This design comes from an exercise in tuning for small area, a short achievable clock period and few clock cycles on the open sky130 flow, not from production work. RTL that was checked went through simulation tests only; none was proved equivalent to the original. The series may have gaps, and a smaller design here may also do less where the tests do not look. For runs 11 to 19, only the layout was checked, not whether the RTL still works.

[config.mk]
export PLATFORM = sky130hd
export DESIGN_NAME = fft8_top
export DESIGN_NICKNAME = fft8_top
export VERILOG_FILES = /design/flow/design.v
export SDC_FILE = /design/flow/constraint.sdc
export NUM_CORES = 4
export LEC_CHECK = 0
export ABC_AREA = 1
export CAP_MARGIN = 20
export CORE_MARGIN = 2
export CORE_UTILIZATION = 40
export SLEW_MARGIN = 20
export SYNTH_HIERARCHICAL = 1
export SYNTH_MINIMUM_KEEP_SIZE = 0
[flow/run.sh]
#!/bin/bash
# Standard layout (standard.sh: standard synthesis, floorplan, place,
# CTS, route, finish), with the timing repair asked to leave 7.75 ns of setup
# slack at the design's clock period.  The constraints are unchanged.
set -euo pipefail
bash standard.sh SETUP_SLACK_MARGIN=7.75 finish > standard_flow.log 2>&1
[standard.sh]
#!/bin/bash
# synth_recipe.tcl (not shown) runs the flow's synth.tcl, then flattens the netlist and writes it again
# the make line also repeats each setting of config.mk as NAME=value (left out here)
make -C /OpenROAD-flow-scripts/flow DESIGN_CONFIG=/design/flow/config.mk WORK_HOME=/design/flow/orfs CLKGATE_MAP_FILE= SYNTH_SCRIPT=/design/flow/synth_recipe.tcl "${@:-finish}"
[design.v]
module fa1 (input wire a, input wire b, input wire c, output wire s, output wire co);
    assign s  = a ^ b ^ c;
    assign co = (a & b) | (c & (a ^ b));
endmodule
module ha1 (input wire a, input wire b, output wire s, output wire co);
    assign s  = a ^ b;
    assign co = a & b;
endmodule
module fft8_top #(
parameter N= 8,
parameter WIDTH= 12,
parameter FRACTION = 8
)(
input  wire clk,
input  wire rst,
input  wire start,
input  wire load,
input  wire [$clog2(N)-1:0] load_addr,
input  wire signed [WIDTH-1:0] data_in_re,
input  wire signed [WIDTH-1:0] data_in_im,
input  wire [$clog2(N)-1:0] out_addr,
output reg  done,
output reg  signed [WIDTH-1:0] data_out_re,
output reg  signed [WIDTH-1:0] data_out_im
);
reg fresh;    
reg ph1;      
always @(posedge clk or posedge rst) begin
    if (rst) begin
        done  <= 1'b0;
        ph1   <= 1'b0;
        fresh <= 1'b1;
    end else begin
        ph1  <= start;
        done <= ph1;
        if (start) fresh <= 1'b1;
        else if (load) fresh <= 1'b0;
    end
end
wire [2:0]  e   = load_addr;
wire        clr = load & fresh;
wire [11:0] xr  = data_in_re & {12{load}};
wire [11:0] xi  = data_in_im & {12{load}};
wire [11:0] ar_ = e[2] ? xi : xr, ai_ = e[2] ? xr : xi;
wire [11:0] br_ = e[1] ? xi : xr, bi_ = e[1] ? xr : xi;
wire [11:0] blr = br_ & {12{~e[2]}}, bli = bi_ & {12{~e[2]}};
wire [11:0] bhr = br_ & {12{e[2]}},  bhi = bi_ & {12{e[2]}};
wire n4   = load & e[2];
wire n2r  = load & e[1];                    
wire n2i  = load & (e[2] ^ e[1]);
wire n6r  = load & (e[2] ^ e[1]);           
wire n6i  = load & e[1];
wire nc1r = load & e[0];
wire nc1i = load & (e[1] ^ e[0]);
wire nc3r = load & (e[1] ^ e[0]);
wire nc3i = load & e[0];
reg  [11:0] acc [0:15];
reg  [15:0] pend;
wire [11:0] nxt [0:15];
wire [15:0] npend;
wire [11:0] op  [0:15];
wire [15:0] neg;
assign op[0]  = xr;  assign neg[0]  = 1'b0;
assign op[1]  = xi;  assign neg[1]  = 1'b0;
assign op[2]  = ar_; assign neg[2]  = n2r;
assign op[3]  = ai_; assign neg[3]  = n2i;
assign op[4]  = xr;  assign neg[4]  = n4;
assign op[5]  = xi;  assign neg[5]  = n4;
assign op[6]  = ar_; assign neg[6]  = n6r;
assign op[7]  = ai_; assign neg[7]  = n6i;
assign op[8]  = blr; assign neg[8]  = nc1r;
assign op[9]  = bli; assign neg[9]  = nc1i;
assign op[10] = bhr; assign neg[10] = nc1r;
assign op[11] = bhi; assign neg[11] = nc1i;
assign op[12] = blr; assign neg[12] = nc3r;
assign op[13] = bli; assign neg[13] = nc3i;
assign op[14] = bhr; assign neg[14] = nc3r;
assign op[15] = bhi; assign neg[15] = nc3i;
wire [11:0] aa0 = acc[0] & {12{~clr}};
wire [11:0] ob0 = op[0] ^ {12{neg[0]}};
wire A0_s1, A0_c1; fa1 F1 (.a(aa0[0]), .b(ob0[0]), .c(neg[0]), .s(A0_s1), .co(A0_c1));
wire A0_s2, A0_c2; fa1 F2 (.a(aa0[1]), .b(ob0[1]), .c(A0_c1), .s(A0_s2), .co(A0_c2));
wire A0_s3, A0_c3; fa1 F3 (.a(aa0[2]), .b(ob0[2]), .c(A0_c2), .s(A0_s3), .co(A0_c3));
wire A0_s4, A0_c4; fa1 F4 (.a(aa0[3]), .b(ob0[3]), .c(A0_c3), .s(A0_s4), .co(A0_c4));
wire A0_s5, A0_c5; fa1 F5 (.a(aa0[4]), .b(ob0[4]), .c(A0_c4), .s(A0_s5), .co(A0_c5));
wire A0_s6, A0_c6; fa1 F6 (.a(aa0[5]), .b(ob0[5]), .c(A0_c5), .s(A0_s6), .co(A0_c6));
wire A0_s7, A0_c7; fa1 F7 (.a(aa0[6]), .b(ob0[6]), .c((pend[0] & ~clr)), .s(A0_s7), .co(A0_c7));
wire A0_s8, A0_c8; fa1 F8 (.a(aa0[7]), .b(ob0[7]), .c(A0_c7), .s(A0_s8), .co(A0_c8));
wire A0_s9, A0_c9; fa1 F9 (.a(aa0[8]), .b(ob0[8]), .c(A0_c8), .s(A0_s9), .co(A0_c9));
wire A0_s10, A0_c10; fa1 F10 (.a(aa0[9]), .b(ob0[9]), .c(A0_c9), .s(A0_s10), .co(A0_c10));
wire A0_s11, A0_c11; fa1 F11 (.a(aa0[10]), .b(ob0[10]), .c(A0_c10), .s(A0_s11), .co(A0_c11));
wire A0_s12, A0_c12; fa1 F12 (.a(aa0[11]), .b(ob0[11]), .c(A0_c11), .s(A0_s12), .co(A0_c12));
assign nxt[0] = {A0_s12, A0_s11, A0_s10, A0_s9, A0_s8, A0_s7, A0_s6, A0_s5, A0_s4, A0_s3, A0_s2, A0_s1};
assign npend[0] = A0_c6;
wire [11:0] aa1 = acc[1] & {12{~clr}};
wire [11:0] ob1 = op[1] ^ {12{neg[1]}};
wire A1_s13, A1_c13; fa1 F13 (.a(aa1[0]), .b(ob1[0]), .c(neg[1]), .s(A1_s13), .co(A1_c13));
wire A1_s14, A1_c14; fa1 F14 (.a(aa1[1]), .b(ob1[1]), .c(A1_c13), .s(A1_s14), .co(A1_c14));
wire A1_s15, A1_c15; fa1 F15 (.a(aa1[2]), .b(ob1[2]), .c(A1_c14), .s(A1_s15), .co(A1_c15));
wire A1_s16, A1_c16; fa1 F16 (.a(aa1[3]), .b(ob1[3]), .c(A1_c15), .s(A1_s16), .co(A1_c16));
wire A1_s17, A1_c17; fa1 F17 (.a(aa1[4]), .b(ob1[4]), .c(A1_c16), .s(A1_s17), .co(A1_c17));
wire A1_s18, A1_c18; fa1 F18 (.a(aa1[5]), .b(ob1[5]), .c(A1_c17), .s(A1_s18), .co(A1_c18));
wire A1_s19, A1_c19; fa1 F19 (.a(aa1[6]), .b(ob1[6]), .c((pend[1] & ~clr)), .s(A1_s19), .co(A1_c19));
wire A1_s20, A1_c20; fa1 F20 (.a(aa1[7]), .b(ob1[7]), .c(A1_c19), .s(A1_s20), .co(A1_c20));
wire A1_s21, A1_c21; fa1 F21 (.a(aa1[8]), .b(ob1[8]), .c(A1_c20), .s(A1_s21), .co(A1_c21));
wire A1_s22, A1_c22; fa1 F22 (.a(aa1[9]), .b(ob1[9]), .c(A1_c21), .s(A1_s22), .co(A1_c22));
wire A1_s23, A1_c23; fa1 F23 (.a(aa1[10]), .b(ob1[10]), .c(A1_c22), .s(A1_s23), .co(A1_c23));
wire A1_s24, A1_c24; fa1 F24 (.a(aa1[11]), .b(ob1[11]), .c(A1_c23), .s(A1_s24), .co(A1_c24));
assign nxt[1] = {A1_s24, A1_s23, A1_s22, A1_s21, A1_s20, A1_s19, A1_s18, A1_s17, A1_s16, A1_s15, A1_s14, A1_s13};
assign npend[1] = A1_c18;
wire [11:0] aa2 = acc[2] & {12{~clr}};
wire [11:0] ob2 = op[2] ^ {12{neg[2]}};
wire A2_s25, A2_c25; fa1 F25 (.a(aa2[0]), .b(ob2[0]), .c(neg[2]), .s(A2_s25), .co(A2_c25));
wire A2_s26, A2_c26; fa1 F26 (.a(aa2[1]), .b(ob2[1]), .c(A2_c25), .s(A2_s26), .co(A2_c26));
wire A2_s27, A2_c27; fa1 F27 (.a(aa2[2]), .b(ob2[2]), .c(A2_c26), .s(A2_s27), .co(A2_c27));
wire A2_s28, A2_c28; fa1 F28 (.a(aa2[3]), .b(ob2[3]), .c(A2_c27), .s(A2_s28), .co(A2_c28));
wire A2_s29, A2_c29; fa1 F29 (.a(aa2[4]), .b(ob2[4]), .c(A2_c28), .s(A2_s29), .co(A2_c29));
wire A2_s30, A2_c30; fa1 F30 (.a(aa2[5]), .b(ob2[5]), .c(A2_c29), .s(A2_s30), .co(A2_c30));
wire A2_s31, A2_c31; fa1 F31 (.a(aa2[6]), .b(ob2[6]), .c((pend[2] & ~clr)), .s(A2_s31), .co(A2_c31));
wire A2_s32, A2_c32; fa1 F32 (.a(aa2[7]), .b(ob2[7]), .c(A2_c31), .s(A2_s32), .co(A2_c32));
wire A2_s33, A2_c33; fa1 F33 (.a(aa2[8]), .b(ob2[8]), .c(A2_c32), .s(A2_s33), .co(A2_c33));
wire A2_s34, A2_c34; fa1 F34 (.a(aa2[9]), .b(ob2[9]), .c(A2_c33), .s(A2_s34), .co(A2_c34));
wire A2_s35, A2_c35; fa1 F35 (.a(aa2[10]), .b(ob2[10]), .c(A2_c34), .s(A2_s35), .co(A2_c35));
wire A2_s36, A2_c36; fa1 F36 (.a(aa2[11]), .b(ob2[11]), .c(A2_c35), .s(A2_s36), .co(A2_c36));
assign nxt[2] = {A2_s36, A2_s35, A2_s34, A2_s33, A2_s32, A2_s31, A2_s30, A2_s29, A2_s28, A2_s27, A2_s26, A2_s25};
assign npend[2] = A2_c30;
wire [11:0] aa3 = acc[3] & {12{~clr}};
wire [11:0] ob3 = op[3] ^ {12{neg[3]}};
wire A3_s37, A3_c37; fa1 F37 (.a(aa3[0]), .b(ob3[0]), .c(neg[3]), .s(A3_s37), .co(A3_c37));
wire A3_s38, A3_c38; fa1 F38 (.a(aa3[1]), .b(ob3[1]), .c(A3_c37), .s(A3_s38), .co(A3_c38));
wire A3_s39, A3_c39; fa1 F39 (.a(aa3[2]), .b(ob3[2]), .c(A3_c38), .s(A3_s39), .co(A3_c39));
wire A3_s40, A3_c40; fa1 F40 (.a(aa3[3]), .b(ob3[3]), .c(A3_c39), .s(A3_s40), .co(A3_c40));
wire A3_s41, A3_c41; fa1 F41 (.a(aa3[4]), .b(ob3[4]), .c(A3_c40), .s(A3_s41), .co(A3_c41));
wire A3_s42, A3_c42; fa1 F42 (.a(aa3[5]), .b(ob3[5]), .c(A3_c41), .s(A3_s42), .co(A3_c42));
wire A3_s43, A3_c43; fa1 F43 (.a(aa3[6]), .b(ob3[6]), .c((pend[3] & ~clr)), .s(A3_s43), .co(A3_c43));
wire A3_s44, A3_c44; fa1 F44 (.a(aa3[7]), .b(ob3[7]), .c(A3_c43), .s(A3_s44), .co(A3_c44));
wire A3_s45, A3_c45; fa1 F45 (.a(aa3[8]), .b(ob3[8]), .c(A3_c44), .s(A3_s45), .co(A3_c45));
wire A3_s46, A3_c46; fa1 F46 (.a(aa3[9]), .b(ob3[9]), .c(A3_c45), .s(A3_s46), .co(A3_c46));
wire A3_s47, A3_c47; fa1 F47 (.a(aa3[10]), .b(ob3[10]), .c(A3_c46), .s(A3_s47), .co(A3_c47));
wire A3_s48, A3_c48; fa1 F48 (.a(aa3[11]), .b(ob3[11]), .c(A3_c47), .s(A3_s48), .co(A3_c48));
assign nxt[3] = {A3_s48, A3_s47, A3_s46, A3_s45, A3_s44, A3_s43, A3_s42, A3_s41, A3_s40, A3_s39, A3_s38, A3_s37};
assign npend[3] = A3_c42;
wire [11:0] aa4 = acc[4] & {12{~clr}};
wire [11:0] ob4 = op[4] ^ {12{neg[4]}};
wire A4_s49, A4_c49; fa1 F49 (.a(aa4[0]), .b(ob4[0]), .c(neg[4]), .s(A4_s49), .co(A4_c49));
wire A4_s50, A4_c50; fa1 F50 (.a(aa4[1]), .b(ob4[1]), .c(A4_c49), .s(A4_s50), .co(A4_c50));
wire A4_s51, A4_c51; fa1 F51 (.a(aa4[2]), .b(ob4[2]), .c(A4_c50), .s(A4_s51), .co(A4_c51));
wire A4_s52, A4_c52; fa1 F52 (.a(aa4[3]), .b(ob4[3]), .c(A4_c51), .s(A4_s52), .co(A4_c52));
wire A4_s53, A4_c53; fa1 F53 (.a(aa4[4]), .b(ob4[4]), .c(A4_c52), .s(A4_s53), .co(A4_c53));
wire A4_s54, A4_c54; fa1 F54 (.a(aa4[5]), .b(ob4[5]), .c(A4_c53), .s(A4_s54), .co(A4_c54));
wire A4_s55, A4_c55; fa1 F55 (.a(aa4[6]), .b(ob4[6]), .c((pend[4] & ~clr)), .s(A4_s55), .co(A4_c55));
wire A4_s56, A4_c56; fa1 F56 (.a(aa4[7]), .b(ob4[7]), .c(A4_c55), .s(A4_s56), .co(A4_c56));
wire A4_s57, A4_c57; fa1 F57 (.a(aa4[8]), .b(ob4[8]), .c(A4_c56), .s(A4_s57), .co(A4_c57));
wire A4_s58, A4_c58; fa1 F58 (.a(aa4[9]), .b(ob4[9]), .c(A4_c57), .s(A4_s58), .co(A4_c58));
wire A4_s59, A4_c59; fa1 F59 (.a(aa4[10]), .b(ob4[10]), .c(A4_c58), .s(A4_s59), .co(A4_c59));
wire A4_s60, A4_c60; fa1 F60 (.a(aa4[11]), .b(ob4[11]), .c(A4_c59), .s(A4_s60), .co(A4_c60));
assign nxt[4] = {A4_s60, A4_s59, A4_s58, A4_s57, A4_s56, A4_s55, A4_s54, A4_s53, A4_s52, A4_s51, A4_s50, A4_s49};
assign npend[4] = A4_c54;
wire [11:0] aa5 = acc[5] & {12{~clr}};
wire [11:0] ob5 = op[5] ^ {12{neg[5]}};
wire A5_s61, A5_c61; fa1 F61 (.a(aa5[0]), .b(ob5[0]), .c(neg[5]), .s(A5_s61), .co(A5_c61));
wire A5_s62, A5_c62; fa1 F62 (.a(aa5[1]), .b(ob5[1]), .c(A5_c61), .s(A5_s62), .co(A5_c62));
wire A5_s63, A5_c63; fa1 F63 (.a(aa5[2]), .b(ob5[2]), .c(A5_c62), .s(A5_s63), .co(A5_c63));
wire A5_s64, A5_c64; fa1 F64 (.a(aa5[3]), .b(ob5[3]), .c(A5_c63), .s(A5_s64), .co(A5_c64));
wire A5_s65, A5_c65; fa1 F65 (.a(aa5[4]), .b(ob5[4]), .c(A5_c64), .s(A5_s65), .co(A5_c65));
wire A5_s66, A5_c66; fa1 F66 (.a(aa5[5]), .b(ob5[5]), .c(A5_c65), .s(A5_s66), .co(A5_c66));
wire A5_s67, A5_c67; fa1 F67 (.a(aa5[6]), .b(ob5[6]), .c((pend[5] & ~clr)), .s(A5_s67), .co(A5_c67));
wire A5_s68, A5_c68; fa1 F68 (.a(aa5[7]), .b(ob5[7]), .c(A5_c67), .s(A5_s68), .co(A5_c68));
wire A5_s69, A5_c69; fa1 F69 (.a(aa5[8]), .b(ob5[8]), .c(A5_c68), .s(A5_s69), .co(A5_c69));
wire A5_s70, A5_c70; fa1 F70 (.a(aa5[9]), .b(ob5[9]), .c(A5_c69), .s(A5_s70), .co(A5_c70));
wire A5_s71, A5_c71; fa1 F71 (.a(aa5[10]), .b(ob5[10]), .c(A5_c70), .s(A5_s71), .co(A5_c71));
wire A5_s72, A5_c72; fa1 F72 (.a(aa5[11]), .b(ob5[11]), .c(A5_c71), .s(A5_s72), .co(A5_c72));
assign nxt[5] = {A5_s72, A5_s71, A5_s70, A5_s69, A5_s68, A5_s67, A5_s66, A5_s65, A5_s64, A5_s63, A5_s62, A5_s61};
assign npend[5] = A5_c66;
wire [11:0] aa6 = acc[6] & {12{~clr}};
wire [11:0] ob6 = op[6] ^ {12{neg[6]}};
wire A6_s73, A6_c73; fa1 F73 (.a(aa6[0]), .b(ob6[0]), .c(neg[6]), .s(A6_s73), .co(A6_c73));
wire A6_s74, A6_c74; fa1 F74 (.a(aa6[1]), .b(ob6[1]), .c(A6_c73), .s(A6_s74), .co(A6_c74));
wire A6_s75, A6_c75; fa1 F75 (.a(aa6[2]), .b(ob6[2]), .c(A6_c74), .s(A6_s75), .co(A6_c75));
wire A6_s76, A6_c76; fa1 F76 (.a(aa6[3]), .b(ob6[3]), .c(A6_c75), .s(A6_s76), .co(A6_c76));
wire A6_s77, A6_c77; fa1 F77 (.a(aa6[4]), .b(ob6[4]), .c(A6_c76), .s(A6_s77), .co(A6_c77));
wire A6_s78, A6_c78; fa1 F78 (.a(aa6[5]), .b(ob6[5]), .c(A6_c77), .s(A6_s78), .co(A6_c78));
wire A6_s79, A6_c79; fa1 F79 (.a(aa6[6]), .b(ob6[6]), .c((pend[6] & ~clr)), .s(A6_s79), .co(A6_c79));
wire A6_s80, A6_c80; fa1 F80 (.a(aa6[7]), .b(ob6[7]), .c(A6_c79), .s(A6_s80), .co(A6_c80));
wire A6_s81, A6_c81; fa1 F81 (.a(aa6[8]), .b(ob6[8]), .c(A6_c80), .s(A6_s81), .co(A6_c81));
wire A6_s82, A6_c82; fa1 F82 (.a(aa6[9]), .b(ob6[9]), .c(A6_c81), .s(A6_s82), .co(A6_c82));
wire A6_s83, A6_c83; fa1 F83 (.a(aa6[10]), .b(ob6[10]), .c(A6_c82), .s(A6_s83), .co(A6_c83));
wire A6_s84, A6_c84; fa1 F84 (.a(aa6[11]), .b(ob6[11]), .c(A6_c83), .s(A6_s84), .co(A6_c84));
assign nxt[6] = {A6_s84, A6_s83, A6_s82, A6_s81, A6_s80, A6_s79, A6_s78, A6_s77, A6_s76, A6_s75, A6_s74, A6_s73};
assign npend[6] = A6_c78;
wire [11:0] aa7 = acc[7] & {12{~clr}};
wire [11:0] ob7 = op[7] ^ {12{neg[7]}};
wire A7_s85, A7_c85; fa1 F85 (.a(aa7[0]), .b(ob7[0]), .c(neg[7]), .s(A7_s85), .co(A7_c85));
wire A7_s86, A7_c86; fa1 F86 (.a(aa7[1]), .b(ob7[1]), .c(A7_c85), .s(A7_s86), .co(A7_c86));
wire A7_s87, A7_c87; fa1 F87 (.a(aa7[2]), .b(ob7[2]), .c(A7_c86), .s(A7_s87), .co(A7_c87));
wire A7_s88, A7_c88; fa1 F88 (.a(aa7[3]), .b(ob7[3]), .c(A7_c87), .s(A7_s88), .co(A7_c88));
wire A7_s89, A7_c89; fa1 F89 (.a(aa7[4]), .b(ob7[4]), .c(A7_c88), .s(A7_s89), .co(A7_c89));
wire A7_s90, A7_c90; fa1 F90 (.a(aa7[5]), .b(ob7[5]), .c(A7_c89), .s(A7_s90), .co(A7_c90));
wire A7_s91, A7_c91; fa1 F91 (.a(aa7[6]), .b(ob7[6]), .c((pend[7] & ~clr)), .s(A7_s91), .co(A7_c91));
wire A7_s92, A7_c92; fa1 F92 (.a(aa7[7]), .b(ob7[7]), .c(A7_c91), .s(A7_s92), .co(A7_c92));
wire A7_s93, A7_c93; fa1 F93 (.a(aa7[8]), .b(ob7[8]), .c(A7_c92), .s(A7_s93), .co(A7_c93));
wire A7_s94, A7_c94; fa1 F94 (.a(aa7[9]), .b(ob7[9]), .c(A7_c93), .s(A7_s94), .co(A7_c94));
wire A7_s95, A7_c95; fa1 F95 (.a(aa7[10]), .b(ob7[10]), .c(A7_c94), .s(A7_s95), .co(A7_c95));
wire A7_s96, A7_c96; fa1 F96 (.a(aa7[11]), .b(ob7[11]), .c(A7_c95), .s(A7_s96), .co(A7_c96));
assign nxt[7] = {A7_s96, A7_s95, A7_s94, A7_s93, A7_s92, A7_s91, A7_s90, A7_s89, A7_s88, A7_s87, A7_s86, A7_s85};
assign npend[7] = A7_c90;
wire [11:0] aa8 = acc[8] & {12{~clr}};
wire [11:0] ob8 = op[8] ^ {12{neg[8]}};
wire A8_s97, A8_c97; fa1 F97 (.a(aa8[0]), .b(ob8[0]), .c(neg[8]), .s(A8_s97), .co(A8_c97));
wire A8_s98, A8_c98; fa1 F98 (.a(aa8[1]), .b(ob8[1]), .c(A8_c97), .s(A8_s98), .co(A8_c98));
wire A8_s99, A8_c99; fa1 F99 (.a(aa8[2]), .b(ob8[2]), .c(A8_c98), .s(A8_s99), .co(A8_c99));
wire A8_s100, A8_c100; fa1 F100 (.a(aa8[3]), .b(ob8[3]), .c(A8_c99), .s(A8_s100), .co(A8_c100));
wire A8_s101, A8_c101; fa1 F101 (.a(aa8[4]), .b(ob8[4]), .c(A8_c100), .s(A8_s101), .co(A8_c101));
wire A8_s102, A8_c102; fa1 F102 (.a(aa8[5]), .b(ob8[5]), .c(A8_c101), .s(A8_s102), .co(A8_c102));
wire A8_s103, A8_c103; fa1 F103 (.a(aa8[6]), .b(ob8[6]), .c((pend[8] & ~clr)), .s(A8_s103), .co(A8_c103));
wire A8_s104, A8_c104; fa1 F104 (.a(aa8[7]), .b(ob8[7]), .c(A8_c103), .s(A8_s104), .co(A8_c104));
wire A8_s105, A8_c105; fa1 F105 (.a(aa8[8]), .b(ob8[8]), .c(A8_c104), .s(A8_s105), .co(A8_c105));
wire A8_s106, A8_c106; fa1 F106 (.a(aa8[9]), .b(ob8[9]), .c(A8_c105), .s(A8_s106), .co(A8_c106));
wire A8_s107, A8_c107; fa1 F107 (.a(aa8[10]), .b(ob8[10]), .c(A8_c106), .s(A8_s107), .co(A8_c107));
wire A8_s108, A8_c108; fa1 F108 (.a(aa8[11]), .b(ob8[11]), .c(A8_c107), .s(A8_s108), .co(A8_c108));
assign nxt[8] = {A8_s108, A8_s107, A8_s106, A8_s105, A8_s104, A8_s103, A8_s102, A8_s101, A8_s100, A8_s99, A8_s98, A8_s97};
assign npend[8] = A8_c102;
wire [11:0] aa9 = acc[9] & {12{~clr}};
wire [11:0] ob9 = op[9] ^ {12{neg[9]}};
wire A9_s109, A9_c109; fa1 F109 (.a(aa9[0]), .b(ob9[0]), .c(neg[9]), .s(A9_s109), .co(A9_c109));
wire A9_s110, A9_c110; fa1 F110 (.a(aa9[1]), .b(ob9[1]), .c(A9_c109), .s(A9_s110), .co(A9_c110));
wire A9_s111, A9_c111; fa1 F111 (.a(aa9[2]), .b(ob9[2]), .c(A9_c110), .s(A9_s111), .co(A9_c111));
wire A9_s112, A9_c112; fa1 F112 (.a(aa9[3]), .b(ob9[3]), .c(A9_c111), .s(A9_s112), .co(A9_c112));
wire A9_s113, A9_c113; fa1 F113 (.a(aa9[4]), .b(ob9[4]), .c(A9_c112), .s(A9_s113), .co(A9_c113));
wire A9_s114, A9_c114; fa1 F114 (.a(aa9[5]), .b(ob9[5]), .c(A9_c113), .s(A9_s114), .co(A9_c114));
wire A9_s115, A9_c115; fa1 F115 (.a(aa9[6]), .b(ob9[6]), .c((pend[9] & ~clr)), .s(A9_s115), .co(A9_c115));
wire A9_s116, A9_c116; fa1 F116 (.a(aa9[7]), .b(ob9[7]), .c(A9_c115), .s(A9_s116), .co(A9_c116));
wire A9_s117, A9_c117; fa1 F117 (.a(aa9[8]), .b(ob9[8]), .c(A9_c116), .s(A9_s117), .co(A9_c117));
wire A9_s118, A9_c118; fa1 F118 (.a(aa9[9]), .b(ob9[9]), .c(A9_c117), .s(A9_s118), .co(A9_c118));
wire A9_s119, A9_c119; fa1 F119 (.a(aa9[10]), .b(ob9[10]), .c(A9_c118), .s(A9_s119), .co(A9_c119));
wire A9_s120, A9_c120; fa1 F120 (.a(aa9[11]), .b(ob9[11]), .c(A9_c119), .s(A9_s120), .co(A9_c120));
assign nxt[9] = {A9_s120, A9_s119, A9_s118, A9_s117, A9_s116, A9_s115, A9_s114, A9_s113, A9_s112, A9_s111, A9_s110, A9_s109};
assign npend[9] = A9_c114;
wire [11:0] aa10 = acc[10] & {12{~clr}};
wire [11:0] ob10 = op[10] ^ {12{neg[10]}};
wire A10_s121, A10_c121; fa1 F121 (.a(aa10[0]), .b(ob10[0]), .c(neg[10]), .s(A10_s121), .co(A10_c121));
wire A10_s122, A10_c122; fa1 F122 (.a(aa10[1]), .b(ob10[1]), .c(A10_c121), .s(A10_s122), .co(A10_c122));
wire A10_s123, A10_c123; fa1 F123 (.a(aa10[2]), .b(ob10[2]), .c(A10_c122), .s(A10_s123), .co(A10_c123));
wire A10_s124, A10_c124; fa1 F124 (.a(aa10[3]), .b(ob10[3]), .c(A10_c123), .s(A10_s124), .co(A10_c124));
wire A10_s125, A10_c125; fa1 F125 (.a(aa10[4]), .b(ob10[4]), .c(A10_c124), .s(A10_s125), .co(A10_c125));
wire A10_s126, A10_c126; fa1 F126 (.a(aa10[5]), .b(ob10[5]), .c(A10_c125), .s(A10_s126), .co(A10_c126));
wire A10_s127, A10_c127; fa1 F127 (.a(aa10[6]), .b(ob10[6]), .c((pend[10] & ~clr)), .s(A10_s127), .co(A10_c127));
wire A10_s128, A10_c128; fa1 F128 (.a(aa10[7]), .b(ob10[7]), .c(A10_c127), .s(A10_s128), .co(A10_c128));
wire A10_s129, A10_c129; fa1 F129 (.a(aa10[8]), .b(ob10[8]), .c(A10_c128), .s(A10_s129), .co(A10_c129));
wire A10_s130, A10_c130; fa1 F130 (.a(aa10[9]), .b(ob10[9]), .c(A10_c129), .s(A10_s130), .co(A10_c130));
wire A10_s131, A10_c131; fa1 F131 (.a(aa10[10]), .b(ob10[10]), .c(A10_c130), .s(A10_s131), .co(A10_c131));
wire A10_s132, A10_c132; fa1 F132 (.a(aa10[11]), .b(ob10[11]), .c(A10_c131), .s(A10_s132), .co(A10_c132));
assign nxt[10] = {A10_s132, A10_s131, A10_s130, A10_s129, A10_s128, A10_s127, A10_s126, A10_s125, A10_s124, A10_s123, A10_s122, A10_s121};
assign npend[10] = A10_c126;
wire [11:0] aa11 = acc[11] & {12{~clr}};
wire [11:0] ob11 = op[11] ^ {12{neg[11]}};
wire A11_s133, A11_c133; fa1 F133 (.a(aa11[0]), .b(ob11[0]), .c(neg[11]), .s(A11_s133), .co(A11_c133));
wire A11_s134, A11_c134; fa1 F134 (.a(aa11[1]), .b(ob11[1]), .c(A11_c133), .s(A11_s134), .co(A11_c134));
wire A11_s135, A11_c135; fa1 F135 (.a(aa11[2]), .b(ob11[2]), .c(A11_c134), .s(A11_s135), .co(A11_c135));
wire A11_s136, A11_c136; fa1 F136 (.a(aa11[3]), .b(ob11[3]), .c(A11_c135), .s(A11_s136), .co(A11_c136));
wire A11_s137, A11_c137; fa1 F137 (.a(aa11[4]), .b(ob11[4]), .c(A11_c136), .s(A11_s137), .co(A11_c137));
wire A11_s138, A11_c138; fa1 F138 (.a(aa11[5]), .b(ob11[5]), .c(A11_c137), .s(A11_s138), .co(A11_c138));
wire A11_s139, A11_c139; fa1 F139 (.a(aa11[6]), .b(ob11[6]), .c((pend[11] & ~clr)), .s(A11_s139), .co(A11_c139));
wire A11_s140, A11_c140; fa1 F140 (.a(aa11[7]), .b(ob11[7]), .c(A11_c139), .s(A11_s140), .co(A11_c140));
wire A11_s141, A11_c141; fa1 F141 (.a(aa11[8]), .b(ob11[8]), .c(A11_c140), .s(A11_s141), .co(A11_c141));
wire A11_s142, A11_c142; fa1 F142 (.a(aa11[9]), .b(ob11[9]), .c(A11_c141), .s(A11_s142), .co(A11_c142));
wire A11_s143, A11_c143; fa1 F143 (.a(aa11[10]), .b(ob11[10]), .c(A11_c142), .s(A11_s143), .co(A11_c143));
wire A11_s144, A11_c144; fa1 F144 (.a(aa11[11]), .b(ob11[11]), .c(A11_c143), .s(A11_s144), .co(A11_c144));
assign nxt[11] = {A11_s144, A11_s143, A11_s142, A11_s141, A11_s140, A11_s139, A11_s138, A11_s137, A11_s136, A11_s135, A11_s134, A11_s133};
assign npend[11] = A11_c138;
wire [11:0] aa12 = acc[12] & {12{~clr}};
wire [11:0] ob12 = op[12] ^ {12{neg[12]}};
wire A12_s145, A12_c145; fa1 F145 (.a(aa12[0]), .b(ob12[0]), .c(neg[12]), .s(A12_s145), .co(A12_c145));
wire A12_s146, A12_c146; fa1 F146 (.a(aa12[1]), .b(ob12[1]), .c(A12_c145), .s(A12_s146), .co(A12_c146));
wire A12_s147, A12_c147; fa1 F147 (.a(aa12[2]), .b(ob12[2]), .c(A12_c146), .s(A12_s147), .co(A12_c147));
wire A12_s148, A12_c148; fa1 F148 (.a(aa12[3]), .b(ob12[3]), .c(A12_c147), .s(A12_s148), .co(A12_c148));
wire A12_s149, A12_c149; fa1 F149 (.a(aa12[4]), .b(ob12[4]), .c(A12_c148), .s(A12_s149), .co(A12_c149));
wire A12_s150, A12_c150; fa1 F150 (.a(aa12[5]), .b(ob12[5]), .c(A12_c149), .s(A12_s150), .co(A12_c150));
wire A12_s151, A12_c151; fa1 F151 (.a(aa12[6]), .b(ob12[6]), .c((pend[12] & ~clr)), .s(A12_s151), .co(A12_c151));
wire A12_s152, A12_c152; fa1 F152 (.a(aa12[7]), .b(ob12[7]), .c(A12_c151), .s(A12_s152), .co(A12_c152));
wire A12_s153, A12_c153; fa1 F153 (.a(aa12[8]), .b(ob12[8]), .c(A12_c152), .s(A12_s153), .co(A12_c153));
wire A12_s154, A12_c154; fa1 F154 (.a(aa12[9]), .b(ob12[9]), .c(A12_c153), .s(A12_s154), .co(A12_c154));
wire A12_s155, A12_c155; fa1 F155 (.a(aa12[10]), .b(ob12[10]), .c(A12_c154), .s(A12_s155), .co(A12_c155));
wire A12_s156, A12_c156; fa1 F156 (.a(aa12[11]), .b(ob12[11]), .c(A12_c155), .s(A12_s156), .co(A12_c156));
assign nxt[12] = {A12_s156, A12_s155, A12_s154, A12_s153, A12_s152, A12_s151, A12_s150, A12_s149, A12_s148, A12_s147, A12_s146, A12_s145};
assign npend[12] = A12_c150;
wire [11:0] aa13 = acc[13] & {12{~clr}};
wire [11:0] ob13 = op[13] ^ {12{neg[13]}};
wire A13_s157, A13_c157; fa1 F157 (.a(aa13[0]), .b(ob13[0]), .c(neg[13]), .s(A13_s157), .co(A13_c157));
wire A13_s158, A13_c158; fa1 F158 (.a(aa13[1]), .b(ob13[1]), .c(A13_c157), .s(A13_s158), .co(A13_c158));
wire A13_s159, A13_c159; fa1 F159 (.a(aa13[2]), .b(ob13[2]), .c(A13_c158), .s(A13_s159), .co(A13_c159));
wire A13_s160, A13_c160; fa1 F160 (.a(aa13[3]), .b(ob13[3]), .c(A13_c159), .s(A13_s160), .co(A13_c160));
wire A13_s161, A13_c161; fa1 F161 (.a(aa13[4]), .b(ob13[4]), .c(A13_c160), .s(A13_s161), .co(A13_c161));
wire A13_s162, A13_c162; fa1 F162 (.a(aa13[5]), .b(ob13[5]), .c(A13_c161), .s(A13_s162), .co(A13_c162));
wire A13_s163, A13_c163; fa1 F163 (.a(aa13[6]), .b(ob13[6]), .c((pend[13] & ~clr)), .s(A13_s163), .co(A13_c163));
wire A13_s164, A13_c164; fa1 F164 (.a(aa13[7]), .b(ob13[7]), .c(A13_c163), .s(A13_s164), .co(A13_c164));
wire A13_s165, A13_c165; fa1 F165 (.a(aa13[8]), .b(ob13[8]), .c(A13_c164), .s(A13_s165), .co(A13_c165));
wire A13_s166, A13_c166; fa1 F166 (.a(aa13[9]), .b(ob13[9]), .c(A13_c165), .s(A13_s166), .co(A13_c166));
wire A13_s167, A13_c167; fa1 F167 (.a(aa13[10]), .b(ob13[10]), .c(A13_c166), .s(A13_s167), .co(A13_c167));
wire A13_s168, A13_c168; fa1 F168 (.a(aa13[11]), .b(ob13[11]), .c(A13_c167), .s(A13_s168), .co(A13_c168));
assign nxt[13] = {A13_s168, A13_s167, A13_s166, A13_s165, A13_s164, A13_s163, A13_s162, A13_s161, A13_s160, A13_s159, A13_s158, A13_s157};
assign npend[13] = A13_c162;
wire [11:0] aa14 = acc[14] & {12{~clr}};
wire [11:0] ob14 = op[14] ^ {12{neg[14]}};
wire A14_s169, A14_c169; fa1 F169 (.a(aa14[0]), .b(ob14[0]), .c(neg[14]), .s(A14_s169), .co(A14_c169));
wire A14_s170, A14_c170; fa1 F170 (.a(aa14[1]), .b(ob14[1]), .c(A14_c169), .s(A14_s170), .co(A14_c170));
wire A14_s171, A14_c171; fa1 F171 (.a(aa14[2]), .b(ob14[2]), .c(A14_c170), .s(A14_s171), .co(A14_c171));
wire A14_s172, A14_c172; fa1 F172 (.a(aa14[3]), .b(ob14[3]), .c(A14_c171), .s(A14_s172), .co(A14_c172));
wire A14_s173, A14_c173; fa1 F173 (.a(aa14[4]), .b(ob14[4]), .c(A14_c172), .s(A14_s173), .co(A14_c173));
wire A14_s174, A14_c174; fa1 F174 (.a(aa14[5]), .b(ob14[5]), .c(A14_c173), .s(A14_s174), .co(A14_c174));
wire A14_s175, A14_c175; fa1 F175 (.a(aa14[6]), .b(ob14[6]), .c((pend[14] & ~clr)), .s(A14_s175), .co(A14_c175));
wire A14_s176, A14_c176; fa1 F176 (.a(aa14[7]), .b(ob14[7]), .c(A14_c175), .s(A14_s176), .co(A14_c176));
wire A14_s177, A14_c177; fa1 F177 (.a(aa14[8]), .b(ob14[8]), .c(A14_c176), .s(A14_s177), .co(A14_c177));
wire A14_s178, A14_c178; fa1 F178 (.a(aa14[9]), .b(ob14[9]), .c(A14_c177), .s(A14_s178), .co(A14_c178));
wire A14_s179, A14_c179; fa1 F179 (.a(aa14[10]), .b(ob14[10]), .c(A14_c178), .s(A14_s179), .co(A14_c179));
wire A14_s180, A14_c180; fa1 F180 (.a(aa14[11]), .b(ob14[11]), .c(A14_c179), .s(A14_s180), .co(A14_c180));
assign nxt[14] = {A14_s180, A14_s179, A14_s178, A14_s177, A14_s176, A14_s175, A14_s174, A14_s173, A14_s172, A14_s171, A14_s170, A14_s169};
assign npend[14] = A14_c174;
wire [11:0] aa15 = acc[15] & {12{~clr}};
wire [11:0] ob15 = op[15] ^ {12{neg[15]}};
wire A15_s181, A15_c181; fa1 F181 (.a(aa15[0]), .b(ob15[0]), .c(neg[15]), .s(A15_s181), .co(A15_c181));
wire A15_s182, A15_c182; fa1 F182 (.a(aa15[1]), .b(ob15[1]), .c(A15_c181), .s(A15_s182), .co(A15_c182));
wire A15_s183, A15_c183; fa1 F183 (.a(aa15[2]), .b(ob15[2]), .c(A15_c182), .s(A15_s183), .co(A15_c183));
wire A15_s184, A15_c184; fa1 F184 (.a(aa15[3]), .b(ob15[3]), .c(A15_c183), .s(A15_s184), .co(A15_c184));
wire A15_s185, A15_c185; fa1 F185 (.a(aa15[4]), .b(ob15[4]), .c(A15_c184), .s(A15_s185), .co(A15_c185));
wire A15_s186, A15_c186; fa1 F186 (.a(aa15[5]), .b(ob15[5]), .c(A15_c185), .s(A15_s186), .co(A15_c186));
wire A15_s187, A15_c187; fa1 F187 (.a(aa15[6]), .b(ob15[6]), .c((pend[15] & ~clr)), .s(A15_s187), .co(A15_c187));
wire A15_s188, A15_c188; fa1 F188 (.a(aa15[7]), .b(ob15[7]), .c(A15_c187), .s(A15_s188), .co(A15_c188));
wire A15_s189, A15_c189; fa1 F189 (.a(aa15[8]), .b(ob15[8]), .c(A15_c188), .s(A15_s189), .co(A15_c189));
wire A15_s190, A15_c190; fa1 F190 (.a(aa15[9]), .b(ob15[9]), .c(A15_c189), .s(A15_s190), .co(A15_c190));
wire A15_s191, A15_c191; fa1 F191 (.a(aa15[10]), .b(ob15[10]), .c(A15_c190), .s(A15_s191), .co(A15_c191));
wire A15_s192, A15_c192; fa1 F192 (.a(aa15[11]), .b(ob15[11]), .c(A15_c191), .s(A15_s192), .co(A15_c192));
assign nxt[15] = {A15_s192, A15_s191, A15_s190, A15_s189, A15_s188, A15_s187, A15_s186, A15_s185, A15_s184, A15_s183, A15_s182, A15_s181};
assign npend[15] = A15_c186;
wire [5:0] ur_c = {pend[8] & (&acc[8][10:6]), pend[8] & (&acc[8][9:6]), pend[8] & (&acc[8][8:6]), pend[8] & (&acc[8][7:6]), pend[8] & acc[8][6], pend[8]};
wire [11:0] ur = {acc[8][11:6] ^ ur_c, acc[8][5:0]};
wire [5:0] ui_c = {pend[9] & (&acc[9][10:6]), pend[9] & (&acc[9][9:6]), pend[9] & (&acc[9][8:6]), pend[9] & (&acc[9][7:6]), pend[9] & acc[9][6], pend[9]};
wire [11:0] ui = {acc[9][11:6] ^ ui_c, acc[9][5:0]};
wire [5:0] vr_c = {pend[10] & (&acc[10][10:6]), pend[10] & (&acc[10][9:6]), pend[10] & (&acc[10][8:6]), pend[10] & (&acc[10][7:6]), pend[10] & acc[10][6], pend[10]};
wire [11:0] vr = {acc[10][11:6] ^ vr_c, acc[10][5:0]};
wire [5:0] vi_c = {pend[11] & (&acc[11][10:6]), pend[11] & (&acc[11][9:6]), pend[11] & (&acc[11][8:6]), pend[11] & (&acc[11][7:6]), pend[11] & acc[11][6], pend[11]};
wire [11:0] vi = {acc[11][11:6] ^ vi_c, acc[11][5:0]};
wire [12:0] S = {vr[11], vr} + {vi[11], vi};
wire [12:0] D = {vi[11], vi} - {vr[11], vr};
wire adjS = ph1 & (|S[7:0]);
wire adjD = ph1 & (|D[7:0]);
wire TS_hs1, TS_hc1; ha1 H1 (.a(S[7]), .b(S[5]), .s(TS_hs1), .co(TS_hc1));
wire TS_s193, TS_c193; fa1 F193 (.a(S[8]), .b(S[6]), .c(S[4]), .s(TS_s193), .co(TS_c193));
wire TS_s194, TS_c194; fa1 F194 (.a(S[9]), .b(S[7]), .c(S[5]), .s(TS_s194), .co(TS_c194));
wire TS_s195, TS_c195; fa1 F195 (.a(S[10]), .b(S[8]), .c(S[6]), .s(TS_s195), .co(TS_c195));
wire TS_s196, TS_c196; fa1 F196 (.a(S[11]), .b(S[9]), .c(S[7]), .s(TS_s196), .co(TS_c196));
wire TS_s197, TS_c197; fa1 F197 (.a(S[12]), .b(S[10]), .c(S[8]), .s(TS_s197), .co(TS_c197));
wire TS_s198, TS_c198; fa1 F198 (.a(S[11]), .b(S[9]), .c(S[8]), .s(TS_s198), .co(TS_c198));
wire TS_hs2, TS_hc2; ha1 H2 (.a(S[5]), .b(S[3]), .s(TS_hs2), .co(TS_hc2));
wire TS_s199, TS_c199; fa1 F199 (.a(S[6]), .b(S[4]), .c(S[2]), .s(TS_s199), .co(TS_c199));
wire TS_s200, TS_c200; fa1 F200 (.a(TS_hs1), .b(S[3]), .c(S[2]), .s(TS_s200), .co(TS_c200));
wire TS_s201, TS_c201; fa1 F201 (.a(TS_hc1), .b(TS_s193), .c(S[3]), .s(TS_s201), .co(TS_c201));
wire TS_s202, TS_c202; fa1 F202 (.a(TS_c193), .b(TS_s194), .c(S[4]), .s(TS_s202), .co(TS_c202));
wire TS_s203, TS_c203; fa1 F203 (.a(TS_c194), .b(TS_s195), .c(S[5]), .s(TS_s203), .co(TS_c203));
wire TS_s204, TS_c204; fa1 F204 (.a(TS_c195), .b(TS_s196), .c(S[6]), .s(TS_s204), .co(TS_c204));
wire TS_s205, TS_c205; fa1 F205 (.a(TS_c196), .b(TS_s197), .c(S[7]), .s(TS_s205), .co(TS_c205));
wire TS_s206, TS_c206; fa1 F206 (.a(TS_c197), .b(TS_s198), .c(S[6]), .s(TS_s206), .co(TS_c206));
wire TS_s207, TS_c207; fa1 F207 (.a(TS_c198), .b(S[10]), .c(S[9]), .s(TS_s207), .co(TS_c207));
wire TS_s208, TS_c208; fa1 F208 (.a(S[11]), .b(S[10]), .c(S[8]), .s(TS_s208), .co(TS_c208));
wire TS_hs3, TS_hc3; ha1 H3 (.a(S[4]), .b(S[2]), .s(TS_hs3), .co(TS_hc3));
wire TS_s209, TS_c209; fa1 F209 (.a(TS_hs2), .b(S[1]), .c(S[0]), .s(TS_s209), .co(TS_c209));
wire TS_s210, TS_c210; fa1 F210 (.a(TS_hc2), .b(TS_s199), .c(S[1]), .s(TS_s210), .co(TS_c210));
wire TS_s211, TS_c211; fa1 F211 (.a(TS_c199), .b(TS_s200), .c(S[0]), .s(TS_s211), .co(TS_c211));
wire TS_s212, TS_c212; fa1 F212 (.a(TS_c200), .b(TS_s201), .c(S[1]), .s(TS_s212), .co(TS_c212));
wire TS_s213, TS_c213; fa1 F213 (.a(TS_c201), .b(TS_s202), .c(S[2]), .s(TS_s213), .co(TS_c213));
wire TS_s214, TS_c214; fa1 F214 (.a(TS_c202), .b(TS_s203), .c(S[3]), .s(TS_s214), .co(TS_c214));
wire TS_s215, TS_c215; fa1 F215 (.a(TS_c203), .b(TS_s204), .c(S[4]), .s(TS_s215), .co(TS_c215));
wire TS_s216, TS_c216; fa1 F216 (.a(TS_c204), .b(TS_s205), .c(S[5]), .s(TS_s216), .co(TS_c216));
wire TS_s217, TS_c217; fa1 F217 (.a(TS_c205), .b(TS_s206), .c(S[12]), .s(TS_s217), .co(TS_c217));
wire TS_s218, TS_c218; fa1 F218 (.a(TS_c206), .b(TS_s207), .c(S[7]), .s(TS_s218), .co(TS_c218));
wire TS_s219, TS_c219; fa1 F219 (.a(TS_c207), .b(TS_s208), .c(S[12]), .s(TS_s219), .co(TS_c219));
wire TS_s220, TS_c220; fa1 F220 (.a(TS_c208), .b(S[11]), .c(S[9]), .s(TS_s220), .co(TS_c220));
wire [19:0] Sr0 = {1'b0, S[11], TS_c220, TS_c219, TS_c218, TS_c217, TS_c216, TS_c215, TS_c214, TS_c213, TS_c212, TS_c211, TS_c210, TS_c209, TS_hc3, TS_hs3, S[3], S[2], S[1], S[0]};
wire [19:0] Sr1 = {1'b0, S[12], S[10], TS_s220, TS_s219, TS_s218, TS_s217, TS_s216, TS_s215, TS_s214, TS_s213, TS_s212, TS_s211, TS_s210, TS_s209, S[0], S[1], S[0], 1'b0, 1'b0};
wire [8:0] Slo = Sr0[7:0] + Sr1[7:0];
wire Sc8 = Slo[8];
wire [11:0] Sh0 = Sr0[19:8], Sh1 = Sr1[19:8];
wire [11:0] Sn0 = ~Sh0, Sn1 = ~Sh1;
wire CSa_s221, CSa_c221; fa1 F221 (.a(ur[0]), .b(Sh0[0]), .c(Sh1[0]), .s(CSa_s221), .co(CSa_c221));
wire CSb_s222, CSb_c222; fa1 F222 (.a(ur[0]), .b(Sn0[0]), .c(Sn1[0]), .s(CSb_s222), .co(CSb_c222));
wire CSa_s223, CSa_c223; fa1 F223 (.a(ur[1]), .b(Sh0[1]), .c(Sh1[1]), .s(CSa_s223), .co(CSa_c223));
wire CSb_s224, CSb_c224; fa1 F224 (.a(ur[1]), .b(Sn0[1]), .c(Sn1[1]), .s(CSb_s224), .co(CSb_c224));
wire CSa_s225, CSa_c225; fa1 F225 (.a(ur[2]), .b(Sh0[2]), .c(Sh1[2]), .s(CSa_s225), .co(CSa_c225));
wire CSb_s226, CSb_c226; fa1 F226 (.a(ur[2]), .b(Sn0[2]), .c(Sn1[2]), .s(CSb_s226), .co(CSb_c226));
wire CSa_s227, CSa_c227; fa1 F227 (.a(ur[3]), .b(Sh0[3]), .c(Sh1[3]), .s(CSa_s227), .co(CSa_c227));
wire CSb_s228, CSb_c228; fa1 F228 (.a(ur[3]), .b(Sn0[3]), .c(Sn1[3]), .s(CSb_s228), .co(CSb_c228));
wire CSa_s229, CSa_c229; fa1 F229 (.a(ur[4]), .b(Sh0[4]), .c(Sh1[4]), .s(CSa_s229), .co(CSa_c229));
wire CSb_s230, CSb_c230; fa1 F230 (.a(ur[4]), .b(Sn0[4]), .c(Sn1[4]), .s(CSb_s230), .co(CSb_c230));
wire CSa_s231, CSa_c231; fa1 F231 (.a(ur[5]), .b(Sh0[5]), .c(Sh1[5]), .s(CSa_s231), .co(CSa_c231));
wire CSb_s232, CSb_c232; fa1 F232 (.a(ur[5]), .b(Sn0[5]), .c(Sn1[5]), .s(CSb_s232), .co(CSb_c232));
wire CSa_s233, CSa_c233; fa1 F233 (.a(ur[6]), .b(Sh0[6]), .c(Sh1[6]), .s(CSa_s233), .co(CSa_c233));
wire CSb_s234, CSb_c234; fa1 F234 (.a(ur[6]), .b(Sn0[6]), .c(Sn1[6]), .s(CSb_s234), .co(CSb_c234));
wire CSa_s235, CSa_c235; fa1 F235 (.a(ur[7]), .b(Sh0[7]), .c(Sh1[7]), .s(CSa_s235), .co(CSa_c235));
wire CSb_s236, CSb_c236; fa1 F236 (.a(ur[7]), .b(Sn0[7]), .c(Sn1[7]), .s(CSb_s236), .co(CSb_c236));
wire CSa_s237, CSa_c237; fa1 F237 (.a(ur[8]), .b(Sh0[8]), .c(Sh1[8]), .s(CSa_s237), .co(CSa_c237));
wire CSb_s238, CSb_c238; fa1 F238 (.a(ur[8]), .b(Sn0[8]), .c(Sn1[8]), .s(CSb_s238), .co(CSb_c238));
wire CSa_s239, CSa_c239; fa1 F239 (.a(ur[9]), .b(Sh0[9]), .c(Sh1[9]), .s(CSa_s239), .co(CSa_c239));
wire CSb_s240, CSb_c240; fa1 F240 (.a(ur[9]), .b(Sn0[9]), .c(Sn1[9]), .s(CSb_s240), .co(CSb_c240));
wire CSa_s241, CSa_c241; fa1 F241 (.a(ur[10]), .b(Sh0[10]), .c(Sh1[10]), .s(CSa_s241), .co(CSa_c241));
wire CSb_s242, CSb_c242; fa1 F242 (.a(ur[10]), .b(Sn0[10]), .c(Sn1[10]), .s(CSb_s242), .co(CSb_c242));
wire CSa_s243, CSa_c243; fa1 F243 (.a(ur[11]), .b(Sh0[11]), .c(Sh1[11]), .s(CSa_s243), .co(CSa_c243));
wire CSb_s244, CSb_c244; fa1 F244 (.a(ur[11]), .b(Sn0[11]), .c(Sn1[11]), .s(CSb_s244), .co(CSb_c244));
wire [11:0] Sas = {CSa_s243, CSa_s241, CSa_s239, CSa_s237, CSa_s235, CSa_s233, CSa_s231, CSa_s229, CSa_s227, CSa_s225, CSa_s223, CSa_s221};
wire [11:0] Sac = {CSa_c241, CSa_c239, CSa_c237, CSa_c235, CSa_c233, CSa_c231, CSa_c229, CSa_c227, CSa_c225, CSa_c223, CSa_c221, adjS};
wire [11:0] Sbs = {CSb_s244, CSb_s242, CSb_s240, CSb_s238, CSb_s236, CSb_s234, CSb_s232, CSb_s230, CSb_s228, CSb_s226, CSb_s224, CSb_s222};
wire [11:0] Sbc = {CSb_c242, CSb_c240, CSb_c238, CSb_c236, CSb_c234, CSb_c232, CSb_c230, CSb_c228, CSb_c226, CSb_c224, CSb_c222, ~adjS};
wire [11:0] tar = Sas + Sac + Sc8;
wire [11:0] tbr = Sbs + Sbc + !Sc8;
wire TD_hs4, TD_hc4; ha1 H4 (.a(D[7]), .b(D[5]), .s(TD_hs4), .co(TD_hc4));
wire TD_s245, TD_c245; fa1 F245 (.a(D[8]), .b(D[6]), .c(D[4]), .s(TD_s245), .co(TD_c245));
wire TD_s246, TD_c246; fa1 F246 (.a(D[9]), .b(D[7]), .c(D[5]), .s(TD_s246), .co(TD_c246));
wire TD_s247, TD_c247; fa1 F247 (.a(D[10]), .b(D[8]), .c(D[6]), .s(TD_s247), .co(TD_c247));
wire TD_s248, TD_c248; fa1 F248 (.a(D[11]), .b(D[9]), .c(D[7]), .s(TD_s248), .co(TD_c248));
wire TD_s249, TD_c249; fa1 F249 (.a(D[12]), .b(D[10]), .c(D[8]), .s(TD_s249), .co(TD_c249));
wire TD_s250, TD_c250; fa1 F250 (.a(D[11]), .b(D[9]), .c(D[8]), .s(TD_s250), .co(TD_c250));
wire TD_hs5, TD_hc5; ha1 H5 (.a(D[5]), .b(D[3]), .s(TD_hs5), .co(TD_hc5));
wire TD_s251, TD_c251; fa1 F251 (.a(D[6]), .b(D[4]), .c(D[2]), .s(TD_s251), .co(TD_c251));
wire TD_s252, TD_c252; fa1 F252 (.a(TD_hs4), .b(D[3]), .c(D[2]), .s(TD_s252), .co(TD_c252));
wire TD_s253, TD_c253; fa1 F253 (.a(TD_hc4), .b(TD_s245), .c(D[3]), .s(TD_s253), .co(TD_c253));
wire TD_s254, TD_c254; fa1 F254 (.a(TD_c245), .b(TD_s246), .c(D[4]), .s(TD_s254), .co(TD_c254));
wire TD_s255, TD_c255; fa1 F255 (.a(TD_c246), .b(TD_s247), .c(D[5]), .s(TD_s255), .co(TD_c255));
wire TD_s256, TD_c256; fa1 F256 (.a(TD_c247), .b(TD_s248), .c(D[6]), .s(TD_s256), .co(TD_c256));
wire TD_s257, TD_c257; fa1 F257 (.a(TD_c248), .b(TD_s249), .c(D[7]), .s(TD_s257), .co(TD_c257));
wire TD_s258, TD_c258; fa1 F258 (.a(TD_c249), .b(TD_s250), .c(D[6]), .s(TD_s258), .co(TD_c258));
wire TD_s259, TD_c259; fa1 F259 (.a(TD_c250), .b(D[10]), .c(D[9]), .s(TD_s259), .co(TD_c259));
wire TD_s260, TD_c260; fa1 F260 (.a(D[11]), .b(D[10]), .c(D[8]), .s(TD_s260), .co(TD_c260));
wire TD_hs6, TD_hc6; ha1 H6 (.a(D[4]), .b(D[2]), .s(TD_hs6), .co(TD_hc6));
wire TD_s261, TD_c261; fa1 F261 (.a(TD_hs5), .b(D[1]), .c(D[0]), .s(TD_s261), .co(TD_c261));
wire TD_s262, TD_c262; fa1 F262 (.a(TD_hc5), .b(TD_s251), .c(D[1]), .s(TD_s262), .co(TD_c262));
wire TD_s263, TD_c263; fa1 F263 (.a(TD_c251), .b(TD_s252), .c(D[0]), .s(TD_s263), .co(TD_c263));
wire TD_s264, TD_c264; fa1 F264 (.a(TD_c252), .b(TD_s253), .c(D[1]), .s(TD_s264), .co(TD_c264));
wire TD_s265, TD_c265; fa1 F265 (.a(TD_c253), .b(TD_s254), .c(D[2]), .s(TD_s265), .co(TD_c265));
wire TD_s266, TD_c266; fa1 F266 (.a(TD_c254), .b(TD_s255), .c(D[3]), .s(TD_s266), .co(TD_c266));
wire TD_s267, TD_c267; fa1 F267 (.a(TD_c255), .b(TD_s256), .c(D[4]), .s(TD_s267), .co(TD_c267));
wire TD_s268, TD_c268; fa1 F268 (.a(TD_c256), .b(TD_s257), .c(D[5]), .s(TD_s268), .co(TD_c268));
wire TD_s269, TD_c269; fa1 F269 (.a(TD_c257), .b(TD_s258), .c(D[12]), .s(TD_s269), .co(TD_c269));
wire TD_s270, TD_c270; fa1 F270 (.a(TD_c258), .b(TD_s259), .c(D[7]), .s(TD_s270), .co(TD_c270));
wire TD_s271, TD_c271; fa1 F271 (.a(TD_c259), .b(TD_s260), .c(D[12]), .s(TD_s271), .co(TD_c271));
wire TD_s272, TD_c272; fa1 F272 (.a(TD_c260), .b(D[11]), .c(D[9]), .s(TD_s272), .co(TD_c272));
wire [19:0] Dr0 = {1'b0, D[11], TD_c272, TD_c271, TD_c270, TD_c269, TD_c268, TD_c267, TD_c266, TD_c265, TD_c264, TD_c263, TD_c262, TD_c261, TD_hc6, TD_hs6, D[3], D[2], D[1], D[0]};
wire [19:0] Dr1 = {1'b0, D[12], D[10], TD_s272, TD_s271, TD_s270, TD_s269, TD_s268, TD_s267, TD_s266, TD_s265, TD_s264, TD_s263, TD_s262, TD_s261, D[0], D[1], D[0], 1'b0, 1'b0};
wire [8:0] Dlo = Dr0[7:0] + Dr1[7:0];
wire Dc8 = Dlo[8];
wire [11:0] Dh0 = Dr0[19:8], Dh1 = Dr1[19:8];
wire [11:0] Dn0 = ~Dh0, Dn1 = ~Dh1;
wire CDa_s273, CDa_c273; fa1 F273 (.a(ui[0]), .b(Dh0[0]), .c(Dh1[0]), .s(CDa_s273), .co(CDa_c273));
wire CDb_s274, CDb_c274; fa1 F274 (.a(ui[0]), .b(Dn0[0]), .c(Dn1[0]), .s(CDb_s274), .co(CDb_c274));
wire CDa_s275, CDa_c275; fa1 F275 (.a(ui[1]), .b(Dh0[1]), .c(Dh1[1]), .s(CDa_s275), .co(CDa_c275));
wire CDb_s276, CDb_c276; fa1 F276 (.a(ui[1]), .b(Dn0[1]), .c(Dn1[1]), .s(CDb_s276), .co(CDb_c276));
wire CDa_s277, CDa_c277; fa1 F277 (.a(ui[2]), .b(Dh0[2]), .c(Dh1[2]), .s(CDa_s277), .co(CDa_c277));
wire CDb_s278, CDb_c278; fa1 F278 (.a(ui[2]), .b(Dn0[2]), .c(Dn1[2]), .s(CDb_s278), .co(CDb_c278));
wire CDa_s279, CDa_c279; fa1 F279 (.a(ui[3]), .b(Dh0[3]), .c(Dh1[3]), .s(CDa_s279), .co(CDa_c279));
wire CDb_s280, CDb_c280; fa1 F280 (.a(ui[3]), .b(Dn0[3]), .c(Dn1[3]), .s(CDb_s280), .co(CDb_c280));
wire CDa_s281, CDa_c281; fa1 F281 (.a(ui[4]), .b(Dh0[4]), .c(Dh1[4]), .s(CDa_s281), .co(CDa_c281));
wire CDb_s282, CDb_c282; fa1 F282 (.a(ui[4]), .b(Dn0[4]), .c(Dn1[4]), .s(CDb_s282), .co(CDb_c282));
wire CDa_s283, CDa_c283; fa1 F283 (.a(ui[5]), .b(Dh0[5]), .c(Dh1[5]), .s(CDa_s283), .co(CDa_c283));
wire CDb_s284, CDb_c284; fa1 F284 (.a(ui[5]), .b(Dn0[5]), .c(Dn1[5]), .s(CDb_s284), .co(CDb_c284));
wire CDa_s285, CDa_c285; fa1 F285 (.a(ui[6]), .b(Dh0[6]), .c(Dh1[6]), .s(CDa_s285), .co(CDa_c285));
wire CDb_s286, CDb_c286; fa1 F286 (.a(ui[6]), .b(Dn0[6]), .c(Dn1[6]), .s(CDb_s286), .co(CDb_c286));
wire CDa_s287, CDa_c287; fa1 F287 (.a(ui[7]), .b(Dh0[7]), .c(Dh1[7]), .s(CDa_s287), .co(CDa_c287));
wire CDb_s288, CDb_c288; fa1 F288 (.a(ui[7]), .b(Dn0[7]), .c(Dn1[7]), .s(CDb_s288), .co(CDb_c288));
wire CDa_s289, CDa_c289; fa1 F289 (.a(ui[8]), .b(Dh0[8]), .c(Dh1[8]), .s(CDa_s289), .co(CDa_c289));
wire CDb_s290, CDb_c290; fa1 F290 (.a(ui[8]), .b(Dn0[8]), .c(Dn1[8]), .s(CDb_s290), .co(CDb_c290));
wire CDa_s291, CDa_c291; fa1 F291 (.a(ui[9]), .b(Dh0[9]), .c(Dh1[9]), .s(CDa_s291), .co(CDa_c291));
wire CDb_s292, CDb_c292; fa1 F292 (.a(ui[9]), .b(Dn0[9]), .c(Dn1[9]), .s(CDb_s292), .co(CDb_c292));
wire CDa_s293, CDa_c293; fa1 F293 (.a(ui[10]), .b(Dh0[10]), .c(Dh1[10]), .s(CDa_s293), .co(CDa_c293));
wire CDb_s294, CDb_c294; fa1 F294 (.a(ui[10]), .b(Dn0[10]), .c(Dn1[10]), .s(CDb_s294), .co(CDb_c294));
wire CDa_s295, CDa_c295; fa1 F295 (.a(ui[11]), .b(Dh0[11]), .c(Dh1[11]), .s(CDa_s295), .co(CDa_c295));
wire CDb_s296, CDb_c296; fa1 F296 (.a(ui[11]), .b(Dn0[11]), .c(Dn1[11]), .s(CDb_s296), .co(CDb_c296));
wire [11:0] Das = {CDa_s295, CDa_s293, CDa_s291, CDa_s289, CDa_s287, CDa_s285, CDa_s283, CDa_s281, CDa_s279, CDa_s277, CDa_s275, CDa_s273};
wire [11:0] Dac = {CDa_c293, CDa_c291, CDa_c289, CDa_c287, CDa_c285, CDa_c283, CDa_c281, CDa_c279, CDa_c277, CDa_c275, CDa_c273, adjD};
wire [11:0] Dbs = {CDb_s296, CDb_s294, CDb_s292, CDb_s290, CDb_s288, CDb_s286, CDb_s284, CDb_s282, CDb_s280, CDb_s278, CDb_s276, CDb_s274};
wire [11:0] Dbc = {CDb_c294, CDb_c292, CDb_c290, CDb_c288, CDb_c286, CDb_c284, CDb_c282, CDb_c280, CDb_c278, CDb_c276, CDb_c274, ~adjD};
wire [11:0] tai = Das + Dac + Dc8;
wire [11:0] tbi = Dbs + Dbc + !Dc8;
always @(posedge clk) begin
    pend <= npend;
    acc[0] <= nxt[0]; acc[1] <= nxt[1]; acc[2] <= nxt[2]; acc[3] <= nxt[3];
    acc[4] <= nxt[4]; acc[5] <= nxt[5]; acc[6] <= nxt[6]; acc[7] <= nxt[7];
    if (start) begin
        acc[12] <= tar;     acc[13] <= tai;
        acc[14] <= tbr;     acc[15] <= tbi;
        acc[8]  <= nxt[13]; acc[9]  <= nxt[12];
        acc[10] <= nxt[15]; acc[11] <= nxt[14];
    end else if (ph1) begin
        acc[8]  <= tbi;     acc[9]  <= tbr;
        acc[10] <= tai;     acc[11] <= tar;
        acc[12] <= nxt[12]; acc[13] <= nxt[13];
        acc[14] <= nxt[14]; acc[15] <= nxt[15];
    end else begin
        acc[8]  <= nxt[8];  acc[9]  <= nxt[9];
        acc[10] <= nxt[10]; acc[11] <= nxt[11];
        acc[12] <= nxt[12]; acc[13] <= nxt[13];
        acc[14] <= nxt[14]; acc[15] <= nxt[15];
    end
end
always @(*) begin
    case (out_addr)
        3'd0: begin data_out_re = acc[0];  data_out_im = acc[1];  end
        3'd1: begin data_out_re = acc[12]; data_out_im = acc[13]; end
        3'd2: begin data_out_re = acc[2];  data_out_im = acc[3];  end
        3'd3: begin data_out_re = acc[8];  data_out_im = acc[9];  end
        3'd4: begin data_out_re = acc[4];  data_out_im = acc[5];  end
        3'd5: begin data_out_re = acc[14]; data_out_im = acc[15]; end
        3'd6: begin data_out_re = acc[6];  data_out_im = acc[7];  end
        default: begin data_out_re = acc[10]; data_out_im = acc[11]; end
    endcase
end
endmodule
[constraint.sdc]
create_clock -name core_clock -period 15.0 [get_ports {clk}]
set_input_delay 3.0000 -clock core_clock [delete_from_list [all_inputs] [get_ports {clk}]]
set_output_delay 3.0000 -clock core_clock [all_outputs]
set_load 0.01 [all_outputs]
### Sequential cells colored by netlist name, run 1

Bar = 50 um. Other sequential cells in the stronger gray, the rest of the logic in the fainter gray.
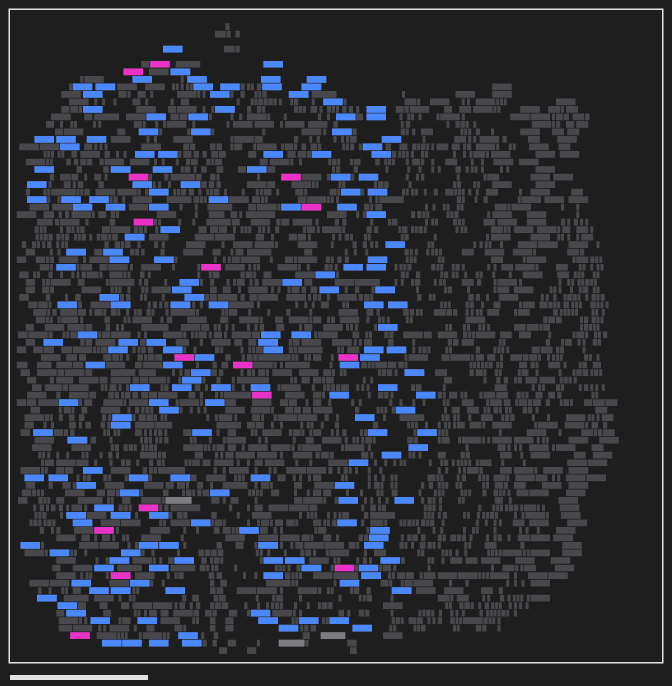
Blue marks acc, placed flops 192. Magenta marks pend, placed flops 16.
Another 3 sequential cells are not colored.
sequential share of cell area: 17.7%
post-layout util: 45.4%
Reg area: 4240 um^2

### Zoomed window, run 1

Window x 105 to 130, y 105 to 130 um. Cells in gray, sequential cells in the stronger gray; small squares are vias.
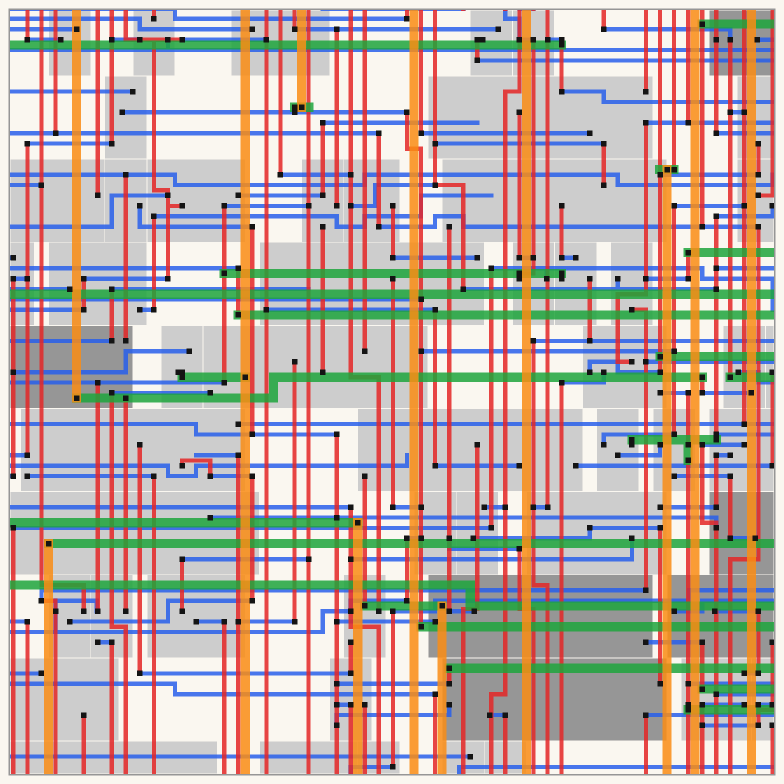
Red marks metal 2. Blue marks metal 1. Green marks metal 3. Orange marks metal 4.
Sequential cells in the window: 3. 42 logic cells have their middle in the window. Netlist names of flops here include acc (2), pend (1). Most frequent: nor2_1 (11), inv_1 (6), fa_1 (6).

==> run_results.csv, run 1 <==
group,metric,value,unit
critical_path,critPathRequiredTime,12.00,ns
critical_path,start_kind,"input port",
synth,yosysUniqueCellTypes,38,
sta,hold_violations,0,
synth,yosysSeqAreaShare,19.7,%
synth,synth_top_cell_by_area,"fa_1",
route,routed_wl,77.8,mm
die,dieArea,55600,um^2
synth,ys_seq_elements,211,
sta,min_period,7.27,ns
route,ant_nets,0,
critical_path,crit_family,"buffers and inverters",
cells_and_area,fin_area,24000,um^2
critical_path,cp.depth,7,
worst_hold_path,hold_end,"fresh$_DFFE_PP1P_",
sta,setup_ws,7.73,ns
die,start_util,40.7,%
route,maxUsedRoutingLayer,"met4",
critical_path,path_buf_inv,3,
cells_and_area,buffers,96,
sta,clock_skew,0.0236,ns
clock_network,insertion_delay,0.56,ns
cells_and_area,largest_register_ffs,192,
cells_and_area,clk_share,3.22,%
cells_and_area,reg.largest.list,"acc x192, pend x16",
sta,maxSlewViolCount,0,
flow_run,cap_violations,0,
sta,min_period_over_period,48.5,%
sta,tns,0,ns
cells_and_area,layout-drive-gt1-share,4.87,%
grt,grt_pass1_wl,116,mm
clock_network,cts_buffers,24,
die,die_x,236,um
outcome,status,"finished clean",
die,num_rows,84,
sta,setup_viol,0,
critical_path,startpoint,"out_addr[1]",
route,wl_met3,6.56,mm
route,drt-met1-wl,32.5,mm
placement,dp_slack,6.06,ns
cells_and_area,nClkBuffers,39,
sta,max_freq,137,MHz
critical_path,path_cells,"buf_8 -> inv_4 -> nand3_4 -> o22ai_1 -> nor2_1 -> o211ai_1 -> clkdlybuf4s15_2",
placement,routabilityCongestion,0.979,
cells_and_area,layout_commonest_cell,"nand2_1",
route,drc_errors,0,
synth,synthArstFlopShare,1.42,%
sta,rsz0062_at_grt,"yes",
die,coreArea,52900,um^2
synth,synth_fa_ha_area_share,33.4,%
synth,synthTopCellsByArea,"fa_1 (28%), dfxtp_1 (19%), nand2_1 (9.6%)",
cells_and_area,multi_input_gates,1993,
grt,grt_pass1_vias,18837,
critical_path,cp.arrival,4.27,ns
route,drt_iter0_markers,1908,
synth,synth.most_common_cell,"nand2_1",
critical_path,rrSetupSlack,8.04,ns
clock_network,cts_hold_buf,0,
synth,yosys.area_share.simple,19.2,%
synth,synthTopCellsByCount,"nand2_1 (548), inv_1 (462), nor2_1 (365)",
route,dr.pass1.iters,6,
critical_path,slowest_stage,"clkdlybuf4s15_2",
critical_path,rr_worst_depth,22,
grt,antenna_found_initial,2,
sta,worst_pin_slew,0.893,ns
die,fp.dieH,236,um
placement,io_buffers,58,
grt,grt_use_met1,37.6,%
synth,synth_top_family_by_area,"adder cells",
Testbench counts for the RTL of run 1, summed over its fixed seeds: cycles 5,760.
### Clock tree branches, run 1

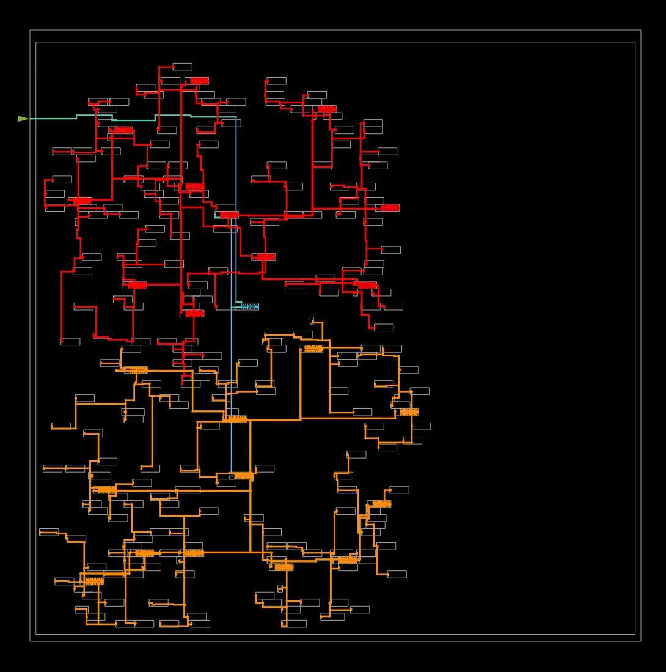
H-tree levels: 1
seq_cells: 211
Root Driver: clkbuf_16
Sink Count: 211

### Selected gate families, run 1

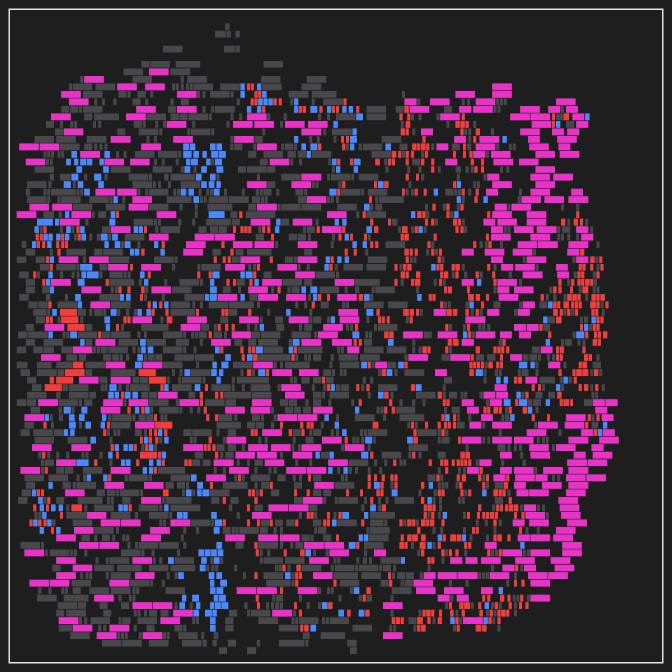
Blue marks inverting AOI/OAI gates, cells 350, most used o21ai_0. Magenta marks adder and majority cells, cells 391, most used fa_1, where all over the die. Red marks NAND gates, cells 675, most used nand2_1.
Final Non-Filler Cells: 3,501
multi-input combinational area share: 63.5%

### Met3 routing, run 1

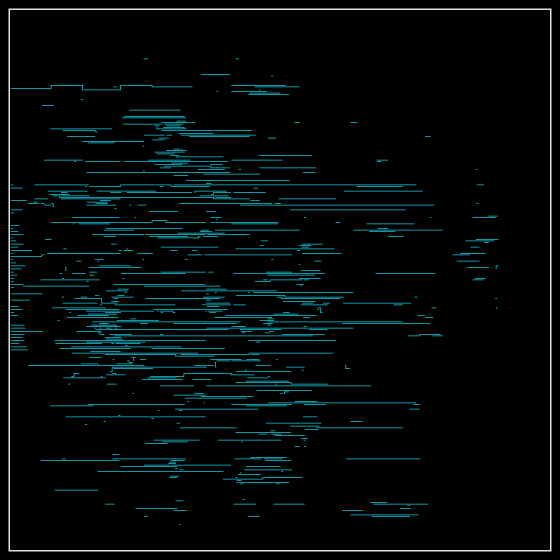

==> run 1 -> run 2 <==
--- a/config.mk
+++ b/config.mk
@@ -9,5 +9,5 @@
 export CAP_MARGIN = 20
 export CORE_MARGIN = 2
-export CORE_UTILIZATION = 40
+export CORE_UTILIZATION = 50
 export SLEW_MARGIN = 20
 export SYNTH_HIERARCHICAL = 1
### Met3 routing, run 2

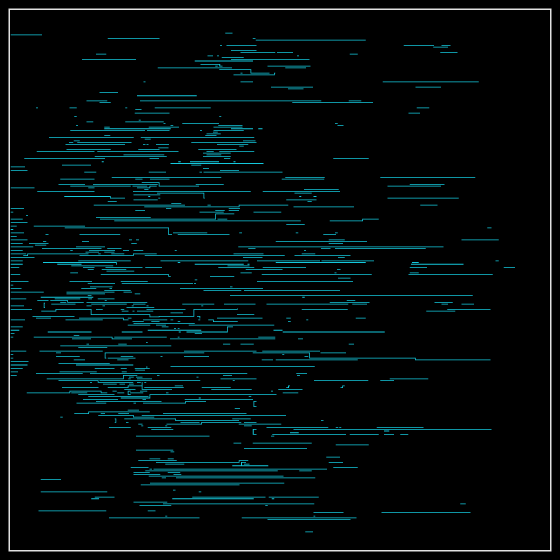
The layer holds 8.8% of the routed length. 347 nets have wire on it. The wires run mostly horizontal.

==> run_results.csv, run 2 <==
group,metric,value,unit
synth,synth_top_family_by_area,"adder cells",
die,num_rows,75,
die,start_util,50.9,%
clock_network,cts_htree_levels,1,
critical_path,rrSetupSlack,8.09,ns
critical_path,rr_worst_depth,25,
die,dieArea,44700,um^2
route,routed_wl,80.3,mm
outcome,status,"finished clean",
sta,rsz0062_at_grt,"yes",
sta,clock_skew,0.0308,ns
clock_network,cts_hold_buf,0,
route,wl_met3,7.06,mm
grt,grt_pass1_wl,119,mm
sta,setup_ws,7.72,ns
critical_path,path_cells,"buf_16 -> buf_12 -> buf_12 -> nand3_4 -> buf_4 -> o22ai_1 -> a21oi_1 -> o211ai_1 -> clkbuf_2",
sta,tns,0,ns
placement,routabilityCongestion,0.989,
worst_hold_path,hold_end,"fresh$_DFFE_PP1P_",
cells_and_area,regArea,4240,um^2
die,coreArea,42200,um^2
sta,max_freq,137,MHz
synth,synthTopCellsByArea,"fa_1 (28%), dfxtp_1 (19%), nand2_1 (9.6%)",
die,die_x,211,um
sta,min_period,7.28,ns
die,fp.dieH,211,um
cells_and_area,multi_input_gates,1998,
cells_and_area,seq_share,17.5,%
sta,setup_viol,0,
synth,yosysUniqueCellTypes,38,
route,maxUsedRoutingLayer,"met5",
synth,synthArstFlopShare,1.42,%
clock_network,cts.sinks,211,
critical_path,startpoint,"out_addr[1]",
route,drt_iter0_markers,2169,
critical_path,cp.depth,9,
grt,antenna_found_initial,1,
clock_network,cts_buffers,27,
route,drt-met1-wl,31.8,mm
route,ant_nets,0,
flow_run,cap_violations,0,
synth,ys_seq_elements,211,
sta,min_period_over_period,48.5,%
cells_and_area,largest_register_ffs,192,
critical_path,slowest_stage,"buf_4",
critical_path,path_buf_inv,5,
cells_and_area,utilization,57.5,%
synth,yosysSeqAreaShare,19.7,%
critical_path,cp.arrival,4.28,ns
grt,grt_pass1_vias,19216,
sta,worst_pin_slew,0.915,ns
placement,io_buffers,58,
clock_network,cts-root-buf,"clkbuf_16",
synth,synth_top_cell_by_area,"fa_1",
cells_and_area,layout-drive-gt1-share,6.15,%
critical_path,crit_family,"buffers and inverters",
synth,synth_fa_ha_area_share,33.4,%
route,dr.pass1.iters,7,
sta,maxSlewViolCount,0,
route,drc_errors,0,
cells_and_area,reg.largest.list,"acc x192, pend x16",
cells_and_area,clk_share,3.72,%
synth,synth.most_common_cell,"nand2_1",
### Selected gate families, run 2

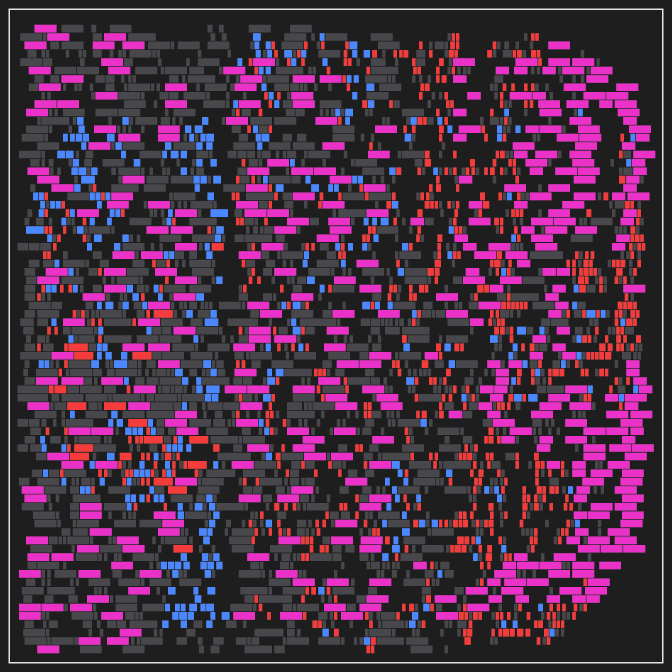
Blue marks inverting AOI/OAI gates, cells 350, most used o21ai_0, where all over the die. Magenta marks adder and majority cells, cells 391, most used fa_1, where all over the die. Red marks NAND gates, cells 680, most used nand2_1, where all over the die.
multi-input combinational area share: 63.2%
most common cell after layout, fill and taps aside: nand2_1
Final Non-Filler Cells: 3,385

### Zoomed window, run 2

Window x 93 to 118, y 93 to 118 um. Cells in gray, sequential cells in the stronger gray; small squares are vias.
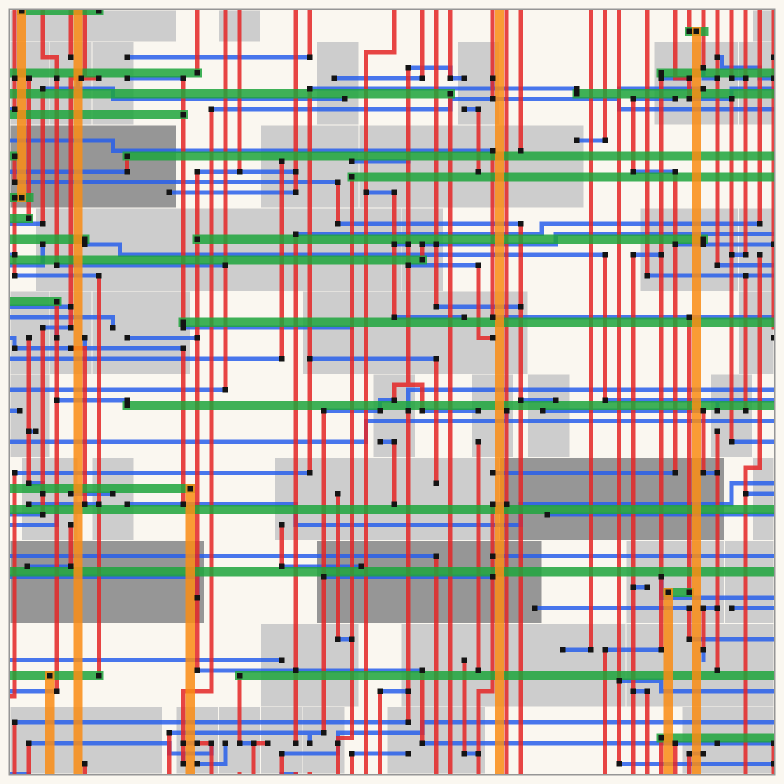

==> run 2 -> run 3 <==
--- a/design.v
+++ b/design.v
@@ -483,14 +483,9 @@
     acc[0] <= nxt[0]; acc[1] <= nxt[1]; acc[2] <= nxt[2]; acc[3] <= nxt[3];
     acc[4] <= nxt[4]; acc[5] <= nxt[5]; acc[6] <= nxt[6]; acc[7] <= nxt[7];
-    if (start) begin
-        acc[12] <= tar;     acc[13] <= tai;
-        acc[14] <= tbr;     acc[15] <= tbi;
+    if (start | ph1) begin
         acc[8]  <= nxt[13]; acc[9]  <= nxt[12];
         acc[10] <= nxt[15]; acc[11] <= nxt[14];
-    end else if (ph1) begin
-        acc[8]  <= tbi;     acc[9]  <= tbr;
-        acc[10] <= tai;     acc[11] <= tar;
-        acc[12] <= nxt[12]; acc[13] <= nxt[13];
-        acc[14] <= nxt[14]; acc[15] <= nxt[15];
+        acc[12] <= tai;     acc[13] <= tar;
+        acc[14] <= tbi;     acc[15] <= tbr;
     end else begin
         acc[8]  <= nxt[8];  acc[9]  <= nxt[9];
@@ -503,11 +498,11 @@
     case (out_addr)
         3'd0: begin data_out_re = acc[0];  data_out_im = acc[1];  end
-        3'd1: begin data_out_re = acc[12]; data_out_im = acc[13]; end
+        3'd1: begin data_out_re = acc[8];  data_out_im = acc[9];  end
         3'd2: begin data_out_re = acc[2];  data_out_im = acc[3];  end
-        3'd3: begin data_out_re = acc[8];  data_out_im = acc[9];  end
+        3'd3: begin data_out_re = acc[14]; data_out_im = acc[15]; end
         3'd4: begin data_out_re = acc[4];  data_out_im = acc[5];  end
-        3'd5: begin data_out_re = acc[14]; data_out_im = acc[15]; end
+        3'd5: begin data_out_re = acc[10]; data_out_im = acc[11]; end
         3'd6: begin data_out_re = acc[6];  data_out_im = acc[7];  end
-        default: begin data_out_re = acc[10]; data_out_im = acc[11]; end
+        default: begin data_out_re = acc[12]; data_out_im = acc[13]; end
     endcase
 end
--- a/config.mk
+++ b/config.mk
@@ -6,8 +6,7 @@
 export NUM_CORES = 4
 export LEC_CHECK = 0
-export ABC_AREA = 1
 export CAP_MARGIN = 20
 export CORE_MARGIN = 2
-export CORE_UTILIZATION = 50
+export CORE_UTILIZATION = 40
 export SLEW_MARGIN = 20
 export SYNTH_HIERARCHICAL = 1
### Zoomed window, run 3

Window x 106 to 131, y 106 to 131 um. Cells in gray, sequential cells in the stronger gray; small squares are vias.
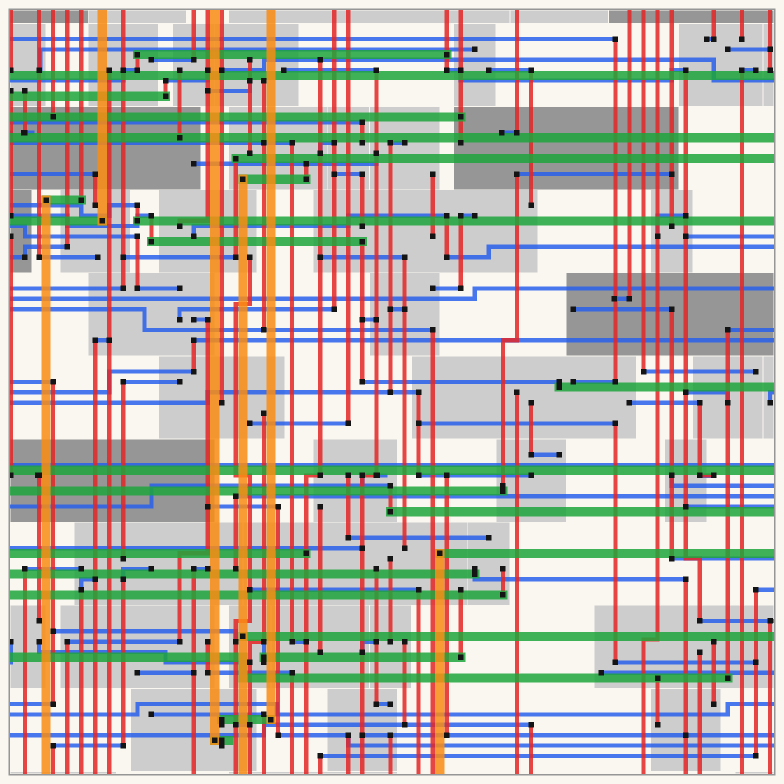
Blue marks metal 1. Red marks metal 2. Orange marks metal 4. Green marks metal 3.
Netlist names of flops here include acc (4). Most frequent: nand2_1 (8), and2_1 (7). 37 logic cells have their middle in the window. Sequential cells in the window: 4.

### Selected gate families, run 3

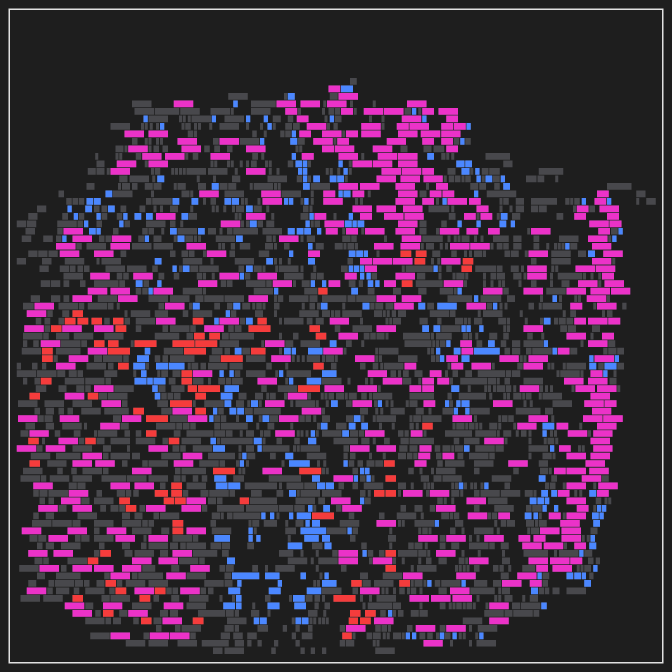
Blue marks inverting AOI/OAI gates, cells 306, most used a21oi_1. Red marks multiplexers, cells 90, most used mux2_2. Magenta marks adder and majority cells, cells 391, most used fa_1, where all over the die.
Final Non-Filler Cells: 3,055
most common cell after layout, fill and taps aside: fa_1
multi-input combinational area share: 69.0%

==> run_results.csv, run 3 <==
group,metric,value,unit
outcome,status,"finished clean",
clock_network,cts_htree_levels,1,
cells_and_area,regMostFlops,"acc",
route,ant_nets,0,
cells_and_area,syn_to_final_growth,15.6,%
die,dieArea,56000,um^2
placement,dpl.hpwl,54.0,mm
synth,yosysSeqAreaShare,19.6,%
flow_run,cap_violations,0,
grt,grt_pass1_wl,111,mm
sta,worst_pin_slew,1.11,ns
synth,ys_seq_elements,211,
route,drc_errors,0,
die,coreArea,53700,um^2
critical_path,cp.depth,6,
cells_and_area,reg.largest.list,"acc x192, pend x16",
critical_path,startpoint,"out_addr[0]",
sta,tns,0,ns
route,dr.pass1.iters,5,
cells_and_area,multi_input_gates,1890,
route,drt-met1-wl,31.0,mm
sta,max_freq,137,MHz
cells_and_area,regArea,4250,um^2
route,maxUsedRoutingLayer,"met4",
cells_and_area,layout-drive-gt1-share,13.6,%
critical_path,rr_worst_depth,25,
critical_path,slowest_stage,"mux4_2",
synth,synthArstFlopShare,1.42,%
cells_and_area,seq_share,17.0,%
cells_and_area,largest_register_ffs,192,
critical_path,crit_path_end,"data_out_re[0]",
grt,grt_use_met1,35.9,%
placement,io_buffers,58,
sta,hold_violations,0,
synth,synth_compound_area_share,10.7,%
sta,setup_viol,0,
grt,antenna_found_initial,1,
clock_network,cts_setup_buffers,25,
clock_network,cts_buffers,27,
clock_network,cts_resized,209,
clock_network,cts-root-buf,"clkbuf_16",
sta,rsz0062_at_grt,"yes",
synth,synthXorXnorAreaFrac,8.33,%
cells_and_area,clk_share,3.61,%
sta,clock_skew,0.0158,ns
synth,synth_fa_ha_area_share,33.2,%
sta,setup_ws,7.68,ns
synth,synth.most_common_cell,"fa_1",
synth,yosysUniqueCellTypes,65,
cells_and_area,top_area_cell_class,"multi-input combinational cells",
worst_hold_path,hold_end,"acc[4][6]$_DFF_P_",
cells_and_area,num-nonclk-inverters,89,
route,wl_per_cell,23.8,um
cells_and_area,utilization,46.6,%
critical_path,critPathRequiredTime,12.00,ns
route,drt_iter0_markers,1487,
critical_path,cp_max_fo,7,
cells_and_area,fin_area,25000,um^2
sta,min_period_over_period,48.8,%
die,num_rows,85,
synth,synth_top_cell_by_area,"fa_1",
route,wl_met3,5.50,mm
synth,synthTopCellsByArea,"fa_1 (28%), dfxtp_1 (19%), and2_1 (6.6%)",
critical_path,start_kind,"input port",
synth,yosys.area_share.simple,18.8,%
clock_network,insertion_delay,0.57,ns
sta,min_period,7.32,ns
placement,place_area,22800,um^2
cells_and_area,layout_common_cells,"fa_1 (306), nand2_1 (254), and2_1 (229), dfxtp_1 (203), nor2_1 (179)",
synth,synth-main-ff-cell,"dfxtp_1",
clock_network,cts_hold_buf,0,
die,fp.dieH,237,um
cells_and_area,buffers,121,
cells_and_area,nFillCells,4961,
route,routed_wl,72.7,mm
cells_and_area,nClkBuffers,41,
synth,synth_area,21700,um^2
sta,maxSlewViolCount,0,
grt,grt_use_met2,41.1,%
die,num_io_pins,59,
synth,synthTopCellsByCount,"fa_1 (306), nand2_1 (256), and2_1 (230)",
cells_and_area,seq_cells,211,
die,start_util,40.3,%
synth,avgSynthCellArea,9.36,um^2
synth,synth_top_family_by_area,"adder cells",
grt,grt_start_max_net_pins,98,
die,die_x,237,um
grt,top_usage_layer,"met2",
critical_path,path_buf_inv,3,
grt,grt_pass1_vias,17672,
critical_path,cp.arrival,4.32,ns
critical_path,rrSetupSlack,8.03,ns
placement,routabilityCongestion,0.910,
clock_network,cts.sinks,211,
critical_path,path_cells,"buf_12 -> buf_12 -> mux4_2 -> nor2_4 -> a211oi_2 -> dlygate4sd2_1",
placement,dp_slack,6.25,ns
critical_path,crit_family,"buffers and inverters",
Testbench counts for the RTL of run 3, summed over its fixed seeds: cycles 5,760.
### Met3 routing, run 3

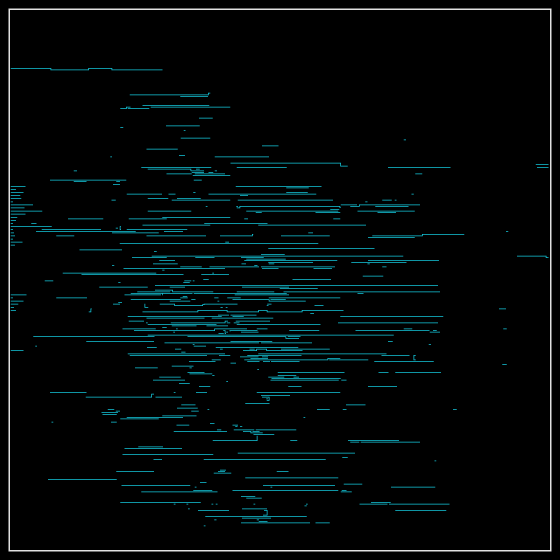

==> run 3 -> run 4 <==
--- a/config.mk
+++ b/config.mk
@@ -6,4 +6,5 @@
 export NUM_CORES = 4
 export LEC_CHECK = 0
+export ABC_AREA = 1
 export CAP_MARGIN = 20
 export CORE_MARGIN = 2
### Met3 routing, run 4

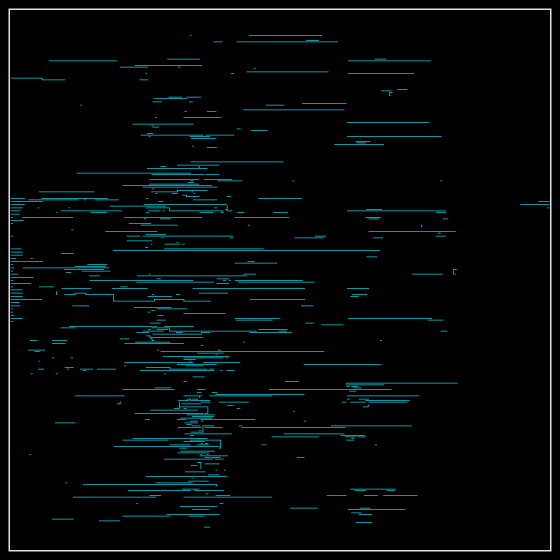
The longest straight run is 115 um. The wires run mostly horizontal.
met3 Use GR: 3.13%
via count: 17,699
final WL: 74.8 mm

==> run_results.csv, run 4 <==
group,metric,value,unit
outcome,status,"finished clean",
cells_and_area,seq_share,17.9,%
die,num_rows,83,
synth,synth_top_cell_by_area,"fa_1",
clock_network,cts-root-buf,"clkbuf_16",
synth,ys_seq_elements,211,
synth,synth_area,20900,um^2
critical_path,slowest_stage,"buf_8",
sta,hold_violations,0,
cells_and_area,clk_share,3.55,%
critical_path,start_kind,"input port",
grt,top_usage_layer,"met2",
critical_path,crit_path_end,"data_out_re[8]",
synth,synthTopCellsByCount,"nand2_1 (486), inv_1 (444), nor2_1 (318)",
synth,synth-main-ff-cell,"dfxtp_1",
cells_and_area,regMostFlops,"acc",
sta,clock_skew,0.0295,ns
cells_and_area,nClkBuffers,37,
placement,place_area,22000,um^2
synth,yosys.area_share.simple,17.8,%
cells_and_area,num-nonclk-inverters,451,
route,dr.pass1.iters,8,
route,drt-met1-wl,30.8,mm
die,fp.dieH,232,um
cells_and_area,stdcell_count,3376,
die,start_util,40.6,%
synth,synthArstFlopShare,1.42,%
sta,min_period_over_period,48.8,%
die,die_x,232,um
sta,max_freq,137,MHz
route,drc_errors,0,
cells_and_area,seq_cells,211,
critical_path,rr_worst_depth,26,
grt,grt_pass1_wl,113,mm
clock_network,insertion_delay,0.58,ns
critical_path,cp_max_fo,6,
cells_and_area,utilization,46.1,%
synth,avgSynthCellArea,7.96,um^2
placement,dpl.hpwl,58.8,mm
synth,synth_fa_ha_area_share,34.5,%
cells_and_area,top_area_cell_class,"multi-input combinational cells",
grt,grt_pass1_vias,18120,
route,wl_met3,4.68,mm
synth,synth.most_common_cell,"nand2_1",
grt,grt_start_max_net_pins,83,
grt,antenna_found_initial,0,
critical_path,path_buf_inv,5,
route,ant_nets,0,
synth,synth_compound_area_share,9.62,%
clock_network,cts_resized,167,
route,wl_per_cell,22.1,um
critical_path,critPathRequiredTime,12.00,ns
synth,synth_top_family_by_area,"adder cells",
cells_and_area,reg.largest.list,"acc x192, pend x16",
die,coreArea,51400,um^2
cells_and_area,layout_common_cells,"nand2_1 (482), inv_1 (440), nor2_1 (316), fa_1 (306), dfxtp_1 (208)",
placement,io_buffers,58,
cells_and_area,nFillCells,5146,
cells_and_area,regArea,4240,um^2
synth,synthXorXnorAreaFrac,7.39,%
critical_path,crit_family,"buffers and inverters",
die,dieArea,54000,um^2
sta,rsz0062_at_grt,"yes",
clock_network,cts.sinks,211,
grt,grt_use_met2,46.3,%
synth,yosysUniqueCellTypes,39,
cells_and_area,layout_commonest_cell,"nand2_1",
placement,routabilityCongestion,0.995,
flow_run,cap_violations,0,
clock_network,cts_buffers,26,
route,maxUsedRoutingLayer,"met4",
placement,dp_slack,6.19,ns
critical_path,cp.depth,9,
sta,setup_viol,0,
cells_and_area,fin_area,23700,um^2
critical_path,path_cells,"buf_16 -> clkinvlp_4 -> buf_8 -> nand3_4 -> buf_6 -> o22ai_2 -> a21oi_1 -> o211ai_1 -> buf_2",
cells_and_area,layout-drive-gt1-share,6.94,%
grt,grt_use_met1,37.3,%
clock_network,cts_htree_levels,1,
cells_and_area,buffers,107,
cells_and_area,multi_input_gates,1881,
clock_network,cts_setup_buffers,24,
sta,maxSlewViolCount,0,
die,num_io_pins,59,
critical_path,cp.arrival,4.32,ns
### Zoomed window, run 4

Window x 104 to 129, y 104 to 129 um. Cells in gray, sequential cells in the stronger gray; small squares are vias.
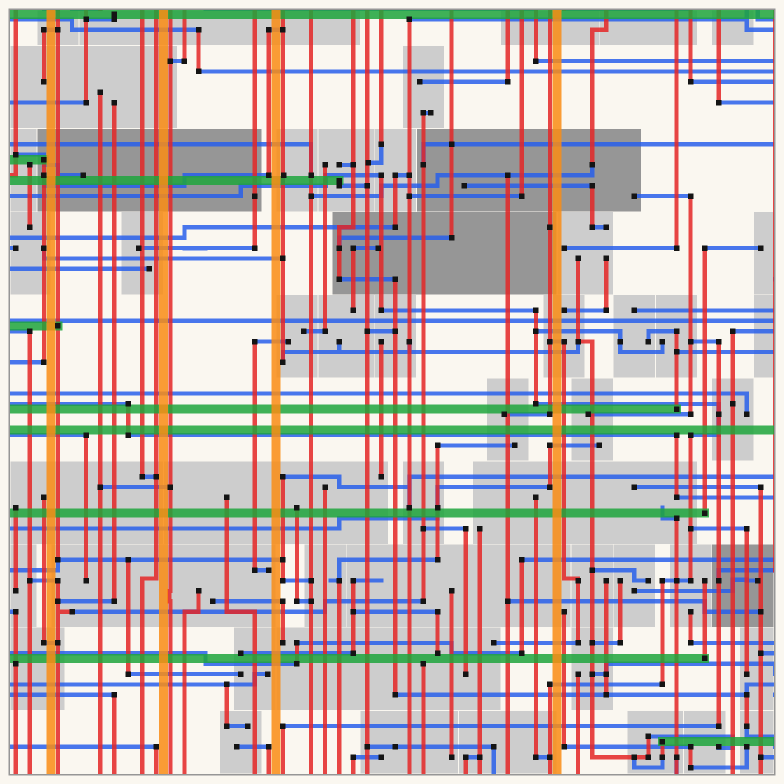
Orange marks metal 4. Blue marks metal 1. Green marks metal 3. Red marks metal 2.
Netlist names of flops here include acc (3). 42 logic cells have their middle in the window. Sequential cells in the window: 3. Most frequent: nand2_1 (15), fa_1 (7), inv_1 (6).

### Selected gate families, run 4

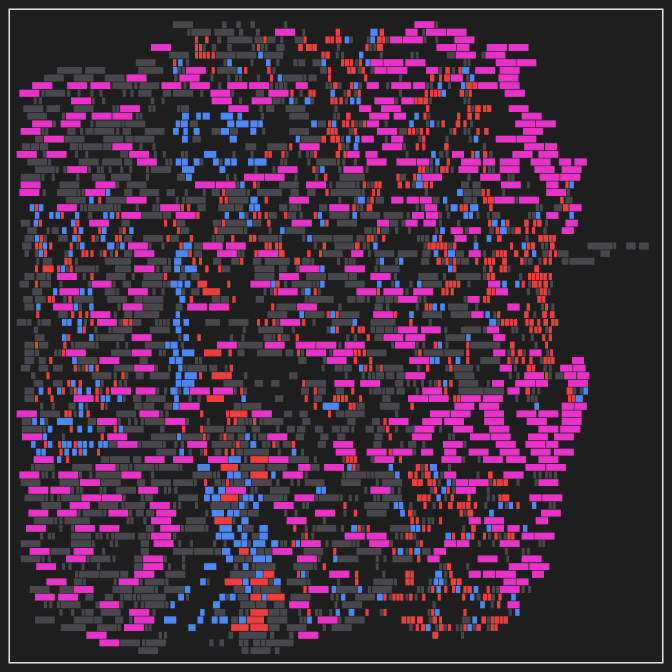

==> run 4 -> run 5 <==
--- a/config.mk
+++ b/config.mk
@@ -9,5 +9,5 @@
 export CAP_MARGIN = 20
 export CORE_MARGIN = 2
-export CORE_UTILIZATION = 40
+export CORE_UTILIZATION = 30
 export SLEW_MARGIN = 20
 export SYNTH_HIERARCHICAL = 1
### Selected gate families, run 5

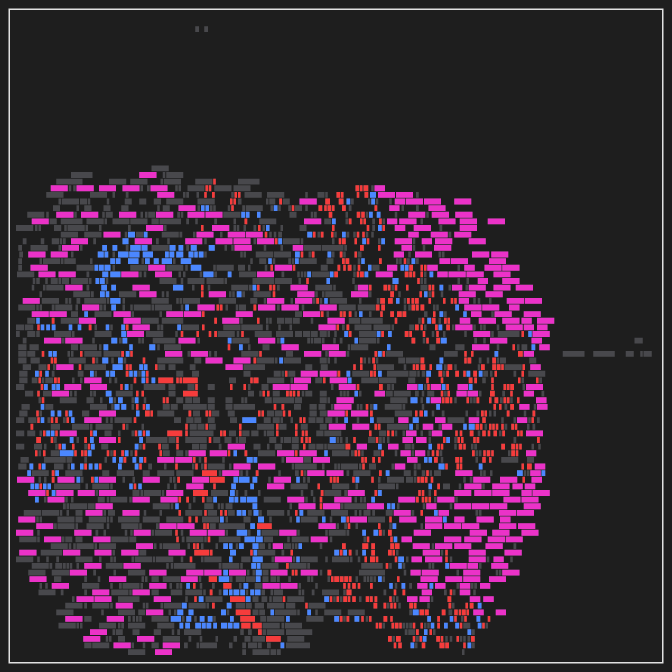
Blue marks inverting AOI/OAI gates, cells 352, most used o21ai_0. Magenta marks adder and majority cells, cells 391, most used fa_1. Red marks NAND gates, cells 615, most used nand2_1.
most common cell after layout, fill and taps aside: nand2_1
multi-input combinational area share: 61.9%

==> run_results.csv, run 5 <==
group,metric,value,unit
outcome,status,"finished clean",
critical_path,slowest_stage,"buf_6",
cells_and_area,largest_register_ffs,192,
die,dieArea,71600,um^2
clock_network,cts_setup_buffers,20,
critical_path,startpoint,"out_addr[2]",
sta,clock_skew,0.0349,ns
cells_and_area,clk_share,4.09,%
cells_and_area,multi_input_gates,1878,
critical_path,start_kind,"input port",
die,die_x,268,um
critical_path,crit_path_end,"data_out_im[0]",
cells_and_area,top_area_cell_class,"multi-input combinational cells",
synth,synth_fa_ha_area_share,34.5,%
route,maxUsedRoutingLayer,"met4",
grt,grt_use_met1,28.7,%
critical_path,rrSetupSlack,8.30,ns
die,num_rows,96,
sta,min_period_over_period,49.1,%
grt,use_met3,3.80,%
placement,place_area,22300,um^2
cells_and_area,regArea,4240,um^2
synth,synth_top_cell_by_area,"fa_1",
cells_and_area,seq_share,17.6,%
cells_and_area,fin_area,24100,um^2
synth,ys_seq_elements,211,
sta,setup_ws,7.63,ns
sta,worst_pin_slew,0.994,ns
route,drc_errors,0,
synth,synth_compound_area_share,9.62,%
cells_and_area,syn_to_final_growth,15.4,%
die,fp.dieH,268,um
grt,grt_pass1_wl,111,mm
critical_path,cp.depth,8,
sta,setup_viol,0,
clock_network,cts_hold_buf,0,
route,drt-met1-wl,31.4,mm
route,ant_nets,0,
critical_path,path_cells,"buf_12 -> clkinvlp_4 -> buf_6 -> nand3_4 -> o22ai_1 -> a21oi_1 -> o211ai_1 -> buf_2",
placement,dp_slack,6.14,ns
critical_path,cp_max_fo,7,
cells_and_area,seq_cells,211,
route,vias,17695,
grt,grt_start_max_net_pins,84,
clock_network,cts_resized,158,
cells_and_area,nFillCells,7316,
synth,synthArstFlopShare,1.42,%
placement,io_buffers,58,
clock_network,cts.sinks,211,
worst_hold_path,hold_end,"fresh$_DFFE_PP1P_",
sta,min_period,7.37,ns
cells_and_area,buffers,101,
clock_network,insertion_delay,0.59,ns
route,routed_wl,74.3,mm
route,drt_iter0_markers,1701,
grt,top_usage_layer,"met2",
sta,hold_violations,0,
grt,grt_use_met2,32.0,%
synth,yosysSeqAreaShare,20.3,%
synth,avgSynthCellArea,7.96,um^2
synth,synth_area,20900,um^2
synth,yosysUniqueCellTypes,39,
cells_and_area,layout_common_cells,"nand2_1 (483), inv_1 (440), nor2_1 (316), fa_1 (306), dfxtp_1 (208)",
sta,maxSlewViolCount,0,
### Sequential cells colored by netlist name, run 5

Bar = 100 um. Other sequential cells in the stronger gray, the rest of the logic in the fainter gray.
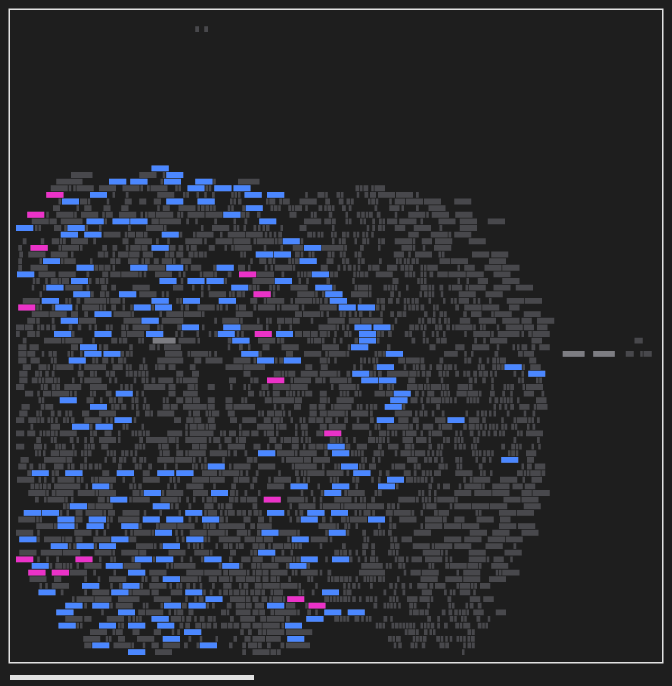
Magenta marks pend, placed flops 16. Blue marks acc, placed flops 192.
Another 3 sequential cells are not colored.

### Clock tree branches, run 5

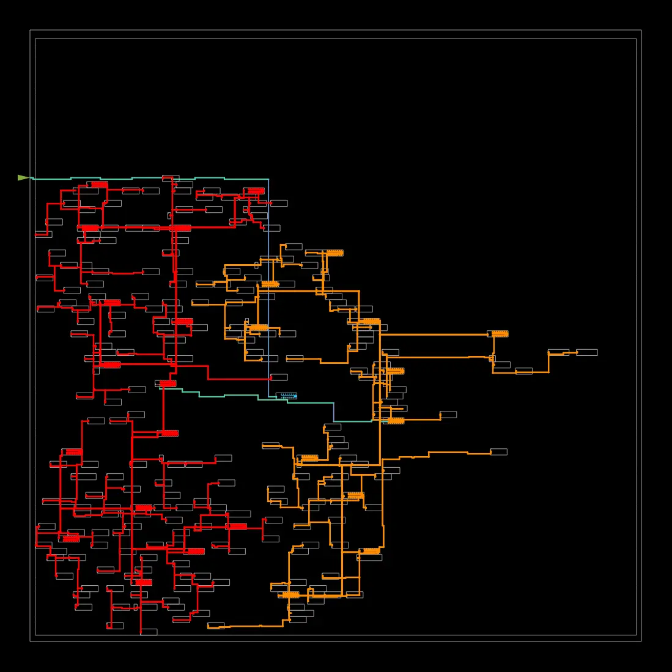

==> run 5 -> run 6 <==
--- a/config.mk
+++ b/config.mk
@@ -9,5 +9,5 @@
 export CAP_MARGIN = 20
 export CORE_MARGIN = 2
-export CORE_UTILIZATION = 30
+export CORE_UTILIZATION = 25
 export SLEW_MARGIN = 20
 export SYNTH_HIERARCHICAL = 1
### Clock tree branches, run 6

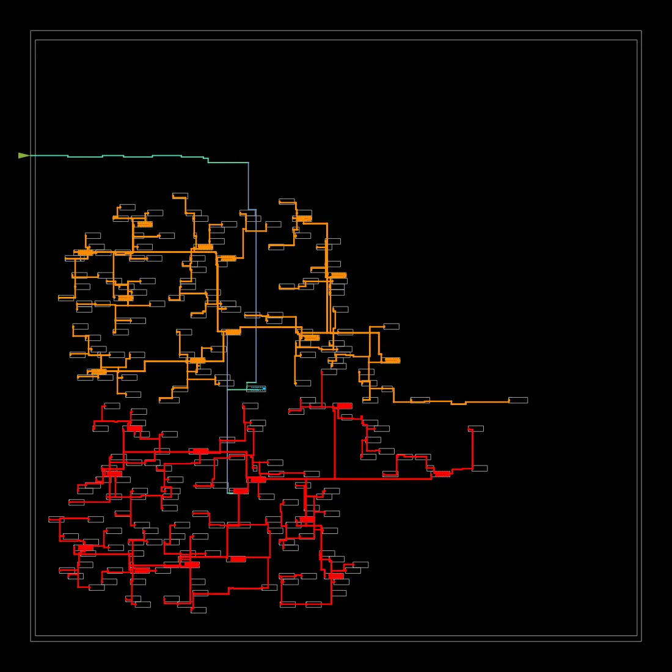
CTS Buf Count: 26

### Met3 routing, run 6

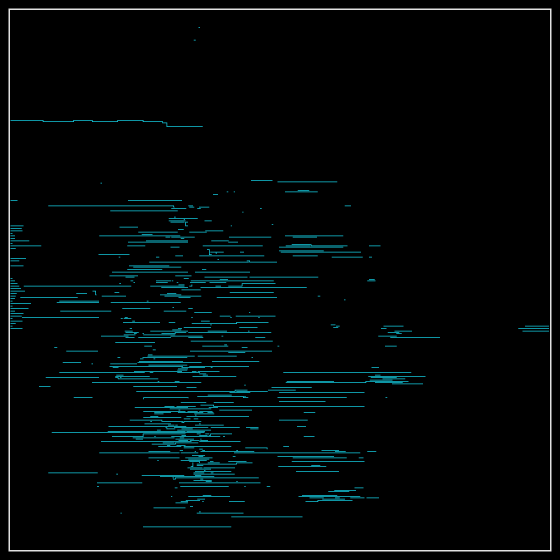
293 nets have wire on it. The longest straight run is 82.6 um.

==> run_results.csv, run 6 <==
group,metric,value,unit
critical_path,cp_max_fo,9,
cells_and_area,largest_register_ffs,192,
clock_network,cts_resized,142,
sta,min_period_over_period,48.5,%
critical_path,path_cells,"buf_12 -> inv_6 -> nand3_4 -> buf_4 -> o22ai_1 -> nor2_1 -> o211ai_1 -> buf_2",
sta,setup_ws,7.72,ns
synth,synth.most_common_cell,"nand2_1",
die,die_x,293,um
route,drt-met1-wl,32.3,mm
cells_and_area,top_area_cell_class,"multi-input combinational cells",
cells_and_area,buffers,106,
synth,avgSynthCellArea,7.96,um^2
route,drt_iter0_markers,1970,
grt,antenna_found_initial,2,
outcome,status,"finished clean",
cells_and_area,seq_cells,211,
sta,tns,0,ns
critical_path,cp.depth,8,
die,dieArea,85700,um^2
synth,synth-main-ff-cell,"dfxtp_1",
route,vias,17688,
grt,grt_use_met1,23.9,%
clock_network,cts_hold_buf,0,
critical_path,slowest_stage,"nand3_4",
route,ant_nets,0,
cells_and_area,nClkBuffers,35,
synth,synth_top_family_by_area,"adder cells",
synth,synthArstFlopShare,1.42,%
route,maxUsedRoutingLayer,"met4",
synth,yosysSeqAreaShare,20.3,%
cells_and_area,layout-drive-gt1-share,5.74,%
synth,synthTopCellsByArea,"fa_1 (29%), dfxtp_1 (20%), nand2_1 (8.7%)",
sta,worst_pin_slew,0.964,ns
synth,synthXorXnorAreaFrac,7.39,%
die,coreArea,82400,um^2
cells_and_area,layout_common_cells,"nand2_1 (482), inv_1 (440), nor2_1 (316), fa_1 (306), dfxtp_1 (208)",
placement,dpl.hpwl,58.9,mm
route,routed_wl,74.6,mm
cells_and_area,stdcell_count,3756,
clock_network,cts.sinks,211,
grt,grt_pass1_vias,17196,
grt,grt_start_max_net_pins,85,
cells_and_area,seq_share,17.6,%
### Zoomed window, run 6

Window x 134 to 159, y 134 to 159 um. Cells in gray, sequential cells in the stronger gray; small squares are vias.
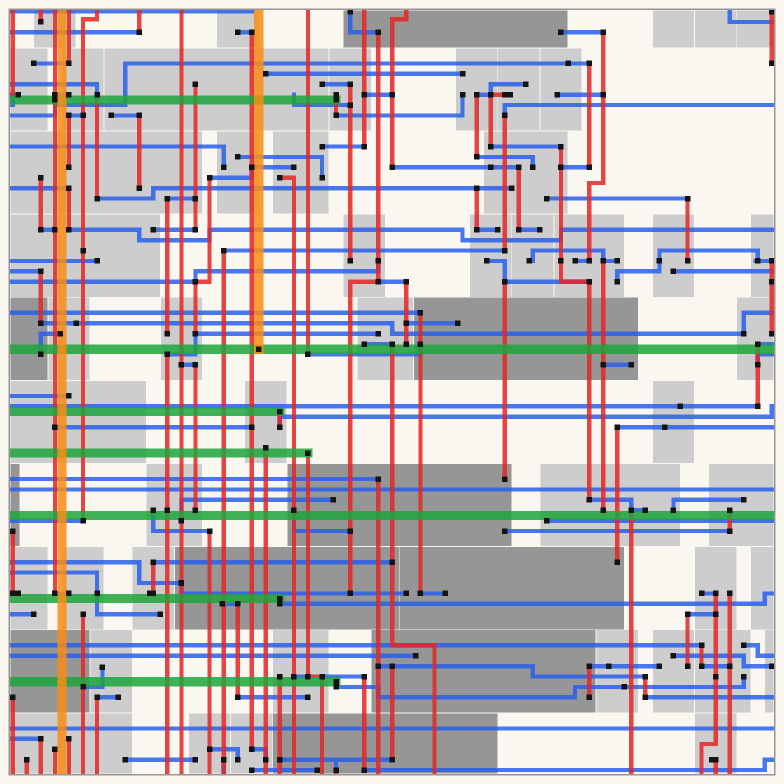

==> run 6 -> run 7 <==
--- a/config.mk
+++ b/config.mk
@@ -9,5 +9,5 @@
 export CAP_MARGIN = 20
 export CORE_MARGIN = 2
-export CORE_UTILIZATION = 25
+export CORE_UTILIZATION = 35
 export SLEW_MARGIN = 20
 export SYNTH_HIERARCHICAL = 1
### Zoomed window, run 7

Window x 112 to 137, y 112 to 137 um. Cells in gray, sequential cells in the stronger gray; small squares are vias.
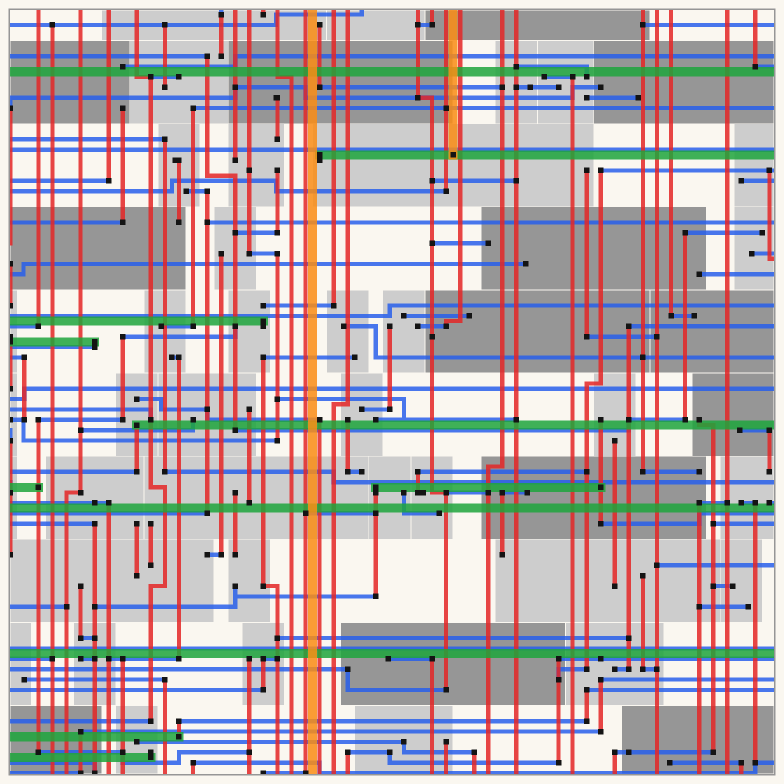
Green marks metal 3. Red marks metal 2. Orange marks metal 4. Blue marks metal 1.
Netlist names of flops here include acc (8), pend (2). Sequential cells in the window: 10. 40 logic cells have their middle in the window. Most frequent: dfxtp_1 (10), nand2_1 (8), inv_1 (6).

### Met3 routing, run 7

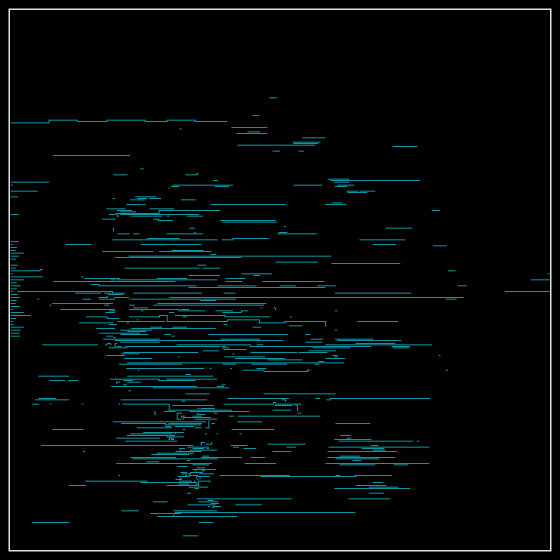
289 nets have wire on it. The wires run mostly horizontal. The layer holds 8.4% of the routed length. The longest straight run is 135 um.

==> run_results.csv, run 7 <==
group,metric,value,unit
cells_and_area,utilization,39.9,%
route,ant_nets,0,
placement,routabilityCongestion,0.974,
grt,grt_use_met1,31.5,%
cells_and_area,layout_commonest_cell,"nand2_1",
cells_and_area,syn_to_final_growth,12.8,%
clock_network,cts-root-buf,"clkbuf_16",
critical_path,crit_family,"buffers and inverters",
critical_path,cp.arrival,4.25,ns
critical_path,path_buf_inv,4,
sta,worst_pin_slew,0.924,ns
cells_and_area,regArea,4240,um^2
synth,ys_seq_elements,211,
cells_and_area,top_area_cell_class,"multi-input combinational cells",
critical_path,rrSetupSlack,8.40,ns
synth,avgSynthCellArea,7.96,um^2
placement,io_buffers,58,
die,die_x,248,um
sta,clock_skew,0.0343,ns
clock_network,cts.sinks,211,
die,num_io_pins,59,
die,start_util,35.4,%
grt,top_usage_layer,"met2",
cells_and_area,nClkBuffers,31,
route,routed_wl,70.7,mm
sta,rsz0062_at_grt,"yes",
cells_and_area,clk_share,3.96,%
grt,grt_start_max_net_pins,82,
critical_path,slowest_stage,"clkdlybuf4s15_2",
cells_and_area,multi_input_gates,1875,
placement,dpl.hpwl,56.2,mm
route,wl_met3,5.95,mm
outcome,status,"finished clean",
synth,synthTopCellsByArea,"fa_1 (29%), dfxtp_1 (20%), nand2_1 (8.7%)",
route,drt-met1-wl,29.9,mm
synth,synth_fa_ha_area_share,34.5,%
clock_network,insertion_delay,0.58,ns
route,maxUsedRoutingLayer,"met5",
placement,place_area,22100,um^2
die,num_rows,89,
grt,grt_pass1_wl,107,mm
critical_path,startpoint,"out_addr[2]",
critical_path,crit_path_end,"data_out_im[9]",
synth,synth_top_family_by_area,"adder cells",
cells_and_area,fin_area,23500,um^2
grt,antenna_found_initial,1,
synth,synth_area,20900,um^2
cells_and_area,buffers,98,
route,vias,17458,
clock_network,cts_buffers,26,
route,dr.pass1.iters,6,
### Clock tree branches, run 7

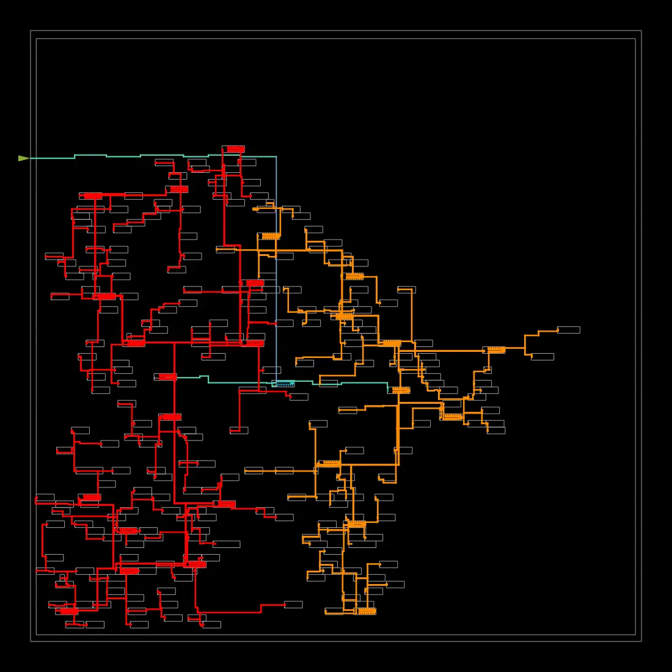

==> run 7 -> run 8 <==
==> flow/run.sh (replaced) <==
#!/bin/bash
# Standard layout (standard.sh: standard synthesis, floorplan, place,
# CTS, route, finish), with the timing repair asked to leave 7.6 ns of setup
# slack at the design's clock period.  The constraints are unchanged.
set -euo pipefail
bash standard.sh SETUP_SLACK_MARGIN=7.6 finish > standard_flow.log 2>&1
### Clock tree branches, run 8

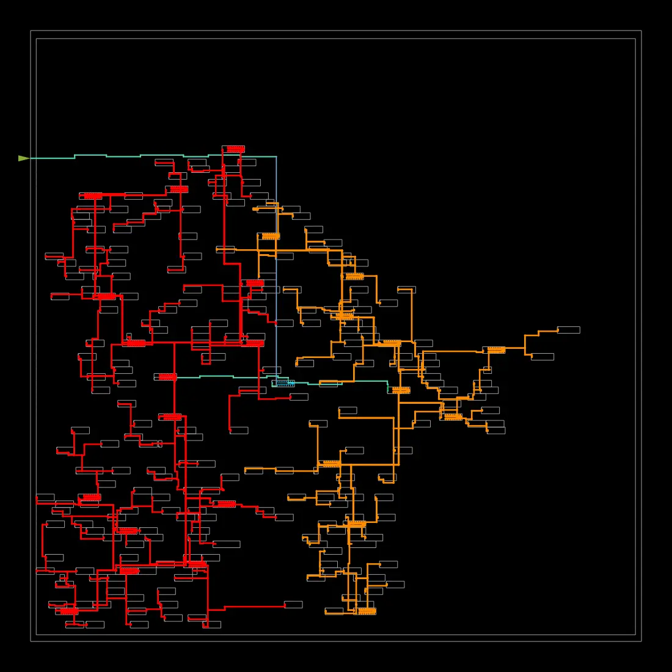

### Zoomed window, run 8

Window x 112 to 137, y 112 to 137 um. Cells in gray, sequential cells in the stronger gray; small squares are vias.
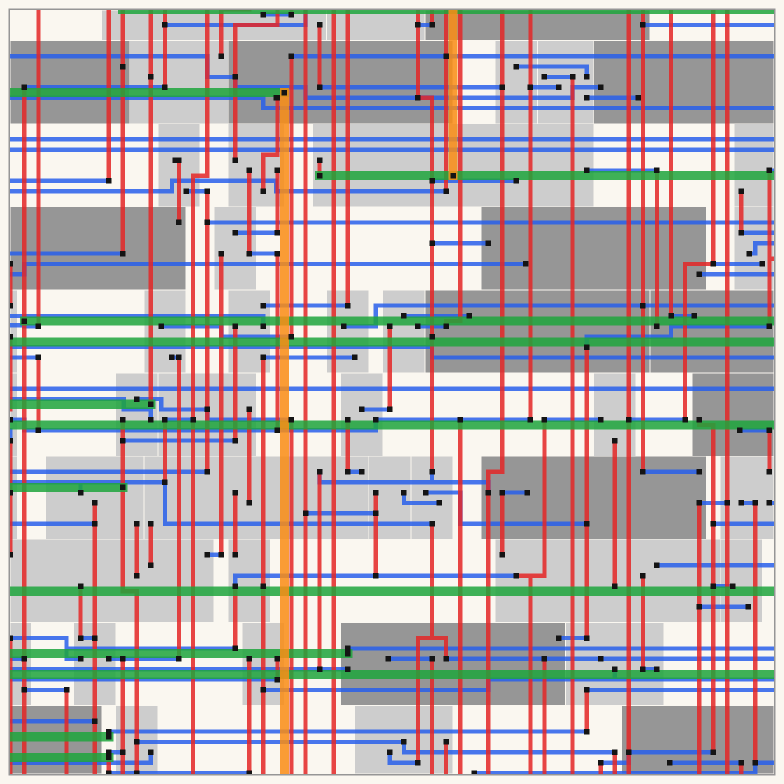
Orange marks metal 4. Red marks metal 2. Blue marks metal 1. Green marks metal 3.
Netlist names of flops here include acc (8), pend (2). 40 logic cells have their middle in the window. Sequential cells in the window: 10. Most frequent: dfxtp_1 (10), nand2_1 (8), inv_1 (6).

==> run_results.csv, run 8 <==
group,metric,value,unit
clock_network,cts_setup_buffers,10,
route,routed_wl,70.6,mm
route,wl_per_cell,20.5,um
route,drt-met1-wl,29.7,mm
clock_network,cts_resized,81,
placement,dpl.hpwl,56.2,mm
cells_and_area,nFillCells,5995,
route,maxUsedRoutingLayer,"met4",
synth,synthTopCellsByArea,"fa_1 (29%), dfxtp_1 (20%), nand2_1 (8.7%)",
grt,grt_pass1_vias,17188,
cells_and_area,layout_common_cells,"nand2_1 (484), inv_1 (440), nor2_1 (316), fa_1 (306), dfxtp_1 (208)",
cells_and_area,stdcell_count,3446,
outcome,status,"finished clean",
die,num_rows,89,
clock_network,cts_buffers,26,
critical_path,path_cells,"buf_8 -> inv_6 -> nand3_4 -> buf_4 -> o22ai_1 -> nor2_1 -> o211ai_1 -> dlygate4sd2_1",
grt,grt_use_met1,31.5,%
route,dr.pass1.iters,6,
sta,tns,0,ns
die,coreArea,58900,um^2
critical_path,critPathRequiredTime,12.00,ns
critical_path,rr_worst_depth,24,
placement,place_area,22100,um^2
cells_and_area,top_area_cell_class,"multi-input combinational cells",
synth,synthArstFlopShare,1.42,%
critical_path,slowest_stage,"dlygate4sd2_1",
sta,worst_pin_slew,0.857,ns
sta,maxSlewViolCount,0,
cells_and_area,layout_commonest_cell,"nand2_1",
synth,ys_seq_elements,211,
sta,setup_viol,0,
cells_and_area,clk_share,3.98,%
route,ant_nets,0,
sta,rsz0062_at_grt,"yes",
cells_and_area,seq_cells,211,
synth,synth_top_family_by_area,"adder cells",
cells_and_area,utilization,39.7,%
sta,setup_ws,7.55,ns
clock_network,cts-root-buf,"clkbuf_16",
critical_path,cp_max_fo,9,
synth,synth_fa_ha_area_share,34.5,%
critical_path,start_kind,"input port",
critical_path,crit_path_end,"data_out_re[0]",
placement,dp_slack,6.21,ns
route,drt_iter0_markers,1641,
cells_and_area,num-nonclk-inverters,451,
cells_and_area,layout-drive-gt1-share,4.53,%
clock_network,cts.sinks,211,
critical_path,crit_family,"buffers and inverters",
sta,clock_skew,0.0342,ns
grt,top_usage_layer,"met2",
clock_network,cts_hold_buf,0,
### Sequential cells colored by netlist name, run 8

Bar = 50 um. Other sequential cells in the stronger gray, the rest of the logic in the fainter gray.
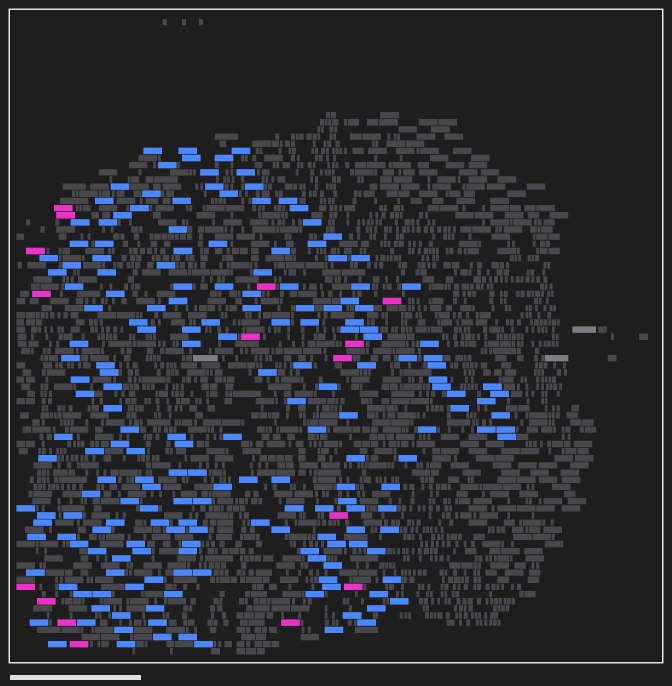

==> run 8 -> run 9 <==
==> flow/run.sh (replaced) <==
#!/bin/bash
# Standard layout (standard.sh: standard synthesis, floorplan, place,
# CTS, route, finish), with the timing repair asked to leave 7.9 ns of setup
# slack at the design's clock period.  The constraints are unchanged.
set -euo pipefail
bash standard.sh SETUP_SLACK_MARGIN=7.9 finish > standard_flow.log 2>&1
### Sequential cells colored by netlist name, run 9

Bar = 50 um. Other sequential cells in the stronger gray, the rest of the logic in the fainter gray.
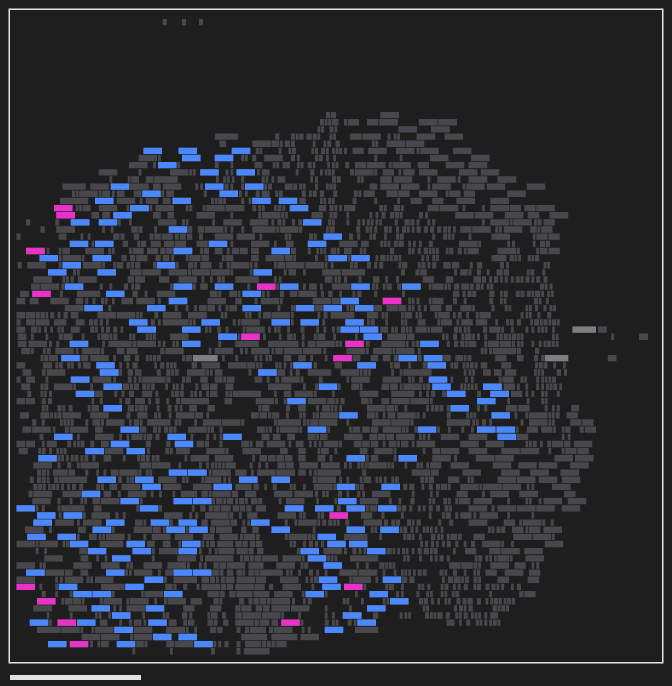
Magenta marks pend, placed flops 16. Blue marks acc, placed flops 192.
Another 3 sequential cells are not colored.
Reg area: 4240 um^2
sequential share of cell area: 17.6%
post-layout util: 40.9%

==> run_results.csv, run 9 <==
group,metric,value,unit
outcome,status,"finished clean",
die,start_util,35.4,%
critical_path,path_buf_inv,3,
sta,relSlewSlack,41.9,%
placement,dpl.hpwl,56.2,mm
critical_path,cp.arrival,4.22,ns
grt,grt_use_met1,31.3,%
route,routed_wl,72.4,mm
critical_path,cp_max_fo,12,
synth,synthTopCellsByCount,"nand2_1 (486), inv_1 (444), nor2_1 (318)",
placement,routabilityCongestion,0.974,
synth,yosysUniqueCellTypes,39,
cells_and_area,clk_share,3.86,%
synth,yosys.area_share.simple,17.8,%
route,drt-met1-wl,30.1,mm
critical_path,crit_family,"buffers and inverters",
critical_path,crit_path_end,"data_out_im[11]",
critical_path,start_kind,"input port",
clock_network,cts.sinks,211,
clock_network,cts_setup_buffers,24,
die,fp.dieH,248,um
route,drt_iter0_markers,1911,
grt,grt_use_met2,37.0,%
worst_hold_path,hold_end,"fresh$_DFFE_PP1P_",
synth,synth_compound_area_share,9.62,%
route,dr.pass1.iters,6,
synth,avgSynthCellArea,7.96,um^2
synth,synth.most_common_cell,"nand2_1",
synth,synthXorXnorAreaFrac,7.39,%
clock_network,cts_hold_buf,0,
route,vias,17637,
sta,setup_viol,0,
placement,dp_slack,6.21,ns
route,maxUsedRoutingLayer,"met5",
cells_and_area,layout_commonest_cell,"nand2_1",
synth,synth_top_family_by_area,"adder cells",
cells_and_area,syn_to_final_growth,15.6,%
sta,hold_violations,0,
route,wl_met3,6.46,mm
synth,synth_top_cell_by_area,"fa_1",
clock_network,cts_htree_levels,1,
cells_and_area,layout-drive-gt1-share,7.33,%
route,ant_nets,0,
cells_and_area,nFillCells,5928,
sta,clock_skew,0.0327,ns
clock_network,cts_buffers,26,
synth,synth-main-ff-cell,"dfxtp_1",
critical_path,critPathKind,"in2out",
clock_network,cts-root-buf,"clkbuf_16",
flow_run,cap_violations,0,
synth,synthArstFlopShare,1.42,%
sta,min_period_over_period,48.1,%
grt,antenna_found_initial,2,
die,dieArea,61500,um^2
grt,grt_pass1_vias,17370,
sta,maxSlewViolCount,0,
synth,synth_area,20900,um^2
cells_and_area,largest_register_ffs,192,
route,drc_errors,0,
synth,ys_seq_elements,211,
die,coreArea,58900,um^2
clock_network,insertion_delay,0.58,ns
grt,grt_start_max_net_pins,82,
cells_and_area,fin_area,24100,um^2
cells_and_area,multi_input_gates,1877,
cells_and_area,layout_common_cells,"nand2_1 (482), inv_1 (439), nor2_1 (315), fa_1 (306), dfxtp_1 (208)",
sta,whs,0.478,ns
clock_network,cts_resized,195,
cells_and_area,multi_input_area_share,62.1,%
die,num_rows,89,
sta,max_freq,138,MHz
cells_and_area,num-nonclk-inverters,453,
critical_path,cp.depth,8,
synth,synth_fa_ha_area_share,34.5,%
die,die_x,248,um
critical_path,slowest_stage,"nor2_4",
cells_and_area,regMostFlops,"acc",
sta,tns,0,ns
critical_path,critPathRequiredTime,12.00,ns
synth,yosysSeqAreaShare,20.3,%
placement,io_buffers,58,
critical_path,rrSetupSlack,8.41,ns
critical_path,rr_worst_depth,25,
sta,rsz0062_at_grt,"yes",
sta,setup_ws,7.78,ns
die,num_io_pins,59,
route,wl_per_cell,20.8,um
cells_and_area,seq_cells,211,
cells_and_area,buffers,111,
cells_and_area,top_area_cell_class,"multi-input combinational cells",
critical_path,path_cells,"buf_16 -> nor2_4 -> buf_12 -> nand2_8 -> o22ai_1 -> nor2_1 -> o211ai_1 -> buf_2",
cells_and_area,reg.largest.list,"acc x192, pend x16",
grt,grt_pass1_wl,107,mm
synth,synthTopCellsByArea,"fa_1 (29%), dfxtp_1 (20%), nand2_1 (8.7%)",
cells_and_area,stdcell_count,3474,
grt,use_met3,4.74,%
sta,min_period,7.22,ns
### Zoomed window, run 9

Window x 112 to 137, y 112 to 137 um. Cells in gray, sequential cells in the stronger gray; small squares are vias.
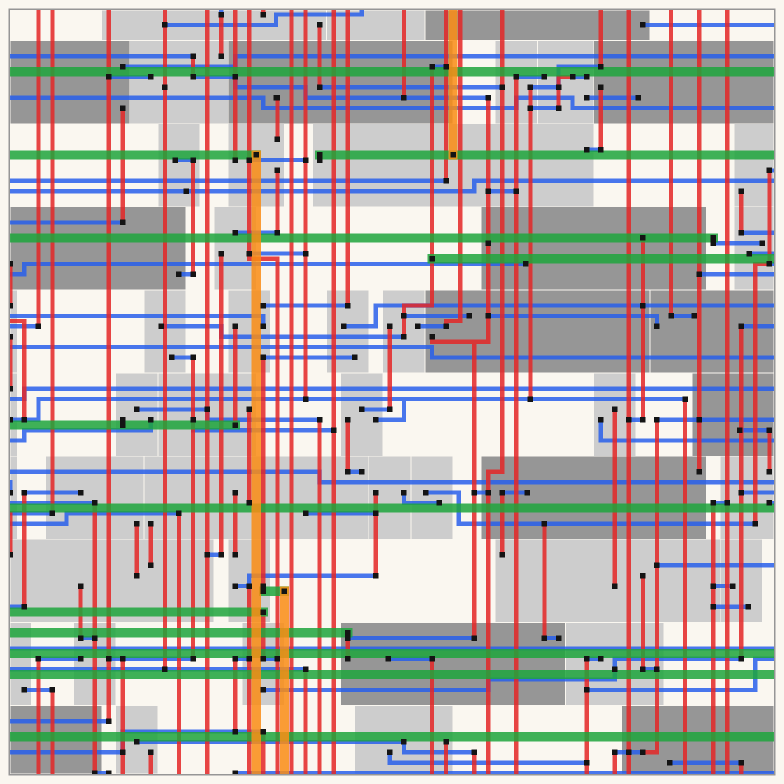
Red marks metal 2. Green marks metal 3. Orange marks metal 4. Blue marks metal 1.
Sequential cells in the window: 10. 40 logic cells have their middle in the window. Netlist names of flops here include acc (8), pend (2). Most frequent: dfxtp_1 (10), nand2_1 (8), inv_1 (6).

### Selected gate families, run 9

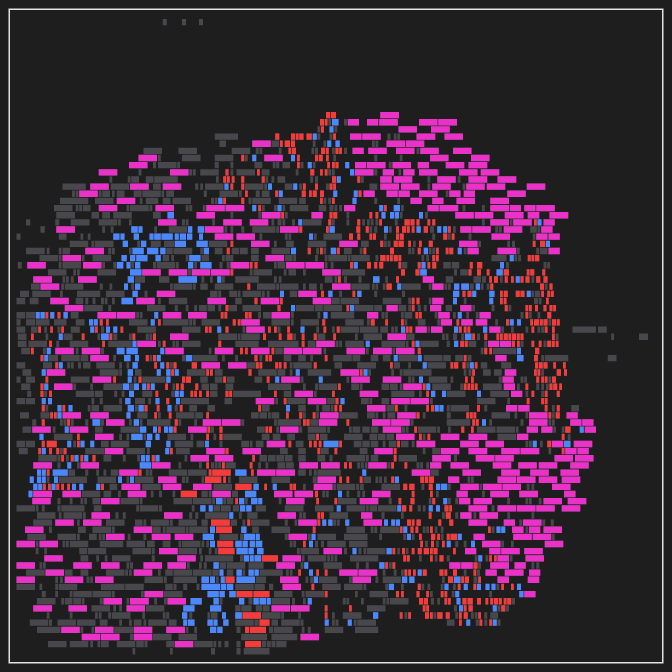

==> run 9 -> run 10 <==
==> flow/run.sh (replaced) <==
#!/bin/bash
# Standard layout (standard.sh: standard synthesis, floorplan, place,
# CTS, route, finish), with the timing repair asked to leave 7.5 ns of setup
# slack at the design's clock period.  The constraints are unchanged.
set -euo pipefail
bash standard.sh SETUP_SLACK_MARGIN=7.5 finish > standard_flow.log 2>&1
--- a/config.mk
+++ b/config.mk
@@ -6,8 +6,7 @@
 export NUM_CORES = 4
 export LEC_CHECK = 0
-export ABC_AREA = 1
 export CAP_MARGIN = 20
 export CORE_MARGIN = 2
-export CORE_UTILIZATION = 35
+export CORE_UTILIZATION = 40
 export SLEW_MARGIN = 20
 export SYNTH_HIERARCHICAL = 1
### Selected gate families, run 10

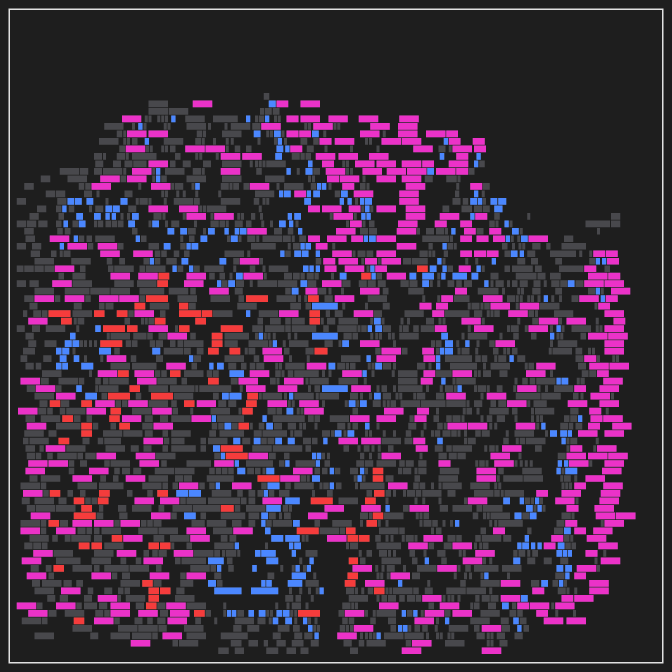
Magenta marks adder and majority cells, cells 391, most used fa_1, where all over the die. Blue marks inverting AOI/OAI gates, cells 306, most used a21oi_1. Red marks multiplexers, cells 90, most used mux2_2.

==> run_results.csv, run 10 <==
group,metric,value,unit
cells_and_area,top_area_cell_class,"multi-input combinational cells",
critical_path,cp_max_fo,11,
cells_and_area,multi_input_area_share,69.4,%
cells_and_area,stdcell_count,3042,
sta,maxSlewViolCount,0,
cells_and_area,reg.largest.list,"acc x192, pend x16",
die,coreArea,53700,um^2
critical_path,cp.depth,8,
critical_path,slowest_stage,"clkdlybuf4s50_1",
sta,tns,0,ns
sta,relSlewSlack,32.9,%
critical_path,cp.arrival,4.72,ns
placement,place_area,22800,um^2
grt,grt_use_met1,34.5,%
die,dieArea,56000,um^2
clock_network,cts_hold_buf,0,
synth,synthArstFlopShare,1.42,%
flow_run,cap_violations,0,
sta,setup_viol,0,
sta,clock_skew,0.0200,ns
cells_and_area,fin_area,24600,um^2
synth,synthTopCellsByArea,"fa_1 (28%), dfxtp_1 (19%), and2_1 (6.6%)",
synth,synth_top_family_by_area,"adder cells",
synth,synthXorXnorAreaFrac,8.33,%
sta,whs,0.599,ns
critical_path,path_buf_inv,3,
route,ant_nets,0,
synth,synth_area,21700,um^2
cells_and_area,buffers,106,
sta,hold_violations,0,
route,drt-met1-wl,30.2,mm
synth,synth.most_common_cell,"fa_1",
route,wl_met3,6.82,mm
clock_network,cts.sinks,211,
synth,synthTopCellsByCount,"fa_1 (306), nand2_1 (256), and2_1 (230)",
grt,top_usage_layer,"met2",
clock_network,cts_buffers,27,
cells_and_area,num-nonclk-inverters,89,
placement,dpl.hpwl,53.6,mm
cells_and_area,clk_share,3.64,%
sta,min_period,7.72,ns
sta,setup_ws,7.28,ns
critical_path,rrSetupSlack,7.83,ns
cells_and_area,utilization,45.9,%
cells_and_area,seq_share,17.2,%
die,num_io_pins,59,
outcome,status,"finished clean",
route,wl_per_cell,23.9,um
critical_path,crit_path_end,"data_out_re[4]",
grt,grt_start_max_net_pins,120,
die,die_x,237,um
critical_path,crit_family,"buffers and inverters",
### Sequential cells colored by netlist name, run 10

Bar = 50 um. Other sequential cells in the stronger gray, the rest of the logic in the fainter gray.
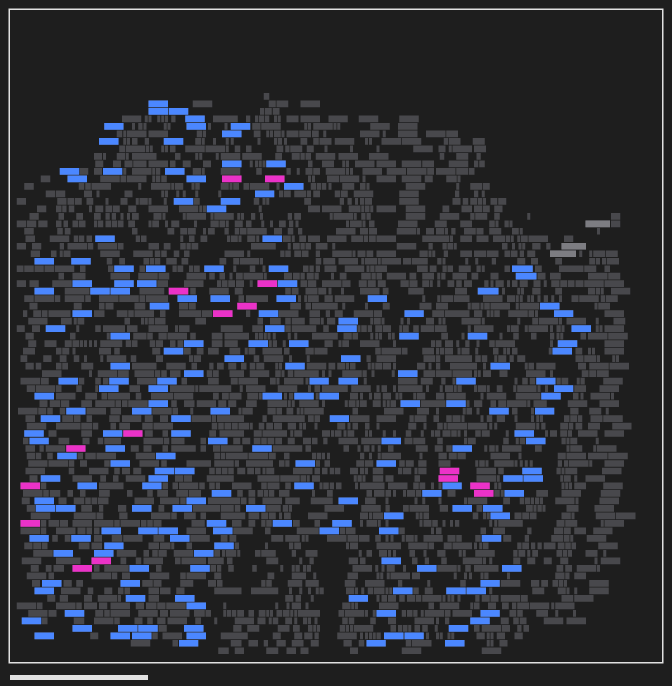
Magenta marks pend, placed flops 16. Blue marks acc, placed flops 192, where all over the die.

### Clock tree branches, run 10

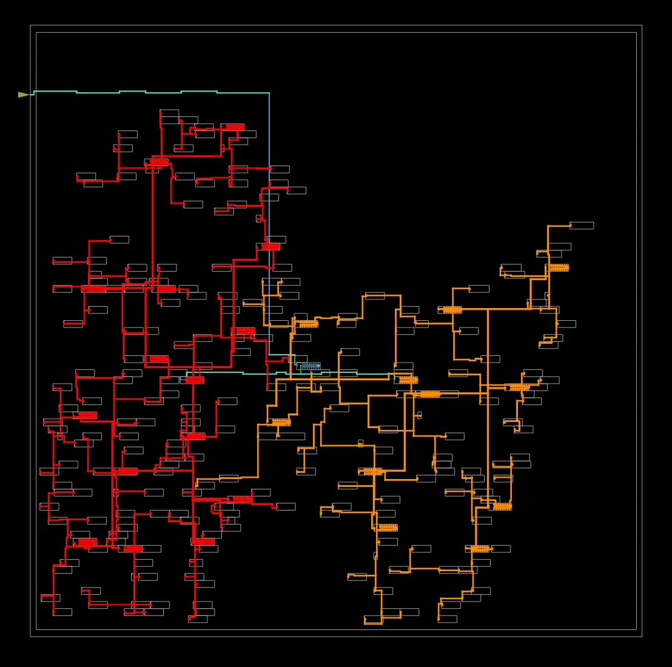

==> run 10 -> run 11 <==
--- a/design.v
+++ b/design.v
@@ -7,4 +7,32 @@
     assign co = a & b;
 endmodule
+module add13 (input wire [12:0] a, input wire [12:0] b, input wire ci, output wire [12:0] s);
+    assign s = a + b + ci;
+endmodule
+module add12 (input wire [11:0] a, input wire [11:0] b, input wire ci, output wire [11:0] s);
+    assign s = a + b + ci;
+endmodule
+module cy8 (input wire [7:0] a, input wire [7:0] b, output wire co);
+    wire [8:0] t = a + b;
+    assign co = t[8];
+endmodule
+module omux8 (input wire d0, input wire d1, input wire d2, input wire d3,
+              input wire d4, input wire d5, input wire d6, input wire d7,
+              input wire [2:0] s, output wire y);
+    reg r;
+    always @(*) begin
+        case (s)
+            3'd0: r = d0;
+            3'd1: r = d1;
+            3'd2: r = d2;
+            3'd3: r = d3;
+            3'd4: r = d4;
+            3'd5: r = d5;
+            3'd6: r = d6;
+            default: r = d7;
+        endcase
+    end
+    assign y = r;
+endmodule
 module fft8_top #(
 parameter N= 8,
@@ -341,6 +369,7 @@
 wire [5:0] vi_c = {pend[11] & (&acc[11][10:6]), pend[11] & (&acc[11][9:6]), pend[11] & (&acc[11][8:6]), pend[11] & (&acc[11][7:6]), pend[11] & acc[11][6], pend[11]};
 wire [11:0] vi = {acc[11][11:6] ^ vi_c, acc[11][5:0]};
-wire [12:0] S = {vr[11], vr} + {vi[11], vi};
-wire [12:0] D = {vi[11], vi} - {vr[11], vr};
+wire [12:0] S, D;
+add13 AS (.a({vr[11], vr}), .b({vi[11], vi}), .ci(1'b0), .s(S));
+add13 AD (.a(~{vr[11], vr}), .b({vi[11], vi}), .ci(1'b1), .s(D));
 wire adjS = ph1 & (|S[7:0]);
 wire adjD = ph1 & (|D[7:0]);
@@ -378,6 +407,5 @@
 wire [19:0] Sr0 = {1'b0, S[11], TS_c220, TS_c219, TS_c218, TS_c217, TS_c216, TS_c215, TS_c214, TS_c213, TS_c212, TS_c211, TS_c210, TS_c209, TS_hc3, TS_hs3, S[3], S[2], S[1], S[0]};
 wire [19:0] Sr1 = {1'b0, S[12], S[10], TS_s220, TS_s219, TS_s218, TS_s217, TS_s216, TS_s215, TS_s214, TS_s213, TS_s212, TS_s211, TS_s210, TS_s209, S[0], S[1], S[0], 1'b0, 1'b0};
-wire [8:0] Slo = Sr0[7:0] + Sr1[7:0];
-wire Sc8 = Slo[8];
+wire Sc8; cy8 LS (.a(Sr0[7:0]), .b(Sr1[7:0]), .co(Sc8));
 wire [11:0] Sh0 = Sr0[19:8], Sh1 = Sr1[19:8];
 wire [11:0] Sn0 = ~Sh0, Sn1 = ~Sh1;
@@ -410,6 +438,7 @@
 wire [11:0] Sbs = {CSb_s244, CSb_s242, CSb_s240, CSb_s238, CSb_s236, CSb_s234, CSb_s232, CSb_s230, CSb_s228, CSb_s226, CSb_s224, CSb_s222};
 wire [11:0] Sbc = {CSb_c242, CSb_c240, CSb_c238, CSb_c236, CSb_c234, CSb_c232, CSb_c230, CSb_c228, CSb_c226, CSb_c224, CSb_c222, ~adjS};
-wire [11:0] tar = Sas + Sac + Sc8;
-wire [11:0] tbr = Sbs + Sbc + !Sc8;
+wire [11:0] tar, tbr;
+add12 FAS (.a(Sas), .b(Sac), .ci(Sc8), .s(tar));
+add12 FBS (.a(Sbs), .b(Sbc), .ci(!Sc8), .s(tbr));
 wire TD_hs4, TD_hc4; ha1 H4 (.a(D[7]), .b(D[5]), .s(TD_hs4), .co(TD_hc4));
 wire TD_s245, TD_c245; fa1 F245 (.a(D[8]), .b(D[6]), .c(D[4]), .s(TD_s245), .co(TD_c245));
@@ -445,6 +474,5 @@
 wire [19:0] Dr0 = {1'b0, D[11], TD_c272, TD_c271, TD_c270, TD_c269, TD_c268, TD_c267, TD_c266, TD_c265, TD_c264, TD_c263, TD_c262, TD_c261, TD_hc6, TD_hs6, D[3], D[2], D[1], D[0]};
 wire [19:0] Dr1 = {1'b0, D[12], D[10], TD_s272, TD_s271, TD_s270, TD_s269, TD_s268, TD_s267, TD_s266, TD_s265, TD_s264, TD_s263, TD_s262, TD_s261, D[0], D[1], D[0], 1'b0, 1'b0};
-wire [8:0] Dlo = Dr0[7:0] + Dr1[7:0];
-wire Dc8 = Dlo[8];
+wire Dc8; cy8 LD (.a(Dr0[7:0]), .b(Dr1[7:0]), .co(Dc8));
 wire [11:0] Dh0 = Dr0[19:8], Dh1 = Dr1[19:8];
 wire [11:0] Dn0 = ~Dh0, Dn1 = ~Dh1;
@@ -477,15 +505,21 @@
 wire [11:0] Dbs = {CDb_s296, CDb_s294, CDb_s292, CDb_s290, CDb_s288, CDb_s286, CDb_s284, CDb_s282, CDb_s280, CDb_s278, CDb_s276, CDb_s274};
 wire [11:0] Dbc = {CDb_c294, CDb_c292, CDb_c290, CDb_c288, CDb_c286, CDb_c284, CDb_c282, CDb_c280, CDb_c278, CDb_c276, CDb_c274, ~adjD};
-wire [11:0] tai = Das + Dac + Dc8;
-wire [11:0] tbi = Dbs + Dbc + !Dc8;
+wire [11:0] tai, tbi;
+add12 FAD (.a(Das), .b(Dac), .ci(Dc8), .s(tai));
+add12 FBD (.a(Dbs), .b(Dbc), .ci(!Dc8), .s(tbi));
 always @(posedge clk) begin
     pend <= npend;
     acc[0] <= nxt[0]; acc[1] <= nxt[1]; acc[2] <= nxt[2]; acc[3] <= nxt[3];
     acc[4] <= nxt[4]; acc[5] <= nxt[5]; acc[6] <= nxt[6]; acc[7] <= nxt[7];
-    if (start | ph1) begin
+    if (start) begin
+        acc[12] <= tar;     acc[13] <= tai;
+        acc[14] <= tbr;     acc[15] <= tbi;
         acc[8]  <= nxt[13]; acc[9]  <= nxt[12];
         acc[10] <= nxt[15]; acc[11] <= nxt[14];
-        acc[12] <= tai;     acc[13] <= tar;
-        acc[14] <= tbi;     acc[15] <= tbr;
+    end else if (ph1) begin
+        acc[8]  <= tbi;     acc[9]  <= tbr;
+        acc[10] <= tai;     acc[11] <= tar;
+        acc[12] <= nxt[12]; acc[13] <= nxt[13];
+        acc[14] <= nxt[14]; acc[15] <= nxt[15];
     end else begin
         acc[8]  <= nxt[8];  acc[9]  <= nxt[9];
@@ -495,15 +529,17 @@
     end
 end
+wire [11:0] ore, oim;
+genvar gi;
+generate for (gi = 0; gi < 12; gi = gi + 1) begin : om
+    omux8 OR_ (.d0(acc[0][gi]), .d1(acc[12][gi]), .d2(acc[2][gi]), .d3(acc[8][gi]),
+               .d4(acc[4][gi]), .d5(acc[14][gi]), .d6(acc[6][gi]), .d7(acc[10][gi]),
+               .s(out_addr), .y(ore[gi]));
+    omux8 OI_ (.d0(acc[1][gi]), .d1(acc[13][gi]), .d2(acc[3][gi]), .d3(acc[9][gi]),
+               .d4(acc[5][gi]), .d5(acc[15][gi]), .d6(acc[7][gi]), .d7(acc[11][gi]),
+               .s(out_addr), .y(oim[gi]));
+end endgenerate
 always @(*) begin
-    case (out_addr)
-        3'd0: begin data_out_re = acc[0];  data_out_im = acc[1];  end
-        3'd1: begin data_out_re = acc[8];  data_out_im = acc[9];  end
-        3'd2: begin data_out_re = acc[2];  data_out_im = acc[3];  end
-        3'd3: begin data_out_re = acc[14]; data_out_im = acc[15]; end
-        3'd4: begin data_out_re = acc[4];  data_out_im = acc[5];  end
-        3'd5: begin data_out_re = acc[10]; data_out_im = acc[11]; end
-        3'd6: begin data_out_re = acc[6];  data_out_im = acc[7];  end
-        default: begin data_out_re = acc[12]; data_out_im = acc[13]; end
-    endcase
+    data_out_re = ore;
+    data_out_im = oim;
 end
 endmodule
### Clock tree branches, run 11

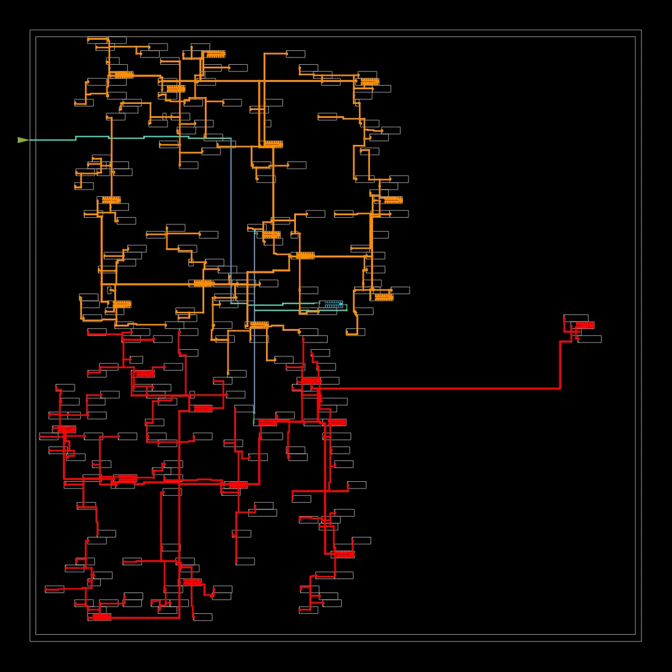

==> run_results.csv, run 11 <==
group,metric,value,unit
outcome,status,"finished clean",
route,vias,15388,
synth,synth_compound_area_share,7.14,%
critical_path,path_buf_inv,4,
route,ant_nets,0,
route,wl_met3,4.82,mm
route,routed_wl,67.7,mm
synth,synthTopCellsByArea,"fa_1 (28%), dfxtp_1 (19%), and2_1 (6.9%)",
route,dr.pass1.iters,5,
placement,routabilityCongestion,0.881,
clock_network,cts_hold_buf,0,
critical_path,crit_path_end,"data_out_re[2]",
route,drc_errors,0,
die,num_rows,86,
die,num_io_pins,59,
synth,synth_top_family_by_area,"adder cells",
clock_network,insertion_delay,0.57,ns
sta,min_period,7.53,ns
cells_and_area,layout-drive-gt1-share,12.1,%
cells_and_area,clk_share,3.69,%
synth,synth_top_cell_by_area,"fa_1",
die,die_x,239,um
flow_run,cap_violations,0,
clock_network,cts_resized,61,
cells_and_area,syn_to_final_growth,10.7,%
critical_path,path_cells,"buf_16 -> buf_12 -> buf_12 -> mux4_1 -> mux2_2 -> dlygate4sd2_1",
placement,dpl.hpwl,52.7,mm
grt,grt_start_max_net_pins,100,
sta,max_freq,133,MHz
cells_and_area,utilization,44.6,%
die,fp.dieH,239,um
synth,synthArstFlopShare,1.42,%
synth,yosysSeqAreaShare,19.2,%
grt,grt_use_met2,39.7,%
sta,worst_pin_slew,1.01,ns
grt,antenna_found_initial,7,
critical_path,critPathRequiredTime,12.00,ns
synth,yosys.area_share.simple,15.3,%
route,wl_per_cell,24.2,um
critical_path,cp_max_fo,5,
die,coreArea,54900,um^2
synth,avgSynthCellArea,10.8,um^2
synth,synth.most_common_cell,"fa_1",
cells_and_area,nFillCells,5105,
clock_network,cts.sinks,211,
cells_and_area,nClkBuffers,35,
synth,ys_seq_elements,211,
critical_path,cp.depth,6,
synth,synth-main-ff-cell,"dfxtp_1",
placement,place_area,23200,um^2
critical_path,critPathKind,"in2out",
cells_and_area,regMostFlops,"acc",
clock_network,cts-root-buf,"clkbuf_16",
### Selected gate families, run 11

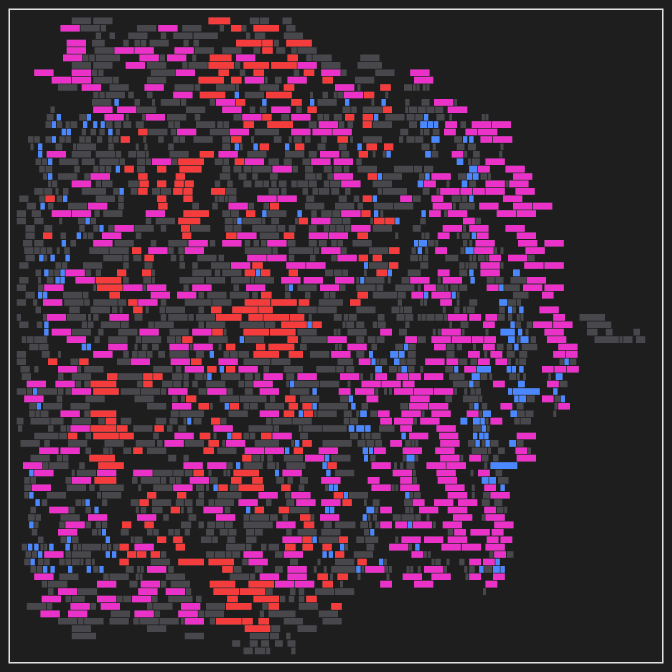
Red marks multiplexers, cells 216, most used mux2i_1. Blue marks inverting AOI/OAI gates, cells 214, most used a21oi_1, where all over the die. Magenta marks adder and majority cells, cells 394, most used fa_1, where all over the die.
multi-input combinational area share: 70.3%
Final Non-Filler Cells: 2,800

### Sequential cells colored by netlist name, run 11

Bar = 50 um. Other sequential cells in the stronger gray, the rest of the logic in the fainter gray.
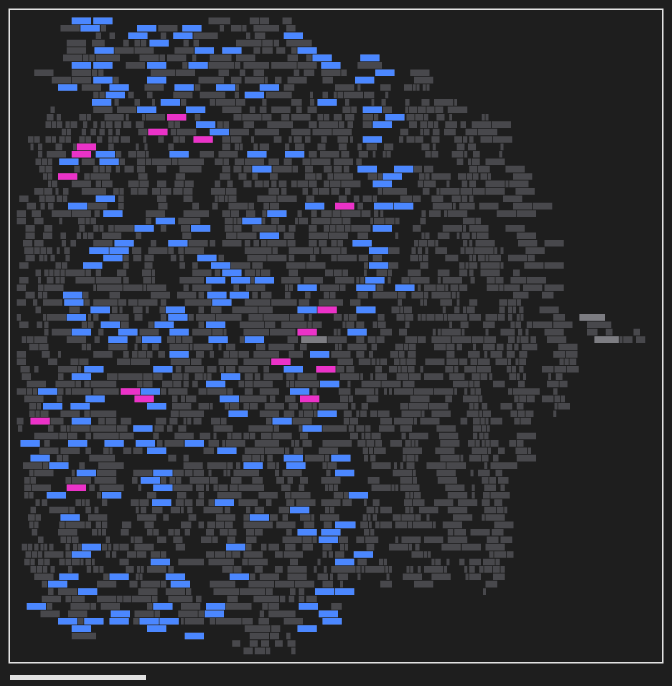

==> run 11 -> run 12 <==
--- a/config.mk
+++ b/config.mk
@@ -6,4 +6,5 @@
 export NUM_CORES = 4
 export LEC_CHECK = 0
+export ABC_AREA = 1
 export CAP_MARGIN = 20
 export CORE_MARGIN = 2
### Sequential cells colored by netlist name, run 12

Bar = 50 um. Other sequential cells in the stronger gray, the rest of the logic in the fainter gray.
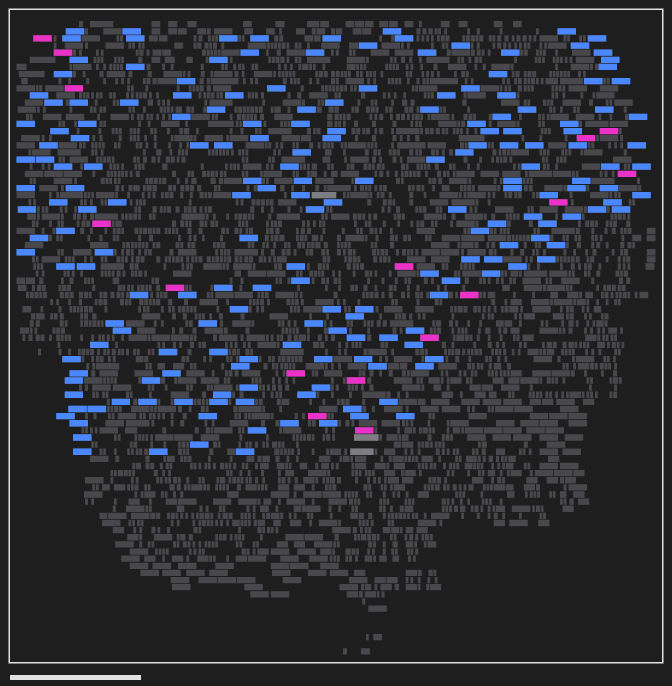
Magenta marks pend, placed flops 16. Blue marks acc, placed flops 192.
Reg area: 4240 um^2
post-layout util: 44.3%
sequential share of cell area: 16.2%

==> run_results.csv, run 12 <==
group,metric,value,unit
die,start_util,40.6,%
cells_and_area,fin_area,26200,um^2
sta,worst_pin_slew,1.01,ns
die,num_io_pins,59,
grt,grt_use_met1,38.9,%
sta,min_period_over_period,49.6,%
clock_network,cts_htree_levels,1,
route,vias,22450,
die,fp.dieH,249,um
grt,grt_start_max_net_pins,98,
clock_network,cts_hold_buf,0,
route,maxUsedRoutingLayer,"met4",
route,wl_per_cell,19.4,um
synth,synth-main-ff-cell,"dfxtp_1",
sta,setup_ws,7.56,ns
synth,synthArstFlopShare,1.42,%
clock_network,cts.sinks,211,
die,num_rows,89,
flow_run,cap_violations,0,
cells_and_area,seq_cells,211,
placement,place_area,25100,um^2
critical_path,cp.depth,7,
critical_path,path_cells,"clkbuf_4 -> buf_16 -> inv_1 -> nand3_1 -> nand3_1 -> nand2_2 -> clkdlybuf4s50_1",
outcome,status,"finished clean",
die,coreArea,59100,um^2
sta,min_period,7.44,ns
sta,clock_skew,0.0323,ns
cells_and_area,multi_input_gates,2714,
critical_path,path_buf_inv,4,
critical_path,critPathKind,"in2out",
critical_path,cp_max_fo,18,
sta,hold_violations,0,
cells_and_area,reg.largest.list,"acc x192, pend x16",
synth,avgSynthCellArea,6.67,um^2
synth,synth_fa_ha_area_share,30.2,%
grt,grt_pass1_vias,21006,
route,routed_wl,85.2,mm
sta,rsz0062_at_grt,"no",
placement,routabilityCongestion,0.932,
cells_and_area,syn_to_final_growth,9.16,%
sta,tns,0,ns
critical_path,crit_family,"buffers and inverters",
cells_and_area,num-nonclk-inverters,561,
cells_and_area,top_area_cell_class,"multi-input combinational cells",
route,drt-met1-wl,37.5,mm
synth,yosys.area_share.simple,35.6,%
cells_and_area,clk_share,3.17,%
critical_path,start_kind,"input port",
sta,maxSlewViolCount,0,
critical_path,startpoint,"out_addr[1]",
synth,synth_compound_area_share,3.40,%
sta,whs,0.477,ns
route,ant_nets,0,
cells_and_area,layout_commonest_cell,"nand2_1",
synth,synth_area,24000,um^2
cells_and_area,regMostFlops,"acc",
clock_network,cts_setup_buffers,0,
placement,dpl.hpwl,66.1,mm
sta,max_freq,134,MHz
synth,synthTopCellsByCount,"nand2_1 (1,277), inv_1 (527), nand3_1 (404)",
synth,yosysSeqAreaShare,17.7,%
critical_path,crit_path_end,"data_out_re[8]",
critical_path,slowest_stage,"clkdlybuf4s50_1",
### Clock tree branches, run 12

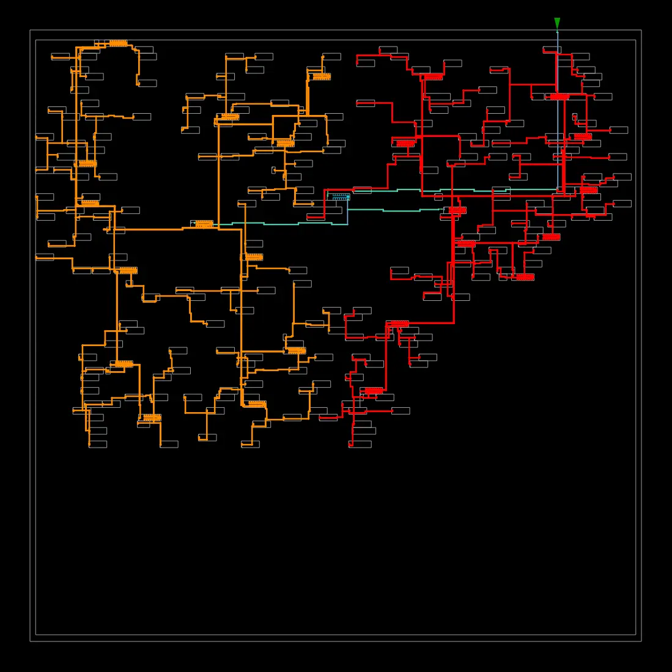
CTS Buf Count: 25

### Met3 routing, run 12

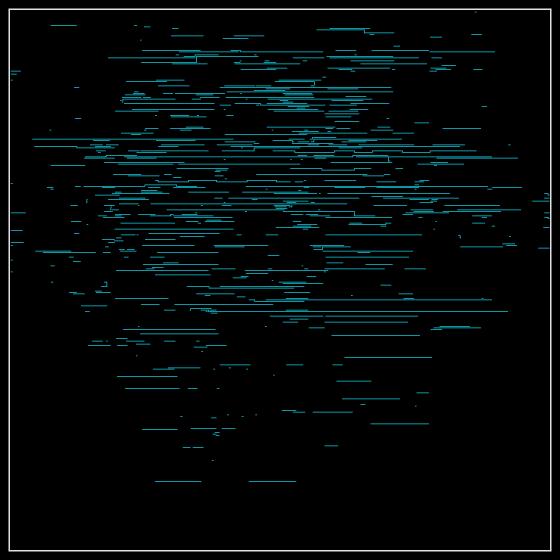

==> run 12 -> run 13 <==
==> flow/run.sh (replaced) <==
#!/bin/bash
# Standard layout (standard.sh: standard synthesis, floorplan, place,
# CTS, route, finish), with the timing repair asked to leave 8.0 ns of setup
# slack at the design's clock period.  The constraints are unchanged.
set -euo pipefail
bash standard.sh SETUP_SLACK_MARGIN=8.0 finish > standard_flow.log 2>&1
--- a/config.mk
+++ b/config.mk
@@ -6,5 +6,4 @@
 export NUM_CORES = 4
 export LEC_CHECK = 0
-export ABC_AREA = 1
 export CAP_MARGIN = 20
 export CORE_MARGIN = 2
### Met3 routing, run 13

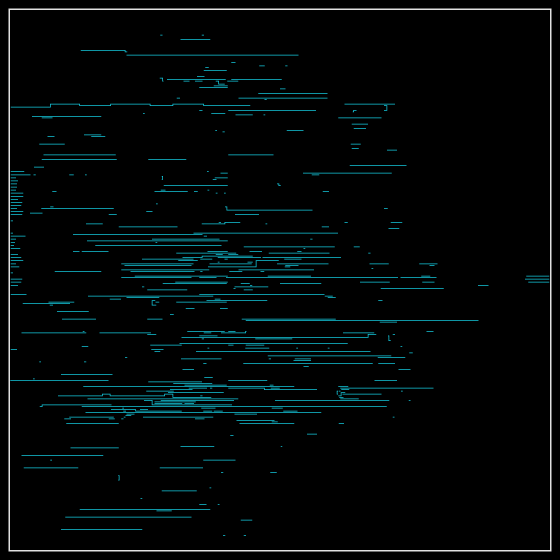
228 nets have wire on it. The wires run mostly horizontal.

### Selected gate families, run 13

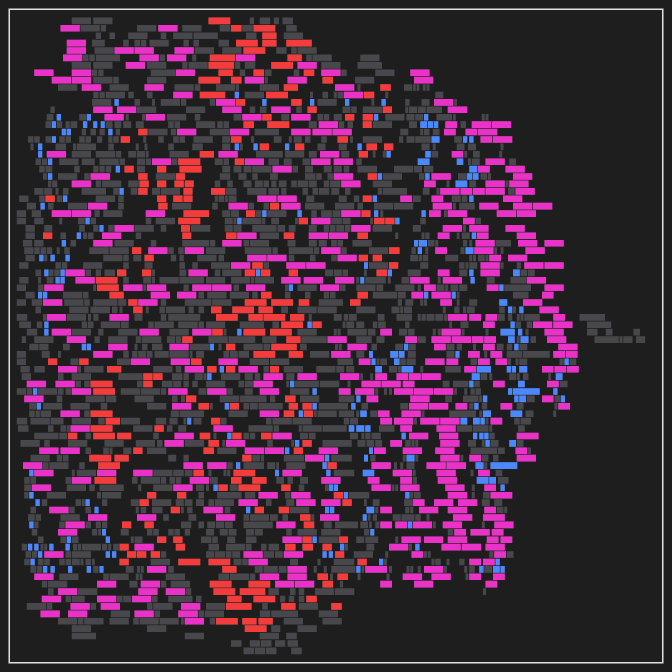
Red marks multiplexers, cells 216, most used mux2i_1. Magenta marks adder and majority cells, cells 394, most used fa_1, where all over the die. Blue marks inverting AOI/OAI gates, cells 214, most used a21oi_1, where all over the die.
multi-input combinational area share: 69.1%
Final Non-Filler Cells: 2,822
most common cell after layout, fill and taps aside: fa_1

==> run_results.csv, run 13 <==
group,metric,value,unit
route,routed_wl,69.1,mm
clock_network,cts_setup_buffers,26,
cells_and_area,clk_share,3.60,%
sta,max_freq,135,MHz
clock_network,cts_buffers,26,
critical_path,rr_worst_depth,22,
synth,synth_top_family_by_area,"adder cells",
grt,antenna_found_initial,8,
cells_and_area,largest_register_ffs,192,
synth,synth_fa_ha_area_share,32.7,%
synth,yosysUniqueCellTypes,59,
cells_and_area,regMostFlops,"acc",
clock_network,cts.sinks,211,
sta,whs,0.616,ns
route,drt-met1-wl,28.5,mm
placement,routabilityCongestion,0.881,
route,dr.pass1.iters,7,
flow_run,cap_violations,0,
synth,synthArstFlopShare,1.42,%
cells_and_area,multi_input_gates,1665,
route,drt_iter0_markers,1170,
sta,worst_pin_slew,1.03,ns
placement,dpl.hpwl,52.7,mm
cells_and_area,layout-drive-gt1-share,17.1,%
synth,synthTopCellsByCount,"fa_1 (308), and2_1 (244), dfxtp_1 (208)",
die,start_util,40.3,%
grt,grt_start_max_net_pins,100,
die,num_rows,86,
critical_path,cp.arrival,4.40,ns
sta,tns,0,ns
synth,synth_area,22100,um^2
critical_path,crit_path_end,"data_out_re[4]",
cells_and_area,reg.largest.list,"acc x192, pend x16",
die,fp.dieH,239,um
cells_and_area,fin_area,25100,um^2
cells_and_area,num-nonclk-inverters,82,
outcome,status,"finished clean",
cells_and_area,layout_common_cells,"fa_1 (304), and2_1 (244), dfxtp_1 (200), xnor2_1 (160), mux2i_1 (96)",
die,coreArea,54900,um^2
clock_network,cts_resized,243,
critical_path,start_kind,"input port",
critical_path,slowest_stage,"mux4_2",
critical_path,cp_max_fo,7,
critical_path,critPathRequiredTime,12.00,ns
cells_and_area,top_area_cell_class,"multi-input combinational cells",
clock_network,cts_hold_buf,0,
cells_and_area,nFillCells,5056,
sta,min_period_over_period,49.4,%
sta,clock_skew,0.0294,ns
placement,dp_slack,6.57,ns
placement,place_area,23200,um^2
critical_path,startpoint,"out_addr[0]",
cells_and_area,seq_cells,211,
die,num_io_pins,59,
route,ant_nets,0,
synth,synth-main-ff-cell,"dfxtp_1",
placement,io_buffers,58,
route,drc_errors,0,
critical_path,path_buf_inv,4,
route,maxUsedRoutingLayer,"met5",
critical_path,path_cells,"buf_16 -> buf_12 -> buf_8 -> mux4_2 -> mux2_4 -> buf_6",
sta,maxSlewViolCount,0,
sta,rsz0062_at_grt,"yes",
clock_network,insertion_delay,0.57,ns
cells_and_area,utilization,45.8,%
synth,ys_seq_elements,211,
cells_and_area,regArea,4250,um^2
synth,yosysSeqAreaShare,19.2,%
route,wl_met3,4.85,mm
synth,synthXorXnorAreaFrac,8.15,%
### Sequential cells colored by netlist name, run 13

Bar = 50 um. Other sequential cells in the stronger gray, the rest of the logic in the fainter gray.
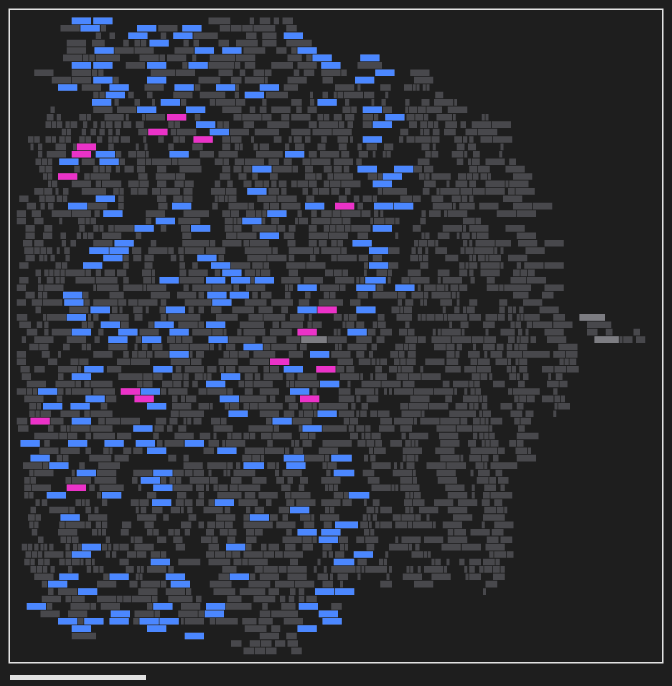

==> run 13 -> run 14 <==
--- a/design.v
+++ b/design.v
@@ -3,17 +3,6 @@
     assign co = (a & b) | (c & (a ^ b));
 endmodule
-module ha1 (input wire a, input wire b, output wire s, output wire co);
-    assign s  = a ^ b;
-    assign co = a & b;
-endmodule
-module add13 (input wire [12:0] a, input wire [12:0] b, input wire ci, output wire [12:0] s);
-    assign s = a + b + ci;
-endmodule
-module add12 (input wire [11:0] a, input wire [11:0] b, input wire ci, output wire [11:0] s);
-    assign s = a + b + ci;
-endmodule
-module cy8 (input wire [7:0] a, input wire [7:0] b, output wire co);
-    wire [8:0] t = a + b;
-    assign co = t[8];
+module gand (input wire a, input wire k, output wire y);
+    assign y = a & k;
 endmodule
 module omux8 (input wire d0, input wire d1, input wire d2, input wire d3,
@@ -35,4 +24,8 @@
     assign y = r;
 endmodule
+module ha1 (input wire a, input wire b, output wire s, output wire co);
+    assign s  = a ^ b;
+    assign co = a & b;
+endmodule
 module fft8_top #(
 parameter N= 8,
@@ -105,5 +98,6 @@
 assign op[14] = bhr; assign neg[14] = nc3r;
 assign op[15] = bhi; assign neg[15] = nc3i;
-wire [11:0] aa0 = acc[0] & {12{~clr}};
+wire keep = ~clr;
+wire [11:0] aa0; gand G0 [11:0] (.a(acc[0]), .k(keep), .y(aa0));
 wire [11:0] ob0 = op[0] ^ {12{neg[0]}};
 wire A0_s1, A0_c1; fa1 F1 (.a(aa0[0]), .b(ob0[0]), .c(neg[0]), .s(A0_s1), .co(A0_c1));
@@ -121,5 +115,5 @@
 assign nxt[0] = {A0_s12, A0_s11, A0_s10, A0_s9, A0_s8, A0_s7, A0_s6, A0_s5, A0_s4, A0_s3, A0_s2, A0_s1};
 assign npend[0] = A0_c6;
-wire [11:0] aa1 = acc[1] & {12{~clr}};
+wire [11:0] aa1; gand G1 [11:0] (.a(acc[1]), .k(keep), .y(aa1));
 wire [11:0] ob1 = op[1] ^ {12{neg[1]}};
 wire A1_s13, A1_c13; fa1 F13 (.a(aa1[0]), .b(ob1[0]), .c(neg[1]), .s(A1_s13), .co(A1_c13));
@@ -137,5 +131,5 @@
 assign nxt[1] = {A1_s24, A1_s23, A1_s22, A1_s21, A1_s20, A1_s19, A1_s18, A1_s17, A1_s16, A1_s15, A1_s14, A1_s13};
 assign npend[1] = A1_c18;
-wire [11:0] aa2 = acc[2] & {12{~clr}};
+wire [11:0] aa2; gand G2 [11:0] (.a(acc[2]), .k(keep), .y(aa2));
 wire [11:0] ob2 = op[2] ^ {12{neg[2]}};
 wire A2_s25, A2_c25; fa1 F25 (.a(aa2[0]), .b(ob2[0]), .c(neg[2]), .s(A2_s25), .co(A2_c25));
@@ -153,5 +147,5 @@
 assign nxt[2] = {A2_s36, A2_s35, A2_s34, A2_s33, A2_s32, A2_s31, A2_s30, A2_s29, A2_s28, A2_s27, A2_s26, A2_s25};
 assign npend[2] = A2_c30;
-wire [11:0] aa3 = acc[3] & {12{~clr}};
+wire [11:0] aa3; gand G3 [11:0] (.a(acc[3]), .k(keep), .y(aa3));
 wire [11:0] ob3 = op[3] ^ {12{neg[3]}};
 wire A3_s37, A3_c37; fa1 F37 (.a(aa3[0]), .b(ob3[0]), .c(neg[3]), .s(A3_s37), .co(A3_c37));
@@ -169,5 +163,5 @@
 assign nxt[3] = {A3_s48, A3_s47, A3_s46, A3_s45, A3_s44, A3_s43, A3_s42, A3_s41, A3_s40, A3_s39, A3_s38, A3_s37};
 assign npend[3] = A3_c42;
-wire [11:0] aa4 = acc[4] & {12{~clr}};
+wire [11:0] aa4; gand G4 [11:0] (.a(acc[4]), .k(keep), .y(aa4));
 wire [11:0] ob4 = op[4] ^ {12{neg[4]}};
 wire A4_s49, A4_c49; fa1 F49 (.a(aa4[0]), .b(ob4[0]), .c(neg[4]), .s(A4_s49), .co(A4_c49));
@@ -185,5 +179,5 @@
 assign nxt[4] = {A4_s60, A4_s59, A4_s58, A4_s57, A4_s56, A4_s55, A4_s54, A4_s53, A4_s52, A4_s51, A4_s50, A4_s49};
 assign npend[4] = A4_c54;
-wire [11:0] aa5 = acc[5] & {12{~clr}};
+wire [11:0] aa5; gand G5 [11:0] (.a(acc[5]), .k(keep), .y(aa5));
 wire [11:0] ob5 = op[5] ^ {12{neg[5]}};
 wire A5_s61, A5_c61; fa1 F61 (.a(aa5[0]), .b(ob5[0]), .c(neg[5]), .s(A5_s61), .co(A5_c61));
@@ -201,5 +195,5 @@
 assign nxt[5] = {A5_s72, A5_s71, A5_s70, A5_s69, A5_s68, A5_s67, A5_s66, A5_s65, A5_s64, A5_s63, A5_s62, A5_s61};
 assign npend[5] = A5_c66;
-wire [11:0] aa6 = acc[6] & {12{~clr}};
+wire [11:0] aa6; gand G6 [11:0] (.a(acc[6]), .k(keep), .y(aa6));
 wire [11:0] ob6 = op[6] ^ {12{neg[6]}};
 wire A6_s73, A6_c73; fa1 F73 (.a(aa6[0]), .b(ob6[0]), .c(neg[6]), .s(A6_s73), .co(A6_c73));
@@ -217,5 +211,5 @@
 assign nxt[6] = {A6_s84, A6_s83, A6_s82, A6_s81, A6_s80, A6_s79, A6_s78, A6_s77, A6_s76, A6_s75, A6_s74, A6_s73};
 assign npend[6] = A6_c78;
-wire [11:0] aa7 = acc[7] & {12{~clr}};
+wire [11:0] aa7; gand G7 [11:0] (.a(acc[7]), .k(keep), .y(aa7));
 wire [11:0] ob7 = op[7] ^ {12{neg[7]}};
 wire A7_s85, A7_c85; fa1 F85 (.a(aa7[0]), .b(ob7[0]), .c(neg[7]), .s(A7_s85), .co(A7_c85));
@@ -233,5 +227,5 @@
 assign nxt[7] = {A7_s96, A7_s95, A7_s94, A7_s93, A7_s92, A7_s91, A7_s90, A7_s89, A7_s88, A7_s87, A7_s86, A7_s85};
 assign npend[7] = A7_c90;
-wire [11:0] aa8 = acc[8] & {12{~clr}};
+wire [11:0] aa8; gand G8 [11:0] (.a(acc[8]), .k(keep), .y(aa8));
 wire [11:0] ob8 = op[8] ^ {12{neg[8]}};
 wire A8_s97, A8_c97; fa1 F97 (.a(aa8[0]), .b(ob8[0]), .c(neg[8]), .s(A8_s97), .co(A8_c97));
@@ -249,5 +243,5 @@
 assign nxt[8] = {A8_s108, A8_s107, A8_s106, A8_s105, A8_s104, A8_s103, A8_s102, A8_s101, A8_s100, A8_s99, A8_s98, A8_s97};
 assign npend[8] = A8_c102;
-wire [11:0] aa9 = acc[9] & {12{~clr}};
+wire [11:0] aa9; gand G9 [11:0] (.a(acc[9]), .k(keep), .y(aa9));
 wire [11:0] ob9 = op[9] ^ {12{neg[9]}};
 wire A9_s109, A9_c109; fa1 F109 (.a(aa9[0]), .b(ob9[0]), .c(neg[9]), .s(A9_s109), .co(A9_c109));
@@ -265,5 +259,5 @@
 assign nxt[9] = {A9_s120, A9_s119, A9_s118, A9_s117, A9_s116, A9_s115, A9_s114, A9_s113, A9_s112, A9_s111, A9_s110, A9_s109};
 assign npend[9] = A9_c114;
-wire [11:0] aa10 = acc[10] & {12{~clr}};
+wire [11:0] aa10; gand G10 [11:0] (.a(acc[10]), .k(keep), .y(aa10));
 wire [11:0] ob10 = op[10] ^ {12{neg[10]}};
 wire A10_s121, A10_c121; fa1 F121 (.a(aa10[0]), .b(ob10[0]), .c(neg[10]), .s(A10_s121), .co(A10_c121));
@@ -281,5 +275,5 @@
 assign nxt[10] = {A10_s132, A10_s131, A10_s130, A10_s129, A10_s128, A10_s127, A10_s126, A10_s125, A10_s124, A10_s123, A10_s122, A10_s121};
 assign npend[10] = A10_c126;
-wire [11:0] aa11 = acc[11] & {12{~clr}};
+wire [11:0] aa11; gand G11 [11:0] (.a(acc[11]), .k(keep), .y(aa11));
 wire [11:0] ob11 = op[11] ^ {12{neg[11]}};
 wire A11_s133, A11_c133; fa1 F133 (.a(aa11[0]), .b(ob11[0]), .c(neg[11]), .s(A11_s133), .co(A11_c133));
@@ -297,5 +291,5 @@
 assign nxt[11] = {A11_s144, A11_s143, A11_s142, A11_s141, A11_s140, A11_s139, A11_s138, A11_s137, A11_s136, A11_s135, A11_s134, A11_s133};
 assign npend[11] = A11_c138;
-wire [11:0] aa12 = acc[12] & {12{~clr}};
+wire [11:0] aa12; gand G12 [11:0] (.a(acc[12]), .k(keep), .y(aa12));
 wire [11:0] ob12 = op[12] ^ {12{neg[12]}};
 wire A12_s145, A12_c145; fa1 F145 (.a(aa12[0]), .b(ob12[0]), .c(neg[12]), .s(A12_s145), .co(A12_c145));
@@ -313,5 +307,5 @@
 assign nxt[12] = {A12_s156, A12_s155, A12_s154, A12_s153, A12_s152, A12_s151, A12_s150, A12_s149, A12_s148, A12_s147, A12_s146, A12_s145};
 assign npend[12] = A12_c150;
-wire [11:0] aa13 = acc[13] & {12{~clr}};
+wire [11:0] aa13; gand G13 [11:0] (.a(acc[13]), .k(keep), .y(aa13));
 wire [11:0] ob13 = op[13] ^ {12{neg[13]}};
 wire A13_s157, A13_c157; fa1 F157 (.a(aa13[0]), .b(ob13[0]), .c(neg[13]), .s(A13_s157), .co(A13_c157));
@@ -329,5 +323,5 @@
 assign nxt[13] = {A13_s168, A13_s167, A13_s166, A13_s165, A13_s164, A13_s163, A13_s162, A13_s161, A13_s160, A13_s159, A13_s158, A13_s157};
 assign npend[13] = A13_c162;
-wire [11:0] aa14 = acc[14] & {12{~clr}};
+wire [11:0] aa14; gand G14 [11:0] (.a(acc[14]), .k(keep), .y(aa14));
 wire [11:0] ob14 = op[14] ^ {12{neg[14]}};
 wire A14_s169, A14_c169; fa1 F169 (.a(aa14[0]), .b(ob14[0]), .c(neg[14]), .s(A14_s169), .co(A14_c169));
@@ -345,5 +339,5 @@
 assign nxt[14] = {A14_s180, A14_s179, A14_s178, A14_s177, A14_s176, A14_s175, A14_s174, A14_s173, A14_s172, A14_s171, A14_s170, A14_s169};
 assign npend[14] = A14_c174;
-wire [11:0] aa15 = acc[15] & {12{~clr}};
+wire [11:0] aa15; gand G15 [11:0] (.a(acc[15]), .k(keep), .y(aa15));
 wire [11:0] ob15 = op[15] ^ {12{neg[15]}};
 wire A15_s181, A15_c181; fa1 F181 (.a(aa15[0]), .b(ob15[0]), .c(neg[15]), .s(A15_s181), .co(A15_c181));
@@ -369,7 +363,6 @@
 wire [5:0] vi_c = {pend[11] & (&acc[11][10:6]), pend[11] & (&acc[11][9:6]), pend[11] & (&acc[11][8:6]), pend[11] & (&acc[11][7:6]), pend[11] & acc[11][6], pend[11]};
 wire [11:0] vi = {acc[11][11:6] ^ vi_c, acc[11][5:0]};
-wire [12:0] S, D;
-add13 AS (.a({vr[11], vr}), .b({vi[11], vi}), .ci(1'b0), .s(S));
-add13 AD (.a(~{vr[11], vr}), .b({vi[11], vi}), .ci(1'b1), .s(D));
+wire [12:0] S = {vr[11], vr} + {vi[11], vi};
+wire [12:0] D = {vi[11], vi} - {vr[11], vr};
 wire adjS = ph1 & (|S[7:0]);
 wire adjD = ph1 & (|D[7:0]);
@@ -407,5 +400,6 @@
 wire [19:0] Sr0 = {1'b0, S[11], TS_c220, TS_c219, TS_c218, TS_c217, TS_c216, TS_c215, TS_c214, TS_c213, TS_c212, TS_c211, TS_c210, TS_c209, TS_hc3, TS_hs3, S[3], S[2], S[1], S[0]};
 wire [19:0] Sr1 = {1'b0, S[12], S[10], TS_s220, TS_s219, TS_s218, TS_s217, TS_s216, TS_s215, TS_s214, TS_s213, TS_s212, TS_s211, TS_s210, TS_s209, S[0], S[1], S[0], 1'b0, 1'b0};
-wire Sc8; cy8 LS (.a(Sr0[7:0]), .b(Sr1[7:0]), .co(Sc8));
+wire [8:0] Slo = Sr0[7:0] + Sr1[7:0];
+wire Sc8 = Slo[8];
 wire [11:0] Sh0 = Sr0[19:8], Sh1 = Sr1[19:8];
 wire [11:0] Sn0 = ~Sh0, Sn1 = ~Sh1;
@@ -438,7 +432,6 @@
 wire [11:0] Sbs = {CSb_s244, CSb_s242, CSb_s240, CSb_s238, CSb_s236, CSb_s234, CSb_s232, CSb_s230, CSb_s228, CSb_s226, CSb_s224, CSb_s222};
 wire [11:0] Sbc = {CSb_c242, CSb_c240, CSb_c238, CSb_c236, CSb_c234, CSb_c232, CSb_c230, CSb_c228, CSb_c226, CSb_c224, CSb_c222, ~adjS};
-wire [11:0] tar, tbr;
-add12 FAS (.a(Sas), .b(Sac), .ci(Sc8), .s(tar));
-add12 FBS (.a(Sbs), .b(Sbc), .ci(!Sc8), .s(tbr));
+wire [11:0] tar = Sas + Sac + Sc8;
+wire [11:0] tbr = Sbs + Sbc + !Sc8;
 wire TD_hs4, TD_hc4; ha1 H4 (.a(D[7]), .b(D[5]), .s(TD_hs4), .co(TD_hc4));
 wire TD_s245, TD_c245; fa1 F245 (.a(D[8]), .b(D[6]), .c(D[4]), .s(TD_s245), .co(TD_c245));
@@ -474,5 +467,6 @@
 wire [19:0] Dr0 = {1'b0, D[11], TD_c272, TD_c271, TD_c270, TD_c269, TD_c268, TD_c267, TD_c266, TD_c265, TD_c264, TD_c263, TD_c262, TD_c261, TD_hc6, TD_hs6, D[3], D[2], D[1], D[0]};
 wire [19:0] Dr1 = {1'b0, D[12], D[10], TD_s272, TD_s271, TD_s270, TD_s269, TD_s268, TD_s267, TD_s266, TD_s265, TD_s264, TD_s263, TD_s262, TD_s261, D[0], D[1], D[0], 1'b0, 1'b0};
-wire Dc8; cy8 LD (.a(Dr0[7:0]), .b(Dr1[7:0]), .co(Dc8));
+wire [8:0] Dlo = Dr0[7:0] + Dr1[7:0];
+wire Dc8 = Dlo[8];
 wire [11:0] Dh0 = Dr0[19:8], Dh1 = Dr1[19:8];
 wire [11:0] Dn0 = ~Dh0, Dn1 = ~Dh1;
@@ -505,21 +499,15 @@
 wire [11:0] Dbs = {CDb_s296, CDb_s294, CDb_s292, CDb_s290, CDb_s288, CDb_s286, CDb_s284, CDb_s282, CDb_s280, CDb_s278, CDb_s276, CDb_s274};
 wire [11:0] Dbc = {CDb_c294, CDb_c292, CDb_c290, CDb_c288, CDb_c286, CDb_c284, CDb_c282, CDb_c280, CDb_c278, CDb_c276, CDb_c274, ~adjD};
-wire [11:0] tai, tbi;
-add12 FAD (.a(Das), .b(Dac), .ci(Dc8), .s(tai));
-add12 FBD (.a(Dbs), .b(Dbc), .ci(!Dc8), .s(tbi));
+wire [11:0] tai = Das + Dac + Dc8;
+wire [11:0] tbi = Dbs + Dbc + !Dc8;
 always @(posedge clk) begin
     pend <= npend;
     acc[0] <= nxt[0]; acc[1] <= nxt[1]; acc[2] <= nxt[2]; acc[3] <= nxt[3];
     acc[4] <= nxt[4]; acc[5] <= nxt[5]; acc[6] <= nxt[6]; acc[7] <= nxt[7];
-    if (start) begin
-        acc[12] <= tar;     acc[13] <= tai;
-        acc[14] <= tbr;     acc[15] <= tbi;
+    if (start | ph1) begin
         acc[8]  <= nxt[13]; acc[9]  <= nxt[12];
         acc[10] <= nxt[15]; acc[11] <= nxt[14];
-    end else if (ph1) begin
-        acc[8]  <= tbi;     acc[9]  <= tbr;
-        acc[10] <= tai;     acc[11] <= tar;
-        acc[12] <= nxt[12]; acc[13] <= nxt[13];
-        acc[14] <= nxt[14]; acc[15] <= nxt[15];
+        acc[12] <= tai;     acc[13] <= tar;
+        acc[14] <= tbi;     acc[15] <= tbr;
     end else begin
         acc[8]  <= nxt[8];  acc[9]  <= nxt[9];
@@ -530,13 +518,8 @@
 end
 wire [11:0] ore, oim;
-genvar gi;
-generate for (gi = 0; gi < 12; gi = gi + 1) begin : om
-    omux8 OR_ (.d0(acc[0][gi]), .d1(acc[12][gi]), .d2(acc[2][gi]), .d3(acc[8][gi]),
-               .d4(acc[4][gi]), .d5(acc[14][gi]), .d6(acc[6][gi]), .d7(acc[10][gi]),
-               .s(out_addr), .y(ore[gi]));
-    omux8 OI_ (.d0(acc[1][gi]), .d1(acc[13][gi]), .d2(acc[3][gi]), .d3(acc[9][gi]),
-               .d4(acc[5][gi]), .d5(acc[15][gi]), .d6(acc[7][gi]), .d7(acc[11][gi]),
-               .s(out_addr), .y(oim[gi]));
-end endgenerate
+omux8 OR_ [11:0] (.d0(acc[0]), .d1(acc[8]),  .d2(acc[2]), .d3(acc[14]),
+                  .d4(acc[4]), .d5(acc[10]), .d6(acc[6]), .d7(acc[12]), .s(out_addr), .y(ore));
+omux8 OI_ [11:0] (.d0(acc[1]), .d1(acc[9]),  .d2(acc[3]), .d3(acc[15]),
+                  .d4(acc[5]), .d5(acc[11]), .d6(acc[7]), .d7(acc[13]), .s(out_addr), .y(oim));
 always @(*) begin
     data_out_re = ore;
==> flow/run.sh (replaced) <==
#!/bin/bash
# Standard layout (standard.sh: standard synthesis, floorplan, place,
# CTS, route, finish), with the timing repair asked to leave 7.75 ns of setup
# slack at the design's clock period.  The constraints are unchanged.
set -euo pipefail
bash standard.sh SETUP_SLACK_MARGIN=7.75 finish > standard_flow.log 2>&1
--- a/config.mk
+++ b/config.mk
@@ -6,7 +6,8 @@
 export NUM_CORES = 4
 export LEC_CHECK = 0
+export ABC_AREA = 1
 export CAP_MARGIN = 20
 export CORE_MARGIN = 2
-export CORE_UTILIZATION = 40
+export CORE_UTILIZATION = 35
 export SLEW_MARGIN = 20
 export SYNTH_HIERARCHICAL = 1
### Sequential cells colored by netlist name, run 14

Bar = 100 um. Other sequential cells in the stronger gray, the rest of the logic in the fainter gray.
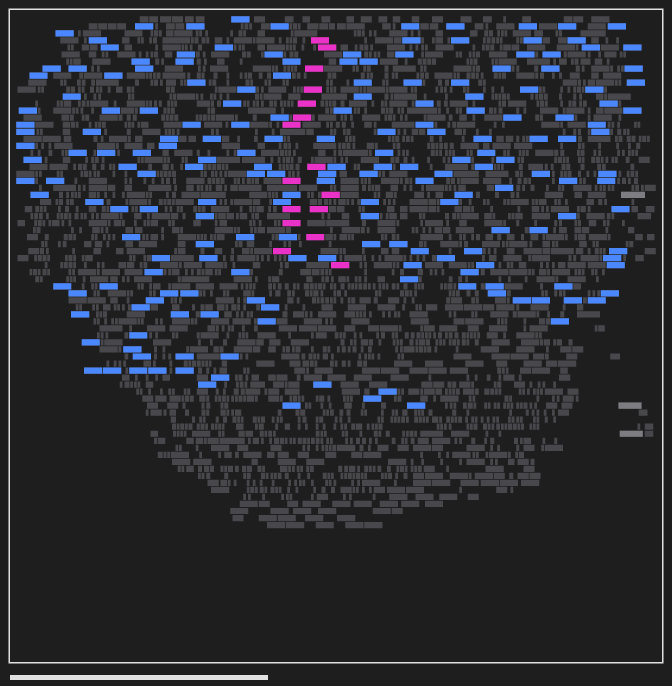
Magenta marks pend, placed flops 16, where top center. Blue marks acc, placed flops 192.
Another 3 sequential cells are not colored.
sequential share of cell area: 17.4%
post-layout util: 39.7%

### Selected gate families, run 14

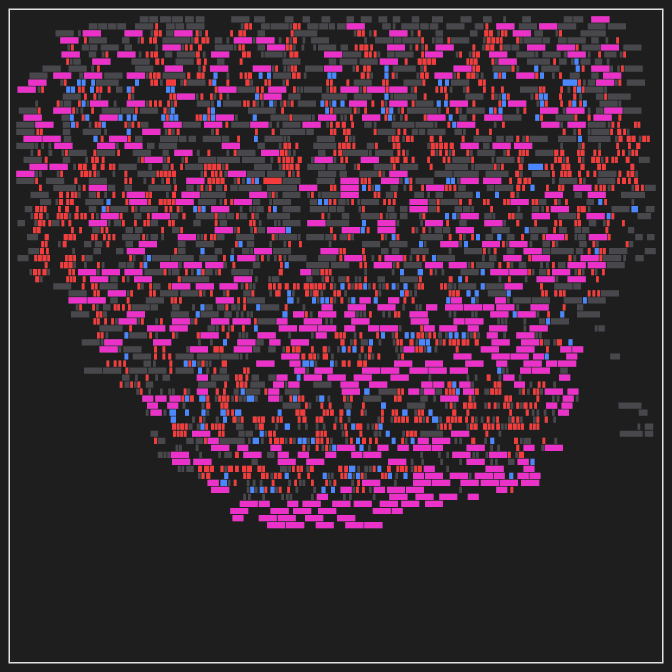
Blue marks inverting AOI/OAI gates, cells 225, most used o21ai_0. Magenta marks adder and majority cells, cells 391, most used fa_1, where all over the die. Red marks NAND gates, cells 1,156, most used nand2_1.
multi-input combinational area share: 62.5%
Final Non-Filler Cells: 3,737
most common cell after layout, fill and taps aside: nand2_1

==> run_results.csv, run 14 <==
group,metric,value,unit
cells_and_area,top_area_cell_class,"multi-input combinational cells",
critical_path,path_cells,"buf_16 -> bufbuf_16 -> inv_2 -> nand2_1 -> nand3_1 -> nand3_1 -> nand2_1 -> dlygate4sd2_1",
sta,min_period_over_period,48.0,%
grt,grt_use_met1,28.0,%
route,wl_met3,3.50,mm
grt,grt_pass1_vias,17680,
synth,synth_fa_ha_area_share,33.3,%
die,start_util,35.2,%
placement,place_area,23000,um^2
sta,rsz0062_at_grt,"yes",
grt,grt_pass1_wl,101,mm
critical_path,crit_path_end,"data_out_im[8]",
sta,worst_pin_slew,1.02,ns
critical_path,critPathRequiredTime,12.00,ns
grt,grt_start_max_net_pins,87,
critical_path,slowest_stage,"bufbuf_16",
die,coreArea,61400,um^2
route,routed_wl,64.3,mm
synth,synth_compound_area_share,5.71,%
route,wl_per_cell,17.2,um
critical_path,cp.arrival,4.19,ns
route,ant_nets,0,
cells_and_area,reg.largest.list,"acc x192, pend x16",
route,dr.pass1.iters,6,
cells_and_area,buffers,90,
die,fp.dieH,253,um
clock_network,cts_buffers,25,
synth,synthXorXnorAreaFrac,7.13,%
sta,min_period,7.19,ns
sta,tns,0,ns
sta,whs,0.564,ns
critical_path,startpoint,"out_addr[0]",
worst_hold_path,hold_end,"done$_DFF_PP0_",
cells_and_area,multi_input_gates,2079,
critical_path,path_buf_inv,4,
cells_and_area,fin_area,24400,um^2
cells_and_area,clk_share,3.39,%
synth,synthTopCellsByCount,"nand2_1 (903), inv_1 (491), fa_1 (306)",
clock_network,cts_resized,35,
clock_network,cts_hold_buf,0,
critical_path,crit_family,"buffers and inverters",
sta,hold_violations,0,
synth,synthArstFlopShare,1.42,%
die,die_x,253,um
cells_and_area,layout_common_cells,"nand2_1 (902), inv_1 (491), fa_1 (306), nand3_1 (233), dfxtp_1 (208)",
synth,synthTopCellsByArea,"fa_1 (28%), dfxtp_1 (19%), nand2_1 (16%)",
critical_path,critPathKind,"in2out",
placement,io_buffers,58,
critical_path,rr_worst_depth,23,
die,num_rows,91,
synth,synth-main-ff-cell,"dfxtp_1",
synth,yosysUniqueCellTypes,41,
clock_network,insertion_delay,0.55,ns
route,drc_errors,0,
synth,yosysSeqAreaShare,19.6,%
flow_run,cap_violations,0,
sta,relSlewSlack,31.9,%
die,dieArea,63800,um^2
sta,setup_viol,0,
critical_path,cp_max_fo,17,
synth,synth.most_common_cell,"nand2_1",
route,drt-met1-wl,28.3,mm
cells_and_area,nFillCells,6264,
sta,clock_skew,0.0162,ns
cells_and_area,regMostFlops,"acc",
synth,yosys.area_share.simple,23.7,%
cells_and_area,regArea,4240,um^2
cells_and_area,seq_cells,211,
sta,maxSlewViolCount,0,
critical_path,start_kind,"input port",
critical_path,rrSetupSlack,8.22,ns
outcome,status,"finished clean",
synth,synth_top_cell_by_area,"fa_1",
grt,grt_use_met2,34.3,%
clock_network,cts_setup_buffers,1,
synth,avgSynthCellArea,7.55,um^2
sta,max_freq,139,MHz
die,num_io_pins,59,
synth,synth_top_family_by_area,"adder cells",
synth,ys_seq_elements,211,
grt,antenna_found_initial,0,
clock_network,cts.sinks,211,
cells_and_area,layout-drive-gt1-share,4.17,%
cells_and_area,syn_to_final_growth,12.7,%
critical_path,cp.depth,8,
### Clock tree branches, run 14

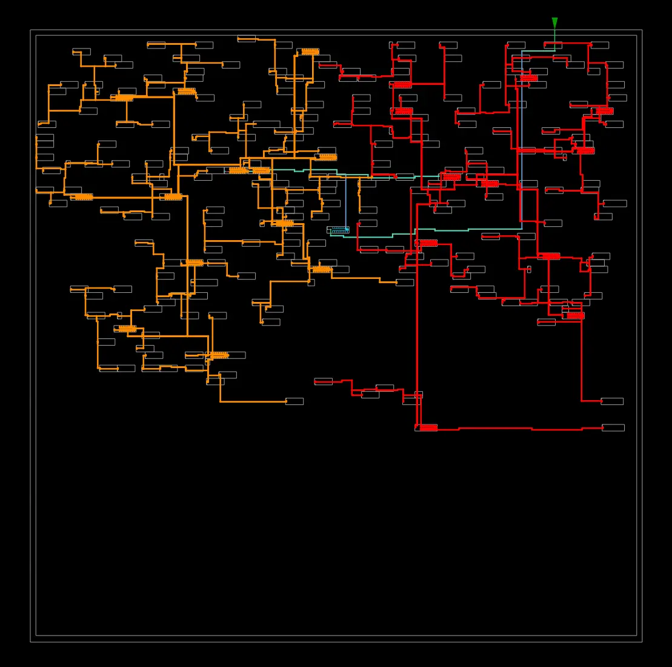

## Run 15: large edit since run 14, in outline
design.v: 528 -> 572 lines; modules unchanged: 2
  fft8_top: edited, 499 -> 564 lines
  removed: gand, omux8
==> flow/run.sh (replaced) <==
#!/bin/bash
# Standard layout (standard.sh: standard synthesis, floorplan, place,
# CTS, route, finish), with the timing repair asked to leave 7.5 ns of setup
# slack at the design's clock period.  The constraints are unchanged.
set -euo pipefail
bash standard.sh SETUP_SLACK_MARGIN=7.5 finish > standard_flow.log 2>&1
--- a/config.mk
+++ b/config.mk
@@ -6,8 +6,7 @@
 export NUM_CORES = 4
 export LEC_CHECK = 0
-export ABC_AREA = 1
 export CAP_MARGIN = 20
 export CORE_MARGIN = 2
-export CORE_UTILIZATION = 35
+export CORE_UTILIZATION = 40
 export SLEW_MARGIN = 20
 export SYNTH_HIERARCHICAL = 1
### Clock tree branches, run 15

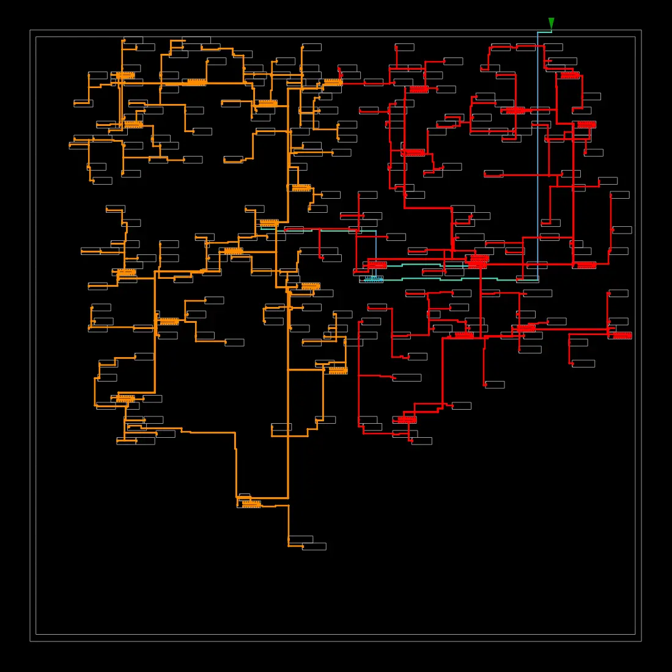
CTS Buf Count: 28

==> run_results.csv, run 15 <==
group,metric,value,unit
synth,synthTopCellsByCount,"fa_1 (342), and2_1 (228), dfxtp_1 (208)",
clock_network,insertion_delay,0.57,ns
critical_path,cp_max_fo,6,
die,coreArea,53600,um^2
cells_and_area,layout-drive-gt1-share,18.9,%
flow_run,cap_violations,0,
sta,relSlewSlack,26.2,%
cells_and_area,stdcell_count,2915,
grt,grt_use_met1,31.1,%
cells_and_area,syn_to_final_growth,17.7,%
outcome,status,"finished clean",
critical_path,startpoint,"out_addr[1]",
cells_and_area,buffers,145,
cells_and_area,num-nonclk-inverters,66,
clock_network,cts_hold_buf,0,
sta,rsz0062_at_grt,"yes",
synth,synth_area,21600,um^2
cells_and_area,layout_common_cells,"fa_1 (314), and2_1 (228), dfxtp_1 (197), nor2_1 (165), nand2_1 (113)",
critical_path,path_buf_inv,3,
cells_and_area,top_area_cell_class,"multi-input combinational cells",
sta,tns,0,ns
route,routed_wl,65.5,mm
cells_and_area,fin_area,25500,um^2
route,drt_iter0_markers,1130,
cells_and_area,regMostFlops,"acc",
route,drt-met1-wl,27.1,mm
synth,ys_seq_elements,211,
sta,hold_violations,0,
critical_path,rrSetupSlack,7.51,ns
sta,max_freq,133,MHz
route,wl_met3,3.85,mm
die,die_x,237,um
die,dieArea,55900,um^2
critical_path,rr_worst_depth,26,
grt,use_met3,3.42,%
cells_and_area,multi_input_gates,1745,
clock_network,cts_resized,193,
synth,synth_top_family_by_area,"adder cells",
placement,dpl.hpwl,48.6,mm
clock_network,cts_setup_buffers,37,
cells_and_area,regArea,4260,um^2
critical_path,cp.arrival,4.49,ns
cells_and_area,seq_share,16.7,%
grt,grt_pass1_wl,102,mm
sta,whs,0.384,ns
die,start_util,40.4,%
synth,synth-main-ff-cell,"dfxtp_1",
cells_and_area,utilization,47.5,%
grt,grt_start_max_net_pins,102,
synth,yosysSeqAreaShare,19.6,%
sta,clock_skew,0.0156,ns
synth,yosysUniqueCellTypes,71,
die,num_rows,85,
synth,synthXorXnorAreaFrac,8.06,%
cells_and_area,nClkBuffers,39,
placement,io_buffers,58,
cells_and_area,layout_commonest_cell,"fa_1",
cells_and_area,reg.largest.list,"acc x192, pend x16",
placement,routabilityCongestion,0.889,
critical_path,crit_family,"buffers and inverters",
cells_and_area,clk_share,4.34,%
grt,top_usage_layer,"met2",
sta,min_period,7.49,ns
synth,yosys.area_share.simple,16.3,%
synth,synth.most_common_cell,"fa_1",
route,dr.pass1.iters,5,
critical_path,critPathRequiredTime,12.00,ns
synth,synthArstFlopShare,1.42,%
route,maxUsedRoutingLayer,"met5",
grt,grt_use_met2,40.7,%
sta,setup_viol,0,
cells_and_area,nFillCells,4969,
cells_and_area,multi_input_area_share,68.8,%
placement,dp_slack,6.32,ns
critical_path,path_cells,"buf_6 -> bufbuf_16 -> mux2_2 -> a221oi_2 -> a31oi_1 -> o22a_1 -> buf_2",
synth,synth_fa_ha_area_share,34.7,%
cells_and_area,largest_register_ffs,192,
route,wl_per_cell,22.5,um
critical_path,critPathKind,"in2out",
clock_network,cts-root-buf,"clkbuf_16",
sta,worst_pin_slew,1.11,ns
grt,antenna_found_initial,2,
route,drc_errors,0,
### Zoomed window, run 15

Window x 106 to 131, y 106 to 131 um. Cells in gray, sequential cells in the stronger gray; small squares are vias.
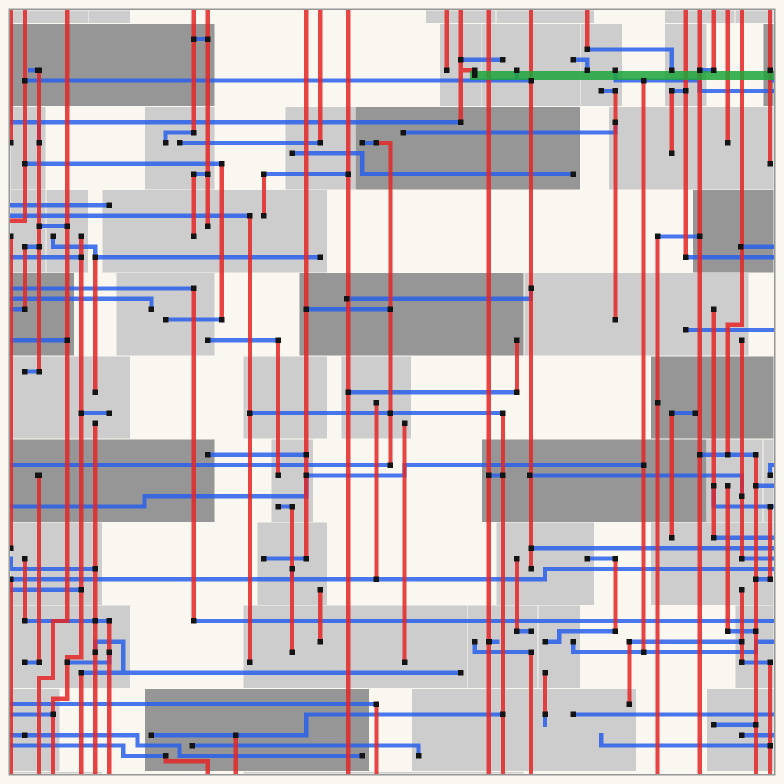
Red marks metal 2. Green marks metal 3. Blue marks metal 1.
Netlist names of flops here include acc (4), pend (3). Sequential cells in the window: 7. Most frequent: dfxtp_1 (7), and2_1 (5), fa_1 (5). 35 logic cells have their middle in the window.

### Met3 routing, run 15

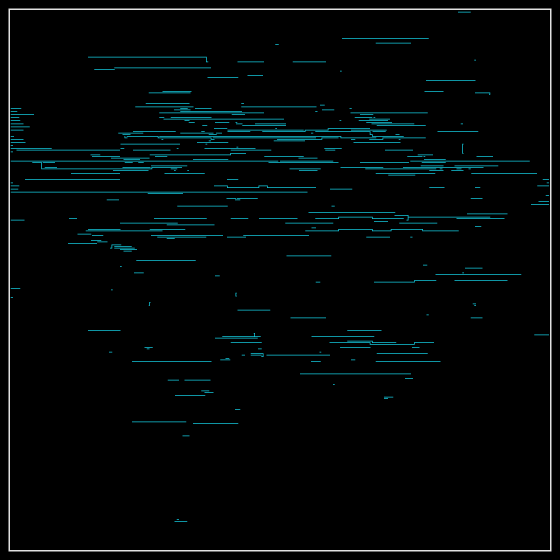

## Run 16: large edit since run 15, in outline
design.v: 572 -> 571 lines; modules unchanged: 2
  fft8_top: edited, 564 -> 563 lines
==> flow/run.sh (replaced) <==
#!/bin/bash
# Standard layout (standard.sh: standard synthesis, floorplan, place,
# CTS, route, finish), with the timing repair asked to leave 7.75 ns of setup
# slack at the design's clock period.  The constraints are unchanged.
set -euo pipefail
bash standard.sh SETUP_SLACK_MARGIN=7.75 finish > standard_flow.log 2>&1
--- a/config.mk
+++ b/config.mk
@@ -6,4 +6,5 @@
 export NUM_CORES = 4
 export LEC_CHECK = 0
+export ABC_AREA = 1
 export CAP_MARGIN = 20
 export CORE_MARGIN = 2
### Met3 routing, run 16

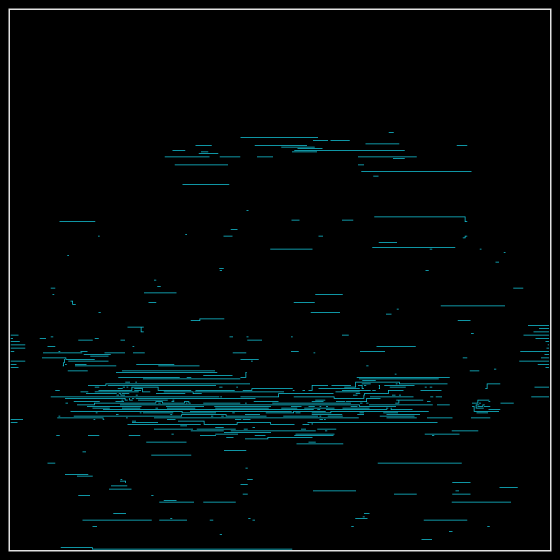
218 nets have wire on it. The layer holds 6.6% of the routed length. The layer carries 3,900 um of wire.

### Zoomed window, run 16

Window x 101 to 126, y 101 to 126 um. Cells in gray, sequential cells in the stronger gray; small squares are vias.
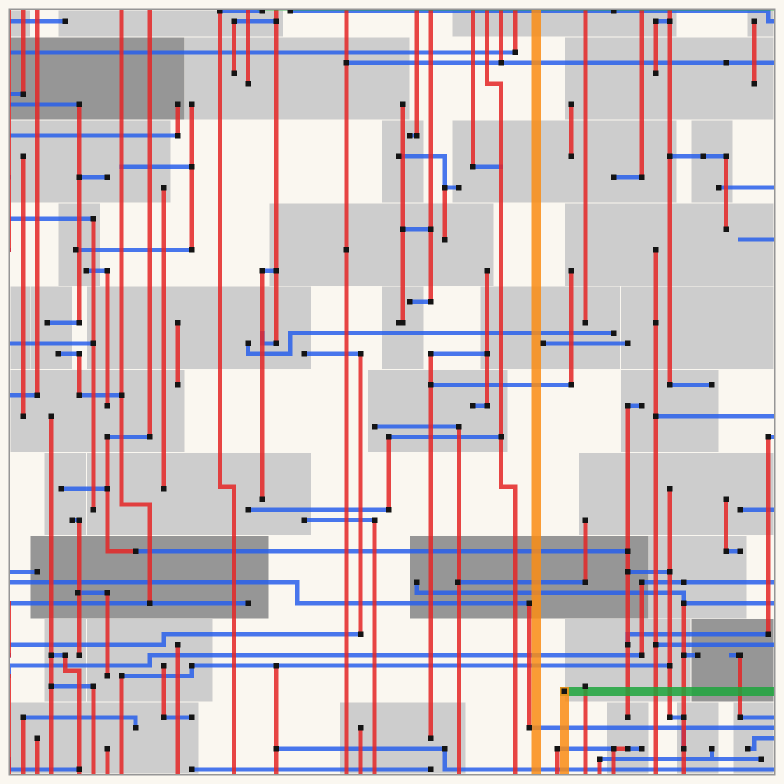
Green marks metal 3. Orange marks metal 4. Blue marks metal 1. Red marks metal 2.
Sequential cells in the window: 3. Most frequent: fa_1 (12), inv_1 (7), mux2_2 (3). 32 logic cells have their middle in the window. Netlist names of flops here include acc (2), pend (1).

==> run_results.csv, run 16 <==
group,metric,value,unit
sta,whs,0.475,ns
synth,synth_top_cell_by_area,"fa_1",
die,fp.dieH,226,um
cells_and_area,num-nonclk-inverters,345,
synth,synth_fa_ha_area_share,37.9,%
cells_and_area,layout-drive-gt1-share,16.2,%
critical_path,start_kind,"input port",
outcome,status,"finished clean",
route,wl_met3,3.90,mm
critical_path,slowest_stage,"buf_2",
critical_path,rr_worst_depth,21,
grt,use_met3,4.03,%
route,drt-met1-wl,24.1,mm
synth,ys_seq_elements,211,
placement,routabilityCongestion,0.936,
synth,yosysUniqueCellTypes,41,
clock_network,cts.sinks,211,
die,dieArea,51300,um^2
critical_path,crit_path_end,"data_out_im[4]",
cells_and_area,multi_input_area_share,62.8,%
critical_path,cp_max_fo,5,
placement,dp_slack,6.11,ns
cells_and_area,utilization,47.4,%
critical_path,crit_family,"buffers and inverters",
placement,io_buffers,58,
sta,setup_viol,0,
cells_and_area,fin_area,23200,um^2
sta,rsz0062_at_grt,"yes",
clock_network,cts_resized,188,
clock_network,cts_hold_buf,0,
cells_and_area,stdcell_count,2917,
clock_network,cts-root-buf,"clkbuf_16",
synth,yosysSeqAreaShare,21.4,%
cells_and_area,top_area_cell_class,"multi-input combinational cells",
die,num_io_pins,59,
grt,grt_use_met2,39.7,%
cells_and_area,multi_input_gates,1514,
synth,synthXorXnorAreaFrac,7.70,%
cells_and_area,reg.largest.list,"acc x192, pend x16",
synth,synth_compound_area_share,6.77,%
route,maxUsedRoutingLayer,"met4",
placement,dpl.hpwl,44.3,mm
clock_network,insertion_delay,0.57,ns
cells_and_area,clk_share,3.59,%
grt,antenna_found_initial,0,
synth,synth-main-ff-cell,"dfxtp_1",
synth,yosys.area_share.simple,12.2,%
route,vias,14998,
cells_and_area,syn_to_final_growth,17.0,%
synth,avgSynthCellArea,9.26,um^2
critical_path,critPathKind,"in2out",
critical_path,path_cells,"buf_16 -> clkinvlp_4 -> buf_6 -> nand3_4 -> buf_6 -> o22ai_2 -> nor2_1 -> o211ai_1 -> buf_2",
die,coreArea,48800,um^2
synth,synthTopCellsByCount,"fa_1 (342), inv_1 (335), nor2_1 (271)",
sta,setup_ws,7.61,ns
cells_and_area,regMostFlops,"acc",
grt,grt_start_max_net_pins,93,
cells_and_area,buffers,139,
worst_hold_path,hold_end,"fresh$_DFFE_PP1P_",
cells_and_area,layout_commonest_cell,"fa_1",
synth,synth_top_family_by_area,"adder cells",
### Clock tree branches, run 16

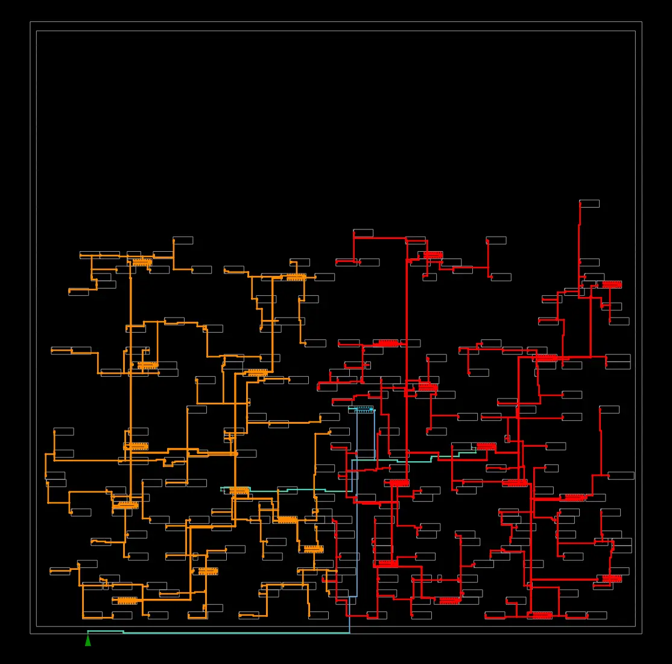

==> run 16 -> run 17 <==
--- a/config.mk
+++ b/config.mk
@@ -9,5 +9,5 @@
 export CAP_MARGIN = 20
 export CORE_MARGIN = 2
-export CORE_UTILIZATION = 40
+export CORE_UTILIZATION = 35
 export SLEW_MARGIN = 20
 export SYNTH_HIERARCHICAL = 1
### Clock tree branches, run 17

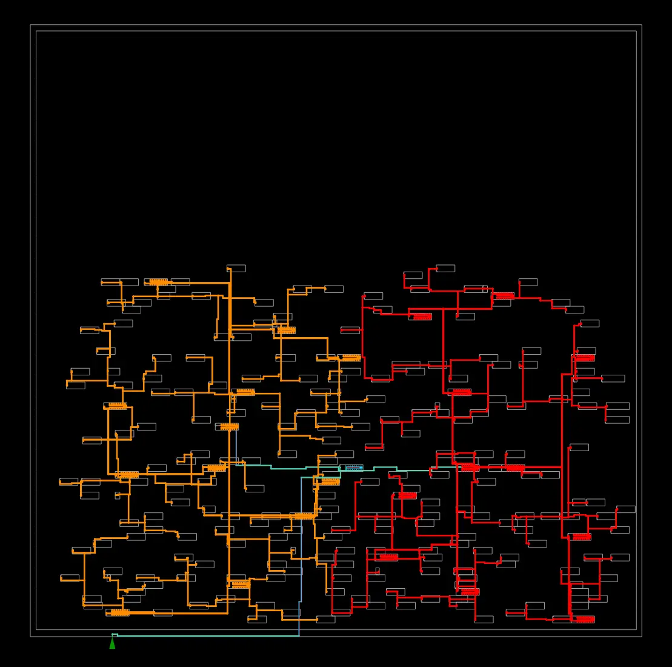
CTS Buf Count: 24

### Met3 routing, run 17

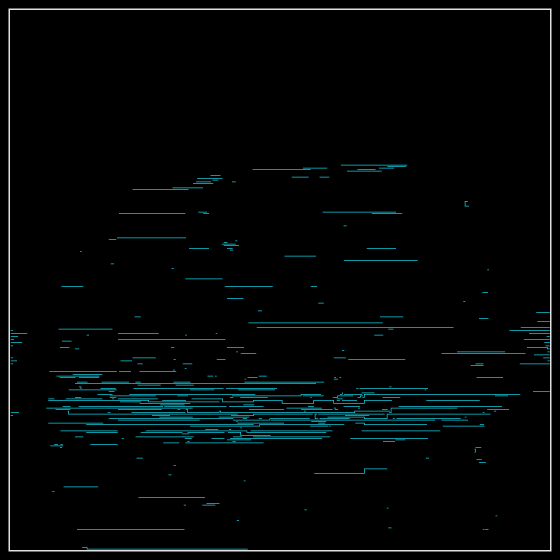
The wires run mostly horizontal. The layer holds 6.7% of the routed length.

==> run_results.csv, run 17 <==
group,metric,value,unit
synth,synthTopCellsByCount,"fa_1 (342), inv_1 (335), nor2_1 (271)",
die,num_io_pins,59,
cells_and_area,fin_area,23300,um^2
synth,synthTopCellsByArea,"fa_1 (35%), dfxtp_1 (21%), xor2_1 (6.5%)",
cells_and_area,nFillCells,5466,
clock_network,insertion_delay,0.55,ns
grt,top_usage_layer,"met2",
synth,avgSynthCellArea,9.26,um^2
synth,yosysUniqueCellTypes,41,
critical_path,crit_family,"buffers and inverters",
critical_path,critPathRequiredTime,12.00,ns
cells_and_area,multi_input_gates,1513,
critical_path,rrSetupSlack,7.94,ns
grt,use_met3,2.42,%
critical_path,rr_worst_depth,16,
route,drt_iter0_markers,1204,
sta,setup_ws,7.67,ns
critical_path,cp_max_fo,12,
outcome,status,"finished clean",
sta,setup_viol,0,
cells_and_area,layout_commonest_cell,"fa_1",
die,die_x,242,um
grt,grt_start_max_net_pins,67,
sta,rsz0062_at_grt,"yes",
critical_path,cp.depth,7,
placement,routabilityCongestion,0.894,
die,dieArea,58500,um^2
route,wl_per_cell,19.9,um
route,routed_wl,59.7,mm
synth,yosys.area_share.simple,12.2,%
cells_and_area,buffers,132,
cells_and_area,layout_common_cells,"fa_1 (335), inv_1 (326), nor2_1 (268), nand2_1 (236), dfxtp_1 (205)",
synth,synth-main-ff-cell,"dfxtp_1",
cells_and_area,utilization,41.5,%
critical_path,path_buf_inv,3,
synth,synthXorXnorAreaFrac,7.70,%
flow_run,cap_violations,0,
route,drt-met1-wl,24.9,mm
route,wl_met3,3.98,mm
die,num_rows,87,
sta,min_period_over_period,48.9,%
synth,synth_fa_ha_area_share,37.9,%
clock_network,cts.sinks,211,
cells_and_area,num-nonclk-inverters,345,
critical_path,start_kind,"input port",
cells_and_area,regArea,4240,um^2
die,start_util,35.2,%
route,ant_nets,0,
clock_network,cts_hold_buf,0,
cells_and_area,regMostFlops,"acc",
grt,grt_pass1_wl,92.0,mm
synth,synth_compound_area_share,6.77,%
cells_and_area,reg.largest.list,"acc x192, pend x16",
cells_and_area,syn_to_final_growth,17.6,%
synth,synth_top_cell_by_area,"fa_1",
critical_path,cp.arrival,4.33,ns
cells_and_area,top_area_cell_class,"multi-input combinational cells",
sta,whs,0.474,ns
die,fp.dieH,242,um
route,vias,14967,
grt,antenna_found_initial,2,
cells_and_area,stdcell_count,3001,
route,maxUsedRoutingLayer,"met5",
cells_and_area,layout-drive-gt1-share,15.5,%
clock_network,cts_setup_buffers,39,
sta,relSlewSlack,39.8,%
cells_and_area,seq_share,18.2,%
placement,io_buffers,58,
synth,ys_seq_elements,211,
synth,synthArstFlopShare,1.42,%
sta,tns,0,ns
grt,grt_use_met1,27.3,%
sta,clock_skew,0.0110,ns
grt,grt_pass1_vias,15845,
cells_and_area,multi_input_area_share,62.2,%
clock_network,cts_htree_levels,1,
synth,yosysSeqAreaShare,21.4,%
sta,max_freq,136,MHz
synth,synth.most_common_cell,"fa_1",
worst_hold_path,hold_end,"fresh$_DFFE_PP1P_",
cells_and_area,nClkBuffers,36,
placement,dpl.hpwl,44.0,mm
placement,dp_slack,6.06,ns
sta,maxSlewViolCount,0,
### Zoomed window, run 17

Window x 108 to 133, y 108 to 133 um. Cells in gray, sequential cells in the stronger gray; small squares are vias.
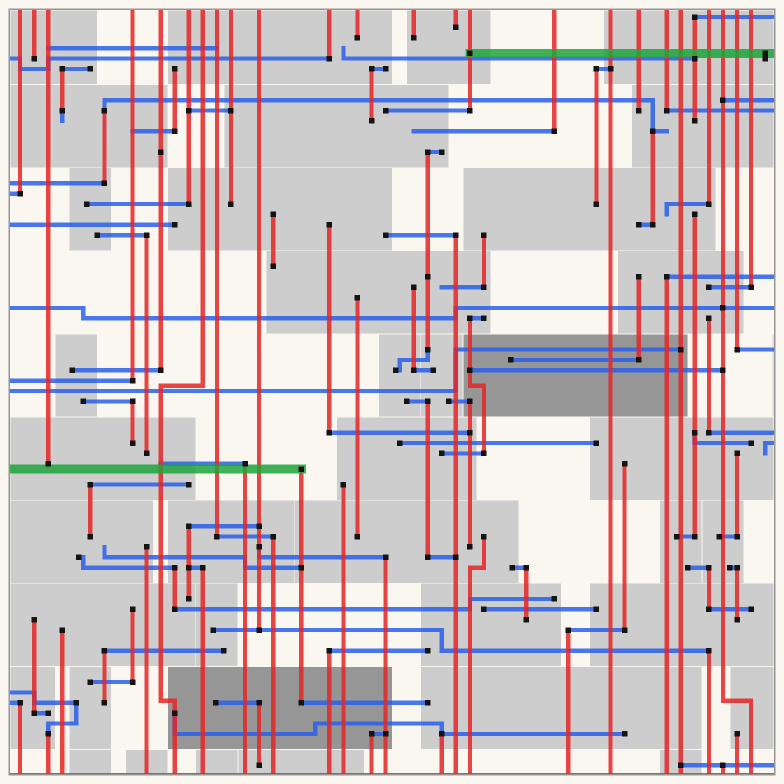

==> run 17 -> run 18 <==
==> flow/run.sh (replaced) <==
#!/bin/bash
# Standard layout (standard.sh: standard synthesis, floorplan, place,
# CTS, route, finish), with the timing repair asked to leave 7.6 ns of setup
# slack at the design's clock period.  The constraints are unchanged.
set -euo pipefail
bash standard.sh SETUP_SLACK_MARGIN=7.6 finish > standard_flow.log 2>&1
### Zoomed window, run 18

Window x 108 to 133, y 108 to 133 um. Cells in gray, sequential cells in the stronger gray; small squares are vias.
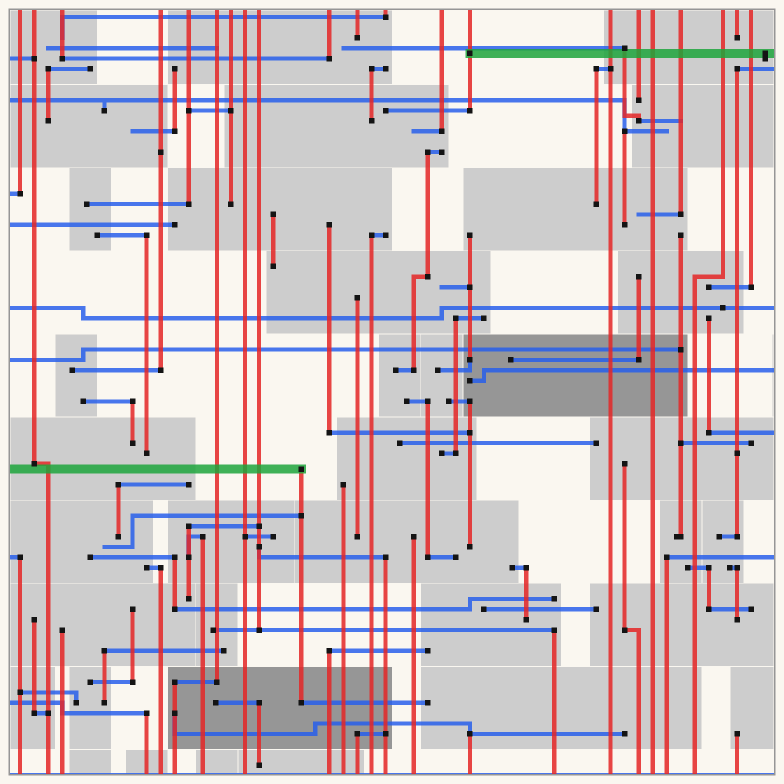
Green marks metal 3. Red marks metal 2. Blue marks metal 1.
29 logic cells have their middle in the window. Sequential cells in the window: 2. Netlist names of flops here include acc (1), pend (1). Most frequent: fa_1 (14), inv_1 (7).

==> run_results.csv, run 18 <==
group,metric,value,unit
cells_and_area,fin_area,22800,um^2
clock_network,cts-root-buf,"clkbuf_16",
cells_and_area,stdcell_count,2978,
sta,hold_violations,0,
route,dr.pass1.iters,5,
route,vias,14641,
cells_and_area,reg.largest.list,"acc x192, pend x16",
critical_path,startpoint,"out_addr[2]",
critical_path,rrSetupSlack,7.84,ns
critical_path,cp.depth,8,
synth,synthTopCellsByArea,"fa_1 (35%), dfxtp_1 (21%), xor2_1 (6.5%)",
synth,yosysUniqueCellTypes,41,
synth,yosys.area_share.simple,12.2,%
cells_and_area,layout-drive-gt1-share,12.7,%
critical_path,cp.arrival,4.62,ns
grt,grt_pass1_vias,15543,
critical_path,critPathKind,"in2out",
sta,whs,0.474,ns
synth,synth_compound_area_share,6.77,%
clock_network,cts_buffers,24,
placement,dpl.hpwl,44.0,mm
die,die_x,242,um
die,num_io_pins,59,
synth,ys_seq_elements,211,
critical_path,slowest_stage,"nand3_4",
clock_network,cts.sinks,211,
grt,antenna_found_initial,1,
route,wl_per_cell,19.4,um
grt,grt_use_met1,25.9,%
placement,io_buffers,58,
outcome,status,"finished clean",
sta,worst_pin_slew,0.888,ns
synth,synth_top_cell_by_area,"fa_1",
critical_path,path_cells,"buf_16 -> nand3_4 -> clkinvlp_4 -> nor2_1 -> o221ai_1 -> nor2_1 -> a21oi_1 -> dlygate4sd2_1",
critical_path,critPathRequiredTime,12.00,ns
cells_and_area,nFillCells,5549,
cells_and_area,multi_input_gates,1510,
cells_and_area,clk_share,3.48,%
cells_and_area,layout_common_cells,"fa_1 (342), inv_1 (328), nor2_1 (269), nand2_1 (236), dfxtp_1 (205)",
die,start_util,35.2,%
flow_run,cap_violations,0,
die,dieArea,58500,um^2
cells_and_area,top_area_cell_class,"multi-input combinational cells",
sta,clock_skew,0.0105,ns
clock_network,insertion_delay,0.54,ns
grt,grt_use_met2,33.4,%
synth,synth.most_common_cell,"fa_1",
cells_and_area,buffers,112,
synth,synth_fa_ha_area_share,37.9,%
clock_network,cts_hold_buf,0,
critical_path,start_kind,"input port",
cells_and_area,regMostFlops,"acc",
route,drt_iter0_markers,1102,
cells_and_area,syn_to_final_growth,15.0,%
cells_and_area,multi_input_area_share,62.6,%
grt,grt_pass1_wl,89.1,mm
sta,setup_viol,0,
placement,routabilityCongestion,0.894,
critical_path,crit_path_end,"data_out_im[11]",
route,routed_wl,57.9,mm
placement,place_area,21000,um^2
cells_and_area,layout_commonest_cell,"fa_1",
sta,setup_ws,7.38,ns
die,num_rows,87,
synth,synthXorXnorAreaFrac,7.70,%
synth,avgSynthCellArea,9.26,um^2
clock_network,cts_setup_buffers,22,
cells_and_area,nClkBuffers,36,
cells_and_area,largest_register_ffs,192,
clock_network,cts_htree_levels,1,
synth,synthTopCellsByCount,"fa_1 (342), inv_1 (335), nor2_1 (271)",
### Met3 routing, run 18

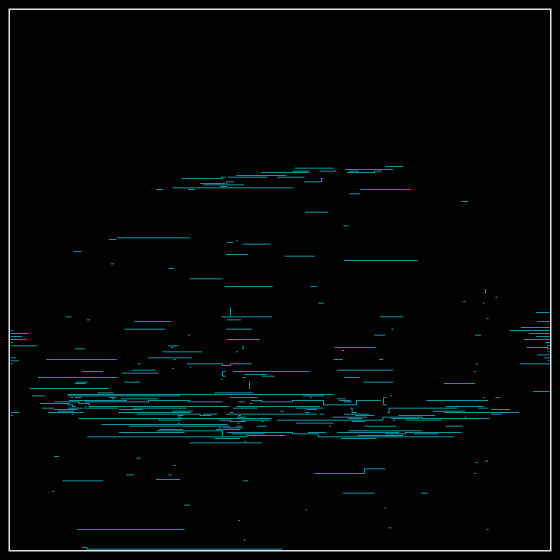
The layer carries 3,250 um of wire. The longest straight run is 119 um. The wires run mostly horizontal.

### Selected gate families, run 18

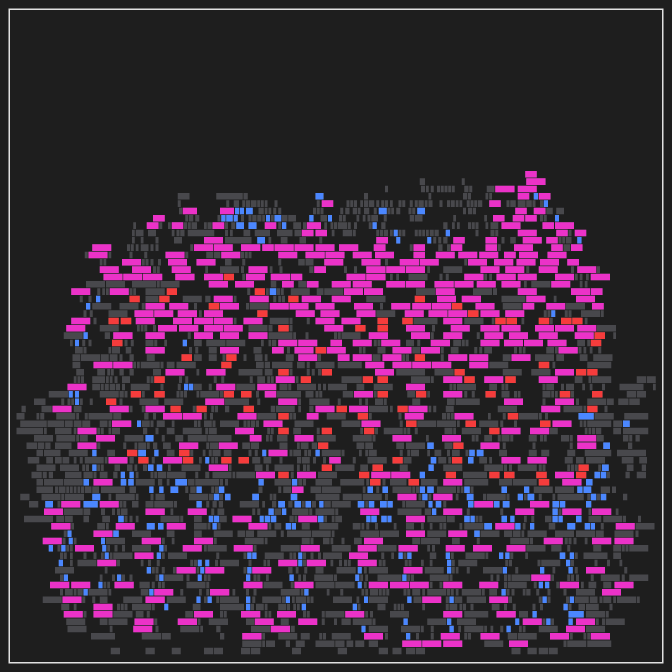

==> run 18 -> run 19 <==
--- a/design.v
+++ b/design.v
@@ -3,4 +3,22 @@
     assign co = (a & b) | (c & (a ^ b));
 endmodule
+module omux8 (input wire d0, input wire d1, input wire d2, input wire d3,
+              input wire d4, input wire d5, input wire d6, input wire d7,
+              input wire [2:0] s, output wire y);
+    reg r;
+    always @(*) begin
+        case (s)
+            3'd0: r = d0;
+            3'd1: r = d1;
+            3'd2: r = d2;
+            3'd3: r = d3;
+            3'd4: r = d4;
+            3'd5: r = d5;
+            3'd6: r = d6;
+            default: r = d7;
+        endcase
+    end
+    assign y = r;
+endmodule
 module ha1 (input wire a, input wire b, output wire s, output wire co);
     assign s  = a ^ b;
@@ -557,15 +575,12 @@
     assign rw[gk] = {acc[gk][11:6] ^ c, acc[gk][5:0]};
 end endgenerate
+wire [11:0] ore, oim;
+omux8 OR_ [11:0] (.d0(acc[0]), .d1(acc[8]),  .d2(acc[2]), .d3(rw[14]),
+                  .d4(acc[4]), .d5(acc[10]), .d6(acc[6]), .d7(rw[12]), .s(out_addr), .y(ore));
+omux8 OI_ [11:0] (.d0(acc[1]), .d1(acc[9]),  .d2(acc[3]), .d3(rw[15]),
+                  .d4(acc[5]), .d5(acc[11]), .d6(acc[7]), .d7(rw[13]), .s(out_addr), .y(oim));
 always @(*) begin
-    case (out_addr)
-        3'd0: begin data_out_re = acc[0];  data_out_im = acc[1];  end
-        3'd1: begin data_out_re = acc[8];  data_out_im = acc[9];  end
-        3'd2: begin data_out_re = acc[2];  data_out_im = acc[3];  end
-        3'd3: begin data_out_re = rw[14];  data_out_im = rw[15];  end
-        3'd4: begin data_out_re = acc[4];  data_out_im = acc[5];  end
-        3'd5: begin data_out_re = acc[10]; data_out_im = acc[11]; end
-        3'd6: begin data_out_re = acc[6];  data_out_im = acc[7];  end
-        default: begin data_out_re = rw[12];  data_out_im = rw[13];  end
-    endcase
+    data_out_re = ore;
+    data_out_im = oim;
 end
 endmodule
==> flow/run.sh (replaced) <==
#!/bin/bash
# Standard layout (standard.sh: standard synthesis, floorplan, place,
# CTS, route, finish), with the timing repair asked to leave 7.75 ns of setup
# slack at the design's clock period.  The constraints are unchanged.
set -euo pipefail
bash standard.sh SETUP_SLACK_MARGIN=7.75 finish > standard_flow.log 2>&1
### Selected gate families, run 19

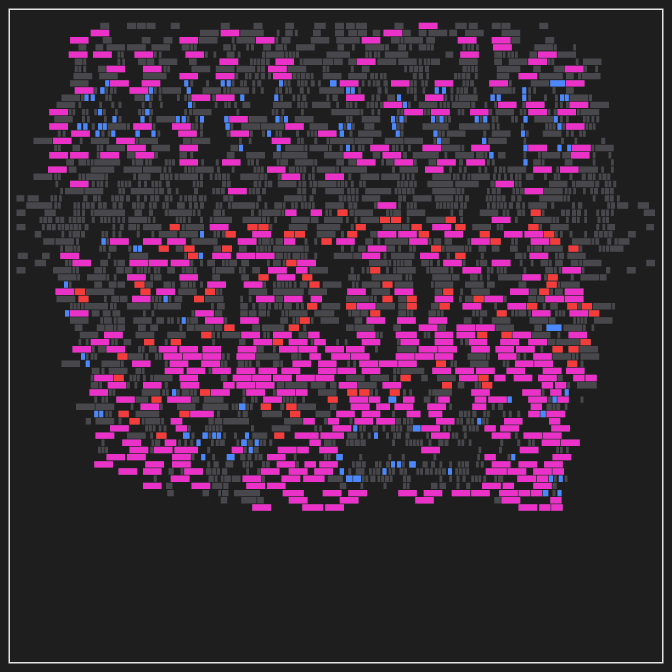
Blue marks inverting AOI/OAI gates, cells 124, most used o21ai_0. Magenta marks adder and majority cells, cells 394, most used fa_1. Red marks multiplexers, cells 92, most used mux2_2.

### Zoomed window, run 19

Window x 111 to 136, y 111 to 136 um. Cells in gray, sequential cells in the stronger gray; small squares are vias.
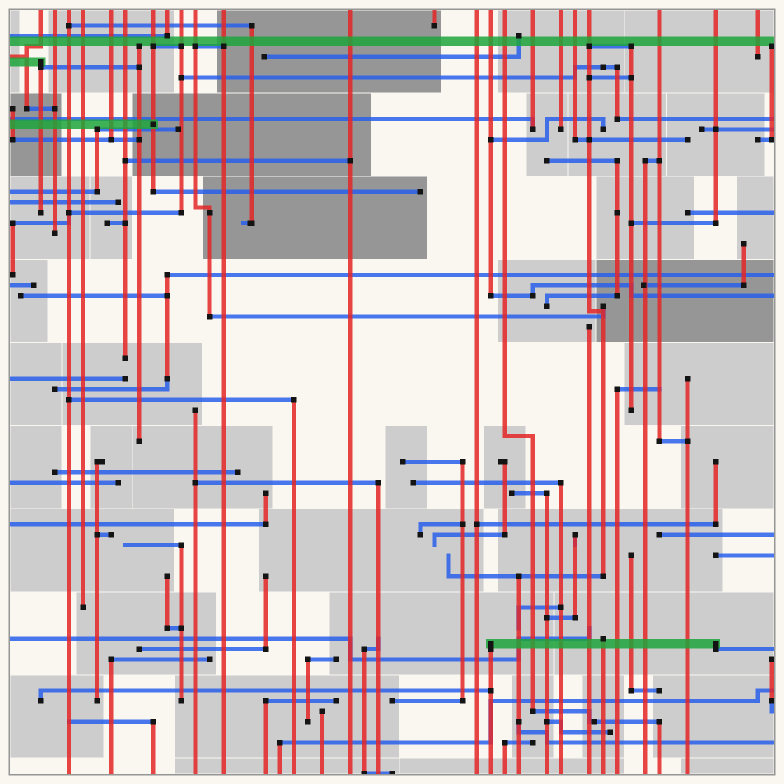
Green marks metal 3. Red marks metal 2. Blue marks metal 1.
Most frequent: fa_1 (9), inv_1 (6), xor2_1 (4). Sequential cells in the window: 4. 31 logic cells have their middle in the window. Netlist names of flops here include acc (2), pend (2).

==> run_results.csv, run 19 <==
group,metric,value,unit
outcome,status,"finished clean",
placement,dpl.hpwl,43.9,mm
clock_network,cts-root-buf,"clkbuf_16",
synth,synth_fa_ha_area_share,36.4,%
grt,grt_pass1_vias,16627,
synth,synthXorXnorAreaFrac,7.65,%
sta,clock_skew,0.0229,ns
critical_path,crit_family,"buffers and inverters",
cells_and_area,buffers,104,
sta,min_period_over_period,48.6,%
synth,synthTopCellsByCount,"nand2_1 (451), inv_1 (380), fa_1 (342)",
synth,synth_top_family_by_area,"adder cells",
worst_hold_path,hold_end,"fresh$_DFFE_PP1P_",
synth,synth_compound_area_share,3.22,%
synth,yosys.area_share.simple,17.8,%
route,dr.pass1.iters,5,
cells_and_area,multi_input_area_share,62.4,%
synth,synth-main-ff-cell,"dfxtp_1",
cells_and_area,num-nonclk-inverters,411,
grt,grt_start_max_net_pins,84,
grt,grt_use_met2,34.6,%
critical_path,path_cells,"buf_16 -> buf_16 -> nand2_1 -> nand3_1 -> nand3_1 -> nand2_1 -> clkdlybuf4s50_1",
flow_run,cap_violations,0,
sta,max_freq,137,MHz
critical_path,critPathKind,"in2out",
synth,avgSynthCellArea,8.61,um^2
clock_network,insertion_delay,0.55,ns
critical_path,start_kind,"input port",
die,dieArea,60900,um^2
critical_path,rr_worst_depth,23,
critical_path,startpoint,"out_addr[0]",
cells_and_area,layout_common_cells,"nand2_1 (439), inv_1 (374), fa_1 (337), nor2_1 (252), dfxtp_1 (199)",
sta,relSlewSlack,33.3,%
critical_path,cp.depth,7,
critical_path,crit_path_end,"data_out_im[8]",
critical_path,rrSetupSlack,7.95,ns
route,drc_errors,0,
clock_network,cts.sinks,211,
cells_and_area,seq_cells,211,
route,ant_nets,0,
clock_network,cts_htree_levels,1,
sta,whs,0.486,ns
grt,grt_pass1_wl,91.6,mm
die,coreArea,57900,um^2
cells_and_area,reg.largest.list,"acc x192, pend x16",
synth,synth_top_cell_by_area,"fa_1",
sta,setup_ws,7.70,ns
placement,dp_slack,6.22,ns

==> port drivers added, routing unchanged <==
How much do the figures lean on ideal ports? The routed layouts below were timed once more, with nothing changed but the port constraints.
Step 1 assumes that a clkbuf_16 drives the clock port and a buf_2 every other input.
Step 2 moves the port delays by t, midway between the first and last clock arrival at a register: inputs arrive t later, outputs are due t later. That takes back most of the time a late clock gives input paths.
a / b / c = ideal ports / drivers / drivers and shift; a / b = the first two.
run | shift t [ns] | setup slack, ns | worst data-port slew with drivers (ns)
run 1 | 0.599 | 7.726 / 7.683 / 7.315 | 0.07
run 2 | 0.621 | 7.725 / 7.633 / 7.275 | 0.09
run 3 | 0.625 | 7.684 / 7.619 / 7.283 | 0.08
run 4 | 0.625 | 7.678 / 7.587 / 7.230 | 0.09
run 5 | 0.629 | 7.630 / 7.565 / 7.350 | 0.09
run 6 | 0.605 | 7.718 / 7.670 / 7.261 | 0.09
run 7 | 0.619 | 7.754 / 7.703 / 7.247 | 0.07
run 8 | 0.617 | 7.551 / 7.508 / 7.210 | 0.05
run 9 | 0.619 | 7.778 / 7.678 / 7.449 | 0.15
run 10 | 0.623 | 7.283 / 7.253 / 7.127 | 0.07
run 11 | 0.617 | 7.466 / 7.370 / 7.129 | 0.09
run 12 | 0.609 | 7.564 / 7.444 / 6.989 | 0.17
run 13 | 0.615 | 7.597 / 7.500 / 7.500 | 0.09
run 14 | 0.601 | 7.806 / 7.582 / 7.293 | 0.23
run 15 | 0.618 | 7.505 / 7.467 / 7.088 | 0.14
run 16 | 0.607 | 7.614 / 7.553 / 7.248 | 0.09
run 17 | 0.589 | 7.670 / 7.610 / 7.257 | 0.08
run 18 | 0.580 | 7.380 / 7.300 / 7.158 | 0.08
run 19 | 0.597 | 7.703 / 7.579 / 7.282 | 0.12
After both steps every run listed still meets setup and hold. The setup slack of run 12, which loses most, moves by -0.120 ns with the drivers and by -0.575 ns with both steps.
